Background: an optimization exercise with open tools, aiming at a short achievable clock period and few clock cycles per item. Do not read the settings as production practice. RTL that was checked went through simulation tests only; none was proved equivalent to the original. Some runs may be left out. An edit can pass the tests and still lose a function that they never use. The RTL of run 2 was laid out without a check of its function.

[design/flow/config.mk]
export PLATFORM = sky130hd
export DESIGN_NAME = snax_alu_shell_wrapper
export DESIGN_NICKNAME = snax_alu_shell_wrapper
export VERILOG_FILES = /design/flow/design.v
export SDC_FILE = /design/flow/constraint.sdc
export NUM_CORES = 4
export LEC_CHECK = 0
export CAP_MARGIN = 20
export CORE_MARGIN = 2
export CORE_UTILIZATION = 40
export SLEW_MARGIN = 20
[design/flow/constraint.sdc]
create_clock -name core_clock -period 15.0 [get_ports {clk_i}]
set_input_delay 3.0000 -clock core_clock [delete_from_list [all_inputs] [get_ports {clk_i}]]
set_output_delay 3.0000 -clock core_clock [all_outputs]
set_load 0.01 [all_outputs]
[design/flow/design.v]
module snax_alu_csr #(
  parameter int unsigned RegRWCount   = 3,
  parameter int unsigned RegROCount   = 2,
  parameter int unsigned RegDataWidth = 32
)(
  input  logic                                    clk_i,
  input  logic                                    rst_ni,
  input  logic [RegRWCount-1:0][RegDataWidth-1:0] csr_reg_set_i,
  input  logic                                    csr_reg_set_valid_i,
  output logic                                    csr_reg_set_ready_o,
  output logic [RegROCount-1:0][RegDataWidth-1:0] csr_reg_ro_set_o,
  input  logic                                    acc_output_success_i,
  output logic                                    acc_ready_o,
  output logic               [1:0]                csr_alu_config_o
);
  logic [RegRWCount-1:0][RegDataWidth-1:0] csr_reg_rw_set;
  logic [RegDataWidth-1:0] csr_reg_rw_len;
  logic                    csr_reg_set_req_success;
  logic                    reg_ro_busy;
  logic [RegDataWidth-1:0] reg_ro_perf_counter;
  logic [RegDataWidth-1:0] len_counter;
  logic                    len_counter_finish;
  assign csr_reg_set_ready_o = 1'b1;
  assign csr_reg_set_req_success = csr_reg_set_valid_i && csr_reg_set_ready_o;
  always_ff @ (posedge clk_i or negedge rst_ni) begin
    if(!rst_ni) begin
      for( int i = 0; i < RegRWCount; i++) begin
        csr_reg_rw_set[i] <= {RegDataWidth{1'b0}};
      end
    end else begin
      if(csr_reg_set_req_success) begin
        csr_reg_rw_set <= csr_reg_set_i;
      end else begin
        csr_reg_rw_set <= csr_reg_rw_set;
      end
    end
  end
  assign csr_alu_config_o = csr_reg_rw_set[0][1:0];
  assign csr_reg_rw_len = csr_reg_rw_set[1];
  assign acc_ready_o = reg_ro_busy;
  assign len_counter_finish = (len_counter == (csr_reg_rw_len - 1));
  always_ff @(posedge clk_i or negedge rst_ni) begin
    if(!rst_ni) begin
      len_counter         <= {RegDataWidth{1'b0}};
      reg_ro_busy         <= 1'b0;
      reg_ro_perf_counter <= {RegDataWidth{1'b0}};
    end else begin
      if (len_counter_finish && acc_output_success_i) begin
        reg_ro_busy <= 1'b0;
      end else if (csr_reg_set_req_success) begin
        reg_ro_busy <= 1'b1;
      end else begin
        reg_ro_busy <= reg_ro_busy;
      end
      if (csr_reg_set_req_success) begin
        reg_ro_perf_counter <= 1;
      end else if (reg_ro_busy && !len_counter_finish) begin
        reg_ro_perf_counter <= reg_ro_perf_counter + 1;
      end else begin
        reg_ro_perf_counter <= reg_ro_perf_counter;
      end
      if (len_counter_finish && acc_output_success_i) begin
        len_counter <= {RegDataWidth{1'b0}};
      end else if (acc_output_success_i) begin
        len_counter <= len_counter + 1;
      end else begin
        len_counter <= len_counter;
      end
    end
  end
  assign csr_reg_ro_set_o[0] = {{(RegDataWidth-1){1'b0}},reg_ro_busy};
  assign csr_reg_ro_set_o[1] = reg_ro_perf_counter;
endmodule
module snax_alu_pe (
  input  logic        clk_i,
  input  logic [31:0] a_i,
  input  logic [31:0] b_i,
  input  logic [ 1:0] mode_i,
  output logic [63:0] c_o
);
  logic [31:0] a_q, b_q;
  logic [ 1:0] mode_q;
  always_ff @(posedge clk_i) begin
    a_q    <= a_i;
    b_q    <= b_i;
    mode_q <= mode_i;
  end
  logic [31:0][31:0] pp;
  always_comb begin
    for (int i = 0; i < 32; i++)
      for (int j = 0; j < 32; j++)
        pp[i][j] = a_q[i] & b_q[j];
  end
  logic s1;
  logic c2;
  logic s3;
  logic c4;
  logic s5;
  logic c6;
  logic s7;
  logic c8;
  logic s9;
  logic c10;
  logic s11;
  logic c12;
  logic s13;
  logic c14;
  logic s15;
  logic c16;
  logic s17;
  logic c18;
  logic s19;
  logic c20;
  logic s21;
  logic c22;
  logic s23;
  logic c24;
  logic s25;
  logic c26;
  logic s27;
  logic c28;
  logic s29;
  logic c30;
  logic s31;
  logic c32;
  logic s33;
  logic c34;
  logic s35;
  logic c36;
  logic s37;
  logic c38;
  logic s39;
  logic c40;
  logic s41;
  logic c42;
  logic s43;
  logic c44;
  logic s45;
  logic c46;
  logic s47;
  logic c48;
  logic s49;
  logic c50;
  logic s51;
  logic c52;
  logic s53;
  logic c54;
  logic s55;
  logic c56;
  logic s57;
  logic c58;
  logic s59;
  logic c60;
  logic s61;
  logic c62;
  logic s63;
  logic c64;
  logic s65;
  logic c66;
  logic s67;
  logic c68;
  logic s69;
  logic c70;
  logic s71;
  logic c72;
  logic s73;
  logic c74;
  logic s75;
  logic c76;
  logic s77;
  logic c78;
  logic s79;
  logic c80;
  logic s81;
  logic c82;
  logic s83;
  logic c84;
  logic s85;
  logic c86;
  logic s87;
  logic c88;
  logic s89;
  logic c90;
  logic s91;
  logic c92;
  logic s93;
  logic c94;
  logic s95;
  logic c96;
  logic s97;
  logic c98;
  logic s99;
  logic c100;
  logic s101;
  logic c102;
  logic s103;
  logic c104;
  logic s105;
  logic c106;
  logic s107;
  logic c108;
  logic s109;
  logic c110;
  logic s111;
  logic c112;
  logic s113;
  logic c114;
  logic s115;
  logic c116;
  logic s117;
  logic c118;
  logic s119;
  logic c120;
  logic s121;
  logic c122;
  logic s123;
  logic c124;
  logic s125;
  logic c126;
  logic s127;
  logic c128;
  logic s129;
  logic c130;
  logic s131;
  logic c132;
  logic s133;
  logic c134;
  logic s135;
  logic c136;
  logic s137;
  logic c138;
  logic s139;
  logic c140;
  logic s141;
  logic c142;
  logic s143;
  logic c144;
  logic s145;
  logic c146;
  logic s147;
  logic c148;
  logic s149;
  logic c150;
  logic s151;
  logic c152;
  logic s153;
  logic c154;
  logic s155;
  logic c156;
  logic s157;
  logic c158;
  logic s159;
  logic c160;
  logic s161;
  logic c162;
  logic s163;
  logic c164;
  logic s165;
  logic c166;
  logic s167;
  logic c168;
  logic s169;
  logic c170;
  logic s171;
  logic c172;
  logic s173;
  logic c174;
  logic s175;
  logic c176;
  logic s177;
  logic c178;
  logic s179;
  logic c180;
  logic s181;
  logic c182;
  logic s183;
  logic c184;
  logic s185;
  logic c186;
  logic s187;
  logic c188;
  logic s189;
  logic c190;
  logic s191;
  logic c192;
  logic s193;
  logic c194;
  logic s195;
  logic c196;
  logic s197;
  logic c198;
  logic s199;
  logic c200;
  logic s201;
  logic c202;
  logic s203;
  logic c204;
  logic s205;
  logic c206;
  logic s207;
  logic c208;
  logic s209;
  logic c210;
  logic s211;
  logic c212;
  logic s213;
  logic c214;
  logic s215;
  logic c216;
  logic s217;
  logic c218;
  logic s219;
  logic c220;
  logic s221;
  logic c222;
  logic s223;
  logic c224;
  logic s225;
  logic c226;
  logic s227;
  logic c228;
  logic s229;
  logic c230;
  logic s231;
  logic c232;
  logic s233;
  logic c234;
  logic s235;
  logic c236;
  logic s237;
  logic c238;
  logic s239;
  logic c240;
  logic s241;
  logic c242;
  logic s243;
  logic c244;
  logic s245;
  logic c246;
  logic s247;
  logic c248;
  logic s249;
  logic c250;
  logic s251;
  logic c252;
  logic s253;
  logic c254;
  logic s255;
  logic c256;
  logic s257;
  logic c258;
  logic s259;
  logic c260;
  logic s261;
  logic c262;
  logic s263;
  logic c264;
  logic s265;
  logic c266;
  logic s267;
  logic c268;
  logic s269;
  logic c270;
  logic s271;
  logic c272;
  logic s273;
  logic c274;
  logic s275;
  logic c276;
  logic s277;
  logic c278;
  logic s279;
  logic c280;
  logic s281;
  logic c282;
  logic s283;
  logic c284;
  logic s285;
  logic c286;
  logic s287;
  logic c288;
  logic s289;
  logic c290;
  logic s291;
  logic c292;
  logic s293;
  logic c294;
  logic s295;
  logic c296;
  logic s297;
  logic c298;
  logic s299;
  logic c300;
  logic s301;
  logic c302;
  logic s303;
  logic c304;
  logic s305;
  logic c306;
  logic s307;
  logic c308;
  logic s309;
  logic c310;
  logic s311;
  logic c312;
  logic s313;
  logic c314;
  logic s315;
  logic c316;
  logic s317;
  logic c318;
  logic s319;
  logic c320;
  logic s321;
  logic c322;
  logic s323;
  logic c324;
  logic s325;
  logic c326;
  logic s327;
  logic c328;
  logic s329;
  logic c330;
  logic s331;
  logic c332;
  logic s333;
  logic c334;
  logic s335;
  logic c336;
  logic s337;
  logic c338;
  logic s339;
  logic c340;
  logic s341;
  logic c342;
  logic s343;
  logic c344;
  logic s345;
  logic c346;
  logic s347;
  logic c348;
  logic s349;
  logic c350;
  logic s351;
  logic c352;
  logic s353;
  logic c354;
  logic s355;
  logic c356;
  logic s357;
  logic c358;
  logic s359;
  logic c360;
  logic s361;
  logic c362;
  logic s363;
  logic c364;
  logic s365;
  logic c366;
  logic s367;
  logic c368;
  logic s369;
  logic c370;
  logic s371;
  logic c372;
  logic s373;
  logic c374;
  logic s375;
  logic c376;
  logic s377;
  logic c378;
  logic s379;
  logic c380;
  logic s381;
  logic c382;
  logic s383;
  logic c384;
  logic s385;
  logic c386;
  logic s387;
  logic c388;
  logic s389;
  logic c390;
  logic s391;
  logic c392;
  logic s393;
  logic c394;
  logic s395;
  logic c396;
  logic s397;
  logic c398;
  logic s399;
  logic c400;
  logic s401;
  logic c402;
  logic s403;
  logic c404;
  logic s405;
  logic c406;
  logic s407;
  logic c408;
  logic s409;
  logic c410;
  logic s411;
  logic c412;
  logic s413;
  logic c414;
  logic s415;
  logic c416;
  logic s417;
  logic c418;
  logic s419;
  logic c420;
  logic s421;
  logic c422;
  logic s423;
  logic c424;
  logic s425;
  logic c426;
  logic s427;
  logic c428;
  logic s429;
  logic c430;
  logic s431;
  logic c432;
  logic s433;
  logic c434;
  logic s435;
  logic c436;
  logic s437;
  logic c438;
  logic s439;
  logic c440;
  logic s441;
  logic c442;
  logic s443;
  logic c444;
  logic s445;
  logic c446;
  logic s447;
  logic c448;
  logic s449;
  logic c450;
  logic s451;
  logic c452;
  logic s453;
  logic c454;
  logic s455;
  logic c456;
  logic s457;
  logic c458;
  logic s459;
  logic c460;
  logic s461;
  logic c462;
  logic s463;
  logic c464;
  logic s465;
  logic c466;
  logic s467;
  logic c468;
  logic s469;
  logic c470;
  logic s471;
  logic c472;
  logic s473;
  logic c474;
  logic s475;
  logic c476;
  logic s477;
  logic c478;
  logic s479;
  logic c480;
  logic s481;
  logic c482;
  logic s483;
  logic c484;
  logic s485;
  logic c486;
  logic s487;
  logic c488;
  logic s489;
  logic c490;
  logic s491;
  logic c492;
  logic s493;
  logic c494;
  logic s495;
  logic c496;
  logic s497;
  logic c498;
  logic s499;
  logic c500;
  logic s501;
  logic c502;
  logic s503;
  logic c504;
  logic s505;
  logic c506;
  logic s507;
  logic c508;
  logic s509;
  logic c510;
  logic s511;
  logic c512;
  logic s513;
  logic c514;
  logic s515;
  logic c516;
  logic s517;
  logic c518;
  logic s519;
  logic c520;
  logic s521;
  logic c522;
  logic s523;
  logic c524;
  logic s525;
  logic c526;
  logic s527;
  logic c528;
  logic s529;
  logic c530;
  logic s531;
  logic c532;
  logic s533;
  logic c534;
  logic s535;
  logic c536;
  logic s537;
  logic c538;
  logic s539;
  logic c540;
  logic s541;
  logic c542;
  logic s543;
  logic c544;
  logic s545;
  logic c546;
  logic s547;
  logic c548;
  logic s549;
  logic c550;
  logic s551;
  logic c552;
  logic s553;
  logic c554;
  logic s555;
  logic c556;
  logic s557;
  logic c558;
  logic s559;
  logic c560;
  logic s561;
  logic c562;
  logic s563;
  logic c564;
  logic s565;
  logic c566;
  logic s567;
  logic c568;
  logic s569;
  logic c570;
  logic s571;
  logic c572;
  logic s573;
  logic c574;
  logic s575;
  logic c576;
  logic s577;
  logic c578;
  logic s579;
  logic c580;
  logic s581;
  logic c582;
  logic s583;
  logic c584;
  logic s585;
  logic c586;
  logic s587;
  logic c588;
  logic s589;
  logic c590;
  logic s591;
  logic c592;
  logic s593;
  logic c594;
  logic s595;
  logic c596;
  logic s597;
  logic c598;
  logic s599;
  logic c600;
  logic s601;
  logic c602;
  logic s603;
  logic c604;
  logic s605;
  logic c606;
  logic s607;
  logic c608;
  logic s609;
  logic c610;
  logic s611;
  logic c612;
  logic s613;
  logic c614;
  logic s615;
  logic c616;
  logic s617;
  logic c618;
  logic s619;
  logic c620;
  logic s621;
  logic c622;
  logic s623;
  logic c624;
  logic s625;
  logic c626;
  logic s627;
  logic c628;
  logic s629;
  logic c630;
  logic s631;
  logic c632;
  logic s633;
  logic c634;
  logic s635;
  logic c636;
  logic s637;
  logic c638;
  logic s639;
  logic c640;
  logic s641;
  logic c642;
  logic s643;
  logic c644;
  logic s645;
  logic c646;
  logic s647;
  logic c648;
  logic s649;
  logic c650;
  logic s651;
  logic c652;
  logic s653;
  logic c654;
  logic s655;
  logic c656;
  logic s657;
  logic c658;
  logic s659;
  logic c660;
  logic s661;
  logic c662;
  logic s663;
  logic c664;
  logic s665;
  logic c666;
  logic s667;
  logic c668;
  logic s669;
  logic c670;
  logic s671;
  logic c672;
  logic s673;
  logic c674;
  logic s675;
  logic c676;
  logic s677;
  logic c678;
  logic s679;
  logic c680;
  logic s681;
  logic c682;
  logic s683;
  logic c684;
  logic s685;
  logic c686;
  logic s687;
  logic c688;
  logic s689;
  logic c690;
  logic s691;
  logic c692;
  logic s693;
  logic c694;
  logic s695;
  logic c696;
  logic s697;
  logic c698;
  logic s699;
  logic c700;
  logic s701;
  logic c702;
  logic s703;
  logic c704;
  logic s705;
  logic c706;
  logic s707;
  logic c708;
  logic s709;
  logic c710;
  logic s711;
  logic c712;
  logic s713;
  logic c714;
  logic s715;
  logic c716;
  logic s717;
  logic c718;
  logic s719;
  logic c720;
  logic s721;
  logic c722;
  logic s723;
  logic c724;
  logic s725;
  logic c726;
  logic s727;
  logic c728;
  logic s729;
  logic c730;
  logic s731;
  logic c732;
  logic s733;
  logic c734;
  logic s735;
  logic c736;
  logic s737;
  logic c738;
  logic s739;
  logic c740;
  logic s741;
  logic c742;
  logic s743;
  logic c744;
  logic s745;
  logic c746;
  logic s747;
  logic c748;
  logic s749;
  logic c750;
  logic s751;
  logic c752;
  logic s753;
  logic c754;
  logic s755;
  logic c756;
  logic s757;
  logic c758;
  logic s759;
  logic c760;
  logic s761;
  logic c762;
  logic s763;
  logic c764;
  logic s765;
  logic c766;
  logic s767;
  logic c768;
  logic s769;
  logic c770;
  logic s771;
  logic c772;
  logic s773;
  logic c774;
  logic s775;
  logic c776;
  logic s777;
  logic c778;
  logic s779;
  logic c780;
  logic s781;
  logic c782;
  logic s783;
  logic c784;
  logic s785;
  logic c786;
  logic s787;
  logic c788;
  logic s789;
  logic c790;
  logic s791;
  logic c792;
  logic s793;
  logic c794;
  logic s795;
  logic c796;
  logic s797;
  logic c798;
  logic s799;
  logic c800;
  logic s801;
  logic c802;
  logic s803;
  logic c804;
  logic s805;
  logic c806;
  logic s807;
  logic c808;
  logic s809;
  logic c810;
  logic s811;
  logic c812;
  logic s813;
  logic c814;
  logic s815;
  logic c816;
  logic s817;
  logic c818;
  logic s819;
  logic c820;
  logic s821;
  logic c822;
  logic s823;
  logic c824;
  logic s825;
  logic c826;
  logic s827;
  logic c828;
  logic s829;
  logic c830;
  logic s831;
  logic c832;
  logic s833;
  logic c834;
  logic s835;
  logic c836;
  logic s837;
  logic c838;
  logic s839;
  logic c840;
  logic s841;
  logic c842;
  logic s843;
  logic c844;
  logic s845;
  logic c846;
  logic s847;
  logic c848;
  logic s849;
  logic c850;
  logic s851;
  logic c852;
  logic s853;
  logic c854;
  logic s855;
  logic c856;
  logic s857;
  logic c858;
  logic s859;
  logic c860;
  logic s861;
  logic c862;
  logic s863;
  logic c864;
  logic s865;
  logic c866;
  logic s867;
  logic c868;
  logic s869;
  logic c870;
  logic s871;
  logic c872;
  logic s873;
  logic c874;
  logic s875;
  logic c876;
  logic s877;
  logic c878;
  logic s879;
  logic c880;
  logic s881;
  logic c882;
  logic s883;
  logic c884;
  logic s885;
  logic c886;
  logic s887;
  logic c888;
  logic s889;
  logic c890;
  logic s891;
  logic c892;
  logic s893;
  logic c894;
  logic s895;
  logic c896;
  logic s897;
  logic c898;
  logic s899;
  logic c900;
  logic s901;
  logic c902;
  logic s903;
  logic c904;
  logic s905;
  logic c906;
  logic s907;
  logic c908;
  logic s909;
  logic c910;
  logic s911;
  logic c912;
  logic s913;
  logic c914;
  logic s915;
  logic c916;
  logic s917;
  logic c918;
  logic s919;
  logic c920;
  logic s921;
  logic c922;
  logic s923;
  logic c924;
  logic s925;
  logic c926;
  logic s927;
  logic c928;
  logic s929;
  logic c930;
  logic s931;
  logic c932;
  logic s933;
  logic c934;
  logic s935;
  logic c936;
  logic s937;
  logic c938;
  logic s939;
  logic c940;
  logic s941;
  logic c942;
  logic s943;
  logic c944;
  logic s945;
  logic c946;
  logic s947;
  logic c948;
  logic s949;
  logic c950;
  logic s951;
  logic c952;
  logic s953;
  logic c954;
  logic s955;
  logic c956;
  logic s957;
  logic c958;
  logic s959;
  logic c960;
  logic s961;
  logic c962;
  logic s963;
  logic c964;
  logic s965;
  logic c966;
  logic s967;
  logic c968;
  logic s969;
  logic c970;
  logic s971;
  logic c972;
  logic s973;
  logic c974;
  logic s975;
  logic c976;
  logic s977;
  logic c978;
  logic s979;
  logic c980;
  logic s981;
  logic c982;
  logic s983;
  logic c984;
  logic s985;
  logic c986;
  logic s987;
  logic c988;
  logic s989;
  logic c990;
  logic s991;
  logic c992;
  logic s993;
  logic c994;
  logic s995;
  logic c996;
  logic s997;
  logic c998;
  logic s999;
  logic c1000;
  logic s1001;
  logic c1002;
  logic s1003;
  logic c1004;
  logic s1005;
  logic c1006;
  logic s1007;
  logic c1008;
  logic s1009;
  logic c1010;
  logic s1011;
  logic c1012;
  logic s1013;
  logic c1014;
  logic s1015;
  logic c1016;
  logic s1017;
  logic c1018;
  logic s1019;
  logic c1020;
  logic s1021;
  logic c1022;
  logic s1023;
  logic c1024;
  logic s1025;
  logic c1026;
  logic s1027;
  logic c1028;
  logic s1029;
  logic c1030;
  logic s1031;
  logic c1032;
  logic s1033;
  logic c1034;
  logic s1035;
  logic c1036;
  logic s1037;
  logic c1038;
  logic s1039;
  logic c1040;
  logic s1041;
  logic c1042;
  logic s1043;
  logic c1044;
  logic s1045;
  logic c1046;
  logic s1047;
  logic c1048;
  logic s1049;
  logic c1050;
  logic s1051;
  logic c1052;
  logic s1053;
  logic c1054;
  logic s1055;
  logic c1056;
  logic s1057;
  logic c1058;
  logic s1059;
  logic c1060;
  logic s1061;
  logic c1062;
  logic s1063;
  logic c1064;
  logic s1065;
  logic c1066;
  logic s1067;
  logic c1068;
  logic s1069;
  logic c1070;
  logic s1071;
  logic c1072;
  logic s1073;
  logic c1074;
  logic s1075;
  logic c1076;
  logic s1077;
  logic c1078;
  logic s1079;
  logic c1080;
  logic s1081;
  logic c1082;
  logic s1083;
  logic c1084;
  logic s1085;
  logic c1086;
  logic s1087;
  logic c1088;
  logic s1089;
  logic c1090;
  logic s1091;
  logic c1092;
  logic s1093;
  logic c1094;
  logic s1095;
  logic c1096;
  logic s1097;
  logic c1098;
  logic s1099;
  logic c1100;
  logic s1101;
  logic c1102;
  logic s1103;
  logic c1104;
  logic s1105;
  logic c1106;
  logic s1107;
  logic c1108;
  logic s1109;
  logic c1110;
  logic s1111;
  logic c1112;
  logic s1113;
  logic c1114;
  logic s1115;
  logic c1116;
  logic s1117;
  logic c1118;
  logic s1119;
  logic c1120;
  logic s1121;
  logic c1122;
  logic s1123;
  logic c1124;
  logic s1125;
  logic c1126;
  logic s1127;
  logic c1128;
  logic s1129;
  logic c1130;
  logic s1131;
  logic c1132;
  logic s1133;
  logic c1134;
  logic s1135;
  logic c1136;
  logic s1137;
  logic c1138;
  logic s1139;
  logic c1140;
  logic s1141;
  logic c1142;
  logic s1143;
  logic c1144;
  logic s1145;
  logic c1146;
  logic s1147;
  logic c1148;
  logic s1149;
  logic c1150;
  logic s1151;
  logic c1152;
  logic s1153;
  logic c1154;
  logic s1155;
  logic c1156;
  logic s1157;
  logic c1158;
  logic s1159;
  logic c1160;
  logic s1161;
  logic c1162;
  logic s1163;
  logic c1164;
  logic s1165;
  logic c1166;
  logic s1167;
  logic c1168;
  logic s1169;
  logic c1170;
  logic s1171;
  logic c1172;
  logic s1173;
  logic c1174;
  logic s1175;
  logic c1176;
  logic s1177;
  logic c1178;
  logic s1179;
  logic c1180;
  logic s1181;
  logic c1182;
  logic s1183;
  logic c1184;
  logic s1185;
  logic c1186;
  logic s1187;
  logic c1188;
  logic s1189;
  logic c1190;
  logic s1191;
  logic c1192;
  logic s1193;
  logic c1194;
  logic s1195;
  logic c1196;
  logic s1197;
  logic c1198;
  logic s1199;
  logic c1200;
  logic s1201;
  logic c1202;
  logic s1203;
  logic c1204;
  logic s1205;
  logic c1206;
  logic s1207;
  logic c1208;
  logic s1209;
  logic c1210;
  logic s1211;
  logic c1212;
  logic s1213;
  logic c1214;
  logic s1215;
  logic c1216;
  logic s1217;
  logic c1218;
  logic s1219;
  logic c1220;
  logic s1221;
  logic c1222;
  logic s1223;
  logic c1224;
  logic s1225;
  logic c1226;
  logic s1227;
  logic c1228;
  logic s1229;
  logic c1230;
  logic s1231;
  logic c1232;
  logic s1233;
  logic c1234;
  logic s1235;
  logic c1236;
  logic s1237;
  logic c1238;
  logic s1239;
  logic c1240;
  logic s1241;
  logic c1242;
  logic s1243;
  logic c1244;
  logic s1245;
  logic c1246;
  logic s1247;
  logic c1248;
  logic s1249;
  logic c1250;
  logic s1251;
  logic c1252;
  logic s1253;
  logic c1254;
  logic s1255;
  logic c1256;
  logic s1257;
  logic c1258;
  logic s1259;
  logic c1260;
  logic s1261;
  logic c1262;
  logic s1263;
  logic c1264;
  logic s1265;
  logic c1266;
  logic s1267;
  logic c1268;
  logic s1269;
  logic c1270;
  logic s1271;
  logic c1272;
  logic s1273;
  logic c1274;
  logic s1275;
  logic c1276;
  logic s1277;
  logic c1278;
  logic s1279;
  logic c1280;
  logic s1281;
  logic c1282;
  logic s1283;
  logic c1284;
  logic s1285;
  logic c1286;
  logic s1287;
  logic c1288;
  logic s1289;
  logic c1290;
  logic s1291;
  logic c1292;
  logic s1293;
  logic c1294;
  logic s1295;
  logic c1296;
  logic s1297;
  logic c1298;
  logic s1299;
  logic c1300;
  logic s1301;
  logic c1302;
  logic s1303;
  logic c1304;
  logic s1305;
  logic c1306;
  logic s1307;
  logic c1308;
  logic s1309;
  logic c1310;
  logic s1311;
  logic c1312;
  logic s1313;
  logic c1314;
  logic s1315;
  logic c1316;
  logic s1317;
  logic c1318;
  logic s1319;
  logic c1320;
  logic s1321;
  logic c1322;
  logic s1323;
  logic c1324;
  logic s1325;
  logic c1326;
  logic s1327;
  logic c1328;
  logic s1329;
  logic c1330;
  logic s1331;
  logic c1332;
  logic s1333;
  logic c1334;
  logic s1335;
  logic c1336;
  logic s1337;
  logic c1338;
  logic s1339;
  logic c1340;
  logic s1341;
  logic c1342;
  logic s1343;
  logic c1344;
  logic s1345;
  logic c1346;
  logic s1347;
  logic c1348;
  logic s1349;
  logic c1350;
  logic s1351;
  logic c1352;
  logic s1353;
  logic c1354;
  logic s1355;
  logic c1356;
  logic s1357;
  logic c1358;
  logic s1359;
  logic c1360;
  logic s1361;
  logic c1362;
  logic s1363;
  logic c1364;
  logic s1365;
  logic c1366;
  logic s1367;
  logic c1368;
  logic s1369;
  logic c1370;
  logic s1371;
  logic c1372;
  logic s1373;
  logic c1374;
  logic s1375;
  logic c1376;
  logic s1377;
  logic c1378;
  logic s1379;
  logic c1380;
  logic s1381;
  logic c1382;
  logic s1383;
  logic c1384;
  logic s1385;
  logic c1386;
  logic s1387;
  logic c1388;
  logic s1389;
  logic c1390;
  logic s1391;
  logic c1392;
  logic s1393;
  logic c1394;
  logic s1395;
  logic c1396;
  logic s1397;
  logic c1398;
  logic s1399;
  logic c1400;
  logic s1401;
  logic c1402;
  logic s1403;
  logic c1404;
  logic s1405;
  logic c1406;
  logic s1407;
  logic c1408;
  logic s1409;
  logic c1410;
  logic s1411;
  logic c1412;
  logic s1413;
  logic c1414;
  logic s1415;
  logic c1416;
  logic s1417;
  logic c1418;
  logic s1419;
  logic c1420;
  logic s1421;
  logic c1422;
  logic s1423;
  logic c1424;
  logic s1425;
  logic c1426;
  logic s1427;
  logic c1428;
  logic s1429;
  logic c1430;
  logic s1431;
  logic c1432;
  logic s1433;
  logic c1434;
  logic s1435;
  logic c1436;
  logic s1437;
  logic c1438;
  logic s1439;
  logic c1440;
  logic s1441;
  logic c1442;
  logic s1443;
  logic c1444;
  logic s1445;
  logic c1446;
  logic s1447;
  logic c1448;
  logic s1449;
  logic c1450;
  logic s1451;
  logic c1452;
  logic s1453;
  logic c1454;
  logic s1455;
  logic c1456;
  logic s1457;
  logic c1458;
  logic s1459;
  logic c1460;
  logic s1461;
  logic c1462;
  logic s1463;
  logic c1464;
  logic s1465;
  logic c1466;
  logic s1467;
  logic c1468;
  logic s1469;
  logic c1470;
  logic s1471;
  logic c1472;
  logic s1473;
  logic c1474;
  logic s1475;
  logic c1476;
  logic s1477;
  logic c1478;
  logic s1479;
  logic c1480;
  logic s1481;
  logic c1482;
  logic s1483;
  logic c1484;
  logic s1485;
  logic c1486;
  logic s1487;
  logic c1488;
  logic s1489;
  logic c1490;
  logic s1491;
  logic c1492;
  logic s1493;
  logic c1494;
  logic s1495;
  logic c1496;
  logic s1497;
  logic c1498;
  logic s1499;
  logic c1500;
  logic s1501;
  logic c1502;
  logic s1503;
  logic c1504;
  logic s1505;
  logic c1506;
  logic s1507;
  logic c1508;
  logic s1509;
  logic c1510;
  logic s1511;
  logic c1512;
  logic s1513;
  logic c1514;
  logic s1515;
  logic c1516;
  logic s1517;
  logic c1518;
  logic s1519;
  logic c1520;
  logic s1521;
  logic c1522;
  logic s1523;
  logic c1524;
  logic s1525;
  logic c1526;
  logic s1527;
  logic c1528;
  logic s1529;
  logic c1530;
  logic s1531;
  logic c1532;
  logic s1533;
  logic c1534;
  logic s1535;
  logic c1536;
  logic s1537;
  logic c1538;
  logic s1539;
  logic c1540;
  logic s1541;
  logic c1542;
  logic s1543;
  logic c1544;
  logic s1545;
  logic c1546;
  logic s1547;
  logic c1548;
  logic s1549;
  logic c1550;
  logic s1551;
  logic c1552;
  logic s1553;
  logic c1554;
  logic s1555;
  logic c1556;
  logic s1557;
  logic c1558;
  logic s1559;
  logic c1560;
  logic s1561;
  logic c1562;
  logic s1563;
  logic c1564;
  logic s1565;
  logic c1566;
  logic s1567;
  logic c1568;
  logic s1569;
  logic c1570;
  logic s1571;
  logic c1572;
  logic s1573;
  logic c1574;
  logic s1575;
  logic c1576;
  logic s1577;
  logic c1578;
  logic s1579;
  logic c1580;
  logic s1581;
  logic c1582;
  logic s1583;
  logic c1584;
  logic s1585;
  logic c1586;
  logic s1587;
  logic c1588;
  logic s1589;
  logic c1590;
  logic s1591;
  logic c1592;
  logic s1593;
  logic c1594;
  logic s1595;
  logic c1596;
  logic s1597;
  logic c1598;
  logic s1599;
  logic c1600;
  logic s1601;
  logic c1602;
  logic s1603;
  logic c1604;
  logic s1605;
  logic c1606;
  logic s1607;
  logic c1608;
  logic s1609;
  logic c1610;
  logic s1611;
  logic c1612;
  logic s1613;
  logic c1614;
  logic s1615;
  logic c1616;
  logic s1617;
  logic c1618;
  logic s1619;
  logic c1620;
  logic s1621;
  logic c1622;
  logic s1623;
  logic c1624;
  assign s1 = pp[0][28] ^ pp[1][27];
  assign c2 = pp[0][28] & pp[1][27];
  assign s3 = pp[0][29] ^ pp[1][28] ^ pp[2][27];
  assign c4 = (pp[0][29] & pp[1][28]) | (pp[0][29] & pp[2][27]) | (pp[1][28] & pp[2][27]);
  assign s5 = pp[3][26] ^ pp[4][25];
  assign c6 = pp[3][26] & pp[4][25];
  assign s7 = pp[0][30] ^ pp[1][29] ^ pp[2][28];
  assign c8 = (pp[0][30] & pp[1][29]) | (pp[0][30] & pp[2][28]) | (pp[1][29] & pp[2][28]);
  assign s9 = pp[3][27] ^ pp[4][26] ^ pp[5][25];
  assign c10 = (pp[3][27] & pp[4][26]) | (pp[3][27] & pp[5][25]) | (pp[4][26] & pp[5][25]);
  assign s11 = pp[6][24] ^ pp[7][23];
  assign c12 = pp[6][24] & pp[7][23];
  assign s13 = pp[0][31] ^ pp[1][30] ^ pp[2][29];
  assign c14 = (pp[0][31] & pp[1][30]) | (pp[0][31] & pp[2][29]) | (pp[1][30] & pp[2][29]);
  assign s15 = pp[3][28] ^ pp[4][27] ^ pp[5][26];
  assign c16 = (pp[3][28] & pp[4][27]) | (pp[3][28] & pp[5][26]) | (pp[4][27] & pp[5][26]);
  assign s17 = pp[6][25] ^ pp[7][24] ^ pp[8][23];
  assign c18 = (pp[6][25] & pp[7][24]) | (pp[6][25] & pp[8][23]) | (pp[7][24] & pp[8][23]);
  assign s19 = pp[9][22] ^ pp[10][21];
  assign c20 = pp[9][22] & pp[10][21];
  assign s21 = pp[1][31] ^ pp[2][30] ^ pp[3][29];
  assign c22 = (pp[1][31] & pp[2][30]) | (pp[1][31] & pp[3][29]) | (pp[2][30] & pp[3][29]);
  assign s23 = pp[4][28] ^ pp[5][27] ^ pp[6][26];
  assign c24 = (pp[4][28] & pp[5][27]) | (pp[4][28] & pp[6][26]) | (pp[5][27] & pp[6][26]);
  assign s25 = pp[7][25] ^ pp[8][24] ^ pp[9][23];
  assign c26 = (pp[7][25] & pp[8][24]) | (pp[7][25] & pp[9][23]) | (pp[8][24] & pp[9][23]);
  assign s27 = pp[10][22] ^ pp[11][21];
  assign c28 = pp[10][22] & pp[11][21];
  assign s29 = pp[2][31] ^ pp[3][30] ^ pp[4][29];
  assign c30 = (pp[2][31] & pp[3][30]) | (pp[2][31] & pp[4][29]) | (pp[3][30] & pp[4][29]);
  assign s31 = pp[5][28] ^ pp[6][27] ^ pp[7][26];
  assign c32 = (pp[5][28] & pp[6][27]) | (pp[5][28] & pp[7][26]) | (pp[6][27] & pp[7][26]);
  assign s33 = pp[8][25] ^ pp[9][24] ^ pp[10][23];
  assign c34 = (pp[8][25] & pp[9][24]) | (pp[8][25] & pp[10][23]) | (pp[9][24] & pp[10][23]);
  assign s35 = pp[3][31] ^ pp[4][30] ^ pp[5][29];
  assign c36 = (pp[3][31] & pp[4][30]) | (pp[3][31] & pp[5][29]) | (pp[4][30] & pp[5][29]);
  assign s37 = pp[6][28] ^ pp[7][27] ^ pp[8][26];
  assign c38 = (pp[6][28] & pp[7][27]) | (pp[6][28] & pp[8][26]) | (pp[7][27] & pp[8][26]);
  assign s39 = pp[4][31] ^ pp[5][30] ^ pp[6][29];
  assign c40 = (pp[4][31] & pp[5][30]) | (pp[4][31] & pp[6][29]) | (pp[5][30] & pp[6][29]);
  assign s41 = pp[0][19] ^ pp[1][18];
  assign c42 = pp[0][19] & pp[1][18];
  assign s43 = pp[0][20] ^ pp[1][19] ^ pp[2][18];
  assign c44 = (pp[0][20] & pp[1][19]) | (pp[0][20] & pp[2][18]) | (pp[1][19] & pp[2][18]);
  assign s45 = pp[3][17] ^ pp[4][16];
  assign c46 = pp[3][17] & pp[4][16];
  assign s47 = pp[0][21] ^ pp[1][20] ^ pp[2][19];
  assign c48 = (pp[0][21] & pp[1][20]) | (pp[0][21] & pp[2][19]) | (pp[1][20] & pp[2][19]);
  assign s49 = pp[3][18] ^ pp[4][17] ^ pp[5][16];
  assign c50 = (pp[3][18] & pp[4][17]) | (pp[3][18] & pp[5][16]) | (pp[4][17] & pp[5][16]);
  assign s51 = pp[6][15] ^ pp[7][14];
  assign c52 = pp[6][15] & pp[7][14];
  assign s53 = pp[0][22] ^ pp[1][21] ^ pp[2][20];
  assign c54 = (pp[0][22] & pp[1][21]) | (pp[0][22] & pp[2][20]) | (pp[1][21] & pp[2][20]);
  assign s55 = pp[3][19] ^ pp[4][18] ^ pp[5][17];
  assign c56 = (pp[3][19] & pp[4][18]) | (pp[3][19] & pp[5][17]) | (pp[4][18] & pp[5][17]);
  assign s57 = pp[6][16] ^ pp[7][15] ^ pp[8][14];
  assign c58 = (pp[6][16] & pp[7][15]) | (pp[6][16] & pp[8][14]) | (pp[7][15] & pp[8][14]);
  assign s59 = pp[9][13] ^ pp[10][12];
  assign c60 = pp[9][13] & pp[10][12];
  assign s61 = pp[0][23] ^ pp[1][22] ^ pp[2][21];
  assign c62 = (pp[0][23] & pp[1][22]) | (pp[0][23] & pp[2][21]) | (pp[1][22] & pp[2][21]);
  assign s63 = pp[3][20] ^ pp[4][19] ^ pp[5][18];
  assign c64 = (pp[3][20] & pp[4][19]) | (pp[3][20] & pp[5][18]) | (pp[4][19] & pp[5][18]);
  assign s65 = pp[6][17] ^ pp[7][16] ^ pp[8][15];
  assign c66 = (pp[6][17] & pp[7][16]) | (pp[6][17] & pp[8][15]) | (pp[7][16] & pp[8][15]);
  assign s67 = pp[9][14] ^ pp[10][13] ^ pp[11][12];
  assign c68 = (pp[9][14] & pp[10][13]) | (pp[9][14] & pp[11][12]) | (pp[10][13] & pp[11][12]);
  assign s69 = pp[12][11] ^ pp[13][10];
  assign c70 = pp[12][11] & pp[13][10];
  assign s71 = pp[0][24] ^ pp[1][23] ^ pp[2][22];
  assign c72 = (pp[0][24] & pp[1][23]) | (pp[0][24] & pp[2][22]) | (pp[1][23] & pp[2][22]);
  assign s73 = pp[3][21] ^ pp[4][20] ^ pp[5][19];
  assign c74 = (pp[3][21] & pp[4][20]) | (pp[3][21] & pp[5][19]) | (pp[4][20] & pp[5][19]);
  assign s75 = pp[6][18] ^ pp[7][17] ^ pp[8][16];
  assign c76 = (pp[6][18] & pp[7][17]) | (pp[6][18] & pp[8][16]) | (pp[7][17] & pp[8][16]);
  assign s77 = pp[9][15] ^ pp[10][14] ^ pp[11][13];
  assign c78 = (pp[9][15] & pp[10][14]) | (pp[9][15] & pp[11][13]) | (pp[10][14] & pp[11][13]);
  assign s79 = pp[12][12] ^ pp[13][11] ^ pp[14][10];
  assign c80 = (pp[12][12] & pp[13][11]) | (pp[12][12] & pp[14][10]) | (pp[13][11] & pp[14][10]);
  assign s81 = pp[15][9] ^ pp[16][8];
  assign c82 = pp[15][9] & pp[16][8];
  assign s83 = pp[0][25] ^ pp[1][24] ^ pp[2][23];
  assign c84 = (pp[0][25] & pp[1][24]) | (pp[0][25] & pp[2][23]) | (pp[1][24] & pp[2][23]);
  assign s85 = pp[3][22] ^ pp[4][21] ^ pp[5][20];
  assign c86 = (pp[3][22] & pp[4][21]) | (pp[3][22] & pp[5][20]) | (pp[4][21] & pp[5][20]);
  assign s87 = pp[6][19] ^ pp[7][18] ^ pp[8][17];
  assign c88 = (pp[6][19] & pp[7][18]) | (pp[6][19] & pp[8][17]) | (pp[7][18] & pp[8][17]);
  assign s89 = pp[9][16] ^ pp[10][15] ^ pp[11][14];
  assign c90 = (pp[9][16] & pp[10][15]) | (pp[9][16] & pp[11][14]) | (pp[10][15] & pp[11][14]);
  assign s91 = pp[12][13] ^ pp[13][12] ^ pp[14][11];
  assign c92 = (pp[12][13] & pp[13][12]) | (pp[12][13] & pp[14][11]) | (pp[13][12] & pp[14][11]);
  assign s93 = pp[15][10] ^ pp[16][9] ^ pp[17][8];
  assign c94 = (pp[15][10] & pp[16][9]) | (pp[15][10] & pp[17][8]) | (pp[16][9] & pp[17][8]);
  assign s95 = pp[18][7] ^ pp[19][6];
  assign c96 = pp[18][7] & pp[19][6];
  assign s97 = pp[0][26] ^ pp[1][25] ^ pp[2][24];
  assign c98 = (pp[0][26] & pp[1][25]) | (pp[0][26] & pp[2][24]) | (pp[1][25] & pp[2][24]);
  assign s99 = pp[3][23] ^ pp[4][22] ^ pp[5][21];
  assign c100 = (pp[3][23] & pp[4][22]) | (pp[3][23] & pp[5][21]) | (pp[4][22] & pp[5][21]);
  assign s101 = pp[6][20] ^ pp[7][19] ^ pp[8][18];
  assign c102 = (pp[6][20] & pp[7][19]) | (pp[6][20] & pp[8][18]) | (pp[7][19] & pp[8][18]);
  assign s103 = pp[9][17] ^ pp[10][16] ^ pp[11][15];
  assign c104 = (pp[9][17] & pp[10][16]) | (pp[9][17] & pp[11][15]) | (pp[10][16] & pp[11][15]);
  assign s105 = pp[12][14] ^ pp[13][13] ^ pp[14][12];
  assign c106 = (pp[12][14] & pp[13][13]) | (pp[12][14] & pp[14][12]) | (pp[13][13] & pp[14][12]);
  assign s107 = pp[15][11] ^ pp[16][10] ^ pp[17][9];
  assign c108 = (pp[15][11] & pp[16][10]) | (pp[15][11] & pp[17][9]) | (pp[16][10] & pp[17][9]);
  assign s109 = pp[18][8] ^ pp[19][7] ^ pp[20][6];
  assign c110 = (pp[18][8] & pp[19][7]) | (pp[18][8] & pp[20][6]) | (pp[19][7] & pp[20][6]);
  assign s111 = pp[21][5] ^ pp[22][4];
  assign c112 = pp[21][5] & pp[22][4];
  assign s113 = pp[0][27] ^ pp[1][26] ^ pp[2][25];
  assign c114 = (pp[0][27] & pp[1][26]) | (pp[0][27] & pp[2][25]) | (pp[1][26] & pp[2][25]);
  assign s115 = pp[3][24] ^ pp[4][23] ^ pp[5][22];
  assign c116 = (pp[3][24] & pp[4][23]) | (pp[3][24] & pp[5][22]) | (pp[4][23] & pp[5][22]);
  assign s117 = pp[6][21] ^ pp[7][20] ^ pp[8][19];
  assign c118 = (pp[6][21] & pp[7][20]) | (pp[6][21] & pp[8][19]) | (pp[7][20] & pp[8][19]);
  assign s119 = pp[9][18] ^ pp[10][17] ^ pp[11][16];
  assign c120 = (pp[9][18] & pp[10][17]) | (pp[9][18] & pp[11][16]) | (pp[10][17] & pp[11][16]);
  assign s121 = pp[12][15] ^ pp[13][14] ^ pp[14][13];
  assign c122 = (pp[12][15] & pp[13][14]) | (pp[12][15] & pp[14][13]) | (pp[13][14] & pp[14][13]);
  assign s123 = pp[15][12] ^ pp[16][11] ^ pp[17][10];
  assign c124 = (pp[15][12] & pp[16][11]) | (pp[15][12] & pp[17][10]) | (pp[16][11] & pp[17][10]);
  assign s125 = pp[18][9] ^ pp[19][8] ^ pp[20][7];
  assign c126 = (pp[18][9] & pp[19][8]) | (pp[18][9] & pp[20][7]) | (pp[19][8] & pp[20][7]);
  assign s127 = pp[21][6] ^ pp[22][5] ^ pp[23][4];
  assign c128 = (pp[21][6] & pp[22][5]) | (pp[21][6] & pp[23][4]) | (pp[22][5] & pp[23][4]);
  assign s129 = pp[24][3] ^ pp[25][2];
  assign c130 = pp[24][3] & pp[25][2];
  assign s131 = s1 ^ pp[2][26] ^ pp[3][25];
  assign c132 = (s1 & pp[2][26]) | (s1 & pp[3][25]) | (pp[2][26] & pp[3][25]);
  assign s133 = pp[4][24] ^ pp[5][23] ^ pp[6][22];
  assign c134 = (pp[4][24] & pp[5][23]) | (pp[4][24] & pp[6][22]) | (pp[5][23] & pp[6][22]);
  assign s135 = pp[7][21] ^ pp[8][20] ^ pp[9][19];
  assign c136 = (pp[7][21] & pp[8][20]) | (pp[7][21] & pp[9][19]) | (pp[8][20] & pp[9][19]);
  assign s137 = pp[10][18] ^ pp[11][17] ^ pp[12][16];
  assign c138 = (pp[10][18] & pp[11][17]) | (pp[10][18] & pp[12][16]) | (pp[11][17] & pp[12][16]);
  assign s139 = pp[13][15] ^ pp[14][14] ^ pp[15][13];
  assign c140 = (pp[13][15] & pp[14][14]) | (pp[13][15] & pp[15][13]) | (pp[14][14] & pp[15][13]);
  assign s141 = pp[16][12] ^ pp[17][11] ^ pp[18][10];
  assign c142 = (pp[16][12] & pp[17][11]) | (pp[16][12] & pp[18][10]) | (pp[17][11] & pp[18][10]);
  assign s143 = pp[19][9] ^ pp[20][8] ^ pp[21][7];
  assign c144 = (pp[19][9] & pp[20][8]) | (pp[19][9] & pp[21][7]) | (pp[20][8] & pp[21][7]);
  assign s145 = pp[22][6] ^ pp[23][5] ^ pp[24][4];
  assign c146 = (pp[22][6] & pp[23][5]) | (pp[22][6] & pp[24][4]) | (pp[23][5] & pp[24][4]);
  assign s147 = pp[25][3] ^ pp[26][2] ^ pp[27][1];
  assign c148 = (pp[25][3] & pp[26][2]) | (pp[25][3] & pp[27][1]) | (pp[26][2] & pp[27][1]);
  assign s149 = c2 ^ s3 ^ s5;
  assign c150 = (c2 & s3) | (c2 & s5) | (s3 & s5);
  assign s151 = pp[5][24] ^ pp[6][23] ^ pp[7][22];
  assign c152 = (pp[5][24] & pp[6][23]) | (pp[5][24] & pp[7][22]) | (pp[6][23] & pp[7][22]);
  assign s153 = pp[8][21] ^ pp[9][20] ^ pp[10][19];
  assign c154 = (pp[8][21] & pp[9][20]) | (pp[8][21] & pp[10][19]) | (pp[9][20] & pp[10][19]);
  assign s155 = pp[11][18] ^ pp[12][17] ^ pp[13][16];
  assign c156 = (pp[11][18] & pp[12][17]) | (pp[11][18] & pp[13][16]) | (pp[12][17] & pp[13][16]);
  assign s157 = pp[14][15] ^ pp[15][14] ^ pp[16][13];
  assign c158 = (pp[14][15] & pp[15][14]) | (pp[14][15] & pp[16][13]) | (pp[15][14] & pp[16][13]);
  assign s159 = pp[17][12] ^ pp[18][11] ^ pp[19][10];
  assign c160 = (pp[17][12] & pp[18][11]) | (pp[17][12] & pp[19][10]) | (pp[18][11] & pp[19][10]);
  assign s161 = pp[20][9] ^ pp[21][8] ^ pp[22][7];
  assign c162 = (pp[20][9] & pp[21][8]) | (pp[20][9] & pp[22][7]) | (pp[21][8] & pp[22][7]);
  assign s163 = pp[23][6] ^ pp[24][5] ^ pp[25][4];
  assign c164 = (pp[23][6] & pp[24][5]) | (pp[23][6] & pp[25][4]) | (pp[24][5] & pp[25][4]);
  assign s165 = pp[26][3] ^ pp[27][2] ^ pp[28][1];
  assign c166 = (pp[26][3] & pp[27][2]) | (pp[26][3] & pp[28][1]) | (pp[27][2] & pp[28][1]);
  assign s167 = c4 ^ c6 ^ s7;
  assign c168 = (c4 & c6) | (c4 & s7) | (c6 & s7);
  assign s169 = s9 ^ s11 ^ pp[8][22];
  assign c170 = (s9 & s11) | (s9 & pp[8][22]) | (s11 & pp[8][22]);
  assign s171 = pp[9][21] ^ pp[10][20] ^ pp[11][19];
  assign c172 = (pp[9][21] & pp[10][20]) | (pp[9][21] & pp[11][19]) | (pp[10][20] & pp[11][19]);
  assign s173 = pp[12][18] ^ pp[13][17] ^ pp[14][16];
  assign c174 = (pp[12][18] & pp[13][17]) | (pp[12][18] & pp[14][16]) | (pp[13][17] & pp[14][16]);
  assign s175 = pp[15][15] ^ pp[16][14] ^ pp[17][13];
  assign c176 = (pp[15][15] & pp[16][14]) | (pp[15][15] & pp[17][13]) | (pp[16][14] & pp[17][13]);
  assign s177 = pp[18][12] ^ pp[19][11] ^ pp[20][10];
  assign c178 = (pp[18][12] & pp[19][11]) | (pp[18][12] & pp[20][10]) | (pp[19][11] & pp[20][10]);
  assign s179 = pp[21][9] ^ pp[22][8] ^ pp[23][7];
  assign c180 = (pp[21][9] & pp[22][8]) | (pp[21][9] & pp[23][7]) | (pp[22][8] & pp[23][7]);
  assign s181 = pp[24][6] ^ pp[25][5] ^ pp[26][4];
  assign c182 = (pp[24][6] & pp[25][5]) | (pp[24][6] & pp[26][4]) | (pp[25][5] & pp[26][4]);
  assign s183 = pp[27][3] ^ pp[28][2] ^ pp[29][1];
  assign c184 = (pp[27][3] & pp[28][2]) | (pp[27][3] & pp[29][1]) | (pp[28][2] & pp[29][1]);
  assign s185 = c8 ^ c10 ^ c12;
  assign c186 = (c8 & c10) | (c8 & c12) | (c10 & c12);
  assign s187 = s13 ^ s15 ^ s17;
  assign c188 = (s13 & s15) | (s13 & s17) | (s15 & s17);
  assign s189 = s19 ^ pp[11][20] ^ pp[12][19];
  assign c190 = (s19 & pp[11][20]) | (s19 & pp[12][19]) | (pp[11][20] & pp[12][19]);
  assign s191 = pp[13][18] ^ pp[14][17] ^ pp[15][16];
  assign c192 = (pp[13][18] & pp[14][17]) | (pp[13][18] & pp[15][16]) | (pp[14][17] & pp[15][16]);
  assign s193 = pp[16][15] ^ pp[17][14] ^ pp[18][13];
  assign c194 = (pp[16][15] & pp[17][14]) | (pp[16][15] & pp[18][13]) | (pp[17][14] & pp[18][13]);
  assign s195 = pp[19][12] ^ pp[20][11] ^ pp[21][10];
  assign c196 = (pp[19][12] & pp[20][11]) | (pp[19][12] & pp[21][10]) | (pp[20][11] & pp[21][10]);
  assign s197 = pp[22][9] ^ pp[23][8] ^ pp[24][7];
  assign c198 = (pp[22][9] & pp[23][8]) | (pp[22][9] & pp[24][7]) | (pp[23][8] & pp[24][7]);
  assign s199 = pp[25][6] ^ pp[26][5] ^ pp[27][4];
  assign c200 = (pp[25][6] & pp[26][5]) | (pp[25][6] & pp[27][4]) | (pp[26][5] & pp[27][4]);
  assign s201 = pp[28][3] ^ pp[29][2] ^ pp[30][1];
  assign c202 = (pp[28][3] & pp[29][2]) | (pp[28][3] & pp[30][1]) | (pp[29][2] & pp[30][1]);
  assign s203 = c14 ^ c16 ^ c18;
  assign c204 = (c14 & c16) | (c14 & c18) | (c16 & c18);
  assign s205 = c20 ^ s21 ^ s23;
  assign c206 = (c20 & s21) | (c20 & s23) | (s21 & s23);
  assign s207 = s25 ^ s27 ^ pp[12][20];
  assign c208 = (s25 & s27) | (s25 & pp[12][20]) | (s27 & pp[12][20]);
  assign s209 = pp[13][19] ^ pp[14][18] ^ pp[15][17];
  assign c210 = (pp[13][19] & pp[14][18]) | (pp[13][19] & pp[15][17]) | (pp[14][18] & pp[15][17]);
  assign s211 = pp[16][16] ^ pp[17][15] ^ pp[18][14];
  assign c212 = (pp[16][16] & pp[17][15]) | (pp[16][16] & pp[18][14]) | (pp[17][15] & pp[18][14]);
  assign s213 = pp[19][13] ^ pp[20][12] ^ pp[21][11];
  assign c214 = (pp[19][13] & pp[20][12]) | (pp[19][13] & pp[21][11]) | (pp[20][12] & pp[21][11]);
  assign s215 = pp[22][10] ^ pp[23][9] ^ pp[24][8];
  assign c216 = (pp[22][10] & pp[23][9]) | (pp[22][10] & pp[24][8]) | (pp[23][9] & pp[24][8]);
  assign s217 = pp[25][7] ^ pp[26][6] ^ pp[27][5];
  assign c218 = (pp[25][7] & pp[26][6]) | (pp[25][7] & pp[27][5]) | (pp[26][6] & pp[27][5]);
  assign s219 = pp[28][4] ^ pp[29][3] ^ pp[30][2];
  assign c220 = (pp[28][4] & pp[29][3]) | (pp[28][4] & pp[30][2]) | (pp[29][3] & pp[30][2]);
  assign s221 = c22 ^ c24 ^ c26;
  assign c222 = (c22 & c24) | (c22 & c26) | (c24 & c26);
  assign s223 = c28 ^ s29 ^ s31;
  assign c224 = (c28 & s29) | (c28 & s31) | (s29 & s31);
  assign s225 = s33 ^ pp[11][22] ^ pp[12][21];
  assign c226 = (s33 & pp[11][22]) | (s33 & pp[12][21]) | (pp[11][22] & pp[12][21]);
  assign s227 = pp[13][20] ^ pp[14][19] ^ pp[15][18];
  assign c228 = (pp[13][20] & pp[14][19]) | (pp[13][20] & pp[15][18]) | (pp[14][19] & pp[15][18]);
  assign s229 = pp[16][17] ^ pp[17][16] ^ pp[18][15];
  assign c230 = (pp[16][17] & pp[17][16]) | (pp[16][17] & pp[18][15]) | (pp[17][16] & pp[18][15]);
  assign s231 = pp[19][14] ^ pp[20][13] ^ pp[21][12];
  assign c232 = (pp[19][14] & pp[20][13]) | (pp[19][14] & pp[21][12]) | (pp[20][13] & pp[21][12]);
  assign s233 = pp[22][11] ^ pp[23][10] ^ pp[24][9];
  assign c234 = (pp[22][11] & pp[23][10]) | (pp[22][11] & pp[24][9]) | (pp[23][10] & pp[24][9]);
  assign s235 = pp[25][8] ^ pp[26][7] ^ pp[27][6];
  assign c236 = (pp[25][8] & pp[26][7]) | (pp[25][8] & pp[27][6]) | (pp[26][7] & pp[27][6]);
  assign s237 = pp[28][5] ^ pp[29][4] ^ pp[30][3];
  assign c238 = (pp[28][5] & pp[29][4]) | (pp[28][5] & pp[30][3]) | (pp[29][4] & pp[30][3]);
  assign s239 = c30 ^ c32 ^ c34;
  assign c240 = (c30 & c32) | (c30 & c34) | (c32 & c34);
  assign s241 = s35 ^ s37 ^ pp[9][25];
  assign c242 = (s35 & s37) | (s35 & pp[9][25]) | (s37 & pp[9][25]);
  assign s243 = pp[10][24] ^ pp[11][23] ^ pp[12][22];
  assign c244 = (pp[10][24] & pp[11][23]) | (pp[10][24] & pp[12][22]) | (pp[11][23] & pp[12][22]);
  assign s245 = pp[13][21] ^ pp[14][20] ^ pp[15][19];
  assign c246 = (pp[13][21] & pp[14][20]) | (pp[13][21] & pp[15][19]) | (pp[14][20] & pp[15][19]);
  assign s247 = pp[16][18] ^ pp[17][17] ^ pp[18][16];
  assign c248 = (pp[16][18] & pp[17][17]) | (pp[16][18] & pp[18][16]) | (pp[17][17] & pp[18][16]);
  assign s249 = pp[19][15] ^ pp[20][14] ^ pp[21][13];
  assign c250 = (pp[19][15] & pp[20][14]) | (pp[19][15] & pp[21][13]) | (pp[20][14] & pp[21][13]);
  assign s251 = pp[22][12] ^ pp[23][11] ^ pp[24][10];
  assign c252 = (pp[22][12] & pp[23][11]) | (pp[22][12] & pp[24][10]) | (pp[23][11] & pp[24][10]);
  assign s253 = pp[25][9] ^ pp[26][8] ^ pp[27][7];
  assign c254 = (pp[25][9] & pp[26][8]) | (pp[25][9] & pp[27][7]) | (pp[26][8] & pp[27][7]);
  assign s255 = pp[28][6] ^ pp[29][5] ^ pp[30][4];
  assign c256 = (pp[28][6] & pp[29][5]) | (pp[28][6] & pp[30][4]) | (pp[29][5] & pp[30][4]);
  assign s257 = c36 ^ c38 ^ s39;
  assign c258 = (c36 & c38) | (c36 & s39) | (c38 & s39);
  assign s259 = pp[7][28] ^ pp[8][27] ^ pp[9][26];
  assign c260 = (pp[7][28] & pp[8][27]) | (pp[7][28] & pp[9][26]) | (pp[8][27] & pp[9][26]);
  assign s261 = pp[10][25] ^ pp[11][24] ^ pp[12][23];
  assign c262 = (pp[10][25] & pp[11][24]) | (pp[10][25] & pp[12][23]) | (pp[11][24] & pp[12][23]);
  assign s263 = pp[13][22] ^ pp[14][21] ^ pp[15][20];
  assign c264 = (pp[13][22] & pp[14][21]) | (pp[13][22] & pp[15][20]) | (pp[14][21] & pp[15][20]);
  assign s265 = pp[16][19] ^ pp[17][18] ^ pp[18][17];
  assign c266 = (pp[16][19] & pp[17][18]) | (pp[16][19] & pp[18][17]) | (pp[17][18] & pp[18][17]);
  assign s267 = pp[19][16] ^ pp[20][15] ^ pp[21][14];
  assign c268 = (pp[19][16] & pp[20][15]) | (pp[19][16] & pp[21][14]) | (pp[20][15] & pp[21][14]);
  assign s269 = pp[22][13] ^ pp[23][12] ^ pp[24][11];
  assign c270 = (pp[22][13] & pp[23][12]) | (pp[22][13] & pp[24][11]) | (pp[23][12] & pp[24][11]);
  assign s271 = pp[25][10] ^ pp[26][9] ^ pp[27][8];
  assign c272 = (pp[25][10] & pp[26][9]) | (pp[25][10] & pp[27][8]) | (pp[26][9] & pp[27][8]);
  assign s273 = pp[28][7] ^ pp[29][6] ^ pp[30][5];
  assign c274 = (pp[28][7] & pp[29][6]) | (pp[28][7] & pp[30][5]) | (pp[29][6] & pp[30][5]);
  assign s275 = c40 ^ pp[5][31] ^ pp[6][30];
  assign c276 = (c40 & pp[5][31]) | (c40 & pp[6][30]) | (pp[5][31] & pp[6][30]);
  assign s277 = pp[7][29] ^ pp[8][28] ^ pp[9][27];
  assign c278 = (pp[7][29] & pp[8][28]) | (pp[7][29] & pp[9][27]) | (pp[8][28] & pp[9][27]);
  assign s279 = pp[10][26] ^ pp[11][25] ^ pp[12][24];
  assign c280 = (pp[10][26] & pp[11][25]) | (pp[10][26] & pp[12][24]) | (pp[11][25] & pp[12][24]);
  assign s281 = pp[13][23] ^ pp[14][22] ^ pp[15][21];
  assign c282 = (pp[13][23] & pp[14][22]) | (pp[13][23] & pp[15][21]) | (pp[14][22] & pp[15][21]);
  assign s283 = pp[16][20] ^ pp[17][19] ^ pp[18][18];
  assign c284 = (pp[16][20] & pp[17][19]) | (pp[16][20] & pp[18][18]) | (pp[17][19] & pp[18][18]);
  assign s285 = pp[19][17] ^ pp[20][16] ^ pp[21][15];
  assign c286 = (pp[19][17] & pp[20][16]) | (pp[19][17] & pp[21][15]) | (pp[20][16] & pp[21][15]);
  assign s287 = pp[22][14] ^ pp[23][13] ^ pp[24][12];
  assign c288 = (pp[22][14] & pp[23][13]) | (pp[22][14] & pp[24][12]) | (pp[23][13] & pp[24][12]);
  assign s289 = pp[25][11] ^ pp[26][10] ^ pp[27][9];
  assign c290 = (pp[25][11] & pp[26][10]) | (pp[25][11] & pp[27][9]) | (pp[26][10] & pp[27][9]);
  assign s291 = pp[28][8] ^ pp[29][7] ^ pp[30][6];
  assign c292 = (pp[28][8] & pp[29][7]) | (pp[28][8] & pp[30][6]) | (pp[29][7] & pp[30][6]);
  assign s293 = pp[6][31] ^ pp[7][30] ^ pp[8][29];
  assign c294 = (pp[6][31] & pp[7][30]) | (pp[6][31] & pp[8][29]) | (pp[7][30] & pp[8][29]);
  assign s295 = pp[9][28] ^ pp[10][27] ^ pp[11][26];
  assign c296 = (pp[9][28] & pp[10][27]) | (pp[9][28] & pp[11][26]) | (pp[10][27] & pp[11][26]);
  assign s297 = pp[12][25] ^ pp[13][24] ^ pp[14][23];
  assign c298 = (pp[12][25] & pp[13][24]) | (pp[12][25] & pp[14][23]) | (pp[13][24] & pp[14][23]);
  assign s299 = pp[15][22] ^ pp[16][21] ^ pp[17][20];
  assign c300 = (pp[15][22] & pp[16][21]) | (pp[15][22] & pp[17][20]) | (pp[16][21] & pp[17][20]);
  assign s301 = pp[18][19] ^ pp[19][18] ^ pp[20][17];
  assign c302 = (pp[18][19] & pp[19][18]) | (pp[18][19] & pp[20][17]) | (pp[19][18] & pp[20][17]);
  assign s303 = pp[21][16] ^ pp[22][15] ^ pp[23][14];
  assign c304 = (pp[21][16] & pp[22][15]) | (pp[21][16] & pp[23][14]) | (pp[22][15] & pp[23][14]);
  assign s305 = pp[24][13] ^ pp[25][12] ^ pp[26][11];
  assign c306 = (pp[24][13] & pp[25][12]) | (pp[24][13] & pp[26][11]) | (pp[25][12] & pp[26][11]);
  assign s307 = pp[27][10] ^ pp[28][9] ^ pp[29][8];
  assign c308 = (pp[27][10] & pp[28][9]) | (pp[27][10] & pp[29][8]) | (pp[28][9] & pp[29][8]);
  assign s309 = pp[7][31] ^ pp[8][30] ^ pp[9][29];
  assign c310 = (pp[7][31] & pp[8][30]) | (pp[7][31] & pp[9][29]) | (pp[8][30] & pp[9][29]);
  assign s311 = pp[10][28] ^ pp[11][27] ^ pp[12][26];
  assign c312 = (pp[10][28] & pp[11][27]) | (pp[10][28] & pp[12][26]) | (pp[11][27] & pp[12][26]);
  assign s313 = pp[13][25] ^ pp[14][24] ^ pp[15][23];
  assign c314 = (pp[13][25] & pp[14][24]) | (pp[13][25] & pp[15][23]) | (pp[14][24] & pp[15][23]);
  assign s315 = pp[16][22] ^ pp[17][21] ^ pp[18][20];
  assign c316 = (pp[16][22] & pp[17][21]) | (pp[16][22] & pp[18][20]) | (pp[17][21] & pp[18][20]);
  assign s317 = pp[19][19] ^ pp[20][18] ^ pp[21][17];
  assign c318 = (pp[19][19] & pp[20][18]) | (pp[19][19] & pp[21][17]) | (pp[20][18] & pp[21][17]);
  assign s319 = pp[22][16] ^ pp[23][15] ^ pp[24][14];
  assign c320 = (pp[22][16] & pp[23][15]) | (pp[22][16] & pp[24][14]) | (pp[23][15] & pp[24][14]);
  assign s321 = pp[25][13] ^ pp[26][12] ^ pp[27][11];
  assign c322 = (pp[25][13] & pp[26][12]) | (pp[25][13] & pp[27][11]) | (pp[26][12] & pp[27][11]);
  assign s323 = pp[8][31] ^ pp[9][30] ^ pp[10][29];
  assign c324 = (pp[8][31] & pp[9][30]) | (pp[8][31] & pp[10][29]) | (pp[9][30] & pp[10][29]);
  assign s325 = pp[11][28] ^ pp[12][27] ^ pp[13][26];
  assign c326 = (pp[11][28] & pp[12][27]) | (pp[11][28] & pp[13][26]) | (pp[12][27] & pp[13][26]);
  assign s327 = pp[14][25] ^ pp[15][24] ^ pp[16][23];
  assign c328 = (pp[14][25] & pp[15][24]) | (pp[14][25] & pp[16][23]) | (pp[15][24] & pp[16][23]);
  assign s329 = pp[17][22] ^ pp[18][21] ^ pp[19][20];
  assign c330 = (pp[17][22] & pp[18][21]) | (pp[17][22] & pp[19][20]) | (pp[18][21] & pp[19][20]);
  assign s331 = pp[20][19] ^ pp[21][18] ^ pp[22][17];
  assign c332 = (pp[20][19] & pp[21][18]) | (pp[20][19] & pp[22][17]) | (pp[21][18] & pp[22][17]);
  assign s333 = pp[23][16] ^ pp[24][15] ^ pp[25][14];
  assign c334 = (pp[23][16] & pp[24][15]) | (pp[23][16] & pp[25][14]) | (pp[24][15] & pp[25][14]);
  assign s335 = pp[9][31] ^ pp[10][30] ^ pp[11][29];
  assign c336 = (pp[9][31] & pp[10][30]) | (pp[9][31] & pp[11][29]) | (pp[10][30] & pp[11][29]);
  assign s337 = pp[12][28] ^ pp[13][27] ^ pp[14][26];
  assign c338 = (pp[12][28] & pp[13][27]) | (pp[12][28] & pp[14][26]) | (pp[13][27] & pp[14][26]);
  assign s339 = pp[15][25] ^ pp[16][24] ^ pp[17][23];
  assign c340 = (pp[15][25] & pp[16][24]) | (pp[15][25] & pp[17][23]) | (pp[16][24] & pp[17][23]);
  assign s341 = pp[18][22] ^ pp[19][21] ^ pp[20][20];
  assign c342 = (pp[18][22] & pp[19][21]) | (pp[18][22] & pp[20][20]) | (pp[19][21] & pp[20][20]);
  assign s343 = pp[21][19] ^ pp[22][18] ^ pp[23][17];
  assign c344 = (pp[21][19] & pp[22][18]) | (pp[21][19] & pp[23][17]) | (pp[22][18] & pp[23][17]);
  assign s345 = pp[10][31] ^ pp[11][30] ^ pp[12][29];
  assign c346 = (pp[10][31] & pp[11][30]) | (pp[10][31] & pp[12][29]) | (pp[11][30] & pp[12][29]);
  assign s347 = pp[13][28] ^ pp[14][27] ^ pp[15][26];
  assign c348 = (pp[13][28] & pp[14][27]) | (pp[13][28] & pp[15][26]) | (pp[14][27] & pp[15][26]);
  assign s349 = pp[16][25] ^ pp[17][24] ^ pp[18][23];
  assign c350 = (pp[16][25] & pp[17][24]) | (pp[16][25] & pp[18][23]) | (pp[17][24] & pp[18][23]);
  assign s351 = pp[19][22] ^ pp[20][21] ^ pp[21][20];
  assign c352 = (pp[19][22] & pp[20][21]) | (pp[19][22] & pp[21][20]) | (pp[20][21] & pp[21][20]);
  assign s353 = pp[11][31] ^ pp[12][30] ^ pp[13][29];
  assign c354 = (pp[11][31] & pp[12][30]) | (pp[11][31] & pp[13][29]) | (pp[12][30] & pp[13][29]);
  assign s355 = pp[14][28] ^ pp[15][27] ^ pp[16][26];
  assign c356 = (pp[14][28] & pp[15][27]) | (pp[14][28] & pp[16][26]) | (pp[15][27] & pp[16][26]);
  assign s357 = pp[17][25] ^ pp[18][24] ^ pp[19][23];
  assign c358 = (pp[17][25] & pp[18][24]) | (pp[17][25] & pp[19][23]) | (pp[18][24] & pp[19][23]);
  assign s359 = pp[12][31] ^ pp[13][30] ^ pp[14][29];
  assign c360 = (pp[12][31] & pp[13][30]) | (pp[12][31] & pp[14][29]) | (pp[13][30] & pp[14][29]);
  assign s361 = pp[15][28] ^ pp[16][27] ^ pp[17][26];
  assign c362 = (pp[15][28] & pp[16][27]) | (pp[15][28] & pp[17][26]) | (pp[16][27] & pp[17][26]);
  assign s363 = pp[13][31] ^ pp[14][30] ^ pp[15][29];
  assign c364 = (pp[13][31] & pp[14][30]) | (pp[13][31] & pp[15][29]) | (pp[14][30] & pp[15][29]);
  assign s365 = pp[0][13] ^ pp[1][12];
  assign c366 = pp[0][13] & pp[1][12];
  assign s367 = pp[0][14] ^ pp[1][13] ^ pp[2][12];
  assign c368 = (pp[0][14] & pp[1][13]) | (pp[0][14] & pp[2][12]) | (pp[1][13] & pp[2][12]);
  assign s369 = pp[3][11] ^ pp[4][10];
  assign c370 = pp[3][11] & pp[4][10];
  assign s371 = pp[0][15] ^ pp[1][14] ^ pp[2][13];
  assign c372 = (pp[0][15] & pp[1][14]) | (pp[0][15] & pp[2][13]) | (pp[1][14] & pp[2][13]);
  assign s373 = pp[3][12] ^ pp[4][11] ^ pp[5][10];
  assign c374 = (pp[3][12] & pp[4][11]) | (pp[3][12] & pp[5][10]) | (pp[4][11] & pp[5][10]);
  assign s375 = pp[6][9] ^ pp[7][8];
  assign c376 = pp[6][9] & pp[7][8];
  assign s377 = pp[0][16] ^ pp[1][15] ^ pp[2][14];
  assign c378 = (pp[0][16] & pp[1][15]) | (pp[0][16] & pp[2][14]) | (pp[1][15] & pp[2][14]);
  assign s379 = pp[3][13] ^ pp[4][12] ^ pp[5][11];
  assign c380 = (pp[3][13] & pp[4][12]) | (pp[3][13] & pp[5][11]) | (pp[4][12] & pp[5][11]);
  assign s381 = pp[6][10] ^ pp[7][9] ^ pp[8][8];
  assign c382 = (pp[6][10] & pp[7][9]) | (pp[6][10] & pp[8][8]) | (pp[7][9] & pp[8][8]);
  assign s383 = pp[9][7] ^ pp[10][6];
  assign c384 = pp[9][7] & pp[10][6];
  assign s385 = pp[0][17] ^ pp[1][16] ^ pp[2][15];
  assign c386 = (pp[0][17] & pp[1][16]) | (pp[0][17] & pp[2][15]) | (pp[1][16] & pp[2][15]);
  assign s387 = pp[3][14] ^ pp[4][13] ^ pp[5][12];
  assign c388 = (pp[3][14] & pp[4][13]) | (pp[3][14] & pp[5][12]) | (pp[4][13] & pp[5][12]);
  assign s389 = pp[6][11] ^ pp[7][10] ^ pp[8][9];
  assign c390 = (pp[6][11] & pp[7][10]) | (pp[6][11] & pp[8][9]) | (pp[7][10] & pp[8][9]);
  assign s391 = pp[9][8] ^ pp[10][7] ^ pp[11][6];
  assign c392 = (pp[9][8] & pp[10][7]) | (pp[9][8] & pp[11][6]) | (pp[10][7] & pp[11][6]);
  assign s393 = pp[12][5] ^ pp[13][4];
  assign c394 = pp[12][5] & pp[13][4];
  assign s395 = pp[0][18] ^ pp[1][17] ^ pp[2][16];
  assign c396 = (pp[0][18] & pp[1][17]) | (pp[0][18] & pp[2][16]) | (pp[1][17] & pp[2][16]);
  assign s397 = pp[3][15] ^ pp[4][14] ^ pp[5][13];
  assign c398 = (pp[3][15] & pp[4][14]) | (pp[3][15] & pp[5][13]) | (pp[4][14] & pp[5][13]);
  assign s399 = pp[6][12] ^ pp[7][11] ^ pp[8][10];
  assign c400 = (pp[6][12] & pp[7][11]) | (pp[6][12] & pp[8][10]) | (pp[7][11] & pp[8][10]);
  assign s401 = pp[9][9] ^ pp[10][8] ^ pp[11][7];
  assign c402 = (pp[9][9] & pp[10][8]) | (pp[9][9] & pp[11][7]) | (pp[10][8] & pp[11][7]);
  assign s403 = pp[12][6] ^ pp[13][5] ^ pp[14][4];
  assign c404 = (pp[12][6] & pp[13][5]) | (pp[12][6] & pp[14][4]) | (pp[13][5] & pp[14][4]);
  assign s405 = pp[15][3] ^ pp[16][2];
  assign c406 = pp[15][3] & pp[16][2];
  assign s407 = s41 ^ pp[2][17] ^ pp[3][16];
  assign c408 = (s41 & pp[2][17]) | (s41 & pp[3][16]) | (pp[2][17] & pp[3][16]);
  assign s409 = pp[4][15] ^ pp[5][14] ^ pp[6][13];
  assign c410 = (pp[4][15] & pp[5][14]) | (pp[4][15] & pp[6][13]) | (pp[5][14] & pp[6][13]);
  assign s411 = pp[7][12] ^ pp[8][11] ^ pp[9][10];
  assign c412 = (pp[7][12] & pp[8][11]) | (pp[7][12] & pp[9][10]) | (pp[8][11] & pp[9][10]);
  assign s413 = pp[10][9] ^ pp[11][8] ^ pp[12][7];
  assign c414 = (pp[10][9] & pp[11][8]) | (pp[10][9] & pp[12][7]) | (pp[11][8] & pp[12][7]);
  assign s415 = pp[13][6] ^ pp[14][5] ^ pp[15][4];
  assign c416 = (pp[13][6] & pp[14][5]) | (pp[13][6] & pp[15][4]) | (pp[14][5] & pp[15][4]);
  assign s417 = pp[16][3] ^ pp[17][2] ^ pp[18][1];
  assign c418 = (pp[16][3] & pp[17][2]) | (pp[16][3] & pp[18][1]) | (pp[17][2] & pp[18][1]);
  assign s419 = c42 ^ s43 ^ s45;
  assign c420 = (c42 & s43) | (c42 & s45) | (s43 & s45);
  assign s421 = pp[5][15] ^ pp[6][14] ^ pp[7][13];
  assign c422 = (pp[5][15] & pp[6][14]) | (pp[5][15] & pp[7][13]) | (pp[6][14] & pp[7][13]);
  assign s423 = pp[8][12] ^ pp[9][11] ^ pp[10][10];
  assign c424 = (pp[8][12] & pp[9][11]) | (pp[8][12] & pp[10][10]) | (pp[9][11] & pp[10][10]);
  assign s425 = pp[11][9] ^ pp[12][8] ^ pp[13][7];
  assign c426 = (pp[11][9] & pp[12][8]) | (pp[11][9] & pp[13][7]) | (pp[12][8] & pp[13][7]);
  assign s427 = pp[14][6] ^ pp[15][5] ^ pp[16][4];
  assign c428 = (pp[14][6] & pp[15][5]) | (pp[14][6] & pp[16][4]) | (pp[15][5] & pp[16][4]);
  assign s429 = pp[17][3] ^ pp[18][2] ^ pp[19][1];
  assign c430 = (pp[17][3] & pp[18][2]) | (pp[17][3] & pp[19][1]) | (pp[18][2] & pp[19][1]);
  assign s431 = c44 ^ c46 ^ s47;
  assign c432 = (c44 & c46) | (c44 & s47) | (c46 & s47);
  assign s433 = s49 ^ s51 ^ pp[8][13];
  assign c434 = (s49 & s51) | (s49 & pp[8][13]) | (s51 & pp[8][13]);
  assign s435 = pp[9][12] ^ pp[10][11] ^ pp[11][10];
  assign c436 = (pp[9][12] & pp[10][11]) | (pp[9][12] & pp[11][10]) | (pp[10][11] & pp[11][10]);
  assign s437 = pp[12][9] ^ pp[13][8] ^ pp[14][7];
  assign c438 = (pp[12][9] & pp[13][8]) | (pp[12][9] & pp[14][7]) | (pp[13][8] & pp[14][7]);
  assign s439 = pp[15][6] ^ pp[16][5] ^ pp[17][4];
  assign c440 = (pp[15][6] & pp[16][5]) | (pp[15][6] & pp[17][4]) | (pp[16][5] & pp[17][4]);
  assign s441 = pp[18][3] ^ pp[19][2] ^ pp[20][1];
  assign c442 = (pp[18][3] & pp[19][2]) | (pp[18][3] & pp[20][1]) | (pp[19][2] & pp[20][1]);
  assign s443 = c48 ^ c50 ^ c52;
  assign c444 = (c48 & c50) | (c48 & c52) | (c50 & c52);
  assign s445 = s53 ^ s55 ^ s57;
  assign c446 = (s53 & s55) | (s53 & s57) | (s55 & s57);
  assign s447 = s59 ^ pp[11][11] ^ pp[12][10];
  assign c448 = (s59 & pp[11][11]) | (s59 & pp[12][10]) | (pp[11][11] & pp[12][10]);
  assign s449 = pp[13][9] ^ pp[14][8] ^ pp[15][7];
  assign c450 = (pp[13][9] & pp[14][8]) | (pp[13][9] & pp[15][7]) | (pp[14][8] & pp[15][7]);
  assign s451 = pp[16][6] ^ pp[17][5] ^ pp[18][4];
  assign c452 = (pp[16][6] & pp[17][5]) | (pp[16][6] & pp[18][4]) | (pp[17][5] & pp[18][4]);
  assign s453 = pp[19][3] ^ pp[20][2] ^ pp[21][1];
  assign c454 = (pp[19][3] & pp[20][2]) | (pp[19][3] & pp[21][1]) | (pp[20][2] & pp[21][1]);
  assign s455 = c54 ^ c56 ^ c58;
  assign c456 = (c54 & c56) | (c54 & c58) | (c56 & c58);
  assign s457 = c60 ^ s61 ^ s63;
  assign c458 = (c60 & s61) | (c60 & s63) | (s61 & s63);
  assign s459 = s65 ^ s67 ^ s69;
  assign c460 = (s65 & s67) | (s65 & s69) | (s67 & s69);
  assign s461 = pp[14][9] ^ pp[15][8] ^ pp[16][7];
  assign c462 = (pp[14][9] & pp[15][8]) | (pp[14][9] & pp[16][7]) | (pp[15][8] & pp[16][7]);
  assign s463 = pp[17][6] ^ pp[18][5] ^ pp[19][4];
  assign c464 = (pp[17][6] & pp[18][5]) | (pp[17][6] & pp[19][4]) | (pp[18][5] & pp[19][4]);
  assign s465 = pp[20][3] ^ pp[21][2] ^ pp[22][1];
  assign c466 = (pp[20][3] & pp[21][2]) | (pp[20][3] & pp[22][1]) | (pp[21][2] & pp[22][1]);
  assign s467 = c62 ^ c64 ^ c66;
  assign c468 = (c62 & c64) | (c62 & c66) | (c64 & c66);
  assign s469 = c68 ^ c70 ^ s71;
  assign c470 = (c68 & c70) | (c68 & s71) | (c70 & s71);
  assign s471 = s73 ^ s75 ^ s77;
  assign c472 = (s73 & s75) | (s73 & s77) | (s75 & s77);
  assign s473 = s79 ^ s81 ^ pp[17][7];
  assign c474 = (s79 & s81) | (s79 & pp[17][7]) | (s81 & pp[17][7]);
  assign s475 = pp[18][6] ^ pp[19][5] ^ pp[20][4];
  assign c476 = (pp[18][6] & pp[19][5]) | (pp[18][6] & pp[20][4]) | (pp[19][5] & pp[20][4]);
  assign s477 = pp[21][3] ^ pp[22][2] ^ pp[23][1];
  assign c478 = (pp[21][3] & pp[22][2]) | (pp[21][3] & pp[23][1]) | (pp[22][2] & pp[23][1]);
  assign s479 = c72 ^ c74 ^ c76;
  assign c480 = (c72 & c74) | (c72 & c76) | (c74 & c76);
  assign s481 = c78 ^ c80 ^ c82;
  assign c482 = (c78 & c80) | (c78 & c82) | (c80 & c82);
  assign s483 = s83 ^ s85 ^ s87;
  assign c484 = (s83 & s85) | (s83 & s87) | (s85 & s87);
  assign s485 = s89 ^ s91 ^ s93;
  assign c486 = (s89 & s91) | (s89 & s93) | (s91 & s93);
  assign s487 = s95 ^ pp[20][5] ^ pp[21][4];
  assign c488 = (s95 & pp[20][5]) | (s95 & pp[21][4]) | (pp[20][5] & pp[21][4]);
  assign s489 = pp[22][3] ^ pp[23][2] ^ pp[24][1];
  assign c490 = (pp[22][3] & pp[23][2]) | (pp[22][3] & pp[24][1]) | (pp[23][2] & pp[24][1]);
  assign s491 = c84 ^ c86 ^ c88;
  assign c492 = (c84 & c86) | (c84 & c88) | (c86 & c88);
  assign s493 = c90 ^ c92 ^ c94;
  assign c494 = (c90 & c92) | (c90 & c94) | (c92 & c94);
  assign s495 = c96 ^ s97 ^ s99;
  assign c496 = (c96 & s97) | (c96 & s99) | (s97 & s99);
  assign s497 = s101 ^ s103 ^ s105;
  assign c498 = (s101 & s103) | (s101 & s105) | (s103 & s105);
  assign s499 = s107 ^ s109 ^ s111;
  assign c500 = (s107 & s109) | (s107 & s111) | (s109 & s111);
  assign s501 = pp[23][3] ^ pp[24][2] ^ pp[25][1];
  assign c502 = (pp[23][3] & pp[24][2]) | (pp[23][3] & pp[25][1]) | (pp[24][2] & pp[25][1]);
  assign s503 = c98 ^ c100 ^ c102;
  assign c504 = (c98 & c100) | (c98 & c102) | (c100 & c102);
  assign s505 = c104 ^ c106 ^ c108;
  assign c506 = (c104 & c106) | (c104 & c108) | (c106 & c108);
  assign s507 = c110 ^ c112 ^ s113;
  assign c508 = (c110 & c112) | (c110 & s113) | (c112 & s113);
  assign s509 = s115 ^ s117 ^ s119;
  assign c510 = (s115 & s117) | (s115 & s119) | (s117 & s119);
  assign s511 = s121 ^ s123 ^ s125;
  assign c512 = (s121 & s123) | (s121 & s125) | (s123 & s125);
  assign s513 = s127 ^ s129 ^ pp[26][1];
  assign c514 = (s127 & s129) | (s127 & pp[26][1]) | (s129 & pp[26][1]);
  assign s515 = c114 ^ c116 ^ c118;
  assign c516 = (c114 & c116) | (c114 & c118) | (c116 & c118);
  assign s517 = c120 ^ c122 ^ c124;
  assign c518 = (c120 & c122) | (c120 & c124) | (c122 & c124);
  assign s519 = c126 ^ c128 ^ c130;
  assign c520 = (c126 & c128) | (c126 & c130) | (c128 & c130);
  assign s521 = s131 ^ s133 ^ s135;
  assign c522 = (s131 & s133) | (s131 & s135) | (s133 & s135);
  assign s523 = s137 ^ s139 ^ s141;
  assign c524 = (s137 & s139) | (s137 & s141) | (s139 & s141);
  assign s525 = s143 ^ s145 ^ s147;
  assign c526 = (s143 & s145) | (s143 & s147) | (s145 & s147);
  assign s527 = c132 ^ c134 ^ c136;
  assign c528 = (c132 & c134) | (c132 & c136) | (c134 & c136);
  assign s529 = c138 ^ c140 ^ c142;
  assign c530 = (c138 & c140) | (c138 & c142) | (c140 & c142);
  assign s531 = c144 ^ c146 ^ c148;
  assign c532 = (c144 & c146) | (c144 & c148) | (c146 & c148);
  assign s533 = s149 ^ s151 ^ s153;
  assign c534 = (s149 & s151) | (s149 & s153) | (s151 & s153);
  assign s535 = s155 ^ s157 ^ s159;
  assign c536 = (s155 & s157) | (s155 & s159) | (s157 & s159);
  assign s537 = s161 ^ s163 ^ s165;
  assign c538 = (s161 & s163) | (s161 & s165) | (s163 & s165);
  assign s539 = c150 ^ c152 ^ c154;
  assign c540 = (c150 & c152) | (c150 & c154) | (c152 & c154);
  assign s541 = c156 ^ c158 ^ c160;
  assign c542 = (c156 & c158) | (c156 & c160) | (c158 & c160);
  assign s543 = c162 ^ c164 ^ c166;
  assign c544 = (c162 & c164) | (c162 & c166) | (c164 & c166);
  assign s545 = s167 ^ s169 ^ s171;
  assign c546 = (s167 & s169) | (s167 & s171) | (s169 & s171);
  assign s547 = s173 ^ s175 ^ s177;
  assign c548 = (s173 & s175) | (s173 & s177) | (s175 & s177);
  assign s549 = s179 ^ s181 ^ s183;
  assign c550 = (s179 & s181) | (s179 & s183) | (s181 & s183);
  assign s551 = c168 ^ c170 ^ c172;
  assign c552 = (c168 & c170) | (c168 & c172) | (c170 & c172);
  assign s553 = c174 ^ c176 ^ c178;
  assign c554 = (c174 & c176) | (c174 & c178) | (c176 & c178);
  assign s555 = c180 ^ c182 ^ c184;
  assign c556 = (c180 & c182) | (c180 & c184) | (c182 & c184);
  assign s557 = s185 ^ s187 ^ s189;
  assign c558 = (s185 & s187) | (s185 & s189) | (s187 & s189);
  assign s559 = s191 ^ s193 ^ s195;
  assign c560 = (s191 & s193) | (s191 & s195) | (s193 & s195);
  assign s561 = s197 ^ s199 ^ s201;
  assign c562 = (s197 & s199) | (s197 & s201) | (s199 & s201);
  assign s563 = c186 ^ c188 ^ c190;
  assign c564 = (c186 & c188) | (c186 & c190) | (c188 & c190);
  assign s565 = c192 ^ c194 ^ c196;
  assign c566 = (c192 & c194) | (c192 & c196) | (c194 & c196);
  assign s567 = c198 ^ c200 ^ c202;
  assign c568 = (c198 & c200) | (c198 & c202) | (c200 & c202);
  assign s569 = s203 ^ s205 ^ s207;
  assign c570 = (s203 & s205) | (s203 & s207) | (s205 & s207);
  assign s571 = s209 ^ s211 ^ s213;
  assign c572 = (s209 & s211) | (s209 & s213) | (s211 & s213);
  assign s573 = s215 ^ s217 ^ s219;
  assign c574 = (s215 & s217) | (s215 & s219) | (s217 & s219);
  assign s575 = c204 ^ c206 ^ c208;
  assign c576 = (c204 & c206) | (c204 & c208) | (c206 & c208);
  assign s577 = c210 ^ c212 ^ c214;
  assign c578 = (c210 & c212) | (c210 & c214) | (c212 & c214);
  assign s579 = c216 ^ c218 ^ c220;
  assign c580 = (c216 & c218) | (c216 & c220) | (c218 & c220);
  assign s581 = s221 ^ s223 ^ s225;
  assign c582 = (s221 & s223) | (s221 & s225) | (s223 & s225);
  assign s583 = s227 ^ s229 ^ s231;
  assign c584 = (s227 & s229) | (s227 & s231) | (s229 & s231);
  assign s585 = s233 ^ s235 ^ s237;
  assign c586 = (s233 & s235) | (s233 & s237) | (s235 & s237);
  assign s587 = c222 ^ c224 ^ c226;
  assign c588 = (c222 & c224) | (c222 & c226) | (c224 & c226);
  assign s589 = c228 ^ c230 ^ c232;
  assign c590 = (c228 & c230) | (c228 & c232) | (c230 & c232);
  assign s591 = c234 ^ c236 ^ c238;
  assign c592 = (c234 & c236) | (c234 & c238) | (c236 & c238);
  assign s593 = s239 ^ s241 ^ s243;
  assign c594 = (s239 & s241) | (s239 & s243) | (s241 & s243);
  assign s595 = s245 ^ s247 ^ s249;
  assign c596 = (s245 & s247) | (s245 & s249) | (s247 & s249);
  assign s597 = s251 ^ s253 ^ s255;
  assign c598 = (s251 & s253) | (s251 & s255) | (s253 & s255);
  assign s599 = c240 ^ c242 ^ c244;
  assign c600 = (c240 & c242) | (c240 & c244) | (c242 & c244);
  assign s601 = c246 ^ c248 ^ c250;
  assign c602 = (c246 & c248) | (c246 & c250) | (c248 & c250);
  assign s603 = c252 ^ c254 ^ c256;
  assign c604 = (c252 & c254) | (c252 & c256) | (c254 & c256);
  assign s605 = s257 ^ s259 ^ s261;
  assign c606 = (s257 & s259) | (s257 & s261) | (s259 & s261);
  assign s607 = s263 ^ s265 ^ s267;
  assign c608 = (s263 & s265) | (s263 & s267) | (s265 & s267);
  assign s609 = s269 ^ s271 ^ s273;
  assign c610 = (s269 & s271) | (s269 & s273) | (s271 & s273);
  assign s611 = c258 ^ c260 ^ c262;
  assign c612 = (c258 & c260) | (c258 & c262) | (c260 & c262);
  assign s613 = c264 ^ c266 ^ c268;
  assign c614 = (c264 & c266) | (c264 & c268) | (c266 & c268);
  assign s615 = c270 ^ c272 ^ c274;
  assign c616 = (c270 & c272) | (c270 & c274) | (c272 & c274);
  assign s617 = s275 ^ s277 ^ s279;
  assign c618 = (s275 & s277) | (s275 & s279) | (s277 & s279);
  assign s619 = s281 ^ s283 ^ s285;
  assign c620 = (s281 & s283) | (s281 & s285) | (s283 & s285);
  assign s621 = s287 ^ s289 ^ s291;
  assign c622 = (s287 & s289) | (s287 & s291) | (s289 & s291);
  assign s623 = c276 ^ c278 ^ c280;
  assign c624 = (c276 & c278) | (c276 & c280) | (c278 & c280);
  assign s625 = c282 ^ c284 ^ c286;
  assign c626 = (c282 & c284) | (c282 & c286) | (c284 & c286);
  assign s627 = c288 ^ c290 ^ c292;
  assign c628 = (c288 & c290) | (c288 & c292) | (c290 & c292);
  assign s629 = s293 ^ s295 ^ s297;
  assign c630 = (s293 & s295) | (s293 & s297) | (s295 & s297);
  assign s631 = s299 ^ s301 ^ s303;
  assign c632 = (s299 & s301) | (s299 & s303) | (s301 & s303);
  assign s633 = s305 ^ s307 ^ pp[30][7];
  assign c634 = (s305 & s307) | (s305 & pp[30][7]) | (s307 & pp[30][7]);
  assign s635 = c294 ^ c296 ^ c298;
  assign c636 = (c294 & c296) | (c294 & c298) | (c296 & c298);
  assign s637 = c300 ^ c302 ^ c304;
  assign c638 = (c300 & c302) | (c300 & c304) | (c302 & c304);
  assign s639 = c306 ^ c308 ^ s309;
  assign c640 = (c306 & c308) | (c306 & s309) | (c308 & s309);
  assign s641 = s311 ^ s313 ^ s315;
  assign c642 = (s311 & s313) | (s311 & s315) | (s313 & s315);
  assign s643 = s317 ^ s319 ^ s321;
  assign c644 = (s317 & s319) | (s317 & s321) | (s319 & s321);
  assign s645 = pp[28][10] ^ pp[29][9] ^ pp[30][8];
  assign c646 = (pp[28][10] & pp[29][9]) | (pp[28][10] & pp[30][8]) | (pp[29][9] & pp[30][8]);
  assign s647 = c310 ^ c312 ^ c314;
  assign c648 = (c310 & c312) | (c310 & c314) | (c312 & c314);
  assign s649 = c316 ^ c318 ^ c320;
  assign c650 = (c316 & c318) | (c316 & c320) | (c318 & c320);
  assign s651 = c322 ^ s323 ^ s325;
  assign c652 = (c322 & s323) | (c322 & s325) | (s323 & s325);
  assign s653 = s327 ^ s329 ^ s331;
  assign c654 = (s327 & s329) | (s327 & s331) | (s329 & s331);
  assign s655 = s333 ^ pp[26][13] ^ pp[27][12];
  assign c656 = (s333 & pp[26][13]) | (s333 & pp[27][12]) | (pp[26][13] & pp[27][12]);
  assign s657 = pp[28][11] ^ pp[29][10] ^ pp[30][9];
  assign c658 = (pp[28][11] & pp[29][10]) | (pp[28][11] & pp[30][9]) | (pp[29][10] & pp[30][9]);
  assign s659 = c324 ^ c326 ^ c328;
  assign c660 = (c324 & c326) | (c324 & c328) | (c326 & c328);
  assign s661 = c330 ^ c332 ^ c334;
  assign c662 = (c330 & c332) | (c330 & c334) | (c332 & c334);
  assign s663 = s335 ^ s337 ^ s339;
  assign c664 = (s335 & s337) | (s335 & s339) | (s337 & s339);
  assign s665 = s341 ^ s343 ^ pp[24][16];
  assign c666 = (s341 & s343) | (s341 & pp[24][16]) | (s343 & pp[24][16]);
  assign s667 = pp[25][15] ^ pp[26][14] ^ pp[27][13];
  assign c668 = (pp[25][15] & pp[26][14]) | (pp[25][15] & pp[27][13]) | (pp[26][14] & pp[27][13]);
  assign s669 = pp[28][12] ^ pp[29][11] ^ pp[30][10];
  assign c670 = (pp[28][12] & pp[29][11]) | (pp[28][12] & pp[30][10]) | (pp[29][11] & pp[30][10]);
  assign s671 = c336 ^ c338 ^ c340;
  assign c672 = (c336 & c338) | (c336 & c340) | (c338 & c340);
  assign s673 = c342 ^ c344 ^ s345;
  assign c674 = (c342 & c344) | (c342 & s345) | (c344 & s345);
  assign s675 = s347 ^ s349 ^ s351;
  assign c676 = (s347 & s349) | (s347 & s351) | (s349 & s351);
  assign s677 = pp[22][19] ^ pp[23][18] ^ pp[24][17];
  assign c678 = (pp[22][19] & pp[23][18]) | (pp[22][19] & pp[24][17]) | (pp[23][18] & pp[24][17]);
  assign s679 = pp[25][16] ^ pp[26][15] ^ pp[27][14];
  assign c680 = (pp[25][16] & pp[26][15]) | (pp[25][16] & pp[27][14]) | (pp[26][15] & pp[27][14]);
  assign s681 = pp[28][13] ^ pp[29][12] ^ pp[30][11];
  assign c682 = (pp[28][13] & pp[29][12]) | (pp[28][13] & pp[30][11]) | (pp[29][12] & pp[30][11]);
  assign s683 = c346 ^ c348 ^ c350;
  assign c684 = (c346 & c348) | (c346 & c350) | (c348 & c350);
  assign s685 = c352 ^ s353 ^ s355;
  assign c686 = (c352 & s353) | (c352 & s355) | (s353 & s355);
  assign s687 = s357 ^ pp[20][22] ^ pp[21][21];
  assign c688 = (s357 & pp[20][22]) | (s357 & pp[21][21]) | (pp[20][22] & pp[21][21]);
  assign s689 = pp[22][20] ^ pp[23][19] ^ pp[24][18];
  assign c690 = (pp[22][20] & pp[23][19]) | (pp[22][20] & pp[24][18]) | (pp[23][19] & pp[24][18]);
  assign s691 = pp[25][17] ^ pp[26][16] ^ pp[27][15];
  assign c692 = (pp[25][17] & pp[26][16]) | (pp[25][17] & pp[27][15]) | (pp[26][16] & pp[27][15]);
  assign s693 = pp[28][14] ^ pp[29][13] ^ pp[30][12];
  assign c694 = (pp[28][14] & pp[29][13]) | (pp[28][14] & pp[30][12]) | (pp[29][13] & pp[30][12]);
  assign s695 = c354 ^ c356 ^ c358;
  assign c696 = (c354 & c356) | (c354 & c358) | (c356 & c358);
  assign s697 = s359 ^ s361 ^ pp[18][25];
  assign c698 = (s359 & s361) | (s359 & pp[18][25]) | (s361 & pp[18][25]);
  assign s699 = pp[19][24] ^ pp[20][23] ^ pp[21][22];
  assign c700 = (pp[19][24] & pp[20][23]) | (pp[19][24] & pp[21][22]) | (pp[20][23] & pp[21][22]);
  assign s701 = pp[22][21] ^ pp[23][20] ^ pp[24][19];
  assign c702 = (pp[22][21] & pp[23][20]) | (pp[22][21] & pp[24][19]) | (pp[23][20] & pp[24][19]);
  assign s703 = pp[25][18] ^ pp[26][17] ^ pp[27][16];
  assign c704 = (pp[25][18] & pp[26][17]) | (pp[25][18] & pp[27][16]) | (pp[26][17] & pp[27][16]);
  assign s705 = pp[28][15] ^ pp[29][14] ^ pp[30][13];
  assign c706 = (pp[28][15] & pp[29][14]) | (pp[28][15] & pp[30][13]) | (pp[29][14] & pp[30][13]);
  assign s707 = c360 ^ c362 ^ s363;
  assign c708 = (c360 & c362) | (c360 & s363) | (c362 & s363);
  assign s709 = pp[16][28] ^ pp[17][27] ^ pp[18][26];
  assign c710 = (pp[16][28] & pp[17][27]) | (pp[16][28] & pp[18][26]) | (pp[17][27] & pp[18][26]);
  assign s711 = pp[19][25] ^ pp[20][24] ^ pp[21][23];
  assign c712 = (pp[19][25] & pp[20][24]) | (pp[19][25] & pp[21][23]) | (pp[20][24] & pp[21][23]);
  assign s713 = pp[22][22] ^ pp[23][21] ^ pp[24][20];
  assign c714 = (pp[22][22] & pp[23][21]) | (pp[22][22] & pp[24][20]) | (pp[23][21] & pp[24][20]);
  assign s715 = pp[25][19] ^ pp[26][18] ^ pp[27][17];
  assign c716 = (pp[25][19] & pp[26][18]) | (pp[25][19] & pp[27][17]) | (pp[26][18] & pp[27][17]);
  assign s717 = pp[28][16] ^ pp[29][15] ^ pp[30][14];
  assign c718 = (pp[28][16] & pp[29][15]) | (pp[28][16] & pp[30][14]) | (pp[29][15] & pp[30][14]);
  assign s719 = c364 ^ pp[14][31] ^ pp[15][30];
  assign c720 = (c364 & pp[14][31]) | (c364 & pp[15][30]) | (pp[14][31] & pp[15][30]);
  assign s721 = pp[16][29] ^ pp[17][28] ^ pp[18][27];
  assign c722 = (pp[16][29] & pp[17][28]) | (pp[16][29] & pp[18][27]) | (pp[17][28] & pp[18][27]);
  assign s723 = pp[19][26] ^ pp[20][25] ^ pp[21][24];
  assign c724 = (pp[19][26] & pp[20][25]) | (pp[19][26] & pp[21][24]) | (pp[20][25] & pp[21][24]);
  assign s725 = pp[22][23] ^ pp[23][22] ^ pp[24][21];
  assign c726 = (pp[22][23] & pp[23][22]) | (pp[22][23] & pp[24][21]) | (pp[23][22] & pp[24][21]);
  assign s727 = pp[25][20] ^ pp[26][19] ^ pp[27][18];
  assign c728 = (pp[25][20] & pp[26][19]) | (pp[25][20] & pp[27][18]) | (pp[26][19] & pp[27][18]);
  assign s729 = pp[28][17] ^ pp[29][16] ^ pp[30][15];
  assign c730 = (pp[28][17] & pp[29][16]) | (pp[28][17] & pp[30][15]) | (pp[29][16] & pp[30][15]);
  assign s731 = pp[15][31] ^ pp[16][30] ^ pp[17][29];
  assign c732 = (pp[15][31] & pp[16][30]) | (pp[15][31] & pp[17][29]) | (pp[16][30] & pp[17][29]);
  assign s733 = pp[18][28] ^ pp[19][27] ^ pp[20][26];
  assign c734 = (pp[18][28] & pp[19][27]) | (pp[18][28] & pp[20][26]) | (pp[19][27] & pp[20][26]);
  assign s735 = pp[21][25] ^ pp[22][24] ^ pp[23][23];
  assign c736 = (pp[21][25] & pp[22][24]) | (pp[21][25] & pp[23][23]) | (pp[22][24] & pp[23][23]);
  assign s737 = pp[24][22] ^ pp[25][21] ^ pp[26][20];
  assign c738 = (pp[24][22] & pp[25][21]) | (pp[24][22] & pp[26][20]) | (pp[25][21] & pp[26][20]);
  assign s739 = pp[27][19] ^ pp[28][18] ^ pp[29][17];
  assign c740 = (pp[27][19] & pp[28][18]) | (pp[27][19] & pp[29][17]) | (pp[28][18] & pp[29][17]);
  assign s741 = pp[16][31] ^ pp[17][30] ^ pp[18][29];
  assign c742 = (pp[16][31] & pp[17][30]) | (pp[16][31] & pp[18][29]) | (pp[17][30] & pp[18][29]);
  assign s743 = pp[19][28] ^ pp[20][27] ^ pp[21][26];
  assign c744 = (pp[19][28] & pp[20][27]) | (pp[19][28] & pp[21][26]) | (pp[20][27] & pp[21][26]);
  assign s745 = pp[22][25] ^ pp[23][24] ^ pp[24][23];
  assign c746 = (pp[22][25] & pp[23][24]) | (pp[22][25] & pp[24][23]) | (pp[23][24] & pp[24][23]);
  assign s747 = pp[25][22] ^ pp[26][21] ^ pp[27][20];
  assign c748 = (pp[25][22] & pp[26][21]) | (pp[25][22] & pp[27][20]) | (pp[26][21] & pp[27][20]);
  assign s749 = pp[17][31] ^ pp[18][30] ^ pp[19][29];
  assign c750 = (pp[17][31] & pp[18][30]) | (pp[17][31] & pp[19][29]) | (pp[18][30] & pp[19][29]);
  assign s751 = pp[20][28] ^ pp[21][27] ^ pp[22][26];
  assign c752 = (pp[20][28] & pp[21][27]) | (pp[20][28] & pp[22][26]) | (pp[21][27] & pp[22][26]);
  assign s753 = pp[23][25] ^ pp[24][24] ^ pp[25][23];
  assign c754 = (pp[23][25] & pp[24][24]) | (pp[23][25] & pp[25][23]) | (pp[24][24] & pp[25][23]);
  assign s755 = pp[18][31] ^ pp[19][30] ^ pp[20][29];
  assign c756 = (pp[18][31] & pp[19][30]) | (pp[18][31] & pp[20][29]) | (pp[19][30] & pp[20][29]);
  assign s757 = pp[21][28] ^ pp[22][27] ^ pp[23][26];
  assign c758 = (pp[21][28] & pp[22][27]) | (pp[21][28] & pp[23][26]) | (pp[22][27] & pp[23][26]);
  assign s759 = pp[19][31] ^ pp[20][30] ^ pp[21][29];
  assign c760 = (pp[19][31] & pp[20][30]) | (pp[19][31] & pp[21][29]) | (pp[20][30] & pp[21][29]);
  assign s761 = pp[0][9] ^ pp[1][8];
  assign c762 = pp[0][9] & pp[1][8];
  assign s763 = pp[0][10] ^ pp[1][9] ^ pp[2][8];
  assign c764 = (pp[0][10] & pp[1][9]) | (pp[0][10] & pp[2][8]) | (pp[1][9] & pp[2][8]);
  assign s765 = pp[3][7] ^ pp[4][6];
  assign c766 = pp[3][7] & pp[4][6];
  assign s767 = pp[0][11] ^ pp[1][10] ^ pp[2][9];
  assign c768 = (pp[0][11] & pp[1][10]) | (pp[0][11] & pp[2][9]) | (pp[1][10] & pp[2][9]);
  assign s769 = pp[3][8] ^ pp[4][7] ^ pp[5][6];
  assign c770 = (pp[3][8] & pp[4][7]) | (pp[3][8] & pp[5][6]) | (pp[4][7] & pp[5][6]);
  assign s771 = pp[6][5] ^ pp[7][4];
  assign c772 = pp[6][5] & pp[7][4];
  assign s773 = pp[0][12] ^ pp[1][11] ^ pp[2][10];
  assign c774 = (pp[0][12] & pp[1][11]) | (pp[0][12] & pp[2][10]) | (pp[1][11] & pp[2][10]);
  assign s775 = pp[3][9] ^ pp[4][8] ^ pp[5][7];
  assign c776 = (pp[3][9] & pp[4][8]) | (pp[3][9] & pp[5][7]) | (pp[4][8] & pp[5][7]);
  assign s777 = pp[6][6] ^ pp[7][5] ^ pp[8][4];
  assign c778 = (pp[6][6] & pp[7][5]) | (pp[6][6] & pp[8][4]) | (pp[7][5] & pp[8][4]);
  assign s779 = pp[9][3] ^ pp[10][2];
  assign c780 = pp[9][3] & pp[10][2];
  assign s781 = s365 ^ pp[2][11] ^ pp[3][10];
  assign c782 = (s365 & pp[2][11]) | (s365 & pp[3][10]) | (pp[2][11] & pp[3][10]);
  assign s783 = pp[4][9] ^ pp[5][8] ^ pp[6][7];
  assign c784 = (pp[4][9] & pp[5][8]) | (pp[4][9] & pp[6][7]) | (pp[5][8] & pp[6][7]);
  assign s785 = pp[7][6] ^ pp[8][5] ^ pp[9][4];
  assign c786 = (pp[7][6] & pp[8][5]) | (pp[7][6] & pp[9][4]) | (pp[8][5] & pp[9][4]);
  assign s787 = pp[10][3] ^ pp[11][2] ^ pp[12][1];
  assign c788 = (pp[10][3] & pp[11][2]) | (pp[10][3] & pp[12][1]) | (pp[11][2] & pp[12][1]);
  assign s789 = c366 ^ s367 ^ s369;
  assign c790 = (c366 & s367) | (c366 & s369) | (s367 & s369);
  assign s791 = pp[5][9] ^ pp[6][8] ^ pp[7][7];
  assign c792 = (pp[5][9] & pp[6][8]) | (pp[5][9] & pp[7][7]) | (pp[6][8] & pp[7][7]);
  assign s793 = pp[8][6] ^ pp[9][5] ^ pp[10][4];
  assign c794 = (pp[8][6] & pp[9][5]) | (pp[8][6] & pp[10][4]) | (pp[9][5] & pp[10][4]);
  assign s795 = pp[11][3] ^ pp[12][2] ^ pp[13][1];
  assign c796 = (pp[11][3] & pp[12][2]) | (pp[11][3] & pp[13][1]) | (pp[12][2] & pp[13][1]);
  assign s797 = c368 ^ c370 ^ s371;
  assign c798 = (c368 & c370) | (c368 & s371) | (c370 & s371);
  assign s799 = s373 ^ s375 ^ pp[8][7];
  assign c800 = (s373 & s375) | (s373 & pp[8][7]) | (s375 & pp[8][7]);
  assign s801 = pp[9][6] ^ pp[10][5] ^ pp[11][4];
  assign c802 = (pp[9][6] & pp[10][5]) | (pp[9][6] & pp[11][4]) | (pp[10][5] & pp[11][4]);
  assign s803 = pp[12][3] ^ pp[13][2] ^ pp[14][1];
  assign c804 = (pp[12][3] & pp[13][2]) | (pp[12][3] & pp[14][1]) | (pp[13][2] & pp[14][1]);
  assign s805 = c372 ^ c374 ^ c376;
  assign c806 = (c372 & c374) | (c372 & c376) | (c374 & c376);
  assign s807 = s377 ^ s379 ^ s381;
  assign c808 = (s377 & s379) | (s377 & s381) | (s379 & s381);
  assign s809 = s383 ^ pp[11][5] ^ pp[12][4];
  assign c810 = (s383 & pp[11][5]) | (s383 & pp[12][4]) | (pp[11][5] & pp[12][4]);
  assign s811 = pp[13][3] ^ pp[14][2] ^ pp[15][1];
  assign c812 = (pp[13][3] & pp[14][2]) | (pp[13][3] & pp[15][1]) | (pp[14][2] & pp[15][1]);
  assign s813 = c378 ^ c380 ^ c382;
  assign c814 = (c378 & c380) | (c378 & c382) | (c380 & c382);
  assign s815 = c384 ^ s385 ^ s387;
  assign c816 = (c384 & s385) | (c384 & s387) | (s385 & s387);
  assign s817 = s389 ^ s391 ^ s393;
  assign c818 = (s389 & s391) | (s389 & s393) | (s391 & s393);
  assign s819 = pp[14][3] ^ pp[15][2] ^ pp[16][1];
  assign c820 = (pp[14][3] & pp[15][2]) | (pp[14][3] & pp[16][1]) | (pp[15][2] & pp[16][1]);
  assign s821 = c386 ^ c388 ^ c390;
  assign c822 = (c386 & c388) | (c386 & c390) | (c388 & c390);
  assign s823 = c392 ^ c394 ^ s395;
  assign c824 = (c392 & c394) | (c392 & s395) | (c394 & s395);
  assign s825 = s397 ^ s399 ^ s401;
  assign c826 = (s397 & s399) | (s397 & s401) | (s399 & s401);
  assign s827 = s403 ^ s405 ^ pp[17][1];
  assign c828 = (s403 & s405) | (s403 & pp[17][1]) | (s405 & pp[17][1]);
  assign s829 = c396 ^ c398 ^ c400;
  assign c830 = (c396 & c398) | (c396 & c400) | (c398 & c400);
  assign s831 = c402 ^ c404 ^ c406;
  assign c832 = (c402 & c404) | (c402 & c406) | (c404 & c406);
  assign s833 = s407 ^ s409 ^ s411;
  assign c834 = (s407 & s409) | (s407 & s411) | (s409 & s411);
  assign s835 = s413 ^ s415 ^ s417;
  assign c836 = (s413 & s415) | (s413 & s417) | (s415 & s417);
  assign s837 = c408 ^ c410 ^ c412;
  assign c838 = (c408 & c410) | (c408 & c412) | (c410 & c412);
  assign s839 = c414 ^ c416 ^ c418;
  assign c840 = (c414 & c416) | (c414 & c418) | (c416 & c418);
  assign s841 = s419 ^ s421 ^ s423;
  assign c842 = (s419 & s421) | (s419 & s423) | (s421 & s423);
  assign s843 = s425 ^ s427 ^ s429;
  assign c844 = (s425 & s427) | (s425 & s429) | (s427 & s429);
  assign s845 = c420 ^ c422 ^ c424;
  assign c846 = (c420 & c422) | (c420 & c424) | (c422 & c424);
  assign s847 = c426 ^ c428 ^ c430;
  assign c848 = (c426 & c428) | (c426 & c430) | (c428 & c430);
  assign s849 = s431 ^ s433 ^ s435;
  assign c850 = (s431 & s433) | (s431 & s435) | (s433 & s435);
  assign s851 = s437 ^ s439 ^ s441;
  assign c852 = (s437 & s439) | (s437 & s441) | (s439 & s441);
  assign s853 = c432 ^ c434 ^ c436;
  assign c854 = (c432 & c434) | (c432 & c436) | (c434 & c436);
  assign s855 = c438 ^ c440 ^ c442;
  assign c856 = (c438 & c440) | (c438 & c442) | (c440 & c442);
  assign s857 = s443 ^ s445 ^ s447;
  assign c858 = (s443 & s445) | (s443 & s447) | (s445 & s447);
  assign s859 = s449 ^ s451 ^ s453;
  assign c860 = (s449 & s451) | (s449 & s453) | (s451 & s453);
  assign s861 = c444 ^ c446 ^ c448;
  assign c862 = (c444 & c446) | (c444 & c448) | (c446 & c448);
  assign s863 = c450 ^ c452 ^ c454;
  assign c864 = (c450 & c452) | (c450 & c454) | (c452 & c454);
  assign s865 = s455 ^ s457 ^ s459;
  assign c866 = (s455 & s457) | (s455 & s459) | (s457 & s459);
  assign s867 = s461 ^ s463 ^ s465;
  assign c868 = (s461 & s463) | (s461 & s465) | (s463 & s465);
  assign s869 = c456 ^ c458 ^ c460;
  assign c870 = (c456 & c458) | (c456 & c460) | (c458 & c460);
  assign s871 = c462 ^ c464 ^ c466;
  assign c872 = (c462 & c464) | (c462 & c466) | (c464 & c466);
  assign s873 = s467 ^ s469 ^ s471;
  assign c874 = (s467 & s469) | (s467 & s471) | (s469 & s471);
  assign s875 = s473 ^ s475 ^ s477;
  assign c876 = (s473 & s475) | (s473 & s477) | (s475 & s477);
  assign s877 = c468 ^ c470 ^ c472;
  assign c878 = (c468 & c470) | (c468 & c472) | (c470 & c472);
  assign s879 = c474 ^ c476 ^ c478;
  assign c880 = (c474 & c476) | (c474 & c478) | (c476 & c478);
  assign s881 = s479 ^ s481 ^ s483;
  assign c882 = (s479 & s481) | (s479 & s483) | (s481 & s483);
  assign s883 = s485 ^ s487 ^ s489;
  assign c884 = (s485 & s487) | (s485 & s489) | (s487 & s489);
  assign s885 = c480 ^ c482 ^ c484;
  assign c886 = (c480 & c482) | (c480 & c484) | (c482 & c484);
  assign s887 = c486 ^ c488 ^ c490;
  assign c888 = (c486 & c488) | (c486 & c490) | (c488 & c490);
  assign s889 = s491 ^ s493 ^ s495;
  assign c890 = (s491 & s493) | (s491 & s495) | (s493 & s495);
  assign s891 = s497 ^ s499 ^ s501;
  assign c892 = (s497 & s499) | (s497 & s501) | (s499 & s501);
  assign s893 = c492 ^ c494 ^ c496;
  assign c894 = (c492 & c494) | (c492 & c496) | (c494 & c496);
  assign s895 = c498 ^ c500 ^ c502;
  assign c896 = (c498 & c500) | (c498 & c502) | (c500 & c502);
  assign s897 = s503 ^ s505 ^ s507;
  assign c898 = (s503 & s505) | (s503 & s507) | (s505 & s507);
  assign s899 = s509 ^ s511 ^ s513;
  assign c900 = (s509 & s511) | (s509 & s513) | (s511 & s513);
  assign s901 = c504 ^ c506 ^ c508;
  assign c902 = (c504 & c506) | (c504 & c508) | (c506 & c508);
  assign s903 = c510 ^ c512 ^ c514;
  assign c904 = (c510 & c512) | (c510 & c514) | (c512 & c514);
  assign s905 = s515 ^ s517 ^ s519;
  assign c906 = (s515 & s517) | (s515 & s519) | (s517 & s519);
  assign s907 = s521 ^ s523 ^ s525;
  assign c908 = (s521 & s523) | (s521 & s525) | (s523 & s525);
  assign s909 = c516 ^ c518 ^ c520;
  assign c910 = (c516 & c518) | (c516 & c520) | (c518 & c520);
  assign s911 = c522 ^ c524 ^ c526;
  assign c912 = (c522 & c524) | (c522 & c526) | (c524 & c526);
  assign s913 = s527 ^ s529 ^ s531;
  assign c914 = (s527 & s529) | (s527 & s531) | (s529 & s531);
  assign s915 = s533 ^ s535 ^ s537;
  assign c916 = (s533 & s535) | (s533 & s537) | (s535 & s537);
  assign s917 = c528 ^ c530 ^ c532;
  assign c918 = (c528 & c530) | (c528 & c532) | (c530 & c532);
  assign s919 = c534 ^ c536 ^ c538;
  assign c920 = (c534 & c536) | (c534 & c538) | (c536 & c538);
  assign s921 = s539 ^ s541 ^ s543;
  assign c922 = (s539 & s541) | (s539 & s543) | (s541 & s543);
  assign s923 = s545 ^ s547 ^ s549;
  assign c924 = (s545 & s547) | (s545 & s549) | (s547 & s549);
  assign s925 = c540 ^ c542 ^ c544;
  assign c926 = (c540 & c542) | (c540 & c544) | (c542 & c544);
  assign s927 = c546 ^ c548 ^ c550;
  assign c928 = (c546 & c548) | (c546 & c550) | (c548 & c550);
  assign s929 = s551 ^ s553 ^ s555;
  assign c930 = (s551 & s553) | (s551 & s555) | (s553 & s555);
  assign s931 = s557 ^ s559 ^ s561;
  assign c932 = (s557 & s559) | (s557 & s561) | (s559 & s561);
  assign s933 = c552 ^ c554 ^ c556;
  assign c934 = (c552 & c554) | (c552 & c556) | (c554 & c556);
  assign s935 = c558 ^ c560 ^ c562;
  assign c936 = (c558 & c560) | (c558 & c562) | (c560 & c562);
  assign s937 = s563 ^ s565 ^ s567;
  assign c938 = (s563 & s565) | (s563 & s567) | (s565 & s567);
  assign s939 = s569 ^ s571 ^ s573;
  assign c940 = (s569 & s571) | (s569 & s573) | (s571 & s573);
  assign s941 = c564 ^ c566 ^ c568;
  assign c942 = (c564 & c566) | (c564 & c568) | (c566 & c568);
  assign s943 = c570 ^ c572 ^ c574;
  assign c944 = (c570 & c572) | (c570 & c574) | (c572 & c574);
  assign s945 = s575 ^ s577 ^ s579;
  assign c946 = (s575 & s577) | (s575 & s579) | (s577 & s579);
  assign s947 = s581 ^ s583 ^ s585;
  assign c948 = (s581 & s583) | (s581 & s585) | (s583 & s585);
  assign s949 = c576 ^ c578 ^ c580;
  assign c950 = (c576 & c578) | (c576 & c580) | (c578 & c580);
  assign s951 = c582 ^ c584 ^ c586;
  assign c952 = (c582 & c584) | (c582 & c586) | (c584 & c586);
  assign s953 = s587 ^ s589 ^ s591;
  assign c954 = (s587 & s589) | (s587 & s591) | (s589 & s591);
  assign s955 = s593 ^ s595 ^ s597;
  assign c956 = (s593 & s595) | (s593 & s597) | (s595 & s597);
  assign s957 = c588 ^ c590 ^ c592;
  assign c958 = (c588 & c590) | (c588 & c592) | (c590 & c592);
  assign s959 = c594 ^ c596 ^ c598;
  assign c960 = (c594 & c596) | (c594 & c598) | (c596 & c598);
  assign s961 = s599 ^ s601 ^ s603;
  assign c962 = (s599 & s601) | (s599 & s603) | (s601 & s603);
  assign s963 = s605 ^ s607 ^ s609;
  assign c964 = (s605 & s607) | (s605 & s609) | (s607 & s609);
  assign s965 = c600 ^ c602 ^ c604;
  assign c966 = (c600 & c602) | (c600 & c604) | (c602 & c604);
  assign s967 = c606 ^ c608 ^ c610;
  assign c968 = (c606 & c608) | (c606 & c610) | (c608 & c610);
  assign s969 = s611 ^ s613 ^ s615;
  assign c970 = (s611 & s613) | (s611 & s615) | (s613 & s615);
  assign s971 = s617 ^ s619 ^ s621;
  assign c972 = (s617 & s619) | (s617 & s621) | (s619 & s621);
  assign s973 = c612 ^ c614 ^ c616;
  assign c974 = (c612 & c614) | (c612 & c616) | (c614 & c616);
  assign s975 = c618 ^ c620 ^ c622;
  assign c976 = (c618 & c620) | (c618 & c622) | (c620 & c622);
  assign s977 = s623 ^ s625 ^ s627;
  assign c978 = (s623 & s625) | (s623 & s627) | (s625 & s627);
  assign s979 = s629 ^ s631 ^ s633;
  assign c980 = (s629 & s631) | (s629 & s633) | (s631 & s633);
  assign s981 = c624 ^ c626 ^ c628;
  assign c982 = (c624 & c626) | (c624 & c628) | (c626 & c628);
  assign s983 = c630 ^ c632 ^ c634;
  assign c984 = (c630 & c632) | (c630 & c634) | (c632 & c634);
  assign s985 = s635 ^ s637 ^ s639;
  assign c986 = (s635 & s637) | (s635 & s639) | (s637 & s639);
  assign s987 = s641 ^ s643 ^ s645;
  assign c988 = (s641 & s643) | (s641 & s645) | (s643 & s645);
  assign s989 = c636 ^ c638 ^ c640;
  assign c990 = (c636 & c638) | (c636 & c640) | (c638 & c640);
  assign s991 = c642 ^ c644 ^ c646;
  assign c992 = (c642 & c644) | (c642 & c646) | (c644 & c646);
  assign s993 = s647 ^ s649 ^ s651;
  assign c994 = (s647 & s649) | (s647 & s651) | (s649 & s651);
  assign s995 = s653 ^ s655 ^ s657;
  assign c996 = (s653 & s655) | (s653 & s657) | (s655 & s657);
  assign s997 = c648 ^ c650 ^ c652;
  assign c998 = (c648 & c650) | (c648 & c652) | (c650 & c652);
  assign s999 = c654 ^ c656 ^ c658;
  assign c1000 = (c654 & c656) | (c654 & c658) | (c656 & c658);
  assign s1001 = s659 ^ s661 ^ s663;
  assign c1002 = (s659 & s661) | (s659 & s663) | (s661 & s663);
  assign s1003 = s665 ^ s667 ^ s669;
  assign c1004 = (s665 & s667) | (s665 & s669) | (s667 & s669);
  assign s1005 = c660 ^ c662 ^ c664;
  assign c1006 = (c660 & c662) | (c660 & c664) | (c662 & c664);
  assign s1007 = c666 ^ c668 ^ c670;
  assign c1008 = (c666 & c668) | (c666 & c670) | (c668 & c670);
  assign s1009 = s671 ^ s673 ^ s675;
  assign c1010 = (s671 & s673) | (s671 & s675) | (s673 & s675);
  assign s1011 = s677 ^ s679 ^ s681;
  assign c1012 = (s677 & s679) | (s677 & s681) | (s679 & s681);
  assign s1013 = c672 ^ c674 ^ c676;
  assign c1014 = (c672 & c674) | (c672 & c676) | (c674 & c676);
  assign s1015 = c678 ^ c680 ^ c682;
  assign c1016 = (c678 & c680) | (c678 & c682) | (c680 & c682);
  assign s1017 = s683 ^ s685 ^ s687;
  assign c1018 = (s683 & s685) | (s683 & s687) | (s685 & s687);
  assign s1019 = s689 ^ s691 ^ s693;
  assign c1020 = (s689 & s691) | (s689 & s693) | (s691 & s693);
  assign s1021 = c684 ^ c686 ^ c688;
  assign c1022 = (c684 & c686) | (c684 & c688) | (c686 & c688);
  assign s1023 = c690 ^ c692 ^ c694;
  assign c1024 = (c690 & c692) | (c690 & c694) | (c692 & c694);
  assign s1025 = s695 ^ s697 ^ s699;
  assign c1026 = (s695 & s697) | (s695 & s699) | (s697 & s699);
  assign s1027 = s701 ^ s703 ^ s705;
  assign c1028 = (s701 & s703) | (s701 & s705) | (s703 & s705);
  assign s1029 = c696 ^ c698 ^ c700;
  assign c1030 = (c696 & c698) | (c696 & c700) | (c698 & c700);
  assign s1031 = c702 ^ c704 ^ c706;
  assign c1032 = (c702 & c704) | (c702 & c706) | (c704 & c706);
  assign s1033 = s707 ^ s709 ^ s711;
  assign c1034 = (s707 & s709) | (s707 & s711) | (s709 & s711);
  assign s1035 = s713 ^ s715 ^ s717;
  assign c1036 = (s713 & s715) | (s713 & s717) | (s715 & s717);
  assign s1037 = c708 ^ c710 ^ c712;
  assign c1038 = (c708 & c710) | (c708 & c712) | (c710 & c712);
  assign s1039 = c714 ^ c716 ^ c718;
  assign c1040 = (c714 & c716) | (c714 & c718) | (c716 & c718);
  assign s1041 = s719 ^ s721 ^ s723;
  assign c1042 = (s719 & s721) | (s719 & s723) | (s721 & s723);
  assign s1043 = s725 ^ s727 ^ s729;
  assign c1044 = (s725 & s727) | (s725 & s729) | (s727 & s729);
  assign s1045 = c720 ^ c722 ^ c724;
  assign c1046 = (c720 & c722) | (c720 & c724) | (c722 & c724);
  assign s1047 = c726 ^ c728 ^ c730;
  assign c1048 = (c726 & c728) | (c726 & c730) | (c728 & c730);
  assign s1049 = s731 ^ s733 ^ s735;
  assign c1050 = (s731 & s733) | (s731 & s735) | (s733 & s735);
  assign s1051 = s737 ^ s739 ^ pp[30][16];
  assign c1052 = (s737 & s739) | (s737 & pp[30][16]) | (s739 & pp[30][16]);
  assign s1053 = c732 ^ c734 ^ c736;
  assign c1054 = (c732 & c734) | (c732 & c736) | (c734 & c736);
  assign s1055 = c738 ^ c740 ^ s741;
  assign c1056 = (c738 & c740) | (c738 & s741) | (c740 & s741);
  assign s1057 = s743 ^ s745 ^ s747;
  assign c1058 = (s743 & s745) | (s743 & s747) | (s745 & s747);
  assign s1059 = pp[28][19] ^ pp[29][18] ^ pp[30][17];
  assign c1060 = (pp[28][19] & pp[29][18]) | (pp[28][19] & pp[30][17]) | (pp[29][18] & pp[30][17]);
  assign s1061 = c742 ^ c744 ^ c746;
  assign c1062 = (c742 & c744) | (c742 & c746) | (c744 & c746);
  assign s1063 = c748 ^ s749 ^ s751;
  assign c1064 = (c748 & s749) | (c748 & s751) | (s749 & s751);
  assign s1065 = s753 ^ pp[26][22] ^ pp[27][21];
  assign c1066 = (s753 & pp[26][22]) | (s753 & pp[27][21]) | (pp[26][22] & pp[27][21]);
  assign s1067 = pp[28][20] ^ pp[29][19] ^ pp[30][18];
  assign c1068 = (pp[28][20] & pp[29][19]) | (pp[28][20] & pp[30][18]) | (pp[29][19] & pp[30][18]);
  assign s1069 = c750 ^ c752 ^ c754;
  assign c1070 = (c750 & c752) | (c750 & c754) | (c752 & c754);
  assign s1071 = s755 ^ s757 ^ pp[24][25];
  assign c1072 = (s755 & s757) | (s755 & pp[24][25]) | (s757 & pp[24][25]);
  assign s1073 = pp[25][24] ^ pp[26][23] ^ pp[27][22];
  assign c1074 = (pp[25][24] & pp[26][23]) | (pp[25][24] & pp[27][22]) | (pp[26][23] & pp[27][22]);
  assign s1075 = pp[28][21] ^ pp[29][20] ^ pp[30][19];
  assign c1076 = (pp[28][21] & pp[29][20]) | (pp[28][21] & pp[30][19]) | (pp[29][20] & pp[30][19]);
  assign s1077 = c756 ^ c758 ^ s759;
  assign c1078 = (c756 & c758) | (c756 & s759) | (c758 & s759);
  assign s1079 = pp[22][28] ^ pp[23][27] ^ pp[24][26];
  assign c1080 = (pp[22][28] & pp[23][27]) | (pp[22][28] & pp[24][26]) | (pp[23][27] & pp[24][26]);
  assign s1081 = pp[25][25] ^ pp[26][24] ^ pp[27][23];
  assign c1082 = (pp[25][25] & pp[26][24]) | (pp[25][25] & pp[27][23]) | (pp[26][24] & pp[27][23]);
  assign s1083 = pp[28][22] ^ pp[29][21] ^ pp[30][20];
  assign c1084 = (pp[28][22] & pp[29][21]) | (pp[28][22] & pp[30][20]) | (pp[29][21] & pp[30][20]);
  assign s1085 = c760 ^ pp[20][31] ^ pp[21][30];
  assign c1086 = (c760 & pp[20][31]) | (c760 & pp[21][30]) | (pp[20][31] & pp[21][30]);
  assign s1087 = pp[22][29] ^ pp[23][28] ^ pp[24][27];
  assign c1088 = (pp[22][29] & pp[23][28]) | (pp[22][29] & pp[24][27]) | (pp[23][28] & pp[24][27]);
  assign s1089 = pp[25][26] ^ pp[26][25] ^ pp[27][24];
  assign c1090 = (pp[25][26] & pp[26][25]) | (pp[25][26] & pp[27][24]) | (pp[26][25] & pp[27][24]);
  assign s1091 = pp[28][23] ^ pp[29][22] ^ pp[30][21];
  assign c1092 = (pp[28][23] & pp[29][22]) | (pp[28][23] & pp[30][21]) | (pp[29][22] & pp[30][21]);
  assign s1093 = pp[21][31] ^ pp[22][30] ^ pp[23][29];
  assign c1094 = (pp[21][31] & pp[22][30]) | (pp[21][31] & pp[23][29]) | (pp[22][30] & pp[23][29]);
  assign s1095 = pp[24][28] ^ pp[25][27] ^ pp[26][26];
  assign c1096 = (pp[24][28] & pp[25][27]) | (pp[24][28] & pp[26][26]) | (pp[25][27] & pp[26][26]);
  assign s1097 = pp[27][25] ^ pp[28][24] ^ pp[29][23];
  assign c1098 = (pp[27][25] & pp[28][24]) | (pp[27][25] & pp[29][23]) | (pp[28][24] & pp[29][23]);
  assign s1099 = pp[22][31] ^ pp[23][30] ^ pp[24][29];
  assign c1100 = (pp[22][31] & pp[23][30]) | (pp[22][31] & pp[24][29]) | (pp[23][30] & pp[24][29]);
  assign s1101 = pp[25][28] ^ pp[26][27] ^ pp[27][26];
  assign c1102 = (pp[25][28] & pp[26][27]) | (pp[25][28] & pp[27][26]) | (pp[26][27] & pp[27][26]);
  assign s1103 = pp[23][31] ^ pp[24][30] ^ pp[25][29];
  assign c1104 = (pp[23][31] & pp[24][30]) | (pp[23][31] & pp[25][29]) | (pp[24][30] & pp[25][29]);
  assign s1105 = pp[0][6] ^ pp[1][5];
  assign c1106 = pp[0][6] & pp[1][5];
  assign s1107 = pp[0][7] ^ pp[1][6] ^ pp[2][5];
  assign c1108 = (pp[0][7] & pp[1][6]) | (pp[0][7] & pp[2][5]) | (pp[1][6] & pp[2][5]);
  assign s1109 = pp[3][4] ^ pp[4][3];
  assign c1110 = pp[3][4] & pp[4][3];
  assign s1111 = pp[0][8] ^ pp[1][7] ^ pp[2][6];
  assign c1112 = (pp[0][8] & pp[1][7]) | (pp[0][8] & pp[2][6]) | (pp[1][7] & pp[2][6]);
  assign s1113 = pp[3][5] ^ pp[4][4] ^ pp[5][3];
  assign c1114 = (pp[3][5] & pp[4][4]) | (pp[3][5] & pp[5][3]) | (pp[4][4] & pp[5][3]);
  assign s1115 = pp[6][2] ^ pp[7][1];
  assign c1116 = pp[6][2] & pp[7][1];
  assign s1117 = s761 ^ pp[2][7] ^ pp[3][6];
  assign c1118 = (s761 & pp[2][7]) | (s761 & pp[3][6]) | (pp[2][7] & pp[3][6]);
  assign s1119 = pp[4][5] ^ pp[5][4] ^ pp[6][3];
  assign c1120 = (pp[4][5] & pp[5][4]) | (pp[4][5] & pp[6][3]) | (pp[5][4] & pp[6][3]);
  assign s1121 = pp[7][2] ^ pp[8][1] ^ pp[9][0];
  assign c1122 = (pp[7][2] & pp[8][1]) | (pp[7][2] & pp[9][0]) | (pp[8][1] & pp[9][0]);
  assign s1123 = c762 ^ s763 ^ s765;
  assign c1124 = (c762 & s763) | (c762 & s765) | (s763 & s765);
  assign s1125 = pp[5][5] ^ pp[6][4] ^ pp[7][3];
  assign c1126 = (pp[5][5] & pp[6][4]) | (pp[5][5] & pp[7][3]) | (pp[6][4] & pp[7][3]);
  assign s1127 = pp[8][2] ^ pp[9][1] ^ pp[10][0];
  assign c1128 = (pp[8][2] & pp[9][1]) | (pp[8][2] & pp[10][0]) | (pp[9][1] & pp[10][0]);
  assign s1129 = c764 ^ c766 ^ s767;
  assign c1130 = (c764 & c766) | (c764 & s767) | (c766 & s767);
  assign s1131 = s769 ^ s771 ^ pp[8][3];
  assign c1132 = (s769 & s771) | (s769 & pp[8][3]) | (s771 & pp[8][3]);
  assign s1133 = pp[9][2] ^ pp[10][1] ^ pp[11][0];
  assign c1134 = (pp[9][2] & pp[10][1]) | (pp[9][2] & pp[11][0]) | (pp[10][1] & pp[11][0]);
  assign s1135 = c768 ^ c770 ^ c772;
  assign c1136 = (c768 & c770) | (c768 & c772) | (c770 & c772);
  assign s1137 = s773 ^ s775 ^ s777;
  assign c1138 = (s773 & s775) | (s773 & s777) | (s775 & s777);
  assign s1139 = s779 ^ pp[11][1] ^ pp[12][0];
  assign c1140 = (s779 & pp[11][1]) | (s779 & pp[12][0]) | (pp[11][1] & pp[12][0]);
  assign s1141 = c774 ^ c776 ^ c778;
  assign c1142 = (c774 & c776) | (c774 & c778) | (c776 & c778);
  assign s1143 = c780 ^ s781 ^ s783;
  assign c1144 = (c780 & s781) | (c780 & s783) | (s781 & s783);
  assign s1145 = s785 ^ s787 ^ pp[13][0];
  assign c1146 = (s785 & s787) | (s785 & pp[13][0]) | (s787 & pp[13][0]);
  assign s1147 = c782 ^ c784 ^ c786;
  assign c1148 = (c782 & c784) | (c782 & c786) | (c784 & c786);
  assign s1149 = c788 ^ s789 ^ s791;
  assign c1150 = (c788 & s789) | (c788 & s791) | (s789 & s791);
  assign s1151 = s793 ^ s795 ^ pp[14][0];
  assign c1152 = (s793 & s795) | (s793 & pp[14][0]) | (s795 & pp[14][0]);
  assign s1153 = c790 ^ c792 ^ c794;
  assign c1154 = (c790 & c792) | (c790 & c794) | (c792 & c794);
  assign s1155 = c796 ^ s797 ^ s799;
  assign c1156 = (c796 & s797) | (c796 & s799) | (s797 & s799);
  assign s1157 = s801 ^ s803 ^ pp[15][0];
  assign c1158 = (s801 & s803) | (s801 & pp[15][0]) | (s803 & pp[15][0]);
  assign s1159 = c798 ^ c800 ^ c802;
  assign c1160 = (c798 & c800) | (c798 & c802) | (c800 & c802);
  assign s1161 = c804 ^ s805 ^ s807;
  assign c1162 = (c804 & s805) | (c804 & s807) | (s805 & s807);
  assign s1163 = s809 ^ s811 ^ pp[16][0];
  assign c1164 = (s809 & s811) | (s809 & pp[16][0]) | (s811 & pp[16][0]);
  assign s1165 = c806 ^ c808 ^ c810;
  assign c1166 = (c806 & c808) | (c806 & c810) | (c808 & c810);
  assign s1167 = c812 ^ s813 ^ s815;
  assign c1168 = (c812 & s813) | (c812 & s815) | (s813 & s815);
  assign s1169 = s817 ^ s819 ^ pp[17][0];
  assign c1170 = (s817 & s819) | (s817 & pp[17][0]) | (s819 & pp[17][0]);
  assign s1171 = c814 ^ c816 ^ c818;
  assign c1172 = (c814 & c816) | (c814 & c818) | (c816 & c818);
  assign s1173 = c820 ^ s821 ^ s823;
  assign c1174 = (c820 & s821) | (c820 & s823) | (s821 & s823);
  assign s1175 = s825 ^ s827 ^ pp[18][0];
  assign c1176 = (s825 & s827) | (s825 & pp[18][0]) | (s827 & pp[18][0]);
  assign s1177 = c822 ^ c824 ^ c826;
  assign c1178 = (c822 & c824) | (c822 & c826) | (c824 & c826);
  assign s1179 = c828 ^ s829 ^ s831;
  assign c1180 = (c828 & s829) | (c828 & s831) | (s829 & s831);
  assign s1181 = s833 ^ s835 ^ pp[19][0];
  assign c1182 = (s833 & s835) | (s833 & pp[19][0]) | (s835 & pp[19][0]);
  assign s1183 = c830 ^ c832 ^ c834;
  assign c1184 = (c830 & c832) | (c830 & c834) | (c832 & c834);
  assign s1185 = c836 ^ s837 ^ s839;
  assign c1186 = (c836 & s837) | (c836 & s839) | (s837 & s839);
  assign s1187 = s841 ^ s843 ^ pp[20][0];
  assign c1188 = (s841 & s843) | (s841 & pp[20][0]) | (s843 & pp[20][0]);
  assign s1189 = c838 ^ c840 ^ c842;
  assign c1190 = (c838 & c840) | (c838 & c842) | (c840 & c842);
  assign s1191 = c844 ^ s845 ^ s847;
  assign c1192 = (c844 & s845) | (c844 & s847) | (s845 & s847);
  assign s1193 = s849 ^ s851 ^ pp[21][0];
  assign c1194 = (s849 & s851) | (s849 & pp[21][0]) | (s851 & pp[21][0]);
  assign s1195 = c846 ^ c848 ^ c850;
  assign c1196 = (c846 & c848) | (c846 & c850) | (c848 & c850);
  assign s1197 = c852 ^ s853 ^ s855;
  assign c1198 = (c852 & s853) | (c852 & s855) | (s853 & s855);
  assign s1199 = s857 ^ s859 ^ pp[22][0];
  assign c1200 = (s857 & s859) | (s857 & pp[22][0]) | (s859 & pp[22][0]);
  assign s1201 = c854 ^ c856 ^ c858;
  assign c1202 = (c854 & c856) | (c854 & c858) | (c856 & c858);
  assign s1203 = c860 ^ s861 ^ s863;
  assign c1204 = (c860 & s861) | (c860 & s863) | (s861 & s863);
  assign s1205 = s865 ^ s867 ^ pp[23][0];
  assign c1206 = (s865 & s867) | (s865 & pp[23][0]) | (s867 & pp[23][0]);
  assign s1207 = c862 ^ c864 ^ c866;
  assign c1208 = (c862 & c864) | (c862 & c866) | (c864 & c866);
  assign s1209 = c868 ^ s869 ^ s871;
  assign c1210 = (c868 & s869) | (c868 & s871) | (s869 & s871);
  assign s1211 = s873 ^ s875 ^ pp[24][0];
  assign c1212 = (s873 & s875) | (s873 & pp[24][0]) | (s875 & pp[24][0]);
  assign s1213 = c870 ^ c872 ^ c874;
  assign c1214 = (c870 & c872) | (c870 & c874) | (c872 & c874);
  assign s1215 = c876 ^ s877 ^ s879;
  assign c1216 = (c876 & s877) | (c876 & s879) | (s877 & s879);
  assign s1217 = s881 ^ s883 ^ pp[25][0];
  assign c1218 = (s881 & s883) | (s881 & pp[25][0]) | (s883 & pp[25][0]);
  assign s1219 = c878 ^ c880 ^ c882;
  assign c1220 = (c878 & c880) | (c878 & c882) | (c880 & c882);
  assign s1221 = c884 ^ s885 ^ s887;
  assign c1222 = (c884 & s885) | (c884 & s887) | (s885 & s887);
  assign s1223 = s889 ^ s891 ^ pp[26][0];
  assign c1224 = (s889 & s891) | (s889 & pp[26][0]) | (s891 & pp[26][0]);
  assign s1225 = c886 ^ c888 ^ c890;
  assign c1226 = (c886 & c888) | (c886 & c890) | (c888 & c890);
  assign s1227 = c892 ^ s893 ^ s895;
  assign c1228 = (c892 & s893) | (c892 & s895) | (s893 & s895);
  assign s1229 = s897 ^ s899 ^ pp[27][0];
  assign c1230 = (s897 & s899) | (s897 & pp[27][0]) | (s899 & pp[27][0]);
  assign s1231 = c894 ^ c896 ^ c898;
  assign c1232 = (c894 & c896) | (c894 & c898) | (c896 & c898);
  assign s1233 = c900 ^ s901 ^ s903;
  assign c1234 = (c900 & s901) | (c900 & s903) | (s901 & s903);
  assign s1235 = s905 ^ s907 ^ pp[28][0];
  assign c1236 = (s905 & s907) | (s905 & pp[28][0]) | (s907 & pp[28][0]);
  assign s1237 = c902 ^ c904 ^ c906;
  assign c1238 = (c902 & c904) | (c902 & c906) | (c904 & c906);
  assign s1239 = c908 ^ s909 ^ s911;
  assign c1240 = (c908 & s909) | (c908 & s911) | (s909 & s911);
  assign s1241 = s913 ^ s915 ^ pp[29][0];
  assign c1242 = (s913 & s915) | (s913 & pp[29][0]) | (s915 & pp[29][0]);
  assign s1243 = c910 ^ c912 ^ c914;
  assign c1244 = (c910 & c912) | (c910 & c914) | (c912 & c914);
  assign s1245 = c916 ^ s917 ^ s919;
  assign c1246 = (c916 & s917) | (c916 & s919) | (s917 & s919);
  assign s1247 = s921 ^ s923 ^ pp[30][0];
  assign c1248 = (s921 & s923) | (s921 & pp[30][0]) | (s923 & pp[30][0]);
  assign s1249 = c918 ^ c920 ^ c922;
  assign c1250 = (c918 & c920) | (c918 & c922) | (c920 & c922);
  assign s1251 = c924 ^ s925 ^ s927;
  assign c1252 = (c924 & s925) | (c924 & s927) | (s925 & s927);
  assign s1253 = s929 ^ s931 ^ pp[31][0];
  assign c1254 = (s929 & s931) | (s929 & pp[31][0]) | (s931 & pp[31][0]);
  assign s1255 = c926 ^ c928 ^ c930;
  assign c1256 = (c926 & c928) | (c926 & c930) | (c928 & c930);
  assign s1257 = c932 ^ s933 ^ s935;
  assign c1258 = (c932 & s933) | (c932 & s935) | (s933 & s935);
  assign s1259 = s937 ^ s939 ^ pp[31][1];
  assign c1260 = (s937 & s939) | (s937 & pp[31][1]) | (s939 & pp[31][1]);
  assign s1261 = c934 ^ c936 ^ c938;
  assign c1262 = (c934 & c936) | (c934 & c938) | (c936 & c938);
  assign s1263 = c940 ^ s941 ^ s943;
  assign c1264 = (c940 & s941) | (c940 & s943) | (s941 & s943);
  assign s1265 = s945 ^ s947 ^ pp[31][2];
  assign c1266 = (s945 & s947) | (s945 & pp[31][2]) | (s947 & pp[31][2]);
  assign s1267 = c942 ^ c944 ^ c946;
  assign c1268 = (c942 & c944) | (c942 & c946) | (c944 & c946);
  assign s1269 = c948 ^ s949 ^ s951;
  assign c1270 = (c948 & s949) | (c948 & s951) | (s949 & s951);
  assign s1271 = s953 ^ s955 ^ pp[31][3];
  assign c1272 = (s953 & s955) | (s953 & pp[31][3]) | (s955 & pp[31][3]);
  assign s1273 = c950 ^ c952 ^ c954;
  assign c1274 = (c950 & c952) | (c950 & c954) | (c952 & c954);
  assign s1275 = c956 ^ s957 ^ s959;
  assign c1276 = (c956 & s957) | (c956 & s959) | (s957 & s959);
  assign s1277 = s961 ^ s963 ^ pp[31][4];
  assign c1278 = (s961 & s963) | (s961 & pp[31][4]) | (s963 & pp[31][4]);
  assign s1279 = c958 ^ c960 ^ c962;
  assign c1280 = (c958 & c960) | (c958 & c962) | (c960 & c962);
  assign s1281 = c964 ^ s965 ^ s967;
  assign c1282 = (c964 & s965) | (c964 & s967) | (s965 & s967);
  assign s1283 = s969 ^ s971 ^ pp[31][5];
  assign c1284 = (s969 & s971) | (s969 & pp[31][5]) | (s971 & pp[31][5]);
  assign s1285 = c966 ^ c968 ^ c970;
  assign c1286 = (c966 & c968) | (c966 & c970) | (c968 & c970);
  assign s1287 = c972 ^ s973 ^ s975;
  assign c1288 = (c972 & s973) | (c972 & s975) | (s973 & s975);
  assign s1289 = s977 ^ s979 ^ pp[31][6];
  assign c1290 = (s977 & s979) | (s977 & pp[31][6]) | (s979 & pp[31][6]);
  assign s1291 = c974 ^ c976 ^ c978;
  assign c1292 = (c974 & c976) | (c974 & c978) | (c976 & c978);
  assign s1293 = c980 ^ s981 ^ s983;
  assign c1294 = (c980 & s981) | (c980 & s983) | (s981 & s983);
  assign s1295 = s985 ^ s987 ^ pp[31][7];
  assign c1296 = (s985 & s987) | (s985 & pp[31][7]) | (s987 & pp[31][7]);
  assign s1297 = c982 ^ c984 ^ c986;
  assign c1298 = (c982 & c984) | (c982 & c986) | (c984 & c986);
  assign s1299 = c988 ^ s989 ^ s991;
  assign c1300 = (c988 & s989) | (c988 & s991) | (s989 & s991);
  assign s1301 = s993 ^ s995 ^ pp[31][8];
  assign c1302 = (s993 & s995) | (s993 & pp[31][8]) | (s995 & pp[31][8]);
  assign s1303 = c990 ^ c992 ^ c994;
  assign c1304 = (c990 & c992) | (c990 & c994) | (c992 & c994);
  assign s1305 = c996 ^ s997 ^ s999;
  assign c1306 = (c996 & s997) | (c996 & s999) | (s997 & s999);
  assign s1307 = s1001 ^ s1003 ^ pp[31][9];
  assign c1308 = (s1001 & s1003) | (s1001 & pp[31][9]) | (s1003 & pp[31][9]);
  assign s1309 = c998 ^ c1000 ^ c1002;
  assign c1310 = (c998 & c1000) | (c998 & c1002) | (c1000 & c1002);
  assign s1311 = c1004 ^ s1005 ^ s1007;
  assign c1312 = (c1004 & s1005) | (c1004 & s1007) | (s1005 & s1007);
  assign s1313 = s1009 ^ s1011 ^ pp[31][10];
  assign c1314 = (s1009 & s1011) | (s1009 & pp[31][10]) | (s1011 & pp[31][10]);
  assign s1315 = c1006 ^ c1008 ^ c1010;
  assign c1316 = (c1006 & c1008) | (c1006 & c1010) | (c1008 & c1010);
  assign s1317 = c1012 ^ s1013 ^ s1015;
  assign c1318 = (c1012 & s1013) | (c1012 & s1015) | (s1013 & s1015);
  assign s1319 = s1017 ^ s1019 ^ pp[31][11];
  assign c1320 = (s1017 & s1019) | (s1017 & pp[31][11]) | (s1019 & pp[31][11]);
  assign s1321 = c1014 ^ c1016 ^ c1018;
  assign c1322 = (c1014 & c1016) | (c1014 & c1018) | (c1016 & c1018);
  assign s1323 = c1020 ^ s1021 ^ s1023;
  assign c1324 = (c1020 & s1021) | (c1020 & s1023) | (s1021 & s1023);
  assign s1325 = s1025 ^ s1027 ^ pp[31][12];
  assign c1326 = (s1025 & s1027) | (s1025 & pp[31][12]) | (s1027 & pp[31][12]);
  assign s1327 = c1022 ^ c1024 ^ c1026;
  assign c1328 = (c1022 & c1024) | (c1022 & c1026) | (c1024 & c1026);
  assign s1329 = c1028 ^ s1029 ^ s1031;
  assign c1330 = (c1028 & s1029) | (c1028 & s1031) | (s1029 & s1031);
  assign s1331 = s1033 ^ s1035 ^ pp[31][13];
  assign c1332 = (s1033 & s1035) | (s1033 & pp[31][13]) | (s1035 & pp[31][13]);
  assign s1333 = c1030 ^ c1032 ^ c1034;
  assign c1334 = (c1030 & c1032) | (c1030 & c1034) | (c1032 & c1034);
  assign s1335 = c1036 ^ s1037 ^ s1039;
  assign c1336 = (c1036 & s1037) | (c1036 & s1039) | (s1037 & s1039);
  assign s1337 = s1041 ^ s1043 ^ pp[31][14];
  assign c1338 = (s1041 & s1043) | (s1041 & pp[31][14]) | (s1043 & pp[31][14]);
  assign s1339 = c1038 ^ c1040 ^ c1042;
  assign c1340 = (c1038 & c1040) | (c1038 & c1042) | (c1040 & c1042);
  assign s1341 = c1044 ^ s1045 ^ s1047;
  assign c1342 = (c1044 & s1045) | (c1044 & s1047) | (s1045 & s1047);
  assign s1343 = s1049 ^ s1051 ^ pp[31][15];
  assign c1344 = (s1049 & s1051) | (s1049 & pp[31][15]) | (s1051 & pp[31][15]);
  assign s1345 = c1046 ^ c1048 ^ c1050;
  assign c1346 = (c1046 & c1048) | (c1046 & c1050) | (c1048 & c1050);
  assign s1347 = c1052 ^ s1053 ^ s1055;
  assign c1348 = (c1052 & s1053) | (c1052 & s1055) | (s1053 & s1055);
  assign s1349 = s1057 ^ s1059 ^ pp[31][16];
  assign c1350 = (s1057 & s1059) | (s1057 & pp[31][16]) | (s1059 & pp[31][16]);
  assign s1351 = c1054 ^ c1056 ^ c1058;
  assign c1352 = (c1054 & c1056) | (c1054 & c1058) | (c1056 & c1058);
  assign s1353 = c1060 ^ s1061 ^ s1063;
  assign c1354 = (c1060 & s1061) | (c1060 & s1063) | (s1061 & s1063);
  assign s1355 = s1065 ^ s1067 ^ pp[31][17];
  assign c1356 = (s1065 & s1067) | (s1065 & pp[31][17]) | (s1067 & pp[31][17]);
  assign s1357 = c1062 ^ c1064 ^ c1066;
  assign c1358 = (c1062 & c1064) | (c1062 & c1066) | (c1064 & c1066);
  assign s1359 = c1068 ^ s1069 ^ s1071;
  assign c1360 = (c1068 & s1069) | (c1068 & s1071) | (s1069 & s1071);
  assign s1361 = s1073 ^ s1075 ^ pp[31][18];
  assign c1362 = (s1073 & s1075) | (s1073 & pp[31][18]) | (s1075 & pp[31][18]);
  assign s1363 = c1070 ^ c1072 ^ c1074;
  assign c1364 = (c1070 & c1072) | (c1070 & c1074) | (c1072 & c1074);
  assign s1365 = c1076 ^ s1077 ^ s1079;
  assign c1366 = (c1076 & s1077) | (c1076 & s1079) | (s1077 & s1079);
  assign s1367 = s1081 ^ s1083 ^ pp[31][19];
  assign c1368 = (s1081 & s1083) | (s1081 & pp[31][19]) | (s1083 & pp[31][19]);
  assign s1369 = c1078 ^ c1080 ^ c1082;
  assign c1370 = (c1078 & c1080) | (c1078 & c1082) | (c1080 & c1082);
  assign s1371 = c1084 ^ s1085 ^ s1087;
  assign c1372 = (c1084 & s1085) | (c1084 & s1087) | (s1085 & s1087);
  assign s1373 = s1089 ^ s1091 ^ pp[31][20];
  assign c1374 = (s1089 & s1091) | (s1089 & pp[31][20]) | (s1091 & pp[31][20]);
  assign s1375 = c1086 ^ c1088 ^ c1090;
  assign c1376 = (c1086 & c1088) | (c1086 & c1090) | (c1088 & c1090);
  assign s1377 = c1092 ^ s1093 ^ s1095;
  assign c1378 = (c1092 & s1093) | (c1092 & s1095) | (s1093 & s1095);
  assign s1379 = s1097 ^ pp[30][22] ^ pp[31][21];
  assign c1380 = (s1097 & pp[30][22]) | (s1097 & pp[31][21]) | (pp[30][22] & pp[31][21]);
  assign s1381 = c1094 ^ c1096 ^ c1098;
  assign c1382 = (c1094 & c1096) | (c1094 & c1098) | (c1096 & c1098);
  assign s1383 = s1099 ^ s1101 ^ pp[28][25];
  assign c1384 = (s1099 & s1101) | (s1099 & pp[28][25]) | (s1101 & pp[28][25]);
  assign s1385 = pp[29][24] ^ pp[30][23] ^ pp[31][22];
  assign c1386 = (pp[29][24] & pp[30][23]) | (pp[29][24] & pp[31][22]) | (pp[30][23] & pp[31][22]);
  assign s1387 = c1100 ^ c1102 ^ s1103;
  assign c1388 = (c1100 & c1102) | (c1100 & s1103) | (c1102 & s1103);
  assign s1389 = pp[26][28] ^ pp[27][27] ^ pp[28][26];
  assign c1390 = (pp[26][28] & pp[27][27]) | (pp[26][28] & pp[28][26]) | (pp[27][27] & pp[28][26]);
  assign s1391 = pp[29][25] ^ pp[30][24] ^ pp[31][23];
  assign c1392 = (pp[29][25] & pp[30][24]) | (pp[29][25] & pp[31][23]) | (pp[30][24] & pp[31][23]);
  assign s1393 = c1104 ^ pp[24][31] ^ pp[25][30];
  assign c1394 = (c1104 & pp[24][31]) | (c1104 & pp[25][30]) | (pp[24][31] & pp[25][30]);
  assign s1395 = pp[26][29] ^ pp[27][28] ^ pp[28][27];
  assign c1396 = (pp[26][29] & pp[27][28]) | (pp[26][29] & pp[28][27]) | (pp[27][28] & pp[28][27]);
  assign s1397 = pp[29][26] ^ pp[30][25] ^ pp[31][24];
  assign c1398 = (pp[29][26] & pp[30][25]) | (pp[29][26] & pp[31][24]) | (pp[30][25] & pp[31][24]);
  assign s1399 = pp[25][31] ^ pp[26][30] ^ pp[27][29];
  assign c1400 = (pp[25][31] & pp[26][30]) | (pp[25][31] & pp[27][29]) | (pp[26][30] & pp[27][29]);
  assign s1401 = pp[28][28] ^ pp[29][27] ^ pp[30][26];
  assign c1402 = (pp[28][28] & pp[29][27]) | (pp[28][28] & pp[30][26]) | (pp[29][27] & pp[30][26]);
  assign s1403 = pp[26][31] ^ pp[27][30] ^ pp[28][29];
  assign c1404 = (pp[26][31] & pp[27][30]) | (pp[26][31] & pp[28][29]) | (pp[27][30] & pp[28][29]);
  assign s1405 = pp[0][4] ^ pp[1][3];
  assign c1406 = pp[0][4] & pp[1][3];
  assign s1407 = pp[0][5] ^ pp[1][4] ^ pp[2][3];
  assign c1408 = (pp[0][5] & pp[1][4]) | (pp[0][5] & pp[2][3]) | (pp[1][4] & pp[2][3]);
  assign s1409 = pp[3][2] ^ pp[4][1];
  assign c1410 = pp[3][2] & pp[4][1];
  assign s1411 = s1105 ^ pp[2][4] ^ pp[3][3];
  assign c1412 = (s1105 & pp[2][4]) | (s1105 & pp[3][3]) | (pp[2][4] & pp[3][3]);
  assign s1413 = pp[4][2] ^ pp[5][1] ^ pp[6][0];
  assign c1414 = (pp[4][2] & pp[5][1]) | (pp[4][2] & pp[6][0]) | (pp[5][1] & pp[6][0]);
  assign s1415 = c1106 ^ s1107 ^ s1109;
  assign c1416 = (c1106 & s1107) | (c1106 & s1109) | (s1107 & s1109);
  assign s1417 = pp[5][2] ^ pp[6][1] ^ pp[7][0];
  assign c1418 = (pp[5][2] & pp[6][1]) | (pp[5][2] & pp[7][0]) | (pp[6][1] & pp[7][0]);
  assign s1419 = c1108 ^ c1110 ^ s1111;
  assign c1420 = (c1108 & c1110) | (c1108 & s1111) | (c1110 & s1111);
  assign s1421 = s1113 ^ s1115 ^ pp[8][0];
  assign c1422 = (s1113 & s1115) | (s1113 & pp[8][0]) | (s1115 & pp[8][0]);
  assign s1423 = c1112 ^ c1114 ^ c1116;
  assign c1424 = (c1112 & c1114) | (c1112 & c1116) | (c1114 & c1116);
  assign s1425 = s1117 ^ s1119 ^ s1121;
  assign c1426 = (s1117 & s1119) | (s1117 & s1121) | (s1119 & s1121);
  assign s1427 = c1118 ^ c1120 ^ c1122;
  assign c1428 = (c1118 & c1120) | (c1118 & c1122) | (c1120 & c1122);
  assign s1429 = s1123 ^ s1125 ^ s1127;
  assign c1430 = (s1123 & s1125) | (s1123 & s1127) | (s1125 & s1127);
  assign s1431 = c1124 ^ c1126 ^ c1128;
  assign c1432 = (c1124 & c1126) | (c1124 & c1128) | (c1126 & c1128);
  assign s1433 = s1129 ^ s1131 ^ s1133;
  assign c1434 = (s1129 & s1131) | (s1129 & s1133) | (s1131 & s1133);
  assign s1435 = c1130 ^ c1132 ^ c1134;
  assign c1436 = (c1130 & c1132) | (c1130 & c1134) | (c1132 & c1134);
  assign s1437 = s1135 ^ s1137 ^ s1139;
  assign c1438 = (s1135 & s1137) | (s1135 & s1139) | (s1137 & s1139);
  assign s1439 = c1136 ^ c1138 ^ c1140;
  assign c1440 = (c1136 & c1138) | (c1136 & c1140) | (c1138 & c1140);
  assign s1441 = s1141 ^ s1143 ^ s1145;
  assign c1442 = (s1141 & s1143) | (s1141 & s1145) | (s1143 & s1145);
  assign s1443 = c1142 ^ c1144 ^ c1146;
  assign c1444 = (c1142 & c1144) | (c1142 & c1146) | (c1144 & c1146);
  assign s1445 = s1147 ^ s1149 ^ s1151;
  assign c1446 = (s1147 & s1149) | (s1147 & s1151) | (s1149 & s1151);
  assign s1447 = c1148 ^ c1150 ^ c1152;
  assign c1448 = (c1148 & c1150) | (c1148 & c1152) | (c1150 & c1152);
  assign s1449 = s1153 ^ s1155 ^ s1157;
  assign c1450 = (s1153 & s1155) | (s1153 & s1157) | (s1155 & s1157);
  assign s1451 = c1154 ^ c1156 ^ c1158;
  assign c1452 = (c1154 & c1156) | (c1154 & c1158) | (c1156 & c1158);
  assign s1453 = s1159 ^ s1161 ^ s1163;
  assign c1454 = (s1159 & s1161) | (s1159 & s1163) | (s1161 & s1163);
  assign s1455 = c1160 ^ c1162 ^ c1164;
  assign c1456 = (c1160 & c1162) | (c1160 & c1164) | (c1162 & c1164);
  assign s1457 = s1165 ^ s1167 ^ s1169;
  assign c1458 = (s1165 & s1167) | (s1165 & s1169) | (s1167 & s1169);
  assign s1459 = c1166 ^ c1168 ^ c1170;
  assign c1460 = (c1166 & c1168) | (c1166 & c1170) | (c1168 & c1170);
  assign s1461 = s1171 ^ s1173 ^ s1175;
  assign c1462 = (s1171 & s1173) | (s1171 & s1175) | (s1173 & s1175);
  assign s1463 = c1172 ^ c1174 ^ c1176;
  assign c1464 = (c1172 & c1174) | (c1172 & c1176) | (c1174 & c1176);
  assign s1465 = s1177 ^ s1179 ^ s1181;
  assign c1466 = (s1177 & s1179) | (s1177 & s1181) | (s1179 & s1181);
  assign s1467 = c1178 ^ c1180 ^ c1182;
  assign c1468 = (c1178 & c1180) | (c1178 & c1182) | (c1180 & c1182);
  assign s1469 = s1183 ^ s1185 ^ s1187;
  assign c1470 = (s1183 & s1185) | (s1183 & s1187) | (s1185 & s1187);
  assign s1471 = c1184 ^ c1186 ^ c1188;
  assign c1472 = (c1184 & c1186) | (c1184 & c1188) | (c1186 & c1188);
  assign s1473 = s1189 ^ s1191 ^ s1193;
  assign c1474 = (s1189 & s1191) | (s1189 & s1193) | (s1191 & s1193);
  assign s1475 = c1190 ^ c1192 ^ c1194;
  assign c1476 = (c1190 & c1192) | (c1190 & c1194) | (c1192 & c1194);
  assign s1477 = s1195 ^ s1197 ^ s1199;
  assign c1478 = (s1195 & s1197) | (s1195 & s1199) | (s1197 & s1199);
  assign s1479 = c1196 ^ c1198 ^ c1200;
  assign c1480 = (c1196 & c1198) | (c1196 & c1200) | (c1198 & c1200);
  assign s1481 = s1201 ^ s1203 ^ s1205;
  assign c1482 = (s1201 & s1203) | (s1201 & s1205) | (s1203 & s1205);
  assign s1483 = c1202 ^ c1204 ^ c1206;
  assign c1484 = (c1202 & c1204) | (c1202 & c1206) | (c1204 & c1206);
  assign s1485 = s1207 ^ s1209 ^ s1211;
  assign c1486 = (s1207 & s1209) | (s1207 & s1211) | (s1209 & s1211);
  assign s1487 = c1208 ^ c1210 ^ c1212;
  assign c1488 = (c1208 & c1210) | (c1208 & c1212) | (c1210 & c1212);
  assign s1489 = s1213 ^ s1215 ^ s1217;
  assign c1490 = (s1213 & s1215) | (s1213 & s1217) | (s1215 & s1217);
  assign s1491 = c1214 ^ c1216 ^ c1218;
  assign c1492 = (c1214 & c1216) | (c1214 & c1218) | (c1216 & c1218);
  assign s1493 = s1219 ^ s1221 ^ s1223;
  assign c1494 = (s1219 & s1221) | (s1219 & s1223) | (s1221 & s1223);
  assign s1495 = c1220 ^ c1222 ^ c1224;
  assign c1496 = (c1220 & c1222) | (c1220 & c1224) | (c1222 & c1224);
  assign s1497 = s1225 ^ s1227 ^ s1229;
  assign c1498 = (s1225 & s1227) | (s1225 & s1229) | (s1227 & s1229);
  assign s1499 = c1226 ^ c1228 ^ c1230;
  assign c1500 = (c1226 & c1228) | (c1226 & c1230) | (c1228 & c1230);
  assign s1501 = s1231 ^ s1233 ^ s1235;
  assign c1502 = (s1231 & s1233) | (s1231 & s1235) | (s1233 & s1235);
  assign s1503 = c1232 ^ c1234 ^ c1236;
  assign c1504 = (c1232 & c1234) | (c1232 & c1236) | (c1234 & c1236);
  assign s1505 = s1237 ^ s1239 ^ s1241;
  assign c1506 = (s1237 & s1239) | (s1237 & s1241) | (s1239 & s1241);
  assign s1507 = c1238 ^ c1240 ^ c1242;
  assign c1508 = (c1238 & c1240) | (c1238 & c1242) | (c1240 & c1242);
  assign s1509 = s1243 ^ s1245 ^ s1247;
  assign c1510 = (s1243 & s1245) | (s1243 & s1247) | (s1245 & s1247);
  assign s1511 = c1244 ^ c1246 ^ c1248;
  assign c1512 = (c1244 & c1246) | (c1244 & c1248) | (c1246 & c1248);
  assign s1513 = s1249 ^ s1251 ^ s1253;
  assign c1514 = (s1249 & s1251) | (s1249 & s1253) | (s1251 & s1253);
  assign s1515 = c1250 ^ c1252 ^ c1254;
  assign c1516 = (c1250 & c1252) | (c1250 & c1254) | (c1252 & c1254);
  assign s1517 = s1255 ^ s1257 ^ s1259;
  assign c1518 = (s1255 & s1257) | (s1255 & s1259) | (s1257 & s1259);
  assign s1519 = c1256 ^ c1258 ^ c1260;
  assign c1520 = (c1256 & c1258) | (c1256 & c1260) | (c1258 & c1260);
  assign s1521 = s1261 ^ s1263 ^ s1265;
  assign c1522 = (s1261 & s1263) | (s1261 & s1265) | (s1263 & s1265);
  assign s1523 = c1262 ^ c1264 ^ c1266;
  assign c1524 = (c1262 & c1264) | (c1262 & c1266) | (c1264 & c1266);
  assign s1525 = s1267 ^ s1269 ^ s1271;
  assign c1526 = (s1267 & s1269) | (s1267 & s1271) | (s1269 & s1271);
  assign s1527 = c1268 ^ c1270 ^ c1272;
  assign c1528 = (c1268 & c1270) | (c1268 & c1272) | (c1270 & c1272);
  assign s1529 = s1273 ^ s1275 ^ s1277;
  assign c1530 = (s1273 & s1275) | (s1273 & s1277) | (s1275 & s1277);
  assign s1531 = c1274 ^ c1276 ^ c1278;
  assign c1532 = (c1274 & c1276) | (c1274 & c1278) | (c1276 & c1278);
  assign s1533 = s1279 ^ s1281 ^ s1283;
  assign c1534 = (s1279 & s1281) | (s1279 & s1283) | (s1281 & s1283);
  assign s1535 = c1280 ^ c1282 ^ c1284;
  assign c1536 = (c1280 & c1282) | (c1280 & c1284) | (c1282 & c1284);
  assign s1537 = s1285 ^ s1287 ^ s1289;
  assign c1538 = (s1285 & s1287) | (s1285 & s1289) | (s1287 & s1289);
  assign s1539 = c1286 ^ c1288 ^ c1290;
  assign c1540 = (c1286 & c1288) | (c1286 & c1290) | (c1288 & c1290);
  assign s1541 = s1291 ^ s1293 ^ s1295;
  assign c1542 = (s1291 & s1293) | (s1291 & s1295) | (s1293 & s1295);
  assign s1543 = c1292 ^ c1294 ^ c1296;
  assign c1544 = (c1292 & c1294) | (c1292 & c1296) | (c1294 & c1296);
  assign s1545 = s1297 ^ s1299 ^ s1301;
  assign c1546 = (s1297 & s1299) | (s1297 & s1301) | (s1299 & s1301);
  assign s1547 = c1298 ^ c1300 ^ c1302;
  assign c1548 = (c1298 & c1300) | (c1298 & c1302) | (c1300 & c1302);
  assign s1549 = s1303 ^ s1305 ^ s1307;
  assign c1550 = (s1303 & s1305) | (s1303 & s1307) | (s1305 & s1307);
  assign s1551 = c1304 ^ c1306 ^ c1308;
  assign c1552 = (c1304 & c1306) | (c1304 & c1308) | (c1306 & c1308);
  assign s1553 = s1309 ^ s1311 ^ s1313;
  assign c1554 = (s1309 & s1311) | (s1309 & s1313) | (s1311 & s1313);
  assign s1555 = c1310 ^ c1312 ^ c1314;
  assign c1556 = (c1310 & c1312) | (c1310 & c1314) | (c1312 & c1314);
  assign s1557 = s1315 ^ s1317 ^ s1319;
  assign c1558 = (s1315 & s1317) | (s1315 & s1319) | (s1317 & s1319);
  assign s1559 = c1316 ^ c1318 ^ c1320;
  assign c1560 = (c1316 & c1318) | (c1316 & c1320) | (c1318 & c1320);
  assign s1561 = s1321 ^ s1323 ^ s1325;
  assign c1562 = (s1321 & s1323) | (s1321 & s1325) | (s1323 & s1325);
  assign s1563 = c1322 ^ c1324 ^ c1326;
  assign c1564 = (c1322 & c1324) | (c1322 & c1326) | (c1324 & c1326);
  assign s1565 = s1327 ^ s1329 ^ s1331;
  assign c1566 = (s1327 & s1329) | (s1327 & s1331) | (s1329 & s1331);
  assign s1567 = c1328 ^ c1330 ^ c1332;
  assign c1568 = (c1328 & c1330) | (c1328 & c1332) | (c1330 & c1332);
  assign s1569 = s1333 ^ s1335 ^ s1337;
  assign c1570 = (s1333 & s1335) | (s1333 & s1337) | (s1335 & s1337);
  assign s1571 = c1334 ^ c1336 ^ c1338;
  assign c1572 = (c1334 & c1336) | (c1334 & c1338) | (c1336 & c1338);
  assign s1573 = s1339 ^ s1341 ^ s1343;
  assign c1574 = (s1339 & s1341) | (s1339 & s1343) | (s1341 & s1343);
  assign s1575 = c1340 ^ c1342 ^ c1344;
  assign c1576 = (c1340 & c1342) | (c1340 & c1344) | (c1342 & c1344);
  assign s1577 = s1345 ^ s1347 ^ s1349;
  assign c1578 = (s1345 & s1347) | (s1345 & s1349) | (s1347 & s1349);
  assign s1579 = c1346 ^ c1348 ^ c1350;
  assign c1580 = (c1346 & c1348) | (c1346 & c1350) | (c1348 & c1350);
  assign s1581 = s1351 ^ s1353 ^ s1355;
  assign c1582 = (s1351 & s1353) | (s1351 & s1355) | (s1353 & s1355);
  assign s1583 = c1352 ^ c1354 ^ c1356;
  assign c1584 = (c1352 & c1354) | (c1352 & c1356) | (c1354 & c1356);
  assign s1585 = s1357 ^ s1359 ^ s1361;
  assign c1586 = (s1357 & s1359) | (s1357 & s1361) | (s1359 & s1361);
  assign s1587 = c1358 ^ c1360 ^ c1362;
  assign c1588 = (c1358 & c1360) | (c1358 & c1362) | (c1360 & c1362);
  assign s1589 = s1363 ^ s1365 ^ s1367;
  assign c1590 = (s1363 & s1365) | (s1363 & s1367) | (s1365 & s1367);
  assign s1591 = c1364 ^ c1366 ^ c1368;
  assign c1592 = (c1364 & c1366) | (c1364 & c1368) | (c1366 & c1368);
  assign s1593 = s1369 ^ s1371 ^ s1373;
  assign c1594 = (s1369 & s1371) | (s1369 & s1373) | (s1371 & s1373);
  assign s1595 = c1370 ^ c1372 ^ c1374;
  assign c1596 = (c1370 & c1372) | (c1370 & c1374) | (c1372 & c1374);
  assign s1597 = s1375 ^ s1377 ^ s1379;
  assign c1598 = (s1375 & s1377) | (s1375 & s1379) | (s1377 & s1379);
  assign s1599 = c1376 ^ c1378 ^ c1380;
  assign c1600 = (c1376 & c1378) | (c1376 & c1380) | (c1378 & c1380);
  assign s1601 = s1381 ^ s1383 ^ s1385;
  assign c1602 = (s1381 & s1383) | (s1381 & s1385) | (s1383 & s1385);
  assign s1603 = c1382 ^ c1384 ^ c1386;
  assign c1604 = (c1382 & c1384) | (c1382 & c1386) | (c1384 & c1386);
  assign s1605 = s1387 ^ s1389 ^ s1391;
  assign c1606 = (s1387 & s1389) | (s1387 & s1391) | (s1389 & s1391);
  assign s1607 = c1388 ^ c1390 ^ c1392;
  assign c1608 = (c1388 & c1390) | (c1388 & c1392) | (c1390 & c1392);
  assign s1609 = s1393 ^ s1395 ^ s1397;
  assign c1610 = (s1393 & s1395) | (s1393 & s1397) | (s1395 & s1397);
  assign s1611 = c1394 ^ c1396 ^ c1398;
  assign c1612 = (c1394 & c1396) | (c1394 & c1398) | (c1396 & c1398);
  assign s1613 = s1399 ^ s1401 ^ pp[31][25];
  assign c1614 = (s1399 & s1401) | (s1399 & pp[31][25]) | (s1401 & pp[31][25]);
  assign s1615 = c1400 ^ c1402 ^ s1403;
  assign c1616 = (c1400 & c1402) | (c1400 & s1403) | (c1402 & s1403);
  assign s1617 = pp[29][28] ^ pp[30][27] ^ pp[31][26];
  assign c1618 = (pp[29][28] & pp[30][27]) | (pp[29][28] & pp[31][26]) | (pp[30][27] & pp[31][26]);
  assign s1619 = c1404 ^ pp[27][31] ^ pp[28][30];
  assign c1620 = (c1404 & pp[27][31]) | (c1404 & pp[28][30]) | (pp[27][31] & pp[28][30]);
  assign s1621 = pp[29][29] ^ pp[30][28] ^ pp[31][27];
  assign c1622 = (pp[29][29] & pp[30][28]) | (pp[29][29] & pp[31][27]) | (pp[30][28] & pp[31][27]);
  assign s1623 = pp[28][31] ^ pp[29][30] ^ pp[30][29];
  assign c1624 = (pp[28][31] & pp[29][30]) | (pp[28][31] & pp[30][29]) | (pp[29][30] & pp[30][29]);
  logic [32:0] oth;
  always_comb begin
    case (mode_q)
      2'd1:    oth = {1'b0, a_q} - {1'b0, b_q};
      2'd3:    oth = {1'b0, a_q ^ b_q};
      default: oth = {1'b0, a_q} + {1'b0, b_q};
    endcase
  end
  logic [240:0] tree_q;
  logic [32:0] oth_q;
  logic [ 1:0] mode_q2;
  always_ff @(posedge clk_i) begin
      tree_q[0] <= pp[0][0];
      tree_q[1] <= pp[0][1];
      tree_q[2] <= pp[1][0];
      tree_q[3] <= pp[0][2];
      tree_q[4] <= pp[1][1];
      tree_q[5] <= pp[2][0];
      tree_q[6] <= pp[0][3];
      tree_q[7] <= pp[1][2];
      tree_q[8] <= pp[2][1];
      tree_q[9] <= pp[3][0];
      tree_q[10] <= s1405;
      tree_q[11] <= pp[2][2];
      tree_q[12] <= pp[3][1];
      tree_q[13] <= pp[4][0];
      tree_q[14] <= c1406;
      tree_q[15] <= s1407;
      tree_q[16] <= s1409;
      tree_q[17] <= pp[5][0];
      tree_q[18] <= c1408;
      tree_q[19] <= c1410;
      tree_q[20] <= s1411;
      tree_q[21] <= s1413;
      tree_q[22] <= c1412;
      tree_q[23] <= c1414;
      tree_q[24] <= s1415;
      tree_q[25] <= s1417;
      tree_q[26] <= c1416;
      tree_q[27] <= c1418;
      tree_q[28] <= s1419;
      tree_q[29] <= s1421;
      tree_q[30] <= c1420;
      tree_q[31] <= c1422;
      tree_q[32] <= s1423;
      tree_q[33] <= s1425;
      tree_q[34] <= c1424;
      tree_q[35] <= c1426;
      tree_q[36] <= s1427;
      tree_q[37] <= s1429;
      tree_q[38] <= c1428;
      tree_q[39] <= c1430;
      tree_q[40] <= s1431;
      tree_q[41] <= s1433;
      tree_q[42] <= c1432;
      tree_q[43] <= c1434;
      tree_q[44] <= s1435;
      tree_q[45] <= s1437;
      tree_q[46] <= c1436;
      tree_q[47] <= c1438;
      tree_q[48] <= s1439;
      tree_q[49] <= s1441;
      tree_q[50] <= c1440;
      tree_q[51] <= c1442;
      tree_q[52] <= s1443;
      tree_q[53] <= s1445;
      tree_q[54] <= c1444;
      tree_q[55] <= c1446;
      tree_q[56] <= s1447;
      tree_q[57] <= s1449;
      tree_q[58] <= c1448;
      tree_q[59] <= c1450;
      tree_q[60] <= s1451;
      tree_q[61] <= s1453;
      tree_q[62] <= c1452;
      tree_q[63] <= c1454;
      tree_q[64] <= s1455;
      tree_q[65] <= s1457;
      tree_q[66] <= c1456;
      tree_q[67] <= c1458;
      tree_q[68] <= s1459;
      tree_q[69] <= s1461;
      tree_q[70] <= c1460;
      tree_q[71] <= c1462;
      tree_q[72] <= s1463;
      tree_q[73] <= s1465;
      tree_q[74] <= c1464;
      tree_q[75] <= c1466;
      tree_q[76] <= s1467;
      tree_q[77] <= s1469;
      tree_q[78] <= c1468;
      tree_q[79] <= c1470;
      tree_q[80] <= s1471;
      tree_q[81] <= s1473;
      tree_q[82] <= c1472;
      tree_q[83] <= c1474;
      tree_q[84] <= s1475;
      tree_q[85] <= s1477;
      tree_q[86] <= c1476;
      tree_q[87] <= c1478;
      tree_q[88] <= s1479;
      tree_q[89] <= s1481;
      tree_q[90] <= c1480;
      tree_q[91] <= c1482;
      tree_q[92] <= s1483;
      tree_q[93] <= s1485;
      tree_q[94] <= c1484;
      tree_q[95] <= c1486;
      tree_q[96] <= s1487;
      tree_q[97] <= s1489;
      tree_q[98] <= c1488;
      tree_q[99] <= c1490;
      tree_q[100] <= s1491;
      tree_q[101] <= s1493;
      tree_q[102] <= c1492;
      tree_q[103] <= c1494;
      tree_q[104] <= s1495;
      tree_q[105] <= s1497;
      tree_q[106] <= c1496;
      tree_q[107] <= c1498;
      tree_q[108] <= s1499;
      tree_q[109] <= s1501;
      tree_q[110] <= c1500;
      tree_q[111] <= c1502;
      tree_q[112] <= s1503;
      tree_q[113] <= s1505;
      tree_q[114] <= c1504;
      tree_q[115] <= c1506;
      tree_q[116] <= s1507;
      tree_q[117] <= s1509;
      tree_q[118] <= c1508;
      tree_q[119] <= c1510;
      tree_q[120] <= s1511;
      tree_q[121] <= s1513;
      tree_q[122] <= c1512;
      tree_q[123] <= c1514;
      tree_q[124] <= s1515;
      tree_q[125] <= s1517;
      tree_q[126] <= c1516;
      tree_q[127] <= c1518;
      tree_q[128] <= s1519;
      tree_q[129] <= s1521;
      tree_q[130] <= c1520;
      tree_q[131] <= c1522;
      tree_q[132] <= s1523;
      tree_q[133] <= s1525;
      tree_q[134] <= c1524;
      tree_q[135] <= c1526;
      tree_q[136] <= s1527;
      tree_q[137] <= s1529;
      tree_q[138] <= c1528;
      tree_q[139] <= c1530;
      tree_q[140] <= s1531;
      tree_q[141] <= s1533;
      tree_q[142] <= c1532;
      tree_q[143] <= c1534;
      tree_q[144] <= s1535;
      tree_q[145] <= s1537;
      tree_q[146] <= c1536;
      tree_q[147] <= c1538;
      tree_q[148] <= s1539;
      tree_q[149] <= s1541;
      tree_q[150] <= c1540;
      tree_q[151] <= c1542;
      tree_q[152] <= s1543;
      tree_q[153] <= s1545;
      tree_q[154] <= c1544;
      tree_q[155] <= c1546;
      tree_q[156] <= s1547;
      tree_q[157] <= s1549;
      tree_q[158] <= c1548;
      tree_q[159] <= c1550;
      tree_q[160] <= s1551;
      tree_q[161] <= s1553;
      tree_q[162] <= c1552;
      tree_q[163] <= c1554;
      tree_q[164] <= s1555;
      tree_q[165] <= s1557;
      tree_q[166] <= c1556;
      tree_q[167] <= c1558;
      tree_q[168] <= s1559;
      tree_q[169] <= s1561;
      tree_q[170] <= c1560;
      tree_q[171] <= c1562;
      tree_q[172] <= s1563;
      tree_q[173] <= s1565;
      tree_q[174] <= c1564;
      tree_q[175] <= c1566;
      tree_q[176] <= s1567;
      tree_q[177] <= s1569;
      tree_q[178] <= c1568;
      tree_q[179] <= c1570;
      tree_q[180] <= s1571;
      tree_q[181] <= s1573;
      tree_q[182] <= c1572;
      tree_q[183] <= c1574;
      tree_q[184] <= s1575;
      tree_q[185] <= s1577;
      tree_q[186] <= c1576;
      tree_q[187] <= c1578;
      tree_q[188] <= s1579;
      tree_q[189] <= s1581;
      tree_q[190] <= c1580;
      tree_q[191] <= c1582;
      tree_q[192] <= s1583;
      tree_q[193] <= s1585;
      tree_q[194] <= c1584;
      tree_q[195] <= c1586;
      tree_q[196] <= s1587;
      tree_q[197] <= s1589;
      tree_q[198] <= c1588;
      tree_q[199] <= c1590;
      tree_q[200] <= s1591;
      tree_q[201] <= s1593;
      tree_q[202] <= c1592;
      tree_q[203] <= c1594;
      tree_q[204] <= s1595;
      tree_q[205] <= s1597;
      tree_q[206] <= c1596;
      tree_q[207] <= c1598;
      tree_q[208] <= s1599;
      tree_q[209] <= s1601;
      tree_q[210] <= c1600;
      tree_q[211] <= c1602;
      tree_q[212] <= s1603;
      tree_q[213] <= s1605;
      tree_q[214] <= c1604;
      tree_q[215] <= c1606;
      tree_q[216] <= s1607;
      tree_q[217] <= s1609;
      tree_q[218] <= c1608;
      tree_q[219] <= c1610;
      tree_q[220] <= s1611;
      tree_q[221] <= s1613;
      tree_q[222] <= c1612;
      tree_q[223] <= c1614;
      tree_q[224] <= s1615;
      tree_q[225] <= s1617;
      tree_q[226] <= c1616;
      tree_q[227] <= c1618;
      tree_q[228] <= s1619;
      tree_q[229] <= s1621;
      tree_q[230] <= c1620;
      tree_q[231] <= c1622;
      tree_q[232] <= s1623;
      tree_q[233] <= pp[31][28];
      tree_q[234] <= c1624;
      tree_q[235] <= pp[29][31];
      tree_q[236] <= pp[30][30];
      tree_q[237] <= pp[31][29];
      tree_q[238] <= pp[30][31];
      tree_q[239] <= pp[31][30];
      tree_q[240] <= pp[31][31];
      oth_q   <= oth;
      mode_q2 <= mode_q;
  end
  logic s1625;
  logic c1626;
  logic s1627;
  logic c1628;
  logic s1629;
  logic c1630;
  logic s1631;
  logic c1632;
  logic s1633;
  logic c1634;
  logic s1635;
  logic c1636;
  logic s1637;
  logic c1638;
  logic s1639;
  logic c1640;
  logic s1641;
  logic c1642;
  logic s1643;
  logic c1644;
  logic s1645;
  logic c1646;
  logic s1647;
  logic c1648;
  logic s1649;
  logic c1650;
  logic s1651;
  logic c1652;
  logic s1653;
  logic c1654;
  logic s1655;
  logic c1656;
  logic s1657;
  logic c1658;
  logic s1659;
  logic c1660;
  logic s1661;
  logic c1662;
  logic s1663;
  logic c1664;
  logic s1665;
  logic c1666;
  logic s1667;
  logic c1668;
  logic s1669;
  logic c1670;
  logic s1671;
  logic c1672;
  logic s1673;
  logic c1674;
  logic s1675;
  logic c1676;
  logic s1677;
  logic c1678;
  logic s1679;
  logic c1680;
  logic s1681;
  logic c1682;
  logic s1683;
  logic c1684;
  logic s1685;
  logic c1686;
  logic s1687;
  logic c1688;
  logic s1689;
  logic c1690;
  logic s1691;
  logic c1692;
  logic s1693;
  logic c1694;
  logic s1695;
  logic c1696;
  logic s1697;
  logic c1698;
  logic s1699;
  logic c1700;
  logic s1701;
  logic c1702;
  logic s1703;
  logic c1704;
  logic s1705;
  logic c1706;
  logic s1707;
  logic c1708;
  logic s1709;
  logic c1710;
  logic s1711;
  logic c1712;
  logic s1713;
  logic c1714;
  logic s1715;
  logic c1716;
  logic s1717;
  logic c1718;
  logic s1719;
  logic c1720;
  logic s1721;
  logic c1722;
  logic s1723;
  logic c1724;
  logic s1725;
  logic c1726;
  logic s1727;
  logic c1728;
  logic s1729;
  logic c1730;
  logic s1731;
  logic c1732;
  logic s1733;
  logic c1734;
  logic s1735;
  logic c1736;
  logic s1737;
  logic c1738;
  logic s1739;
  logic c1740;
  logic s1741;
  logic c1742;
  logic s1743;
  logic c1744;
  logic s1745;
  logic c1746;
  logic s1747;
  logic c1748;
  logic s1749;
  logic c1750;
  logic s1751;
  logic c1752;
  logic s1753;
  logic c1754;
  logic s1755;
  logic c1756;
  logic s1757;
  logic c1758;
  logic s1759;
  logic c1760;
  logic s1761;
  logic c1762;
  logic s1763;
  logic c1764;
  logic s1765;
  logic c1766;
  logic s1767;
  logic c1768;
  logic s1769;
  logic c1770;
  logic s1771;
  logic c1772;
  logic s1773;
  logic c1774;
  logic s1775;
  logic c1776;
  logic s1777;
  logic c1778;
  logic s1779;
  logic c1780;
  logic s1781;
  logic c1782;
  logic s1783;
  logic c1784;
  logic s1785;
  logic c1786;
  logic s1787;
  logic c1788;
  logic s1789;
  logic c1790;
  logic s1791;
  logic c1792;
  logic s1793;
  logic c1794;
  logic s1795;
  logic c1796;
  logic s1797;
  logic c1798;
  logic s1799;
  logic c1800;
  logic s1801;
  logic c1802;
  logic s1803;
  logic c1804;
  logic s1805;
  logic c1806;
  logic s1807;
  logic c1808;
  logic s1809;
  logic c1810;
  logic s1811;
  logic c1812;
  logic s1813;
  logic c1814;
  logic s1815;
  logic c1816;
  logic s1817;
  logic c1818;
  logic s1819;
  logic c1820;
  logic s1821;
  logic c1822;
  logic s1823;
  logic c1824;
  logic s1825;
  logic c1826;
  logic s1827;
  logic c1828;
  logic s1829;
  logic c1830;
  logic s1831;
  logic c1832;
  logic s1833;
  logic c1834;
  logic s1835;
  logic c1836;
  logic s1837;
  logic c1838;
  logic s1839;
  logic c1840;
  logic s1841;
  logic c1842;
  logic s1843;
  logic c1844;
  logic s1845;
  logic c1846;
  logic s1847;
  logic c1848;
  logic s1849;
  logic c1850;
  logic s1851;
  logic c1852;
  logic s1853;
  logic c1854;
  logic s1855;
  logic c1856;
  logic s1857;
  logic c1858;
  logic s1859;
  logic c1860;
  assign s1625 = tree_q[6] ^ tree_q[7];
  assign c1626 = tree_q[6] & tree_q[7];
  assign s1627 = tree_q[10] ^ tree_q[11] ^ tree_q[12];
  assign c1628 = (tree_q[10] & tree_q[11]) | (tree_q[10] & tree_q[12]) | (tree_q[11] & tree_q[12]);
  assign s1629 = tree_q[14] ^ tree_q[15] ^ tree_q[16];
  assign c1630 = (tree_q[14] & tree_q[15]) | (tree_q[14] & tree_q[16]) | (tree_q[15] & tree_q[16]);
  assign s1631 = tree_q[18] ^ tree_q[19] ^ tree_q[20];
  assign c1632 = (tree_q[18] & tree_q[19]) | (tree_q[18] & tree_q[20]) | (tree_q[19] & tree_q[20]);
  assign s1633 = tree_q[22] ^ tree_q[23] ^ tree_q[24];
  assign c1634 = (tree_q[22] & tree_q[23]) | (tree_q[22] & tree_q[24]) | (tree_q[23] & tree_q[24]);
  assign s1635 = tree_q[26] ^ tree_q[27] ^ tree_q[28];
  assign c1636 = (tree_q[26] & tree_q[27]) | (tree_q[26] & tree_q[28]) | (tree_q[27] & tree_q[28]);
  assign s1637 = tree_q[30] ^ tree_q[31] ^ tree_q[32];
  assign c1638 = (tree_q[30] & tree_q[31]) | (tree_q[30] & tree_q[32]) | (tree_q[31] & tree_q[32]);
  assign s1639 = tree_q[34] ^ tree_q[35] ^ tree_q[36];
  assign c1640 = (tree_q[34] & tree_q[35]) | (tree_q[34] & tree_q[36]) | (tree_q[35] & tree_q[36]);
  assign s1641 = tree_q[38] ^ tree_q[39] ^ tree_q[40];
  assign c1642 = (tree_q[38] & tree_q[39]) | (tree_q[38] & tree_q[40]) | (tree_q[39] & tree_q[40]);
  assign s1643 = tree_q[42] ^ tree_q[43] ^ tree_q[44];
  assign c1644 = (tree_q[42] & tree_q[43]) | (tree_q[42] & tree_q[44]) | (tree_q[43] & tree_q[44]);
  assign s1645 = tree_q[46] ^ tree_q[47] ^ tree_q[48];
  assign c1646 = (tree_q[46] & tree_q[47]) | (tree_q[46] & tree_q[48]) | (tree_q[47] & tree_q[48]);
  assign s1647 = tree_q[50] ^ tree_q[51] ^ tree_q[52];
  assign c1648 = (tree_q[50] & tree_q[51]) | (tree_q[50] & tree_q[52]) | (tree_q[51] & tree_q[52]);
  assign s1649 = tree_q[54] ^ tree_q[55] ^ tree_q[56];
  assign c1650 = (tree_q[54] & tree_q[55]) | (tree_q[54] & tree_q[56]) | (tree_q[55] & tree_q[56]);
  assign s1651 = tree_q[58] ^ tree_q[59] ^ tree_q[60];
  assign c1652 = (tree_q[58] & tree_q[59]) | (tree_q[58] & tree_q[60]) | (tree_q[59] & tree_q[60]);
  assign s1653 = tree_q[62] ^ tree_q[63] ^ tree_q[64];
  assign c1654 = (tree_q[62] & tree_q[63]) | (tree_q[62] & tree_q[64]) | (tree_q[63] & tree_q[64]);
  assign s1655 = tree_q[66] ^ tree_q[67] ^ tree_q[68];
  assign c1656 = (tree_q[66] & tree_q[67]) | (tree_q[66] & tree_q[68]) | (tree_q[67] & tree_q[68]);
  assign s1657 = tree_q[70] ^ tree_q[71] ^ tree_q[72];
  assign c1658 = (tree_q[70] & tree_q[71]) | (tree_q[70] & tree_q[72]) | (tree_q[71] & tree_q[72]);
  assign s1659 = tree_q[74] ^ tree_q[75] ^ tree_q[76];
  assign c1660 = (tree_q[74] & tree_q[75]) | (tree_q[74] & tree_q[76]) | (tree_q[75] & tree_q[76]);
  assign s1661 = tree_q[78] ^ tree_q[79] ^ tree_q[80];
  assign c1662 = (tree_q[78] & tree_q[79]) | (tree_q[78] & tree_q[80]) | (tree_q[79] & tree_q[80]);
  assign s1663 = tree_q[82] ^ tree_q[83] ^ tree_q[84];
  assign c1664 = (tree_q[82] & tree_q[83]) | (tree_q[82] & tree_q[84]) | (tree_q[83] & tree_q[84]);
  assign s1665 = tree_q[86] ^ tree_q[87] ^ tree_q[88];
  assign c1666 = (tree_q[86] & tree_q[87]) | (tree_q[86] & tree_q[88]) | (tree_q[87] & tree_q[88]);
  assign s1667 = tree_q[90] ^ tree_q[91] ^ tree_q[92];
  assign c1668 = (tree_q[90] & tree_q[91]) | (tree_q[90] & tree_q[92]) | (tree_q[91] & tree_q[92]);
  assign s1669 = tree_q[94] ^ tree_q[95] ^ tree_q[96];
  assign c1670 = (tree_q[94] & tree_q[95]) | (tree_q[94] & tree_q[96]) | (tree_q[95] & tree_q[96]);
  assign s1671 = tree_q[98] ^ tree_q[99] ^ tree_q[100];
  assign c1672 = (tree_q[98] & tree_q[99]) | (tree_q[98] & tree_q[100]) | (tree_q[99] & tree_q[100]);
  assign s1673 = tree_q[102] ^ tree_q[103] ^ tree_q[104];
  assign c1674 = (tree_q[102] & tree_q[103]) | (tree_q[102] & tree_q[104]) | (tree_q[103] & tree_q[104]);
  assign s1675 = tree_q[106] ^ tree_q[107] ^ tree_q[108];
  assign c1676 = (tree_q[106] & tree_q[107]) | (tree_q[106] & tree_q[108]) | (tree_q[107] & tree_q[108]);
  assign s1677 = tree_q[110] ^ tree_q[111] ^ tree_q[112];
  assign c1678 = (tree_q[110] & tree_q[111]) | (tree_q[110] & tree_q[112]) | (tree_q[111] & tree_q[112]);
  assign s1679 = tree_q[114] ^ tree_q[115] ^ tree_q[116];
  assign c1680 = (tree_q[114] & tree_q[115]) | (tree_q[114] & tree_q[116]) | (tree_q[115] & tree_q[116]);
  assign s1681 = tree_q[118] ^ tree_q[119] ^ tree_q[120];
  assign c1682 = (tree_q[118] & tree_q[119]) | (tree_q[118] & tree_q[120]) | (tree_q[119] & tree_q[120]);
  assign s1683 = tree_q[122] ^ tree_q[123] ^ tree_q[124];
  assign c1684 = (tree_q[122] & tree_q[123]) | (tree_q[122] & tree_q[124]) | (tree_q[123] & tree_q[124]);
  assign s1685 = tree_q[126] ^ tree_q[127] ^ tree_q[128];
  assign c1686 = (tree_q[126] & tree_q[127]) | (tree_q[126] & tree_q[128]) | (tree_q[127] & tree_q[128]);
  assign s1687 = tree_q[130] ^ tree_q[131] ^ tree_q[132];
  assign c1688 = (tree_q[130] & tree_q[131]) | (tree_q[130] & tree_q[132]) | (tree_q[131] & tree_q[132]);
  assign s1689 = tree_q[134] ^ tree_q[135] ^ tree_q[136];
  assign c1690 = (tree_q[134] & tree_q[135]) | (tree_q[134] & tree_q[136]) | (tree_q[135] & tree_q[136]);
  assign s1691 = tree_q[138] ^ tree_q[139] ^ tree_q[140];
  assign c1692 = (tree_q[138] & tree_q[139]) | (tree_q[138] & tree_q[140]) | (tree_q[139] & tree_q[140]);
  assign s1693 = tree_q[142] ^ tree_q[143] ^ tree_q[144];
  assign c1694 = (tree_q[142] & tree_q[143]) | (tree_q[142] & tree_q[144]) | (tree_q[143] & tree_q[144]);
  assign s1695 = tree_q[146] ^ tree_q[147] ^ tree_q[148];
  assign c1696 = (tree_q[146] & tree_q[147]) | (tree_q[146] & tree_q[148]) | (tree_q[147] & tree_q[148]);
  assign s1697 = tree_q[150] ^ tree_q[151] ^ tree_q[152];
  assign c1698 = (tree_q[150] & tree_q[151]) | (tree_q[150] & tree_q[152]) | (tree_q[151] & tree_q[152]);
  assign s1699 = tree_q[154] ^ tree_q[155] ^ tree_q[156];
  assign c1700 = (tree_q[154] & tree_q[155]) | (tree_q[154] & tree_q[156]) | (tree_q[155] & tree_q[156]);
  assign s1701 = tree_q[158] ^ tree_q[159] ^ tree_q[160];
  assign c1702 = (tree_q[158] & tree_q[159]) | (tree_q[158] & tree_q[160]) | (tree_q[159] & tree_q[160]);
  assign s1703 = tree_q[162] ^ tree_q[163] ^ tree_q[164];
  assign c1704 = (tree_q[162] & tree_q[163]) | (tree_q[162] & tree_q[164]) | (tree_q[163] & tree_q[164]);
  assign s1705 = tree_q[166] ^ tree_q[167] ^ tree_q[168];
  assign c1706 = (tree_q[166] & tree_q[167]) | (tree_q[166] & tree_q[168]) | (tree_q[167] & tree_q[168]);
  assign s1707 = tree_q[170] ^ tree_q[171] ^ tree_q[172];
  assign c1708 = (tree_q[170] & tree_q[171]) | (tree_q[170] & tree_q[172]) | (tree_q[171] & tree_q[172]);
  assign s1709 = tree_q[174] ^ tree_q[175] ^ tree_q[176];
  assign c1710 = (tree_q[174] & tree_q[175]) | (tree_q[174] & tree_q[176]) | (tree_q[175] & tree_q[176]);
  assign s1711 = tree_q[178] ^ tree_q[179] ^ tree_q[180];
  assign c1712 = (tree_q[178] & tree_q[179]) | (tree_q[178] & tree_q[180]) | (tree_q[179] & tree_q[180]);
  assign s1713 = tree_q[182] ^ tree_q[183] ^ tree_q[184];
  assign c1714 = (tree_q[182] & tree_q[183]) | (tree_q[182] & tree_q[184]) | (tree_q[183] & tree_q[184]);
  assign s1715 = tree_q[186] ^ tree_q[187] ^ tree_q[188];
  assign c1716 = (tree_q[186] & tree_q[187]) | (tree_q[186] & tree_q[188]) | (tree_q[187] & tree_q[188]);
  assign s1717 = tree_q[190] ^ tree_q[191] ^ tree_q[192];
  assign c1718 = (tree_q[190] & tree_q[191]) | (tree_q[190] & tree_q[192]) | (tree_q[191] & tree_q[192]);
  assign s1719 = tree_q[194] ^ tree_q[195] ^ tree_q[196];
  assign c1720 = (tree_q[194] & tree_q[195]) | (tree_q[194] & tree_q[196]) | (tree_q[195] & tree_q[196]);
  assign s1721 = tree_q[198] ^ tree_q[199] ^ tree_q[200];
  assign c1722 = (tree_q[198] & tree_q[199]) | (tree_q[198] & tree_q[200]) | (tree_q[199] & tree_q[200]);
  assign s1723 = tree_q[202] ^ tree_q[203] ^ tree_q[204];
  assign c1724 = (tree_q[202] & tree_q[203]) | (tree_q[202] & tree_q[204]) | (tree_q[203] & tree_q[204]);
  assign s1725 = tree_q[206] ^ tree_q[207] ^ tree_q[208];
  assign c1726 = (tree_q[206] & tree_q[207]) | (tree_q[206] & tree_q[208]) | (tree_q[207] & tree_q[208]);
  assign s1727 = tree_q[210] ^ tree_q[211] ^ tree_q[212];
  assign c1728 = (tree_q[210] & tree_q[211]) | (tree_q[210] & tree_q[212]) | (tree_q[211] & tree_q[212]);
  assign s1729 = tree_q[214] ^ tree_q[215] ^ tree_q[216];
  assign c1730 = (tree_q[214] & tree_q[215]) | (tree_q[214] & tree_q[216]) | (tree_q[215] & tree_q[216]);
  assign s1731 = tree_q[218] ^ tree_q[219] ^ tree_q[220];
  assign c1732 = (tree_q[218] & tree_q[219]) | (tree_q[218] & tree_q[220]) | (tree_q[219] & tree_q[220]);
  assign s1733 = tree_q[222] ^ tree_q[223] ^ tree_q[224];
  assign c1734 = (tree_q[222] & tree_q[223]) | (tree_q[222] & tree_q[224]) | (tree_q[223] & tree_q[224]);
  assign s1735 = tree_q[226] ^ tree_q[227] ^ tree_q[228];
  assign c1736 = (tree_q[226] & tree_q[227]) | (tree_q[226] & tree_q[228]) | (tree_q[227] & tree_q[228]);
  assign s1737 = tree_q[230] ^ tree_q[231] ^ tree_q[232];
  assign c1738 = (tree_q[230] & tree_q[231]) | (tree_q[230] & tree_q[232]) | (tree_q[231] & tree_q[232]);
  assign s1739 = tree_q[234] ^ tree_q[235] ^ tree_q[236];
  assign c1740 = (tree_q[234] & tree_q[235]) | (tree_q[234] & tree_q[236]) | (tree_q[235] & tree_q[236]);
  assign s1741 = tree_q[3] ^ tree_q[4];
  assign c1742 = tree_q[3] & tree_q[4];
  assign s1743 = s1625 ^ tree_q[8] ^ tree_q[9];
  assign c1744 = (s1625 & tree_q[8]) | (s1625 & tree_q[9]) | (tree_q[8] & tree_q[9]);
  assign s1745 = c1626 ^ s1627 ^ tree_q[13];
  assign c1746 = (c1626 & s1627) | (c1626 & tree_q[13]) | (s1627 & tree_q[13]);
  assign s1747 = c1628 ^ s1629 ^ tree_q[17];
  assign c1748 = (c1628 & s1629) | (c1628 & tree_q[17]) | (s1629 & tree_q[17]);
  assign s1749 = c1630 ^ s1631 ^ tree_q[21];
  assign c1750 = (c1630 & s1631) | (c1630 & tree_q[21]) | (s1631 & tree_q[21]);
  assign s1751 = c1632 ^ s1633 ^ tree_q[25];
  assign c1752 = (c1632 & s1633) | (c1632 & tree_q[25]) | (s1633 & tree_q[25]);
  assign s1753 = c1634 ^ s1635 ^ tree_q[29];
  assign c1754 = (c1634 & s1635) | (c1634 & tree_q[29]) | (s1635 & tree_q[29]);
  assign s1755 = c1636 ^ s1637 ^ tree_q[33];
  assign c1756 = (c1636 & s1637) | (c1636 & tree_q[33]) | (s1637 & tree_q[33]);
  assign s1757 = c1638 ^ s1639 ^ tree_q[37];
  assign c1758 = (c1638 & s1639) | (c1638 & tree_q[37]) | (s1639 & tree_q[37]);
  assign s1759 = c1640 ^ s1641 ^ tree_q[41];
  assign c1760 = (c1640 & s1641) | (c1640 & tree_q[41]) | (s1641 & tree_q[41]);
  assign s1761 = c1642 ^ s1643 ^ tree_q[45];
  assign c1762 = (c1642 & s1643) | (c1642 & tree_q[45]) | (s1643 & tree_q[45]);
  assign s1763 = c1644 ^ s1645 ^ tree_q[49];
  assign c1764 = (c1644 & s1645) | (c1644 & tree_q[49]) | (s1645 & tree_q[49]);
  assign s1765 = c1646 ^ s1647 ^ tree_q[53];
  assign c1766 = (c1646 & s1647) | (c1646 & tree_q[53]) | (s1647 & tree_q[53]);
  assign s1767 = c1648 ^ s1649 ^ tree_q[57];
  assign c1768 = (c1648 & s1649) | (c1648 & tree_q[57]) | (s1649 & tree_q[57]);
  assign s1769 = c1650 ^ s1651 ^ tree_q[61];
  assign c1770 = (c1650 & s1651) | (c1650 & tree_q[61]) | (s1651 & tree_q[61]);
  assign s1771 = c1652 ^ s1653 ^ tree_q[65];
  assign c1772 = (c1652 & s1653) | (c1652 & tree_q[65]) | (s1653 & tree_q[65]);
  assign s1773 = c1654 ^ s1655 ^ tree_q[69];
  assign c1774 = (c1654 & s1655) | (c1654 & tree_q[69]) | (s1655 & tree_q[69]);
  assign s1775 = c1656 ^ s1657 ^ tree_q[73];
  assign c1776 = (c1656 & s1657) | (c1656 & tree_q[73]) | (s1657 & tree_q[73]);
  assign s1777 = c1658 ^ s1659 ^ tree_q[77];
  assign c1778 = (c1658 & s1659) | (c1658 & tree_q[77]) | (s1659 & tree_q[77]);
  assign s1779 = c1660 ^ s1661 ^ tree_q[81];
  assign c1780 = (c1660 & s1661) | (c1660 & tree_q[81]) | (s1661 & tree_q[81]);
  assign s1781 = c1662 ^ s1663 ^ tree_q[85];
  assign c1782 = (c1662 & s1663) | (c1662 & tree_q[85]) | (s1663 & tree_q[85]);
  assign s1783 = c1664 ^ s1665 ^ tree_q[89];
  assign c1784 = (c1664 & s1665) | (c1664 & tree_q[89]) | (s1665 & tree_q[89]);
  assign s1785 = c1666 ^ s1667 ^ tree_q[93];
  assign c1786 = (c1666 & s1667) | (c1666 & tree_q[93]) | (s1667 & tree_q[93]);
  assign s1787 = c1668 ^ s1669 ^ tree_q[97];
  assign c1788 = (c1668 & s1669) | (c1668 & tree_q[97]) | (s1669 & tree_q[97]);
  assign s1789 = c1670 ^ s1671 ^ tree_q[101];
  assign c1790 = (c1670 & s1671) | (c1670 & tree_q[101]) | (s1671 & tree_q[101]);
  assign s1791 = c1672 ^ s1673 ^ tree_q[105];
  assign c1792 = (c1672 & s1673) | (c1672 & tree_q[105]) | (s1673 & tree_q[105]);
  assign s1793 = c1674 ^ s1675 ^ tree_q[109];
  assign c1794 = (c1674 & s1675) | (c1674 & tree_q[109]) | (s1675 & tree_q[109]);
  assign s1795 = c1676 ^ s1677 ^ tree_q[113];
  assign c1796 = (c1676 & s1677) | (c1676 & tree_q[113]) | (s1677 & tree_q[113]);
  assign s1797 = c1678 ^ s1679 ^ tree_q[117];
  assign c1798 = (c1678 & s1679) | (c1678 & tree_q[117]) | (s1679 & tree_q[117]);
  assign s1799 = c1680 ^ s1681 ^ tree_q[121];
  assign c1800 = (c1680 & s1681) | (c1680 & tree_q[121]) | (s1681 & tree_q[121]);
  assign s1801 = c1682 ^ s1683 ^ tree_q[125];
  assign c1802 = (c1682 & s1683) | (c1682 & tree_q[125]) | (s1683 & tree_q[125]);
  assign s1803 = c1684 ^ s1685 ^ tree_q[129];
  assign c1804 = (c1684 & s1685) | (c1684 & tree_q[129]) | (s1685 & tree_q[129]);
  assign s1805 = c1686 ^ s1687 ^ tree_q[133];
  assign c1806 = (c1686 & s1687) | (c1686 & tree_q[133]) | (s1687 & tree_q[133]);
  assign s1807 = c1688 ^ s1689 ^ tree_q[137];
  assign c1808 = (c1688 & s1689) | (c1688 & tree_q[137]) | (s1689 & tree_q[137]);
  assign s1809 = c1690 ^ s1691 ^ tree_q[141];
  assign c1810 = (c1690 & s1691) | (c1690 & tree_q[141]) | (s1691 & tree_q[141]);
  assign s1811 = c1692 ^ s1693 ^ tree_q[145];
  assign c1812 = (c1692 & s1693) | (c1692 & tree_q[145]) | (s1693 & tree_q[145]);
  assign s1813 = c1694 ^ s1695 ^ tree_q[149];
  assign c1814 = (c1694 & s1695) | (c1694 & tree_q[149]) | (s1695 & tree_q[149]);
  assign s1815 = c1696 ^ s1697 ^ tree_q[153];
  assign c1816 = (c1696 & s1697) | (c1696 & tree_q[153]) | (s1697 & tree_q[153]);
  assign s1817 = c1698 ^ s1699 ^ tree_q[157];
  assign c1818 = (c1698 & s1699) | (c1698 & tree_q[157]) | (s1699 & tree_q[157]);
  assign s1819 = c1700 ^ s1701 ^ tree_q[161];
  assign c1820 = (c1700 & s1701) | (c1700 & tree_q[161]) | (s1701 & tree_q[161]);
  assign s1821 = c1702 ^ s1703 ^ tree_q[165];
  assign c1822 = (c1702 & s1703) | (c1702 & tree_q[165]) | (s1703 & tree_q[165]);
  assign s1823 = c1704 ^ s1705 ^ tree_q[169];
  assign c1824 = (c1704 & s1705) | (c1704 & tree_q[169]) | (s1705 & tree_q[169]);
  assign s1825 = c1706 ^ s1707 ^ tree_q[173];
  assign c1826 = (c1706 & s1707) | (c1706 & tree_q[173]) | (s1707 & tree_q[173]);
  assign s1827 = c1708 ^ s1709 ^ tree_q[177];
  assign c1828 = (c1708 & s1709) | (c1708 & tree_q[177]) | (s1709 & tree_q[177]);
  assign s1829 = c1710 ^ s1711 ^ tree_q[181];
  assign c1830 = (c1710 & s1711) | (c1710 & tree_q[181]) | (s1711 & tree_q[181]);
  assign s1831 = c1712 ^ s1713 ^ tree_q[185];
  assign c1832 = (c1712 & s1713) | (c1712 & tree_q[185]) | (s1713 & tree_q[185]);
  assign s1833 = c1714 ^ s1715 ^ tree_q[189];
  assign c1834 = (c1714 & s1715) | (c1714 & tree_q[189]) | (s1715 & tree_q[189]);
  assign s1835 = c1716 ^ s1717 ^ tree_q[193];
  assign c1836 = (c1716 & s1717) | (c1716 & tree_q[193]) | (s1717 & tree_q[193]);
  assign s1837 = c1718 ^ s1719 ^ tree_q[197];
  assign c1838 = (c1718 & s1719) | (c1718 & tree_q[197]) | (s1719 & tree_q[197]);
  assign s1839 = c1720 ^ s1721 ^ tree_q[201];
  assign c1840 = (c1720 & s1721) | (c1720 & tree_q[201]) | (s1721 & tree_q[201]);
  assign s1841 = c1722 ^ s1723 ^ tree_q[205];
  assign c1842 = (c1722 & s1723) | (c1722 & tree_q[205]) | (s1723 & tree_q[205]);
  assign s1843 = c1724 ^ s1725 ^ tree_q[209];
  assign c1844 = (c1724 & s1725) | (c1724 & tree_q[209]) | (s1725 & tree_q[209]);
  assign s1845 = c1726 ^ s1727 ^ tree_q[213];
  assign c1846 = (c1726 & s1727) | (c1726 & tree_q[213]) | (s1727 & tree_q[213]);
  assign s1847 = c1728 ^ s1729 ^ tree_q[217];
  assign c1848 = (c1728 & s1729) | (c1728 & tree_q[217]) | (s1729 & tree_q[217]);
  assign s1849 = c1730 ^ s1731 ^ tree_q[221];
  assign c1850 = (c1730 & s1731) | (c1730 & tree_q[221]) | (s1731 & tree_q[221]);
  assign s1851 = c1732 ^ s1733 ^ tree_q[225];
  assign c1852 = (c1732 & s1733) | (c1732 & tree_q[225]) | (s1733 & tree_q[225]);
  assign s1853 = c1734 ^ s1735 ^ tree_q[229];
  assign c1854 = (c1734 & s1735) | (c1734 & tree_q[229]) | (s1735 & tree_q[229]);
  assign s1855 = c1736 ^ s1737 ^ tree_q[233];
  assign c1856 = (c1736 & s1737) | (c1736 & tree_q[233]) | (s1737 & tree_q[233]);
  assign s1857 = c1738 ^ s1739 ^ tree_q[237];
  assign c1858 = (c1738 & s1739) | (c1738 & tree_q[237]) | (s1739 & tree_q[237]);
  assign s1859 = c1740 ^ tree_q[238] ^ tree_q[239];
  assign c1860 = (c1740 & tree_q[238]) | (c1740 & tree_q[239]) | (tree_q[238] & tree_q[239]);
  logic [63:0] row0, row1, prod;
  assign row0 = {1'b0, c1860, c1858, c1856, c1854, c1852, c1850, c1848, c1846, c1844, c1842, c1840, c1838, c1836, c1834, c1832, c1830, c1828, c1826, c1824, c1822, c1820, c1818, c1816, c1814, c1812, c1810, c1808, c1806, c1804, c1802, c1800, c1798, c1796, c1794, c1792, c1790, c1788, c1786, c1784, c1782, c1780, c1778, c1776, c1774, c1772, c1770, c1768, c1766, c1764, c1762, c1760, c1758, c1756, c1754, c1752, c1750, c1748, c1746, c1744, c1742, s1741, tree_q[1], tree_q[0]};
  assign row1 = {1'b0, tree_q[240], s1859, s1857, s1855, s1853, s1851, s1849, s1847, s1845, s1843, s1841, s1839, s1837, s1835, s1833, s1831, s1829, s1827, s1825, s1823, s1821, s1819, s1817, s1815, s1813, s1811, s1809, s1807, s1805, s1803, s1801, s1799, s1797, s1795, s1793, s1791, s1789, s1787, s1785, s1783, s1781, s1779, s1777, s1775, s1773, s1771, s1769, s1767, s1765, s1763, s1761, s1759, s1757, s1755, s1753, s1751, s1749, s1747, s1745, s1743, tree_q[5], tree_q[2], 1'b0};
  assign prod = row0 + row1;
  always_comb begin
    case (mode_q2)
      2'd2:    c_o = prod;
      2'd1:    c_o = {{31{oth_q[32]}}, oth_q};
      default: c_o = {31'b0, oth_q};
    endcase
  end
endmodule
module snax_alu_shell_wrapper #(
  parameter int unsigned RegRWCount   = 3,
  parameter int unsigned RegROCount   = 2,
  parameter int unsigned NumPE        = 2,
  parameter int unsigned DataWidth    = 32,
  parameter int unsigned OutDataWidth = DataWidth*2,
  parameter int unsigned RegDataWidth = 32,
  parameter int unsigned RegAddrWidth = 32
)(
  input  logic clk_i,
  input  logic rst_ni,
  output logic [(NumPE*OutDataWidth)-1:0] acc2stream_0_data_o,
  output logic acc2stream_0_valid_o,
  input  logic acc2stream_0_ready_i,
  input  logic [(NumPE*DataWidth)-1:0] stream2acc_0_data_i,
  input  logic stream2acc_0_valid_i,
  output logic stream2acc_0_ready_o,
  input  logic [(NumPE*DataWidth)-1:0] stream2acc_1_data_i,
  input  logic stream2acc_1_valid_i,
  output logic stream2acc_1_ready_o,
  input  logic [RegRWCount*RegDataWidth-1:0]      csr_reg_set_i,
  input  logic                                    csr_reg_set_valid_i,
  output logic                                    csr_reg_set_ready_o,
  output logic [RegROCount*RegDataWidth-1:0]      csr_reg_ro_set_o
);
  localparam int unsigned Width   = NumPE*OutDataWidth;
  localparam int unsigned Latency = 3;
  localparam int unsigned QDepth  = Latency;
  localparam int unsigned Cap     = QDepth + 1;
  logic       acc_output_success;
  logic       acc_ready;
  logic [1:0] csr_alu_config;
  logic [1:0] alu_mode;
  logic       in_ready_q;
  logic       take;
  logic [1:0] valid_q;
  logic       res_valid;
  logic [Width-1:0] res;
  logic             out_valid_q;
  logic [Width-1:0] out_data_q;
  logic [QDepth-1:0][Width-1:0] q_data;
  logic [1:0] q_wr, q_rd;
  logic [2:0] q_cnt;
  logic [2:0] occ_q;
  snax_alu_csr #(
    .RegDataWidth         ( RegDataWidth        )
  ) i_simple_alu_csr (
    .clk_i                ( clk_i               ),
    .rst_ni               ( rst_ni              ),
    .csr_reg_set_i        ( csr_reg_set_i       ),
    .csr_reg_set_valid_i  ( csr_reg_set_valid_i ),
    .csr_reg_set_ready_o  ( csr_reg_set_ready_o ),
    .csr_reg_ro_set_o     ( csr_reg_ro_set_o    ),
    .acc_output_success_i ( acc_output_success  ),
    .acc_ready_o          ( acc_ready           ),
    .csr_alu_config_o     ( csr_alu_config      )
  );
  assign alu_mode = csr_reg_set_valid_i ? csr_reg_set_i[1:0] : csr_alu_config;
  assign stream2acc_0_ready_o = in_ready_q;
  assign stream2acc_1_ready_o = in_ready_q;
  assign take = stream2acc_0_valid_i && stream2acc_1_valid_i && in_ready_q;
  assign acc2stream_0_valid_o = out_valid_q;
  assign acc2stream_0_data_o  = out_data_q;
  assign acc_output_success   = out_valid_q && acc2stream_0_ready_i;
  for (genvar i = 0; i < NumPE; i ++) begin: gen_pes
    snax_alu_pe i_snax_alu_pe (
      .clk_i  ( clk_i                                           ),
      .a_i    ( stream2acc_0_data_i[i*DataWidth+:DataWidth]     ),
      .b_i    ( stream2acc_1_data_i[i*DataWidth+:DataWidth]     ),
      .mode_i ( alu_mode                                        ),
      .c_o    ( res[i*OutDataWidth+:OutDataWidth]               )
    );
  end
  always_ff @(posedge clk_i or negedge rst_ni) begin
    if (!rst_ni) begin
      valid_q <= '0;
    end else begin
      valid_q <= {valid_q[0], take};
    end
  end
  assign res_valid = valid_q[1];
  logic out_free;
  logic q_push, q_pop;
  assign out_free = !out_valid_q || acc2stream_0_ready_i;
  assign q_pop    = out_free && (q_cnt != 0);
  assign q_push   = res_valid && !(out_free && (q_cnt == 0));
  always_ff @(posedge clk_i or negedge rst_ni) begin
    if (!rst_ni) begin
      out_valid_q <= 1'b0;
      q_wr        <= '0;
      q_rd        <= '0;
      q_cnt       <= '0;
      occ_q       <= '0;
      in_ready_q  <= 1'b1;
    end else begin
      if (out_free) out_valid_q <= (q_cnt != 0) || res_valid;
      if (q_push) q_wr <= (q_wr == QDepth-1) ? '0 : q_wr + 1;
      if (q_pop)  q_rd <= (q_rd == QDepth-1) ? '0 : q_rd + 1;
      q_cnt <= q_cnt + 3'(q_push) - 3'(q_pop);
      occ_q <= occ_q + 3'(take) - 3'(acc_output_success);
      in_ready_q <= (occ_q + 3'(take) - 3'(acc_output_success)) < Cap;
    end
  end
  always_ff @(posedge clk_i) begin
    if (out_free) out_data_q <= (q_cnt != 0) ? q_data[q_rd] : res;
    if (res_valid) q_data[q_wr] <= res;
  end
endmodule
[design/flow/run.sh]
#!/bin/bash
# synth_recipe.tcl (not shown) runs the flow's synth.tcl, then flattens the netlist and writes it again
# the make line also repeats each setting of config.mk as NAME=value (left out here)
make -C /OpenROAD-flow-scripts/flow DESIGN_CONFIG=/design/flow/config.mk WORK_HOME=/design/flow/orfs CLKGATE_MAP_FILE= SYNTH_SCRIPT=/design/flow/synth_recipe.tcl finish
==> run_1/clock_wires.png <==
Bar = 200 um.
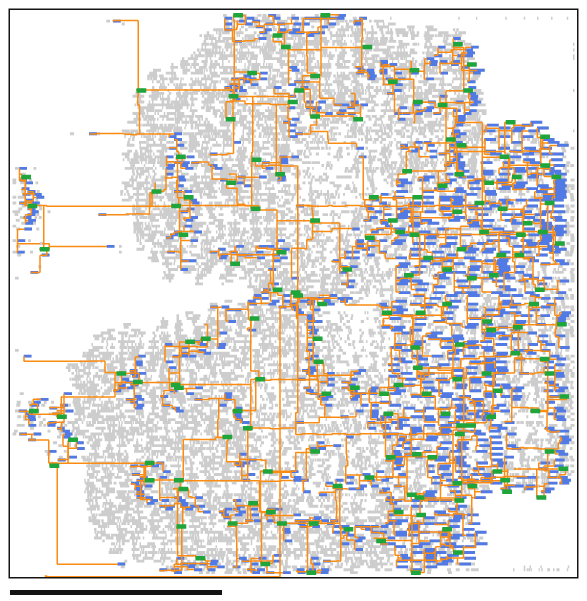
flip-flops: shown in blue, count 1,305. clock wires: shown in orange, length 20.7 mm. clock-net drivers: shown in green, count 162.
Position of the flops: all over the die.
worst-case clock skew: 0.0760 ns
clock insertion delay at the later pin of the skew report: 0.87 ns

==> run_1/util_map.png <==
The die is cut into 27 by 27 equal tiles; white is low, dark blue is high, 0 to 100% covered.
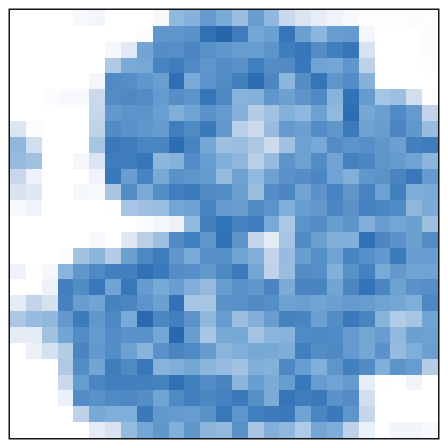
The mean over all tiles is 42%. 18% of the tiles are nearly empty. The fullest tile reaches 78%. The emptiest ninth of the die: upper left. 1.0% of the tiles are over 75% full.
initial core utilization: 40.2%
Core Footprint: 0.279 mm^2

==> run_1/critical_path.png <==
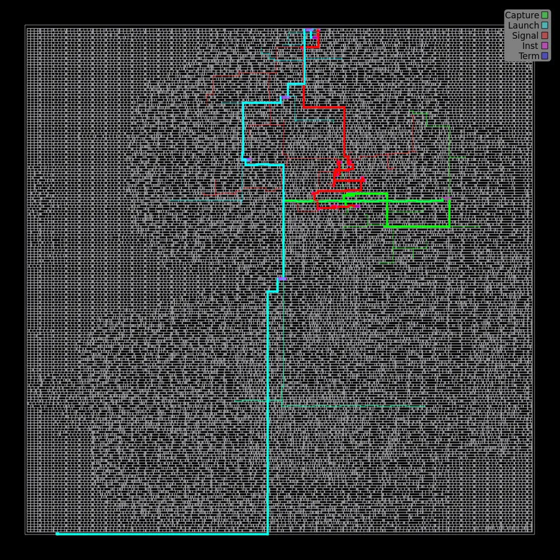
share of the core filled with cells: 44.6%
Final TNS setup: 0 ns
setup slack after layout: 9.03 ns
non-filler instance count after layout: 14.7k
crit path time final: 5.97 ns

run 1: cells in the mapped netlist, drive strengths merged, types with 34 or more instances:
cell | count | share of area, %
a211oi | 121 | 0.81
a21o | 108 | 0.72
a21oi | 516 | 2.3
a22oi | 100 | 0.67
and2 | 1510 | 8.4
buf | 61 | 0.36
clkbuf | 669 | 2.2
dfrtp | 112 | 2.5
dfxtp | 680 | 12
edfxtp | 512 | 14
fa | 1804 | 32
ha | 332 | 3.7
inv | 1501 | 5.0
mux2 | 34 | 0.34
mux2i | 137 | 1.2
nand2 | 742 | 2.5
nand3 | 75 | 0.34
nand4 | 51 | 0.29
nor2 | 379 | 1.3
nor3 | 78 | 0.37
nor4 | 54 | 0.32
o21ai | 315 | 1.4
o21bai | 42 | 0.28
o2bb2ai | 229 | 1.8
xnor2 | 199 | 1.6
xor2 | 130 | 1.0
run 1: layer usage:
metal	up-vias	track usage (%)	share of wire, %
li1	34600	-	-
met1	42700	37.1	43
met2	4375	39.3	43
met3	834	6.54	11
met4	6	8.02	3.3
met5	-	0	0.0091
run 1: flip-flops by register name, summed over array words and instances, names as in the netlist:
register                              cells
out_data_q                              128
i_simple_alu_csr.csr_reg_rw_set          34
occ_q                                     3
in_ready_q                                1
gen_pes.i_snax_alu_pe.tree_q            482
gen_pes.i_snax_alu_pe.b_q                64
gen_pes.i_snax_alu_pe.a_q                64
gen_pes.i_snax_alu_pe.mode_q              2
out_valid_q                               1
q_data                                  384
i_simple_alu_csr.len_counter             32
q_rd                                      2
valid_q                                   2
i_simple_alu_csr.reg_ro_busy              1
q_cnt                                     3
i_simple_alu_csr.reg_ro_perf_counter     32
gen_pes.i_snax_alu_pe.mode_q2             2
gen_pes.i_snax_alu_pe.oth_q              66
q_wr                                      2
run 1: logic make-up after synthesis:
logic type / synth area share [%]
buf+inv: 7.61
simple gates: 14.6
xor+xnor: 2.56
compound gates: 9.55
fa+ha+maj: 35.8
other cells: 0.00668
mux: 1.56
flops: 28.3
==> impl_metrics.yaml, run 1 <==
critical_path:
  timing.critical_path.max_delay_family: "simple AND/OR/NAND/NOR gates"
  cp_slowest_stage_delay_ns: 0.74
  critPathCaptureType: "flop"
  crit_arrival_ns: 6.66
  crit_start: "gen_pes[1].i_snax_alu_pe.b_q[3]$_DFF_P_"
synthesis:
  synth_cell_types: 89
  synth_seq_cells: 1305
  yosys_warnings: 3
  syn_inst: 10900
  avgSynthCellArea_um2: 10.3
global_route:
  grt_start_max_net_pins: 201
  grt-ovfl-total: 0
cells_and_area:
  multi_input_gates: 7380
  clockBufferCount: 202
  n_all_buffers: 512
  area_occupied_by_multi_input_gates_mm2: 0.0722
  seq_area_mm2: 0.0318
  antennaDiodeCount: 11
  layout.cell_area.non_filler_mm2: 0.125
  seq_share_pct: 25.6
route:
  detail_route.drc_violations: 0
outcome:
  status: "finished clean"
clock_network:
  cts.sinks: 1305
  htree_num_levels: 4
  path_clk_slew_ns: 0.06
Testbench counts for the RTL of run 1, summed over its fixed seeds: cycles 12,742, items 12,166.
## Run 2: what changed since run 1
--- a/design/flow/design.v
+++ b/design/flow/design.v
@@ -72,10 +72,13 @@
   assign csr_reg_ro_set_o[1] = reg_ro_perf_counter;
 endmodule
-module snax_alu_pe (
+module snax_alu_pe #(
+  parameter int unsigned FastLat = 1
+) (
   input  logic        clk_i,
   input  logic [31:0] a_i,
   input  logic [31:0] b_i,
   input  logic [ 1:0] mode_i,
-  output logic [63:0] c_o
+  output logic [63:0] fast_o,
+  output logic [63:0] prod_o
 );
   logic [31:0] a_q, b_q;
@@ -86,4 +89,24 @@
     mode_q <= mode_i;
   end
+  logic [31:0] fa, fb;
+  logic [ 1:0] fm;
+  logic [32:0] oth;
+  if (FastLat == 1) begin : gen_fast_in
+    assign fa = a_i;
+    assign fb = b_i;
+    assign fm = mode_i;
+  end else begin : gen_fast_reg
+    assign fa = a_q;
+    assign fb = b_q;
+    assign fm = mode_q;
+  end
+  always_comb begin
+    case (fm)
+      2'd1:    oth = {1'b0, fa} - {1'b0, fb};
+      2'd3:    oth = {1'b0, fa ^ fb};
+      default: oth = {1'b0, fa} + {1'b0, fb};
+    endcase
+  end
+  assign fast_o = (fm == 2'd1) ? {{31{oth[32]}}, oth} : {31'b0, oth};
   logic [31:0][31:0] pp;
   always_comb begin
@@ -3340,15 +3363,5 @@
   assign s1623 = pp[28][31] ^ pp[29][30] ^ pp[30][29];
   assign c1624 = (pp[28][31] & pp[29][30]) | (pp[28][31] & pp[30][29]) | (pp[29][30] & pp[30][29]);
-  logic [32:0] oth;
-  always_comb begin
-    case (mode_q)
-      2'd1:    oth = {1'b0, a_q} - {1'b0, b_q};
-      2'd3:    oth = {1'b0, a_q ^ b_q};
-      default: oth = {1'b0, a_q} + {1'b0, b_q};
-    endcase
-  end
   logic [240:0] tree_q;
-  logic [32:0] oth_q;
-  logic [ 1:0] mode_q2;
   always_ff @(posedge clk_i) begin
       tree_q[0] <= pp[0][0];
@@ -3593,6 +3606,4 @@
       tree_q[239] <= pp[31][30];
       tree_q[240] <= pp[31][31];
-      oth_q   <= oth;
-      mode_q2 <= mode_q;
   end
   logic s1625;
@@ -4068,15 +4079,8 @@
   assign s1859 = c1740 ^ tree_q[238] ^ tree_q[239];
   assign c1860 = (c1740 & tree_q[238]) | (c1740 & tree_q[239]) | (tree_q[238] & tree_q[239]);
-  logic [63:0] row0, row1, prod;
+  logic [63:0] row0, row1;
   assign row0 = {1'b0, c1860, c1858, c1856, c1854, c1852, c1850, c1848, c1846, c1844, c1842, c1840, c1838, c1836, c1834, c1832, c1830, c1828, c1826, c1824, c1822, c1820, c1818, c1816, c1814, c1812, c1810, c1808, c1806, c1804, c1802, c1800, c1798, c1796, c1794, c1792, c1790, c1788, c1786, c1784, c1782, c1780, c1778, c1776, c1774, c1772, c1770, c1768, c1766, c1764, c1762, c1760, c1758, c1756, c1754, c1752, c1750, c1748, c1746, c1744, c1742, s1741, tree_q[1], tree_q[0]};
   assign row1 = {1'b0, tree_q[240], s1859, s1857, s1855, s1853, s1851, s1849, s1847, s1845, s1843, s1841, s1839, s1837, s1835, s1833, s1831, s1829, s1827, s1825, s1823, s1821, s1819, s1817, s1815, s1813, s1811, s1809, s1807, s1805, s1803, s1801, s1799, s1797, s1795, s1793, s1791, s1789, s1787, s1785, s1783, s1781, s1779, s1777, s1775, s1773, s1771, s1769, s1767, s1765, s1763, s1761, s1759, s1757, s1755, s1753, s1751, s1749, s1747, s1745, s1743, tree_q[5], tree_q[2], 1'b0};
-  assign prod = row0 + row1;
-  always_comb begin
-    case (mode_q2)
-      2'd2:    c_o = prod;
-      2'd1:    c_o = {{31{oth_q[32]}}, oth_q};
-      default: c_o = {31'b0, oth_q};
-    endcase
-  end
+  assign prod_o = row0 + row1;
 endmodule
 module snax_alu_shell_wrapper #(
@@ -4106,6 +4110,6 @@
 );
   localparam int unsigned Width   = NumPE*OutDataWidth;
-  localparam int unsigned Latency = 3;
-  localparam int unsigned QDepth  = Latency;
+  localparam int unsigned FastLat = 1;
+  localparam int unsigned QDepth  = 3;
   localparam int unsigned Cap     = QDepth + 1;
   logic       acc_output_success;
@@ -4113,9 +4117,11 @@
   logic [1:0] csr_alu_config;
   logic [1:0] alu_mode;
+  logic       is_mul;
   logic       in_ready_q;
   logic       take;
-  logic [1:0] valid_q;
-  logic       res_valid;
-  logic [Width-1:0] res;
+  logic       take_q;
+  logic       mul_q0, mul_q1;
+  logic       fast_valid, arr_valid;
+  logic [Width-1:0] fast_res, prod_res, arr_data;
   logic             out_valid_q;
   logic [Width-1:0] out_data_q;
@@ -4145,25 +4151,39 @@
   assign acc_output_success   = out_valid_q && acc2stream_0_ready_i;
   for (genvar i = 0; i < NumPE; i ++) begin: gen_pes
-    snax_alu_pe i_snax_alu_pe (
+    snax_alu_pe #(
+      .FastLat ( FastLat )
+    ) i_snax_alu_pe (
       .clk_i  ( clk_i                                           ),
       .a_i    ( stream2acc_0_data_i[i*DataWidth+:DataWidth]     ),
       .b_i    ( stream2acc_1_data_i[i*DataWidth+:DataWidth]     ),
       .mode_i ( alu_mode                                        ),
-      .c_o    ( res[i*OutDataWidth+:OutDataWidth]               )
+      .fast_o ( fast_res[i*OutDataWidth+:OutDataWidth]          ),
+      .prod_o ( prod_res[i*OutDataWidth+:OutDataWidth]          )
     );
   end
+  assign is_mul = (alu_mode == 2'd2);
   always_ff @(posedge clk_i or negedge rst_ni) begin
     if (!rst_ni) begin
-      valid_q <= '0;
+      take_q <= 1'b0;
+      mul_q0 <= 1'b0;
+      mul_q1 <= 1'b0;
     end else begin
-      valid_q <= {valid_q[0], take};
+      take_q <= take;
+      mul_q0 <= take && is_mul;
+      mul_q1 <= mul_q0;
     end
   end
-  assign res_valid = valid_q[1];
+  if (FastLat == 1) begin : gen_fast1
+    assign fast_valid = take && !is_mul;
+  end else begin : gen_fast2
+    assign fast_valid = take_q && !mul_q0;
+  end
+  assign arr_valid = fast_valid || mul_q1;
+  assign arr_data  = mul_q1 ? prod_res : fast_res;
   logic out_free;
   logic q_push, q_pop;
   assign out_free = !out_valid_q || acc2stream_0_ready_i;
   assign q_pop    = out_free && (q_cnt != 0);
-  assign q_push   = res_valid && !(out_free && (q_cnt == 0));
+  assign q_push   = arr_valid && !(out_free && (q_cnt == 0));
   always_ff @(posedge clk_i or negedge rst_ni) begin
     if (!rst_ni) begin
@@ -4175,5 +4195,5 @@
       in_ready_q  <= 1'b1;
     end else begin
-      if (out_free) out_valid_q <= (q_cnt != 0) || res_valid;
+      if (out_free) out_valid_q <= (q_cnt != 0) || arr_valid;
       if (q_push) q_wr <= (q_wr == QDepth-1) ? '0 : q_wr + 1;
       if (q_pop)  q_rd <= (q_rd == QDepth-1) ? '0 : q_rd + 1;
@@ -4184,6 +4204,6 @@
   end
   always_ff @(posedge clk_i) begin
-    if (out_free) out_data_q <= (q_cnt != 0) ? q_data[q_rd] : res;
-    if (res_valid) q_data[q_wr] <= res;
+    if (out_free) out_data_q <= (q_cnt != 0) ? q_data[q_rd] : arr_data;
+    if (arr_valid) q_data[q_wr] <= arr_data;
   end
 endmodule
==> run_2/critical_path.png <==
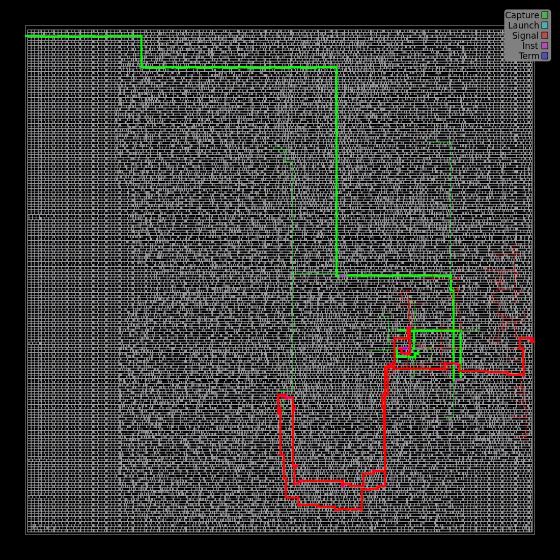
crit path time final: 9.26 ns
share of the core filled with cells: 44.5%
setup slack after layout: 5.74 ns
non-filler instance count after layout: 14.8k

==> run_2/pinout.png <==
Bar = 200 um. Pins as bars across the die edge, other pins in grey.
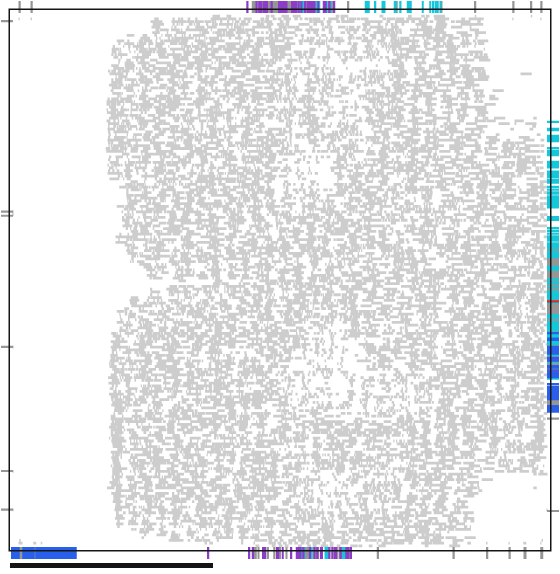
stream2acc_0_data_i: shown in purple, pins 64, direction input, edge 36 top, 26 bottom, 2 right. acc2stream_0_data_o: shown in cyan, pins 128, direction output, edge 91 right, 26 top, 11 bottom. acc2stream_0_ready_i: shown in red, pins 1, direction input, edge right. csr_reg_set_i: shown in blue, pins 96, direction input, edge 62 bottom, 34 right.
All pins by edge: 170 right, 141 bottom, 109 top, 6 left.
port bufs: 331
Die Ht: 532 um

==> impl_metrics.yaml, run 2 <==
route:
  detail_route.iter0.violations: 8227
  detail_route.drc_violations: 0
  drt-pass1-iter-count: 8
synthesis:
  synth_cell_types: 91
  synth_top_family_by_area: "adder cells"
  arithmetic_cell_share_of_the_synthesized_area_counting_full_adders_half_adders_and_majority_gates_pct: 35.3
  synth_simple_gate_area_share_pct: 15.8
  yosysTopAreaCell: "fa_1"
  avgSynthCellArea_um2: 10.2
  yosys-top-cells-count: "fa_1 (1,804), and2_1 (1,564), inv_1 (1,548)"
  synth_seq_cells: 1235
  synth.most_common_cell: "fa_1"
  ys_seq_area_share_pct: 27.2
  synthMuxAreaShare_pct: 1.66
  yosysTopAreaCellShare_pct: 32.4
  yosys_warnings: 3
  synth-xor-area-share_pct: 2.57
  top_post_synthesis_cells_by_area: "fa_1 (32%), edfxtp_1 (14%), dfxtp_1 (11%)"
  synth-compound-area-share_pct: 9.68
  syn_inst: 11000
  synthArstFlopShare_pct: 9.15
critical_path:
  timing.critical_path.max_delay_family: "compound AO/OA/AOI/OAI gates"
  ff2ff_path_depth: 17
  critical_path.reg2reg.endpoint: "q_data[58]$_DFFE_PP_"
  critPathCaptureType: "flop"
  cp_slowest_stage_delay_ns: 0.88
  setup.reg_to_reg.worst_slack_ns: 8.48
  crit_arrival_ns: 9.83
clock_network:
  cts_inserted_buffers: 145
  cts.sinks: 1235
  cts_hold_buffers: 0
  htree_num_levels: 4
  worst_skew_pair.late_latency_ns: 0.87
  path_clk_slew_ns: 0.06
cells_and_area:
  layout_top_registers: "gen_pes.i_snax_alu_pe.tree_q (482), q_data (384), out_data_q (128)"
  area_occupied_by_multi_input_gates_mm2: 0.0729
  largest_register_ff_count: 482
  seq_area_mm2: 0.0305
  largest_register_by_flop_count: "gen_pes.i_snax_alu_pe.tree_q"
outcome:
  status: "finished clean"
global_route:
  grt-ovfl-total: 0
  grt_start_max_net_pins: 191
timing:
  holdWs_ns: 0.334
  setup-tns-final_ns: 0
  timing_hold_violations_final: 0
  setup_failing_eps_final: 0
  fin_worst_skew_ns: 0.0873
  finalMaxSlewViolations: 0
min_path:
  min_from: "mul_q0$_DFF_PN0_"
  hold_path.class: "reg -> reg"
floorplanning:
  die_width_um: 532
  fp.dieArea_mm2: 0.283
==> run_2/util_map.png <==
The die is cut into 27 by 27 equal tiles; white is low, dark blue is high, 0 to 100% covered.
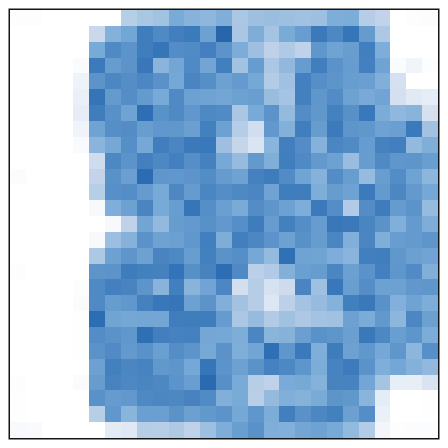
The fullest tile reaches 79%. The emptiest ninth of the die: middle left. The mean over all tiles is 42%. 0.80% of the tiles are over 75% full. 21% of the tiles are nearly empty.
initial core utilization: 40.3%
Core Footprint: 0.277 mm^2

run 2: changes by cell type in the layout (fill, tap and decap cells not counted), moves of 86 or more:
cell	before	now
dfxtp_1	673	517
o2bb2ai_1	229	345
o21ai_0	314	222
a22oi_1	99	8
a21oi_1	516	426
nand2_1	738	826
dfxtp_2	7	93
run 2: logic make-up (layout without fill, tap and decap cells):
kind of cell               Yosys count  in the layout
muxes                              181            181
adders and majority gates         2070           2070
and+or+nand+nor                   3328           3328
xor gates and xnor gates           328            328
AOI/OAI and AO/OA                 1582           1582
DFF                               1235           1235
buffers and inverters             2243           2293
other                                2             62
run 2: how the worst max path moves through the flow:
stage,to,start,cells after the start,slack [ns]
finish,q_data[58]$_DFFE_PP_,csr_reg_set_valid_i,19,5.74
CTS,q_data[95]$_DFFE_PP_,csr_reg_set_valid_i,20,5.77
global route,q_data[58]$_DFFE_PP_,csr_reg_set_valid_i,19,5.54
detailed placement,q_data[95]$_DFFE_PP_,csr_reg_set_valid_i,20,4.90
global placement,out_data_q[95]$_DFFE_PP_,csr_reg_set_valid_i,20,4.99
floorplan,q_cnt[2]$_DFF_PN0_,csr_reg_set_valid_i,13,4.02
run 2: routing by layer:
layer / track usage [%] / part of all wire [%] / vias up
li1: - / - / 34900
met1: 36.6 / 41 / 43200
met2: 42.2 / 44 / 4409
met3: 5.49 / 9.5 / 972
met4: 12.9 / 5.3 / 8
met5: 0 / 0.026 / -
run 2: cell type report:
class / instances / share of cell area (%)
clock buffers: 194 / 3.31
inverters: 1551 / 4.74
multi-input cells: 7521 / 59.2
clock inverters: 53 / 0.432
diodes: 30 / 0.0610
repair buffers: 495 / 3.69
flip-flops and latches: 1235 / 24.8
well taps: 3705 / 3.77
run 2: per-stage QoR:
step                      area [um^2]  util (%)  cells
after CTS                      123000      44.4  14800
after global routing           123000      44.4  14800
final                          123000      44.5  14800
after detailed placement       118000      42.8  14500
after global placement         118000      42.8  14500
after floorplan                112000         -  11000
==> run 3: too many edits to list; what changed since run 2 <==
design/flow/design.v: 4209 -> 4327 lines; modules unchanged: 1
  snax_alu_pe: edited, 4012 -> 4123 lines
  snax_alu_shell_wrapper: edited, 124 -> 131 lines
==> module snax_alu_shell_wrapper as of run 3 <==
module snax_alu_shell_wrapper #(
  parameter int unsigned RegRWCount   = 3,
  parameter int unsigned RegROCount   = 2,
  parameter int unsigned NumPE        = 2,
  parameter int unsigned DataWidth    = 32,
  parameter int unsigned OutDataWidth = DataWidth*2,
  parameter int unsigned RegDataWidth = 32,
  parameter int unsigned RegAddrWidth = 32
)(
  input  logic clk_i,
  input  logic rst_ni,
  output logic [(NumPE*OutDataWidth)-1:0] acc2stream_0_data_o,
  output logic acc2stream_0_valid_o,
  input  logic acc2stream_0_ready_i,
  input  logic [(NumPE*DataWidth)-1:0] stream2acc_0_data_i,
  input  logic stream2acc_0_valid_i,
  output logic stream2acc_0_ready_o,
  input  logic [(NumPE*DataWidth)-1:0] stream2acc_1_data_i,
  input  logic stream2acc_1_valid_i,
  output logic stream2acc_1_ready_o,
  input  logic [RegRWCount*RegDataWidth-1:0]      csr_reg_set_i,
  input  logic                                    csr_reg_set_valid_i,
  output logic                                    csr_reg_set_ready_o,
  output logic [RegROCount*RegDataWidth-1:0]      csr_reg_ro_set_o
);
  localparam int unsigned Width   = NumPE*OutDataWidth;
  localparam int unsigned FastLat = 1;
  localparam int unsigned QDepth  = 3;
  localparam int unsigned Cap     = QDepth + 1;
  logic       acc_output_success;
  logic       acc_ready;
  logic [1:0] csr_alu_config;
  logic [1:0] alu_mode;
  logic       is_mul;
  logic       in_ready_q;
  logic       take;
  logic       take_q;
  logic       mul_q0, mul_q1;
  logic       fast_valid, arr_valid;
  logic [Width-1:0] fast_res, prod_res, arr_data;
  logic             out_valid_q;
  logic [Width-1:0] out_data_q;
  logic [QDepth-1:0][Width-1:0] q_data;
  logic [1:0] q_wr, q_rd;
  logic [2:0] q_cnt;
  logic [2:0] occ_q;
  snax_alu_csr #(
    .RegDataWidth         ( RegDataWidth        )
  ) i_simple_alu_csr (
    .clk_i                ( clk_i               ),
    .rst_ni               ( rst_ni              ),
    .csr_reg_set_i        ( csr_reg_set_i       ),
    .csr_reg_set_valid_i  ( csr_reg_set_valid_i ),
    .csr_reg_set_ready_o  ( csr_reg_set_ready_o ),
    .csr_reg_ro_set_o     ( csr_reg_ro_set_o    ),
    .acc_output_success_i ( acc_output_success  ),
    .acc_ready_o          ( acc_ready           ),
    .csr_alu_config_o     ( csr_alu_config      )
  );
  assign alu_mode = csr_reg_set_valid_i ? csr_reg_set_i[1:0] : csr_alu_config;
  assign stream2acc_0_ready_o = in_ready_q;
  assign stream2acc_1_ready_o = in_ready_q;
  assign take = stream2acc_0_valid_i && stream2acc_1_valid_i && in_ready_q;
  assign acc2stream_0_valid_o = out_valid_q;
  assign acc2stream_0_data_o  = out_data_q;
  assign acc_output_success   = out_valid_q && acc2stream_0_ready_i;
  for (genvar i = 0; i < NumPE; i ++) begin: gen_pes
    snax_alu_pe #(
      .FastLat ( FastLat )
    ) i_snax_alu_pe (
      .clk_i  ( clk_i                                           ),
      .a_i    ( stream2acc_0_data_i[i*DataWidth+:DataWidth]     ),
      .b_i    ( stream2acc_1_data_i[i*DataWidth+:DataWidth]     ),
      .mode_i ( alu_mode                                        ),
      .fast_o ( fast_res[i*OutDataWidth+:OutDataWidth]          ),
      .prod_o ( prod_res[i*OutDataWidth+:OutDataWidth]          )
    );
  end
  assign is_mul = (alu_mode == 2'd2);
  always_ff @(posedge clk_i or negedge rst_ni) begin
    if (!rst_ni) begin
      take_q <= 1'b0;
      mul_q0 <= 1'b0;
      mul_q1 <= 1'b0;
    end else begin
      take_q <= take;
      mul_q0 <= take && is_mul;
      mul_q1 <= mul_q0;
    end
  end
  if (FastLat == 1) begin : gen_fast1
    assign fast_valid = take && !is_mul;
  end else begin : gen_fast2
    assign fast_valid = take_q && !mul_q0;
  end
  assign arr_valid = fast_valid || mul_q1;
  assign arr_data  = mul_q1 ? prod_res : fast_res;
  logic out_free;
  logic q_push, q_pop;
  assign out_free = !out_valid_q || acc2stream_0_ready_i;
  assign q_pop    = out_free && (q_cnt != 0);
  assign q_push   = arr_valid && !(out_free && (q_cnt == 0));
  always_ff @(posedge clk_i or negedge rst_ni) begin
    if (!rst_ni) begin
      out_valid_q <= 1'b0;
      q_wr        <= '0;
      q_rd        <= '0;
      q_cnt       <= '0;
      occ_q       <= '0;
      in_ready_q  <= 1'b1;
    end else begin
      if (out_free) out_valid_q <= (q_cnt != 0) || arr_valid;
      if (q_push) q_wr <= (q_wr == QDepth-1) ? '0 : q_wr + 1;
      if (q_pop)  q_rd <= (q_rd == QDepth-1) ? '0 : q_rd + 1;
      q_cnt <= q_cnt + 3'(q_push) - 3'(q_pop);
      occ_q <= occ_q + 3'(take) - 3'(acc_output_success);
      in_ready_q <= (occ_q + 3'(take) - 3'(acc_output_success)) < Cap;
    end
  end
  logic             sel_queue, sel_arr;
  logic [Width-1:0] out_data_d;
  assign sel_queue  = out_free && (q_cnt != 0);
  assign sel_arr    = out_free && (q_cnt == 0);
  assign out_data_d = ({Width{sel_queue}} & q_data[q_rd])
                    | ({Width{sel_arr}}   & arr_data)
                    | ({Width{!out_free}} & out_data_q);
  always_ff @(posedge clk_i) begin
    out_data_q <= out_data_d;
    if (arr_valid) q_data[q_wr] <= arr_data;
  end
endmodule
==> design/flow/flow/run.sh (new file) <==
#!/bin/bash
set -o pipefail
MARGIN=$(cat flow/margin.txt)
bash standard.sh synth > run_synth.log 2>&1 || exit 1
bash standard.sh SETUP_SLACK_MARGIN=$MARGIN finish > run_layout.log 2>&1 || exit 1
==> design/flow/flow/margin.txt (new file) <==
10.8
==> design/flow/standard.sh (new file) <==
#!/bin/bash
# synth_recipe.tcl (not shown) runs the flow's synth.tcl, then flattens the netlist and writes it again
# the make line also repeats each setting of config.mk as NAME=value (left out here)
make -C /OpenROAD-flow-scripts/flow DESIGN_CONFIG=/design/flow/config.mk WORK_HOME=/design/flow/orfs CLKGATE_MAP_FILE= SYNTH_SCRIPT=/design/flow/synth_recipe.tcl "${@:-finish}"
--- a/design/flow/config.mk
+++ b/design/flow/config.mk
@@ -6,4 +6,5 @@
 export NUM_CORES = 4
 export LEC_CHECK = 0
+export ABC_CLOCK_PERIOD_IN_PS = 4000
 export CAP_MARGIN = 20
 export CORE_MARGIN = 2
removed: design/flow/run.sh
==> run_3/congestion_map.png <==
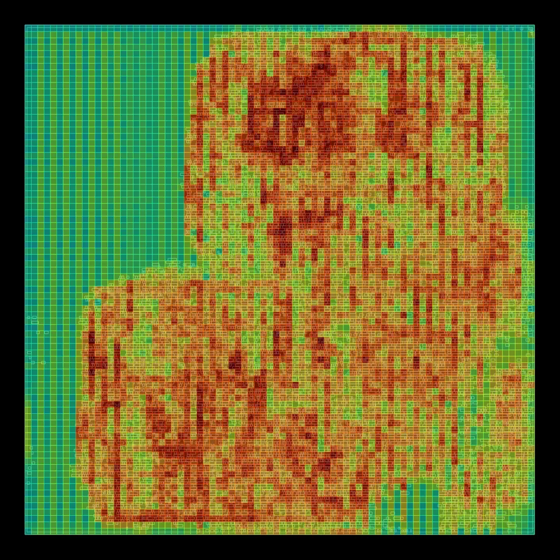
drt wl/cell: 24.9 um
peak-usage layer in the global routing report: met2
met1 Resource Use GR: 37.1%

==> run_3/critical_path.png <==
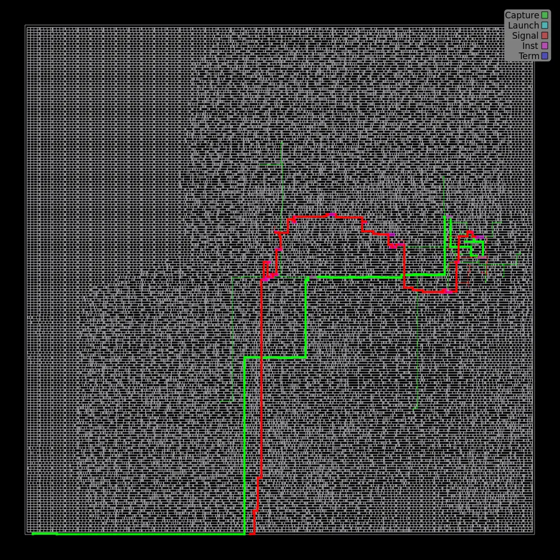
non-filler instance count after layout: 17.1k
share of the core filled with cells: 49.2%

==> impl_metrics.yaml, run 3 <==
synthesis:
  synth.most_common_cell: "inv_1"
  synth_cell_types: 89
  avgSynthCellArea_um2: 9.62
  yosysTopAreaCell: "fa_1"
  ys_seq_area_share_pct: 27.8
  syn_inst: 12500
  yosysTopAreaCellShare_pct: 30.1
  synthArstFlopShare_pct: 7.79
  yosys_warnings: 3
timing:
  holdWs_ns: 0.361
  timing_hold_violations_final: 0
  setup-tns-final_ns: 0
  finalMaxSlewViolations: 0
  post-route-min-period_ns: 5.48
outcome:
  status: "finished clean"
global_route:
  grt-ovfl-total: 0
clock_network:
  cts.sinks: 1451
  cts_hold_buffers: 0
  cts_inserted_buffers: 176
  htree_num_levels: 4
  path_clk_slew_ns: 0.07
  worst_skew_pair.late_latency_ns: 0.88
route:
  detail_route.iter0.violations: 8676
  detail_route.drc_violations: 0
  drt-pass1-iter-count: 6
floorplanning:
  die_h_um: 552
  die_width_um: 552
  fp.dieArea_mm2: 0.305
cells_and_area:
  layout_top_registers: "gen_pes.i_snax_alu_pe.tree_q (698), q_data (384), out_data_q (128)"
  largest_register_ff_count: 698
  largest_register_by_flop_count: "gen_pes.i_snax_alu_pe.tree_q"
min_path:
  min_from: "mul_q0$_DFF_PN0_"
  hold_path.class: "reg -> reg"
critical_path:
  timing.critical_path.max_delay_family: "compound AO/OA/AOI/OAI gates"
  setup.reg_to_reg.worst_slack_ns: 9.74
  critical_path.reg2reg.endpoint: "out_data_q[117]$_DFF_P_"
  cp_slowest_stage_delay_ns: 0.39
  crit_arrival_ns: 6.16
  ff2ff_path_depth: 18
placed_design:
  port_bufs: 331
Testbench counts for the RTL of run 3, summed over its fixed seeds: cycles 12,462, items 12,166.
==> run_3/util_map.png <==
The die is cut into 28 by 28 equal tiles; white is low, dark blue is high, 0 to 100% covered.
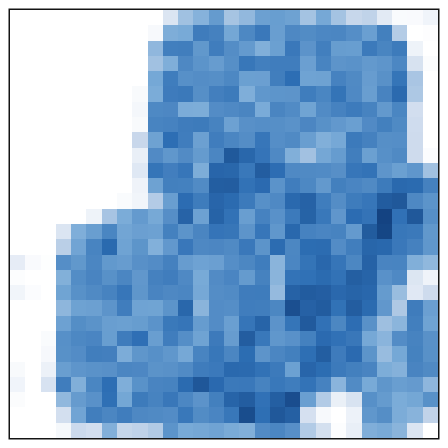
The mean over all tiles is 47%. 9.7% of the tiles are over 75% full. 20% of the tiles are nearly empty. The fullest tile reaches 92%. The emptiest ninth of the die: upper left.
initial core utilization: 40.1%
Core Footprint: 0.300 mm^2

## run 3: worst max path at each step
stage | from | to | slack (ns) | depth (start not counted)
after floorplan | csr_reg_set_valid_i | q_cnt[1]$_DFF_PN0_ | 8.06 | 15
after global placement | stream2acc_1_data_i[35] | q_data[252]$_DFFE_PP_ | 7.23 | 12
after detailed placement | csr_reg_set_valid_i | out_data_q[73]$_DFF_P_ | 7.26 | 12
after CTS | stream2acc_0_data_i[32] | q_data[124]$_DFFE_PP_ | 9.63 | 20
after global routing | stream2acc_0_data_i[32] | q_data[124]$_DFFE_PP_ | 9.45 | 20
final | stream2acc_0_data_i[32] | q_data[124]$_DFFE_PP_ | 9.52 | 20
## run 3: area by class of cell
type | instances | area, um^2
antenna | 13 | 32.5
clock buffer | 241 | 4970
clock inverter | 66 | 778
fill | 27100 | 152000
inverter | 2576 | 9820
multi-input combinational | 7759 | 82400
sequential | 1451 | 33900
tap | 3958 | 4950
timing repair buffer | 999 | 10500
## run 3: metal layers
layer  vias to the layer above  share of wire (%)  track usage, %
li1                      39800                  -               -
met1                     47300                 41            37.1
met2                      4654                 44            42.0
met3                       992                9.8            5.46
met4                         0                5.6            12.9
met5                         -                  0               0
## run 3: stage by stage
stage | setup slack, ns | util (%) | cell area (um^2)
after floorplan | 8.06 | - | 122000
after global placement | 7.23 | 42.8 | 128000
after detailed placement | 7.26 | 42.8 | 128000
after CTS | 9.63 | 47.9 | 143000
after global routing | 9.45 | 49.2 | 147000
final | 9.52 | 49.2 | 147000
## run 3: logic make-up after synthesis
kind of cell	Yosys count	synth area share, %
buffers and inverters	3326	10.5
and+or+nand+nor	3286	14.3
adders and majority gates	2134	33.5
AOI/OAI and AO/OA	1877	10.6
DFF	1451	27.8
xor gates and xnor gates	219	1.60
muxes	199	1.70
other	2	0.00625
--- run 4: outline of the changes from run 3 ---
design/flow/design.v: 4327 -> 4613 lines; modules unchanged: 1
  snax_alu_pe: edited, 4123 -> 4400 lines
  snax_alu_shell_wrapper: edited, 131 -> 140 lines
==> module snax_alu_shell_wrapper as of run 4 <==
module snax_alu_shell_wrapper #(
  parameter int unsigned RegRWCount   = 3,
  parameter int unsigned RegROCount   = 2,
  parameter int unsigned NumPE        = 2,
  parameter int unsigned DataWidth    = 32,
  parameter int unsigned OutDataWidth = DataWidth*2,
  parameter int unsigned RegDataWidth = 32,
  parameter int unsigned RegAddrWidth = 32
)(
  input  logic clk_i,
  input  logic rst_ni,
  output logic [(NumPE*OutDataWidth)-1:0] acc2stream_0_data_o,
  output logic acc2stream_0_valid_o,
  input  logic acc2stream_0_ready_i,
  input  logic [(NumPE*DataWidth)-1:0] stream2acc_0_data_i,
  input  logic stream2acc_0_valid_i,
  output logic stream2acc_0_ready_o,
  input  logic [(NumPE*DataWidth)-1:0] stream2acc_1_data_i,
  input  logic stream2acc_1_valid_i,
  output logic stream2acc_1_ready_o,
  input  logic [RegRWCount*RegDataWidth-1:0]      csr_reg_set_i,
  input  logic                                    csr_reg_set_valid_i,
  output logic                                    csr_reg_set_ready_o,
  output logic [RegROCount*RegDataWidth-1:0]      csr_reg_ro_set_o
);
  localparam int unsigned Width   = NumPE*OutDataWidth;
  localparam int unsigned FastLat = 2;
  localparam int unsigned MulLat  = 4;
  localparam int unsigned QDepth  = MulLat;
  localparam int unsigned Cap     = QDepth + 1;
  logic       acc_output_success;
  logic       acc_ready;
  logic [1:0] csr_alu_config;
  logic [1:0] alu_mode;
  logic       is_mul, is_xor;
  logic       in_full_q, in_ready_q;
  logic       take;
  logic       addsub_q;
  logic [MulLat-2:0] mul_q;
  logic       xor_valid, fast_valid, arr_valid;
  logic [Width-1:0] xor_res, fast_res, prod_res, arr_data;
  logic             out_valid_q, out_empty_q;
  logic [Width-1:0] out_data_q;
  logic [QDepth-1:0][Width-1:0] q_data;
  logic [1:0] q_wr, q_rd;   
  logic [2:0] q_cnt;
  logic [2:0] occ_q;
  snax_alu_csr #(
    .RegDataWidth         ( RegDataWidth        )
  ) i_simple_alu_csr (
    .clk_i                ( clk_i               ),
    .rst_ni               ( rst_ni              ),
    .csr_reg_set_i        ( csr_reg_set_i       ),
    .csr_reg_set_valid_i  ( csr_reg_set_valid_i ),
    .csr_reg_set_ready_o  ( csr_reg_set_ready_o ),
    .csr_reg_ro_set_o     ( csr_reg_ro_set_o    ),
    .acc_output_success_i ( acc_output_success  ),
    .acc_ready_o          ( acc_ready           ),
    .csr_alu_config_o     ( csr_alu_config      )
  );
  assign alu_mode = csr_reg_set_valid_i ? csr_reg_set_i[1:0] : csr_alu_config;
  assign stream2acc_0_ready_o = !in_full_q;
  assign stream2acc_1_ready_o = !in_full_q;
  assign take = stream2acc_0_valid_i && stream2acc_1_valid_i && in_ready_q;
  assign acc2stream_0_valid_o = out_valid_q;
  assign acc2stream_0_data_o  = out_data_q;
  assign acc_output_success   = !out_empty_q && acc2stream_0_ready_i;
  for (genvar i = 0; i < NumPE; i ++) begin: gen_pes
    snax_alu_pe #(
      .FastLat ( FastLat )
    ) i_snax_alu_pe (
      .clk_i  ( clk_i                                           ),
      .a_i    ( stream2acc_0_data_i[i*DataWidth+:DataWidth]     ),
      .b_i    ( stream2acc_1_data_i[i*DataWidth+:DataWidth]     ),
      .mode_i ( alu_mode                                        ),
      .xor_o  ( xor_res[i*OutDataWidth+:OutDataWidth]           ),
      .fast_o ( fast_res[i*OutDataWidth+:OutDataWidth]          ),
      .prod_o ( prod_res[i*OutDataWidth+:OutDataWidth]          )
    );
  end
  assign is_mul = (alu_mode == 2'd2);
  assign is_xor = (alu_mode == 2'd3);
  always_ff @(posedge clk_i or negedge rst_ni) begin
    if (!rst_ni) begin
      addsub_q <= 1'b0;
      mul_q    <= '0;
    end else begin
      addsub_q <= take && !is_mul && !is_xor;
      mul_q    <= {mul_q[MulLat-3:0], take && is_mul};
    end
  end
  assign xor_valid = take && is_xor;
  if (FastLat == 1) begin : gen_fast1
    assign fast_valid = take && !is_mul && !is_xor;
  end else begin : gen_fast2
    assign fast_valid = addsub_q;
  end
  assign arr_valid = xor_valid || fast_valid || mul_q[MulLat-2];
  assign arr_data  = mul_q[MulLat-2] ? prod_res :
                     fast_valid      ? fast_res : xor_res;
  logic out_free;
  logic q_push, q_pop;
  assign out_free = out_empty_q || acc2stream_0_ready_i;
  assign q_pop    = out_free && (q_cnt != 0);
  assign q_push   = arr_valid && !(out_free && (q_cnt == 0));
  always_ff @(posedge clk_i or negedge rst_ni) begin
    if (!rst_ni) begin
      out_valid_q <= 1'b0;
      out_empty_q <= 1'b1;
      q_wr        <= '0;
      q_rd        <= '0;
      q_cnt       <= '0;
      occ_q       <= '0;
      in_full_q   <= 1'b0;
      in_ready_q  <= 1'b1;
    end else begin
      if (out_free) begin
        out_valid_q <=  ((q_cnt != 0) || arr_valid);
        out_empty_q <= !((q_cnt != 0) || arr_valid);
      end
      if (q_push) q_wr <= (q_wr == QDepth-1) ? '0 : q_wr + 1;
      if (q_pop)  q_rd <= (q_rd == QDepth-1) ? '0 : q_rd + 1;
      q_cnt <= q_cnt + 3'(q_push) - 3'(q_pop);
      occ_q <= occ_q + 3'(take) - 3'(acc_output_success);
      in_full_q  <= (occ_q + 3'(take) - 3'(acc_output_success)) >= Cap;
      in_ready_q <= (occ_q + 3'(take) - 3'(acc_output_success)) <  Cap;
    end
  end
  logic             sel_queue, sel_arr;
  logic [Width-1:0] out_data_d;
  assign sel_queue  = out_free && (q_cnt != 0);
  assign sel_arr    = out_free && (q_cnt == 0);
  assign out_data_d = ({Width{sel_queue}} & q_data[q_rd])
                    | ({Width{sel_arr}}   & arr_data)
                    | ({Width{!out_free}} & out_data_q);
  always_ff @(posedge clk_i) begin
    out_data_q <= out_data_d;
    if (arr_valid) q_data[q_wr] <= arr_data;
  end
endmodule
==> design/flow/flow/run.sh (replaced) <==
#!/bin/bash
set -o pipefail
MARGIN=$(cat flow/margin.txt)
bash standard.sh synth > run_synth.log 2>&1 || exit 1
bash standard.sh SETUP_SLACK_MARGIN=$MARGIN MATCH_CELL_FOOTPRINT=0 \
  "BUFFER_PORTS_ARGS=-buffer_cell sky130_fd_sc_hd__buf_8" finish > run_layout.log 2>&1 || exit 1
==> design/flow/flow/margin.txt (replaced) <==
10.75
--- a/design/flow/config.mk
+++ b/design/flow/config.mk
@@ -6,7 +6,9 @@
 export NUM_CORES = 4
 export LEC_CHECK = 0
-export ABC_CLOCK_PERIOD_IN_PS = 4000
+export ABC_CLOCK_PERIOD_IN_PS = 1500
 export CAP_MARGIN = 20
 export CORE_MARGIN = 2
 export CORE_UTILIZATION = 40
+export CTS_CLUSTER_DIAMETER = 150
+export CTS_CLUSTER_SIZE = 20
 export SLEW_MARGIN = 20
==> run_4/congestion_map.png <==
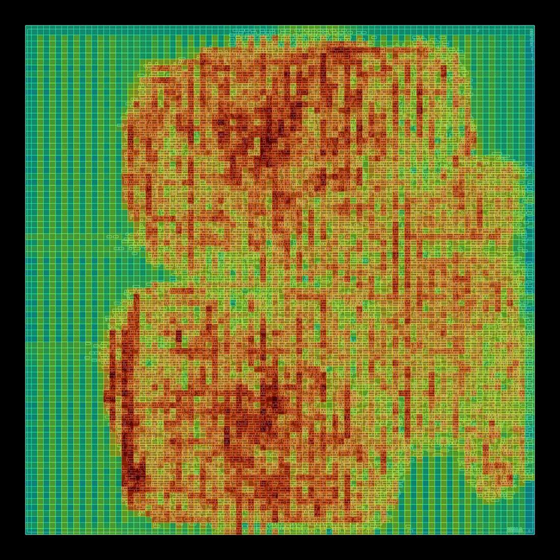
combined global-route utilization of all metal layers: 26.1%
met2 routing resource usage after global routing: 39.6%
drt wl/cell: 25.9 um
share of the core filled with cells: 44.9%
met3 capacity usage during global routing: 5.68%

==> run_4/critical_path.png <==
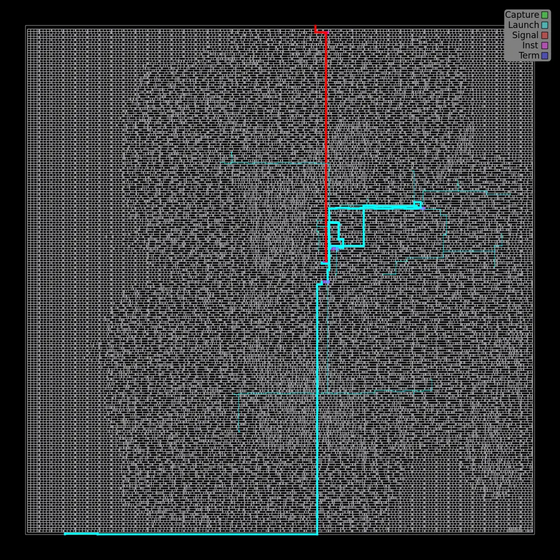
setup slack after layout: 10.56 ns
non-filler instance count after layout: 17.2k
crit path time final: 4.44 ns

==> impl_metrics.yaml, run 4 <==
outcome:
  status: "finished clean"
route:
  drt-pass1-iter-count: 8
  maxUsedRoutingLayer: "met5"
  detail_route.iter0.violations: 9956
  route.vias.total: 93400
  detail_route.drc_violations: 0
  routed-wl-met3_um: 46500
  wl_met1_um: 184000
  met2_wirelength_um: 195000
floorplanning:
  initial_core_utilization_pct: 40.2
  die_h_um: 584
  design.core.area_mm2: 0.334
  die_width_um: 584
  fp.dieArea_mm2: 0.341
timing:
  setup-tns-final_ns: 0
  timing_hold_violations_final: 0
  setup_failing_eps_final: 0
  holdWs_ns: 0.332
  finalMaxSlewViolations: 0
synthesis:
  synthArstFlopShare_pct: 5.50
  yosys_warnings: 3
  top_post_synthesis_cells_by_area: "fa_1 (27%), dfxtp_1 (22%), edfxtp_1 (11%)"
  syn_inst: 12700
  synth_cell_types: 96
  ys_seq_area_share_pct: 36.0
  yosysTopAreaCell: "fa_1"
  synth.most_common_cell: "inv_1"
  avgSynthCellArea_um2: 10.5
cells_and_area:
  final_layout_size_suffix_gt1_share_pct: 10.5
  largest_register_by_flop_count: "gen_pes.i_snax_alu_pe.tree1_q"
  largest_register_ff_count: 992
  layout_top_registers: "gen_pes.i_snax_alu_pe.tree1_q (992), q_data (512), gen_pes.i_snax_alu_pe.tree2_q (250)"
critical_path:
  critical_path.reg2reg.endpoint: "q_data[149]$_DFFE_PP_"
  setup.reg_to_reg.worst_slack_ns: 10.78
  ff2ff_path_depth: 14
  cp_slowest_stage_delay_ns: 0.46
  cp.buffers_inverters: 1
  crit_arrival_ns: 1.44
  timing.critical_path.max_delay_family: "flip-flops"
clock_network:
  htree_num_levels: 3
  cts_inserted_buffers: 117
  path_clk_slew_ns: 0.09
  worst_skew_pair.late_latency_ns: 0.86
  cts_buffer_depth: 3
global_route:
  grt-ovfl-total: 0
placed_design:
  port_bufs: 331
min_path:
  min_from: "gen_pes[0].i_snax_alu_pe.tree1_q[5]$_DFF_P_"
  hold_path.class: "reg -> reg"
Testbench counts for the RTL of run 4, summed over its fixed seeds: cycles 12,607, items 12,166.
==> run_4/clock_wires.png <==
Bar = 200 um.
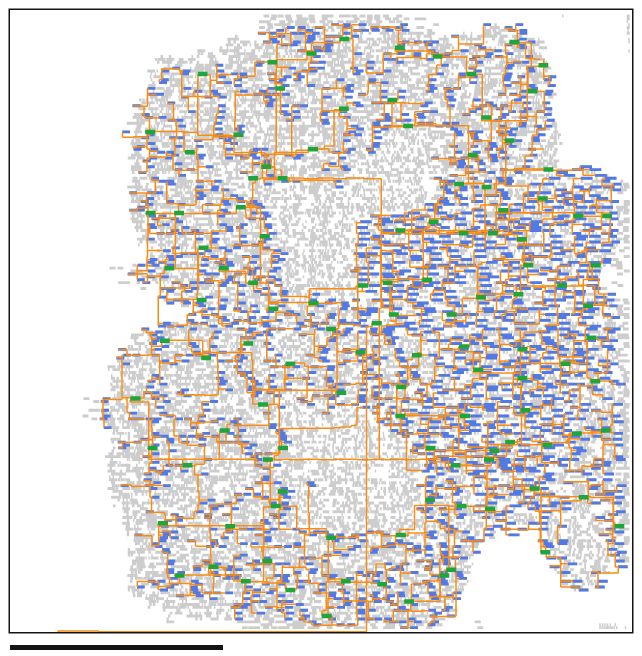
flip-flops: shown in blue, count 2,129. clock-net drivers: shown in green, count 117. clock wires: shown in orange, length 26.0 mm.
There are 118 routed clock nets. Position of the flops: all over the die.

[run 4: layout make-up]
type                       count  area [um^2]
fill                       31200       184000
multi-input combinational   7562        75500
sequential                  2129        48700
inverter                    2320         8720
timing repair buffer         646         8150
tap                         4387         5490
clock buffer                 160         3110
clock inverter                 9          216
antenna                       23         57.6
[run 4: how the worst max path moves through the flow]
stage	start	end	slack (ns)	depth (start not counted)
3_5_place_dp	csr_reg_set_valid_i	q_data[369]$_DFFE_PP_	7.78	7
4_1_cts	i_simple_alu_csr.reg_ro_perf_counter[7]$_DFFE_PN0P_	csr_reg_ro_set_o[39]	10.50	1
5_1_grt	i_simple_alu_csr.reg_ro_perf_counter[7]$_DFFE_PN0P_	csr_reg_ro_set_o[39]	10.53	1
2_1_floorplan	csr_reg_set_valid_i	q_cnt[1]$_DFF_PN0_	7.93	11
3_3_place_gp	csr_reg_set_valid_i	q_data[369]$_DFFE_PP_	7.77	7
6_report	out_data_q[7]$_DFF_P_	acc2stream_0_data_o[7]	10.56	1
[run 4: routing by layer]
metal  global-route usage, %  up-vias
met5                       0        -
met4                    11.0       12
met3                    5.68      830
met2                    39.6     4751
met1                    35.9    47700
li1                        -    40200
[run 4: logic make-up after synthesis]
group,synth area share [%]
multiplexers,2.50
buffers and inverters,8.74
AO/OA/AOI/OAI,8.68
other,0.00559
XOR/XNOR,2.08
AND/OR/NAND/NOR,12.0
adder cells (fa/ha/maj),30.0
flip-flops,36.0
[run 4: what timing repair did]
action / CTS / global route
gates resized for setup: 403 / 182
pin swaps: 14 / 23
hold buffers: 0 / 0
endpoints found under the setup margin: 1170 / 620
buffers inserted: 48 / 48
cloned: 13 / 6
[run 4: metrics by stage]
stage               utilization (%)  instance area [um^2]  worst slack [ns]
floorplan                         -                135000              7.93
global placement               43.0                144000              7.77
detailed placement             43.0                144000              7.78
CTS                            44.5                149000             10.50
global route                   44.9                150000             10.53
finish                         44.9                150000             10.56
## Run 5: what changed since run 4
--- a/design/flow/config.mk
+++ b/design/flow/config.mk
@@ -9,6 +9,7 @@
 export CAP_MARGIN = 20
 export CORE_MARGIN = 2
-export CORE_UTILIZATION = 40
-export CTS_CLUSTER_DIAMETER = 150
-export CTS_CLUSTER_SIZE = 20
+export CORE_UTILIZATION = 60
+export CTS_CLUSTER_DIAMETER = 100
+export CTS_CLUSTER_SIZE = 30
+export PLACE_DENSITY = 0.7
 export SLEW_MARGIN = 20
==> run_5/clock_wires.png <==
Bar = 100 um.
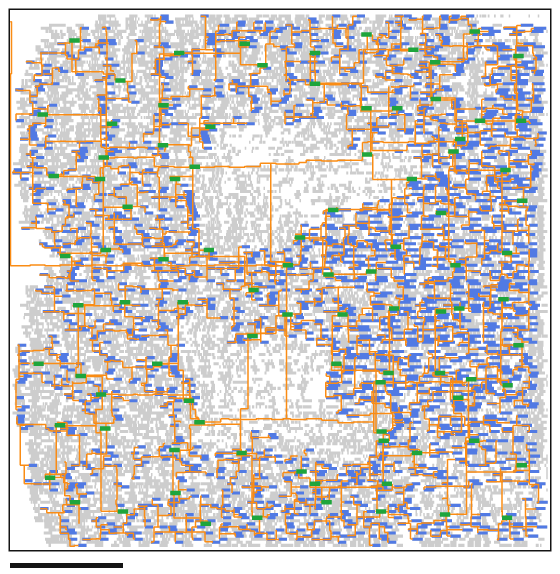
clock-net drivers: shown in green, count 94. flip-flops: shown in blue, count 2,129. clock wires: shown in orange, length 23.6 mm.
Position of the flops: all over the die.

==> run_5/blocks.png <==
Other sequential cells in the stronger grey, the rest of the logic in the fainter grey.
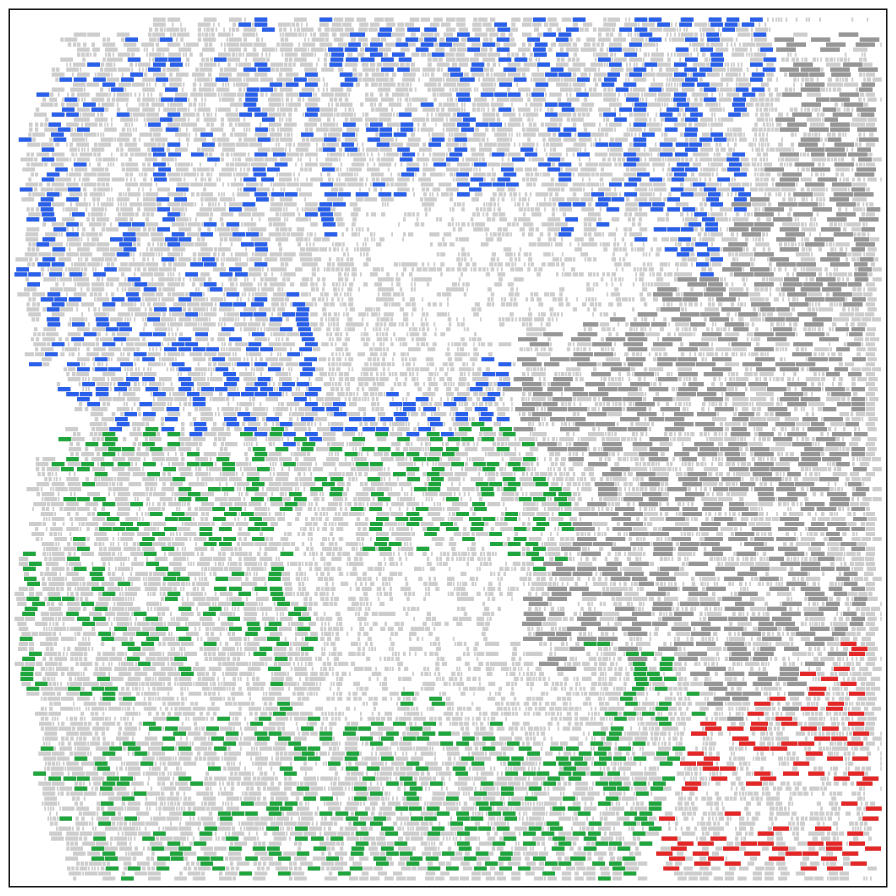
i_simple_alu_csr: shown in red, sequential cells 99, where lower right. gen_pes[0]: shown in blue, sequential cells 685. gen_pes[1]: shown in green, sequential cells 687.
Another 658 sequential cells are not coloured.
non-filler instance count after layout: 15.8k
die area: 0.228 mm^2
share of the core filled with cells: 66.7%

==> impl_metrics.yaml, run 5 <==
synthesis:
  synth_cell_types: 96
  ys_seq_area_share_pct: 36.0
  avgSynthCellArea_um2: 10.5
  synthArstFlopShare_pct: 5.50
  yosysTopAreaCell: "fa_1"
  top_post_synthesis_cells_by_area: "fa_1 (27%), dfxtp_1 (22%), edfxtp_1 (11%)"
  yosys_warnings: 3
route:
  detail_route.drc_violations: 0
  detail_route.wl_per_cell_um: 27.9
  route.vias.total: 96700
  drt-pass1-iter-count: 7
  detail_route.iter0.violations: 11700
global_route:
  grt_usage_pct: 38.8
  grt-ovfl-total: 0
floorplanning:
  design.core.area_mm2: 0.223
  initial_core_utilization_pct: 60.4
  die_width_um: 477
critical_path:
  crit_arrival_ns: 1.44
  ff2ff_path_depth: 14
  setup.reg_to_reg.worst_slack_ns: 10.78
  cp_slowest_stage_delay_ns: 0.47
  critical_path.reg2reg.endpoint: "q_data[405]$_DFFE_PP_"
  cp.buffers_inverters: 1
clock_network:
  cts.repair.resized: 448
  post_cts.repair.setup_buffers: 65
  htree_num_levels: 3
  cts_hold_buffers: 0
  worst_skew_pair.late_latency_ns: 0.84
cells_and_area:
  layout_top_registers: "gen_pes.i_snax_alu_pe.tree1_q (992), q_data (512), gen_pes.i_snax_alu_pe.tree2_q (250)"
  largest_register_ff_count: 992
  final_layout_size_suffix_gt1_share_pct: 10.8
  layout.cell_area.non_filler_mm2: 0.148
timing:
  finalMaxSlewViolations: 0
  setup-tns-final_ns: 0
  timing_hold_violations_final: 0
  holdWs_ns: 0.334
  setup_failing_eps_final: 0
outcome:
  status: "finished clean"
placed_design:
  preCtsSetupSlack_ns: 7.47
  port_bufs: 331
min_path:
  hold_path.class: "reg -> reg"
==> run_5/critical_path.png <==
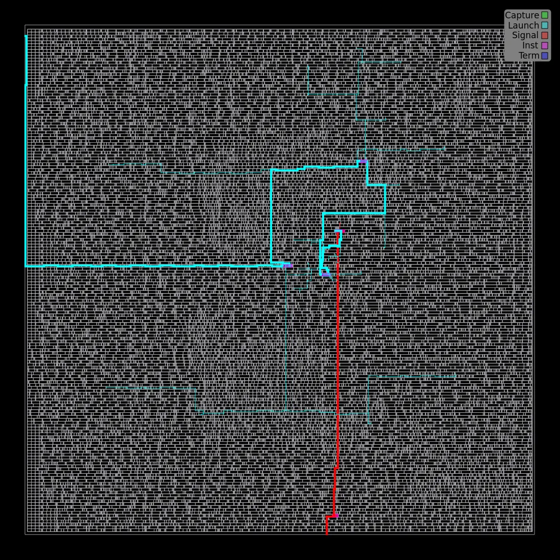
crit path time final: 4.44 ns
setup slack after layout: 10.56 ns

run 5: cell counts after synthesis:
Identical to the previous run, type by type.
run 5: through the flow:
step | cells
finish | 15800
global route | 15800
CTS | 15700
detailed placement | 15500
global placement | 15500
floorplan | 12800
run 5: worst max path at each step:
stage | startpoint | end | slack (ns) | depth (start not counted)
2_1_floorplan | csr_reg_set_valid_i | q_cnt[1]$_DFF_PN0_ | 7.93 | 11
3_3_place_gp | csr_reg_set_valid_i | q_data[184]$_DFFE_PP_ | 7.67 | 7
3_5_place_dp | csr_reg_set_valid_i | q_data[56]$_DFFE_PP_ | 7.47 | 7
4_1_cts | out_data_q[12]$_DFF_P_ | acc2stream_0_data_o[12] | 10.52 | 1
5_1_grt | in_full_q$_DFF_PN0_ | stream2acc_1_ready_o | 10.52 | 2
6_report | out_data_q[12]$_DFF_P_ | acc2stream_0_data_o[12] | 10.56 | 1
run 5: cell type report:
cell class / count / area (um^2)
multi-input combinational: 7563 / 75900
clock inverter: 44 / 596
timing repair buffer: 641 / 8320
sequential: 2129 / 48700
tap: 2975 / 3720
inverter: 2320 / 8730
antenna: 35 / 87.6
clock buffer: 118 / 2490
fill: 17100 / 74000
run 5: logic make-up (layout without fill, tap and decap cells):
| group | Yosys count | in the layout | synth area share (%) |
|---|---|---|---|
| AO/OA/AOI/OAI | 1832 | 1832 | 8.68 |
| flip-flops | 2129 | 2129 | 36.0 |
| XOR/XNOR | 319 | 319 | 2.08 |
| multiplexers | 172 | 172 | 2.50 |
| adder cells (fa/ha/maj) | 2137 | 2137 | 30.0 |
| other | 2 | 67 | 0.00559 |
| buffers and inverters | 3084 | 3123 | 8.74 |
| AND/OR/NAND/NOR | 3061 | 3071 | 12.0 |
run 5: metal layers:
metal  wire length [um]  track usage (%)  up-vias
li1                   -                -    40100
met1             170000             53.3    49200
met4              22800             17.8        2
met2             191000             57.2     6289
met3              57100             11.2     1134
met5                 10           0.0840        -

==> gallery <==
Sequential cells coloured by instance or generate block.
Other sequential cells in the stronger grey, the rest of the logic in the fainter grey.
shot_01.png
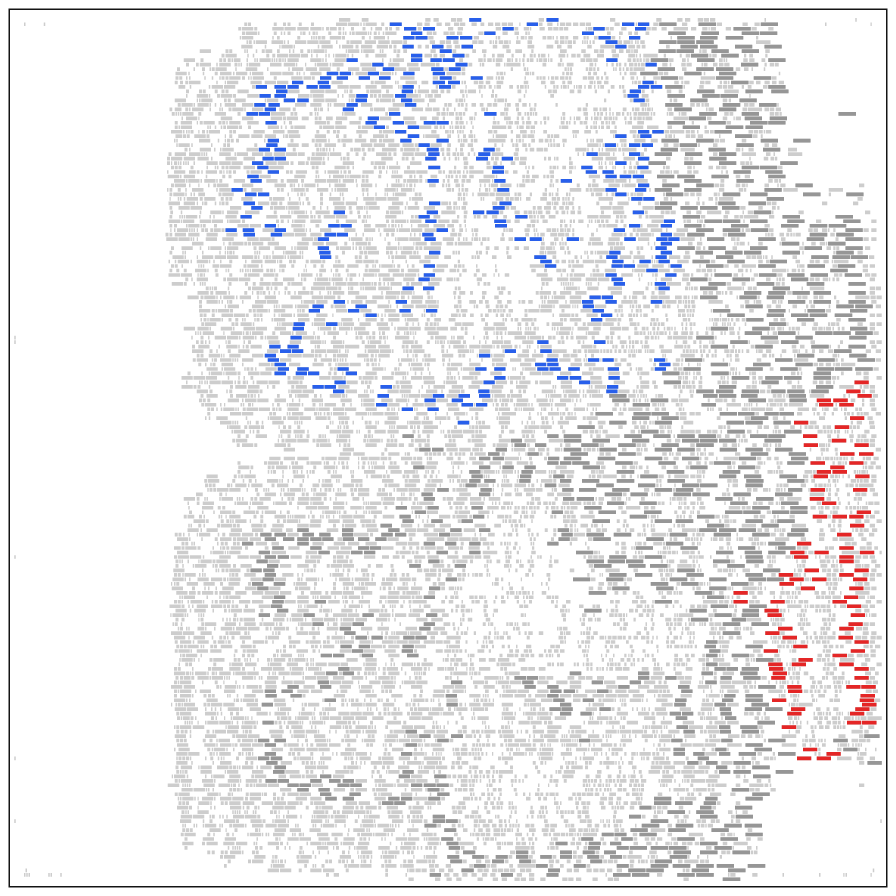
shot_02.png
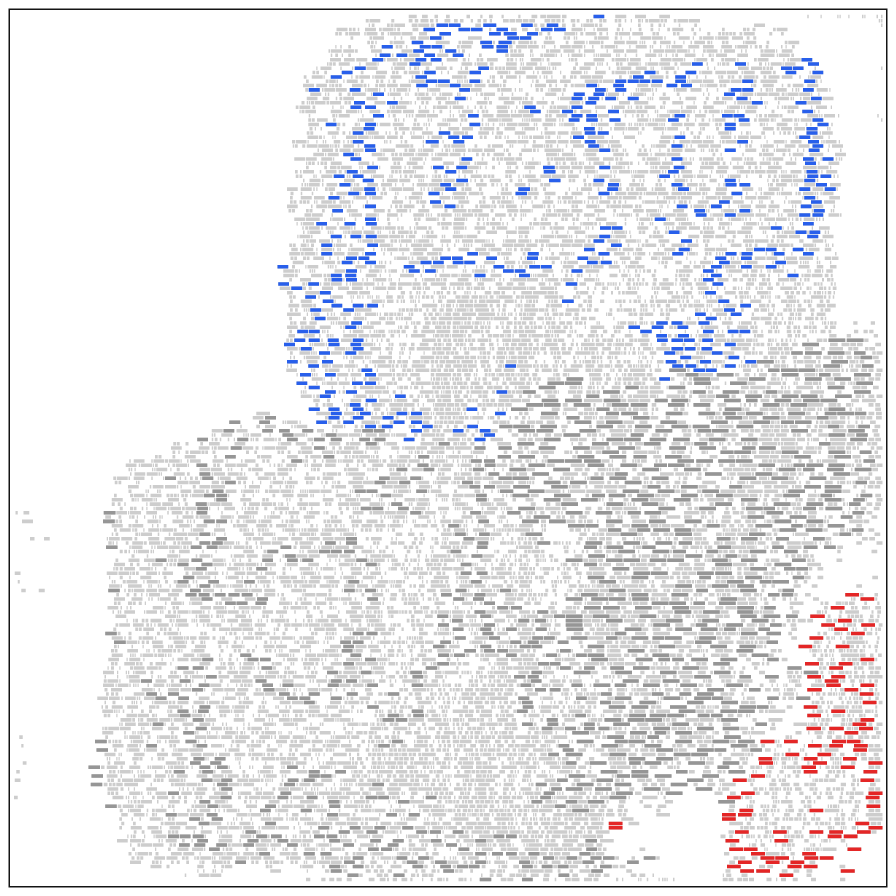
shot_03.png
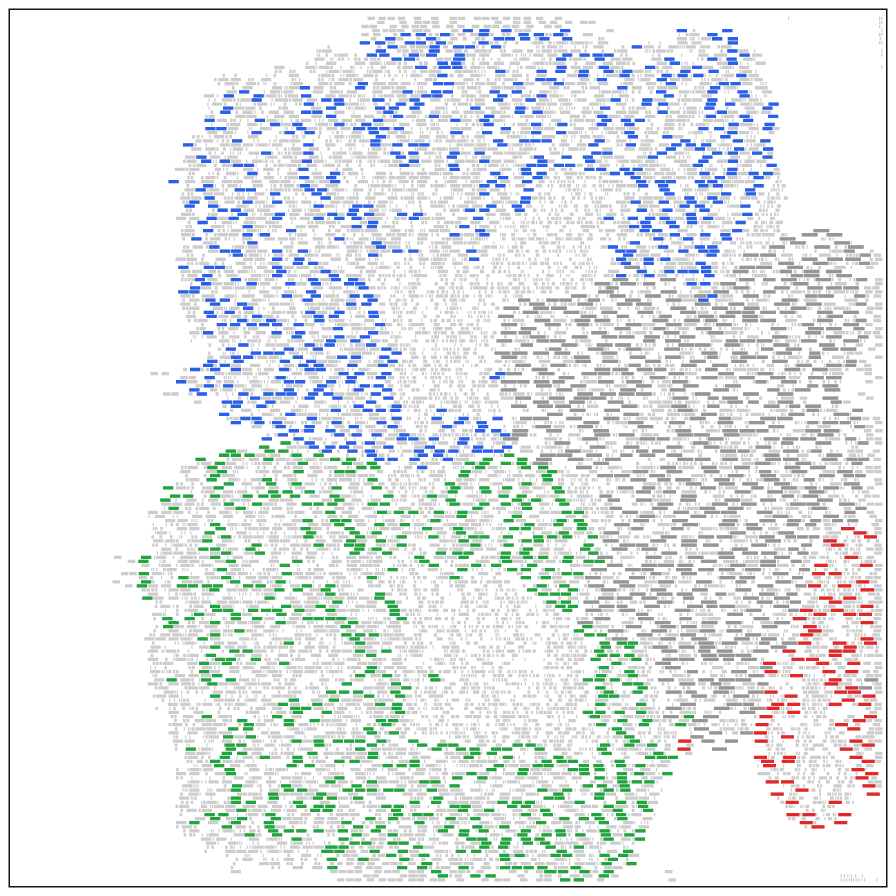
shot_04.png
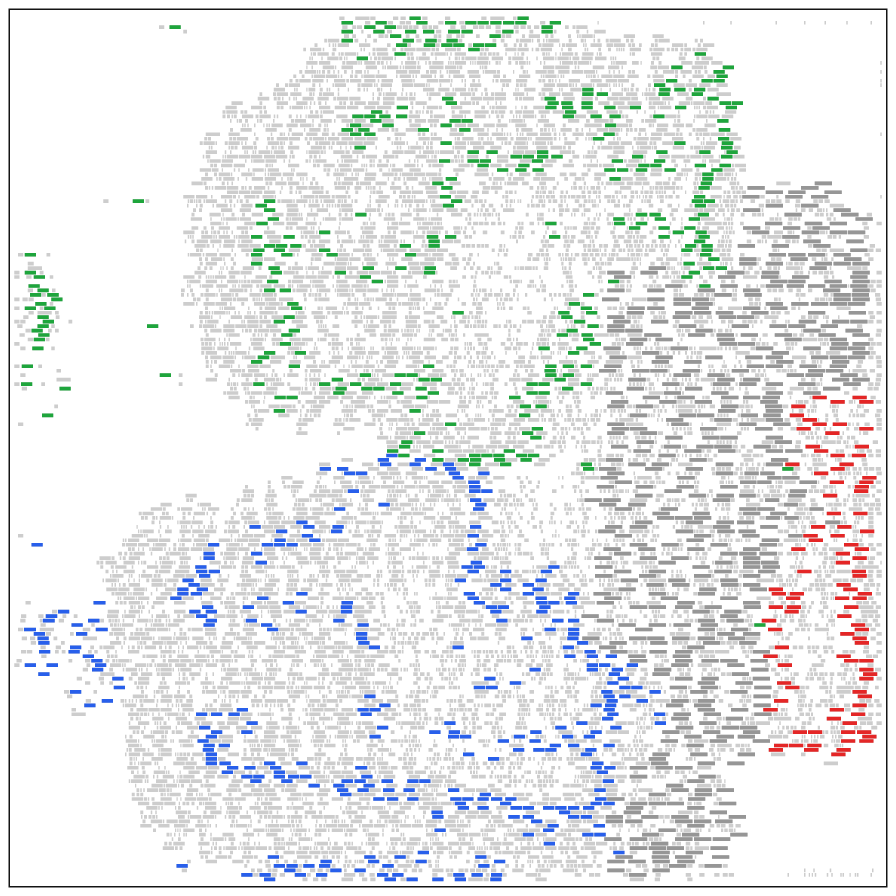
run 1 -> shot_04.png
run 2 -> shot_01.png
run 3 -> shot_02.png
run 4 -> shot_03.png


## Gallery

Ports around the boundary.
(a)
Bar = 200 um. Pins as bars across the die edge, other pins in grey.
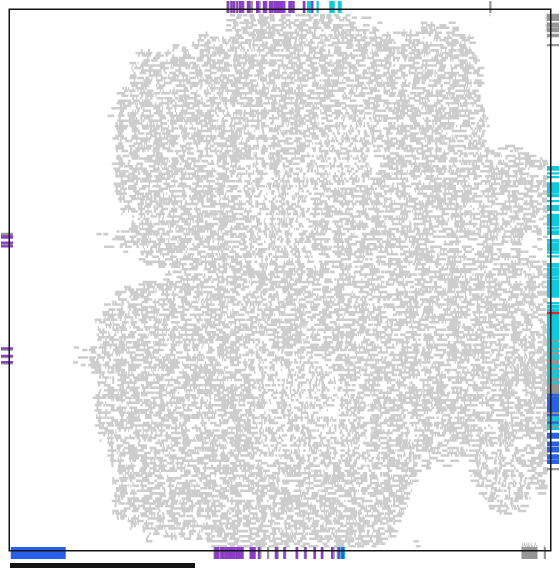
(b)
Bar = 100 um. Pins as bars across the die edge, other pins in grey.
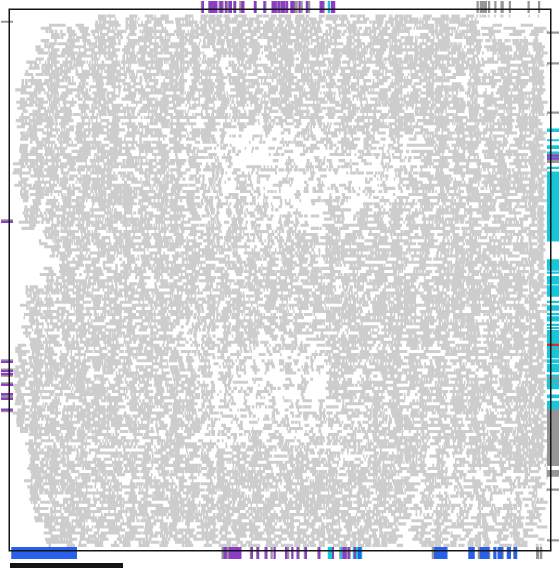
(c)
Bar = 200 um. Pins as bars across the die edge, other pins in grey.
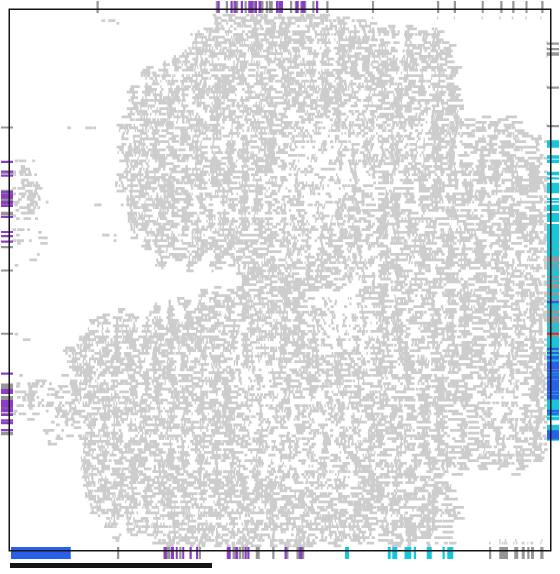
| from | picture |
|---|---|
| run 4 | (a) |
| run 1 | (c) |
| run 5 | (b) |

afterwards: timing with drivers on the ports:
In the flow no input, the clock included, has a driving cell. The finished layouts below were timed again as built, in two steps. Step 1 sets driving cells, clkbuf_16 on the clock port and buf_2 on the other inputs (assumed; they add their load-dependent delay and slew). Step 2 moves the port delays by t, midway between the first and last clock arrival at a register: inputs arrive t later, outputs are due t later. That takes back most of the time a late clock gives input paths. Three values: ideal ports, drivers, drivers and shift; two values: the first two.
| run | t, ns | slack for setup (ns) | worst setup path after step 2 |
|---|---|---|---|
| run 1 | 0.925 | 9.031 / 9.031 / 8.958 | input to register |
| run 2 | 0.932 | 5.735 / 5.823 / 4.890 | input to register |
| run 3 | 0.962 | 9.525 / 9.419 / 8.456 | input to register |
| run 4 | 0.937 | 10.561 / 10.456 / 9.782 | input to register |
| run 5 | 0.903 | 10.562 / 10.474 / 9.785 | input to register |
After both steps setup and hold are still met in every run listed. For run 3, which loses most, drivers alone change the setup slack by -0.106 ns; drivers and shift together by -1.069 ns.
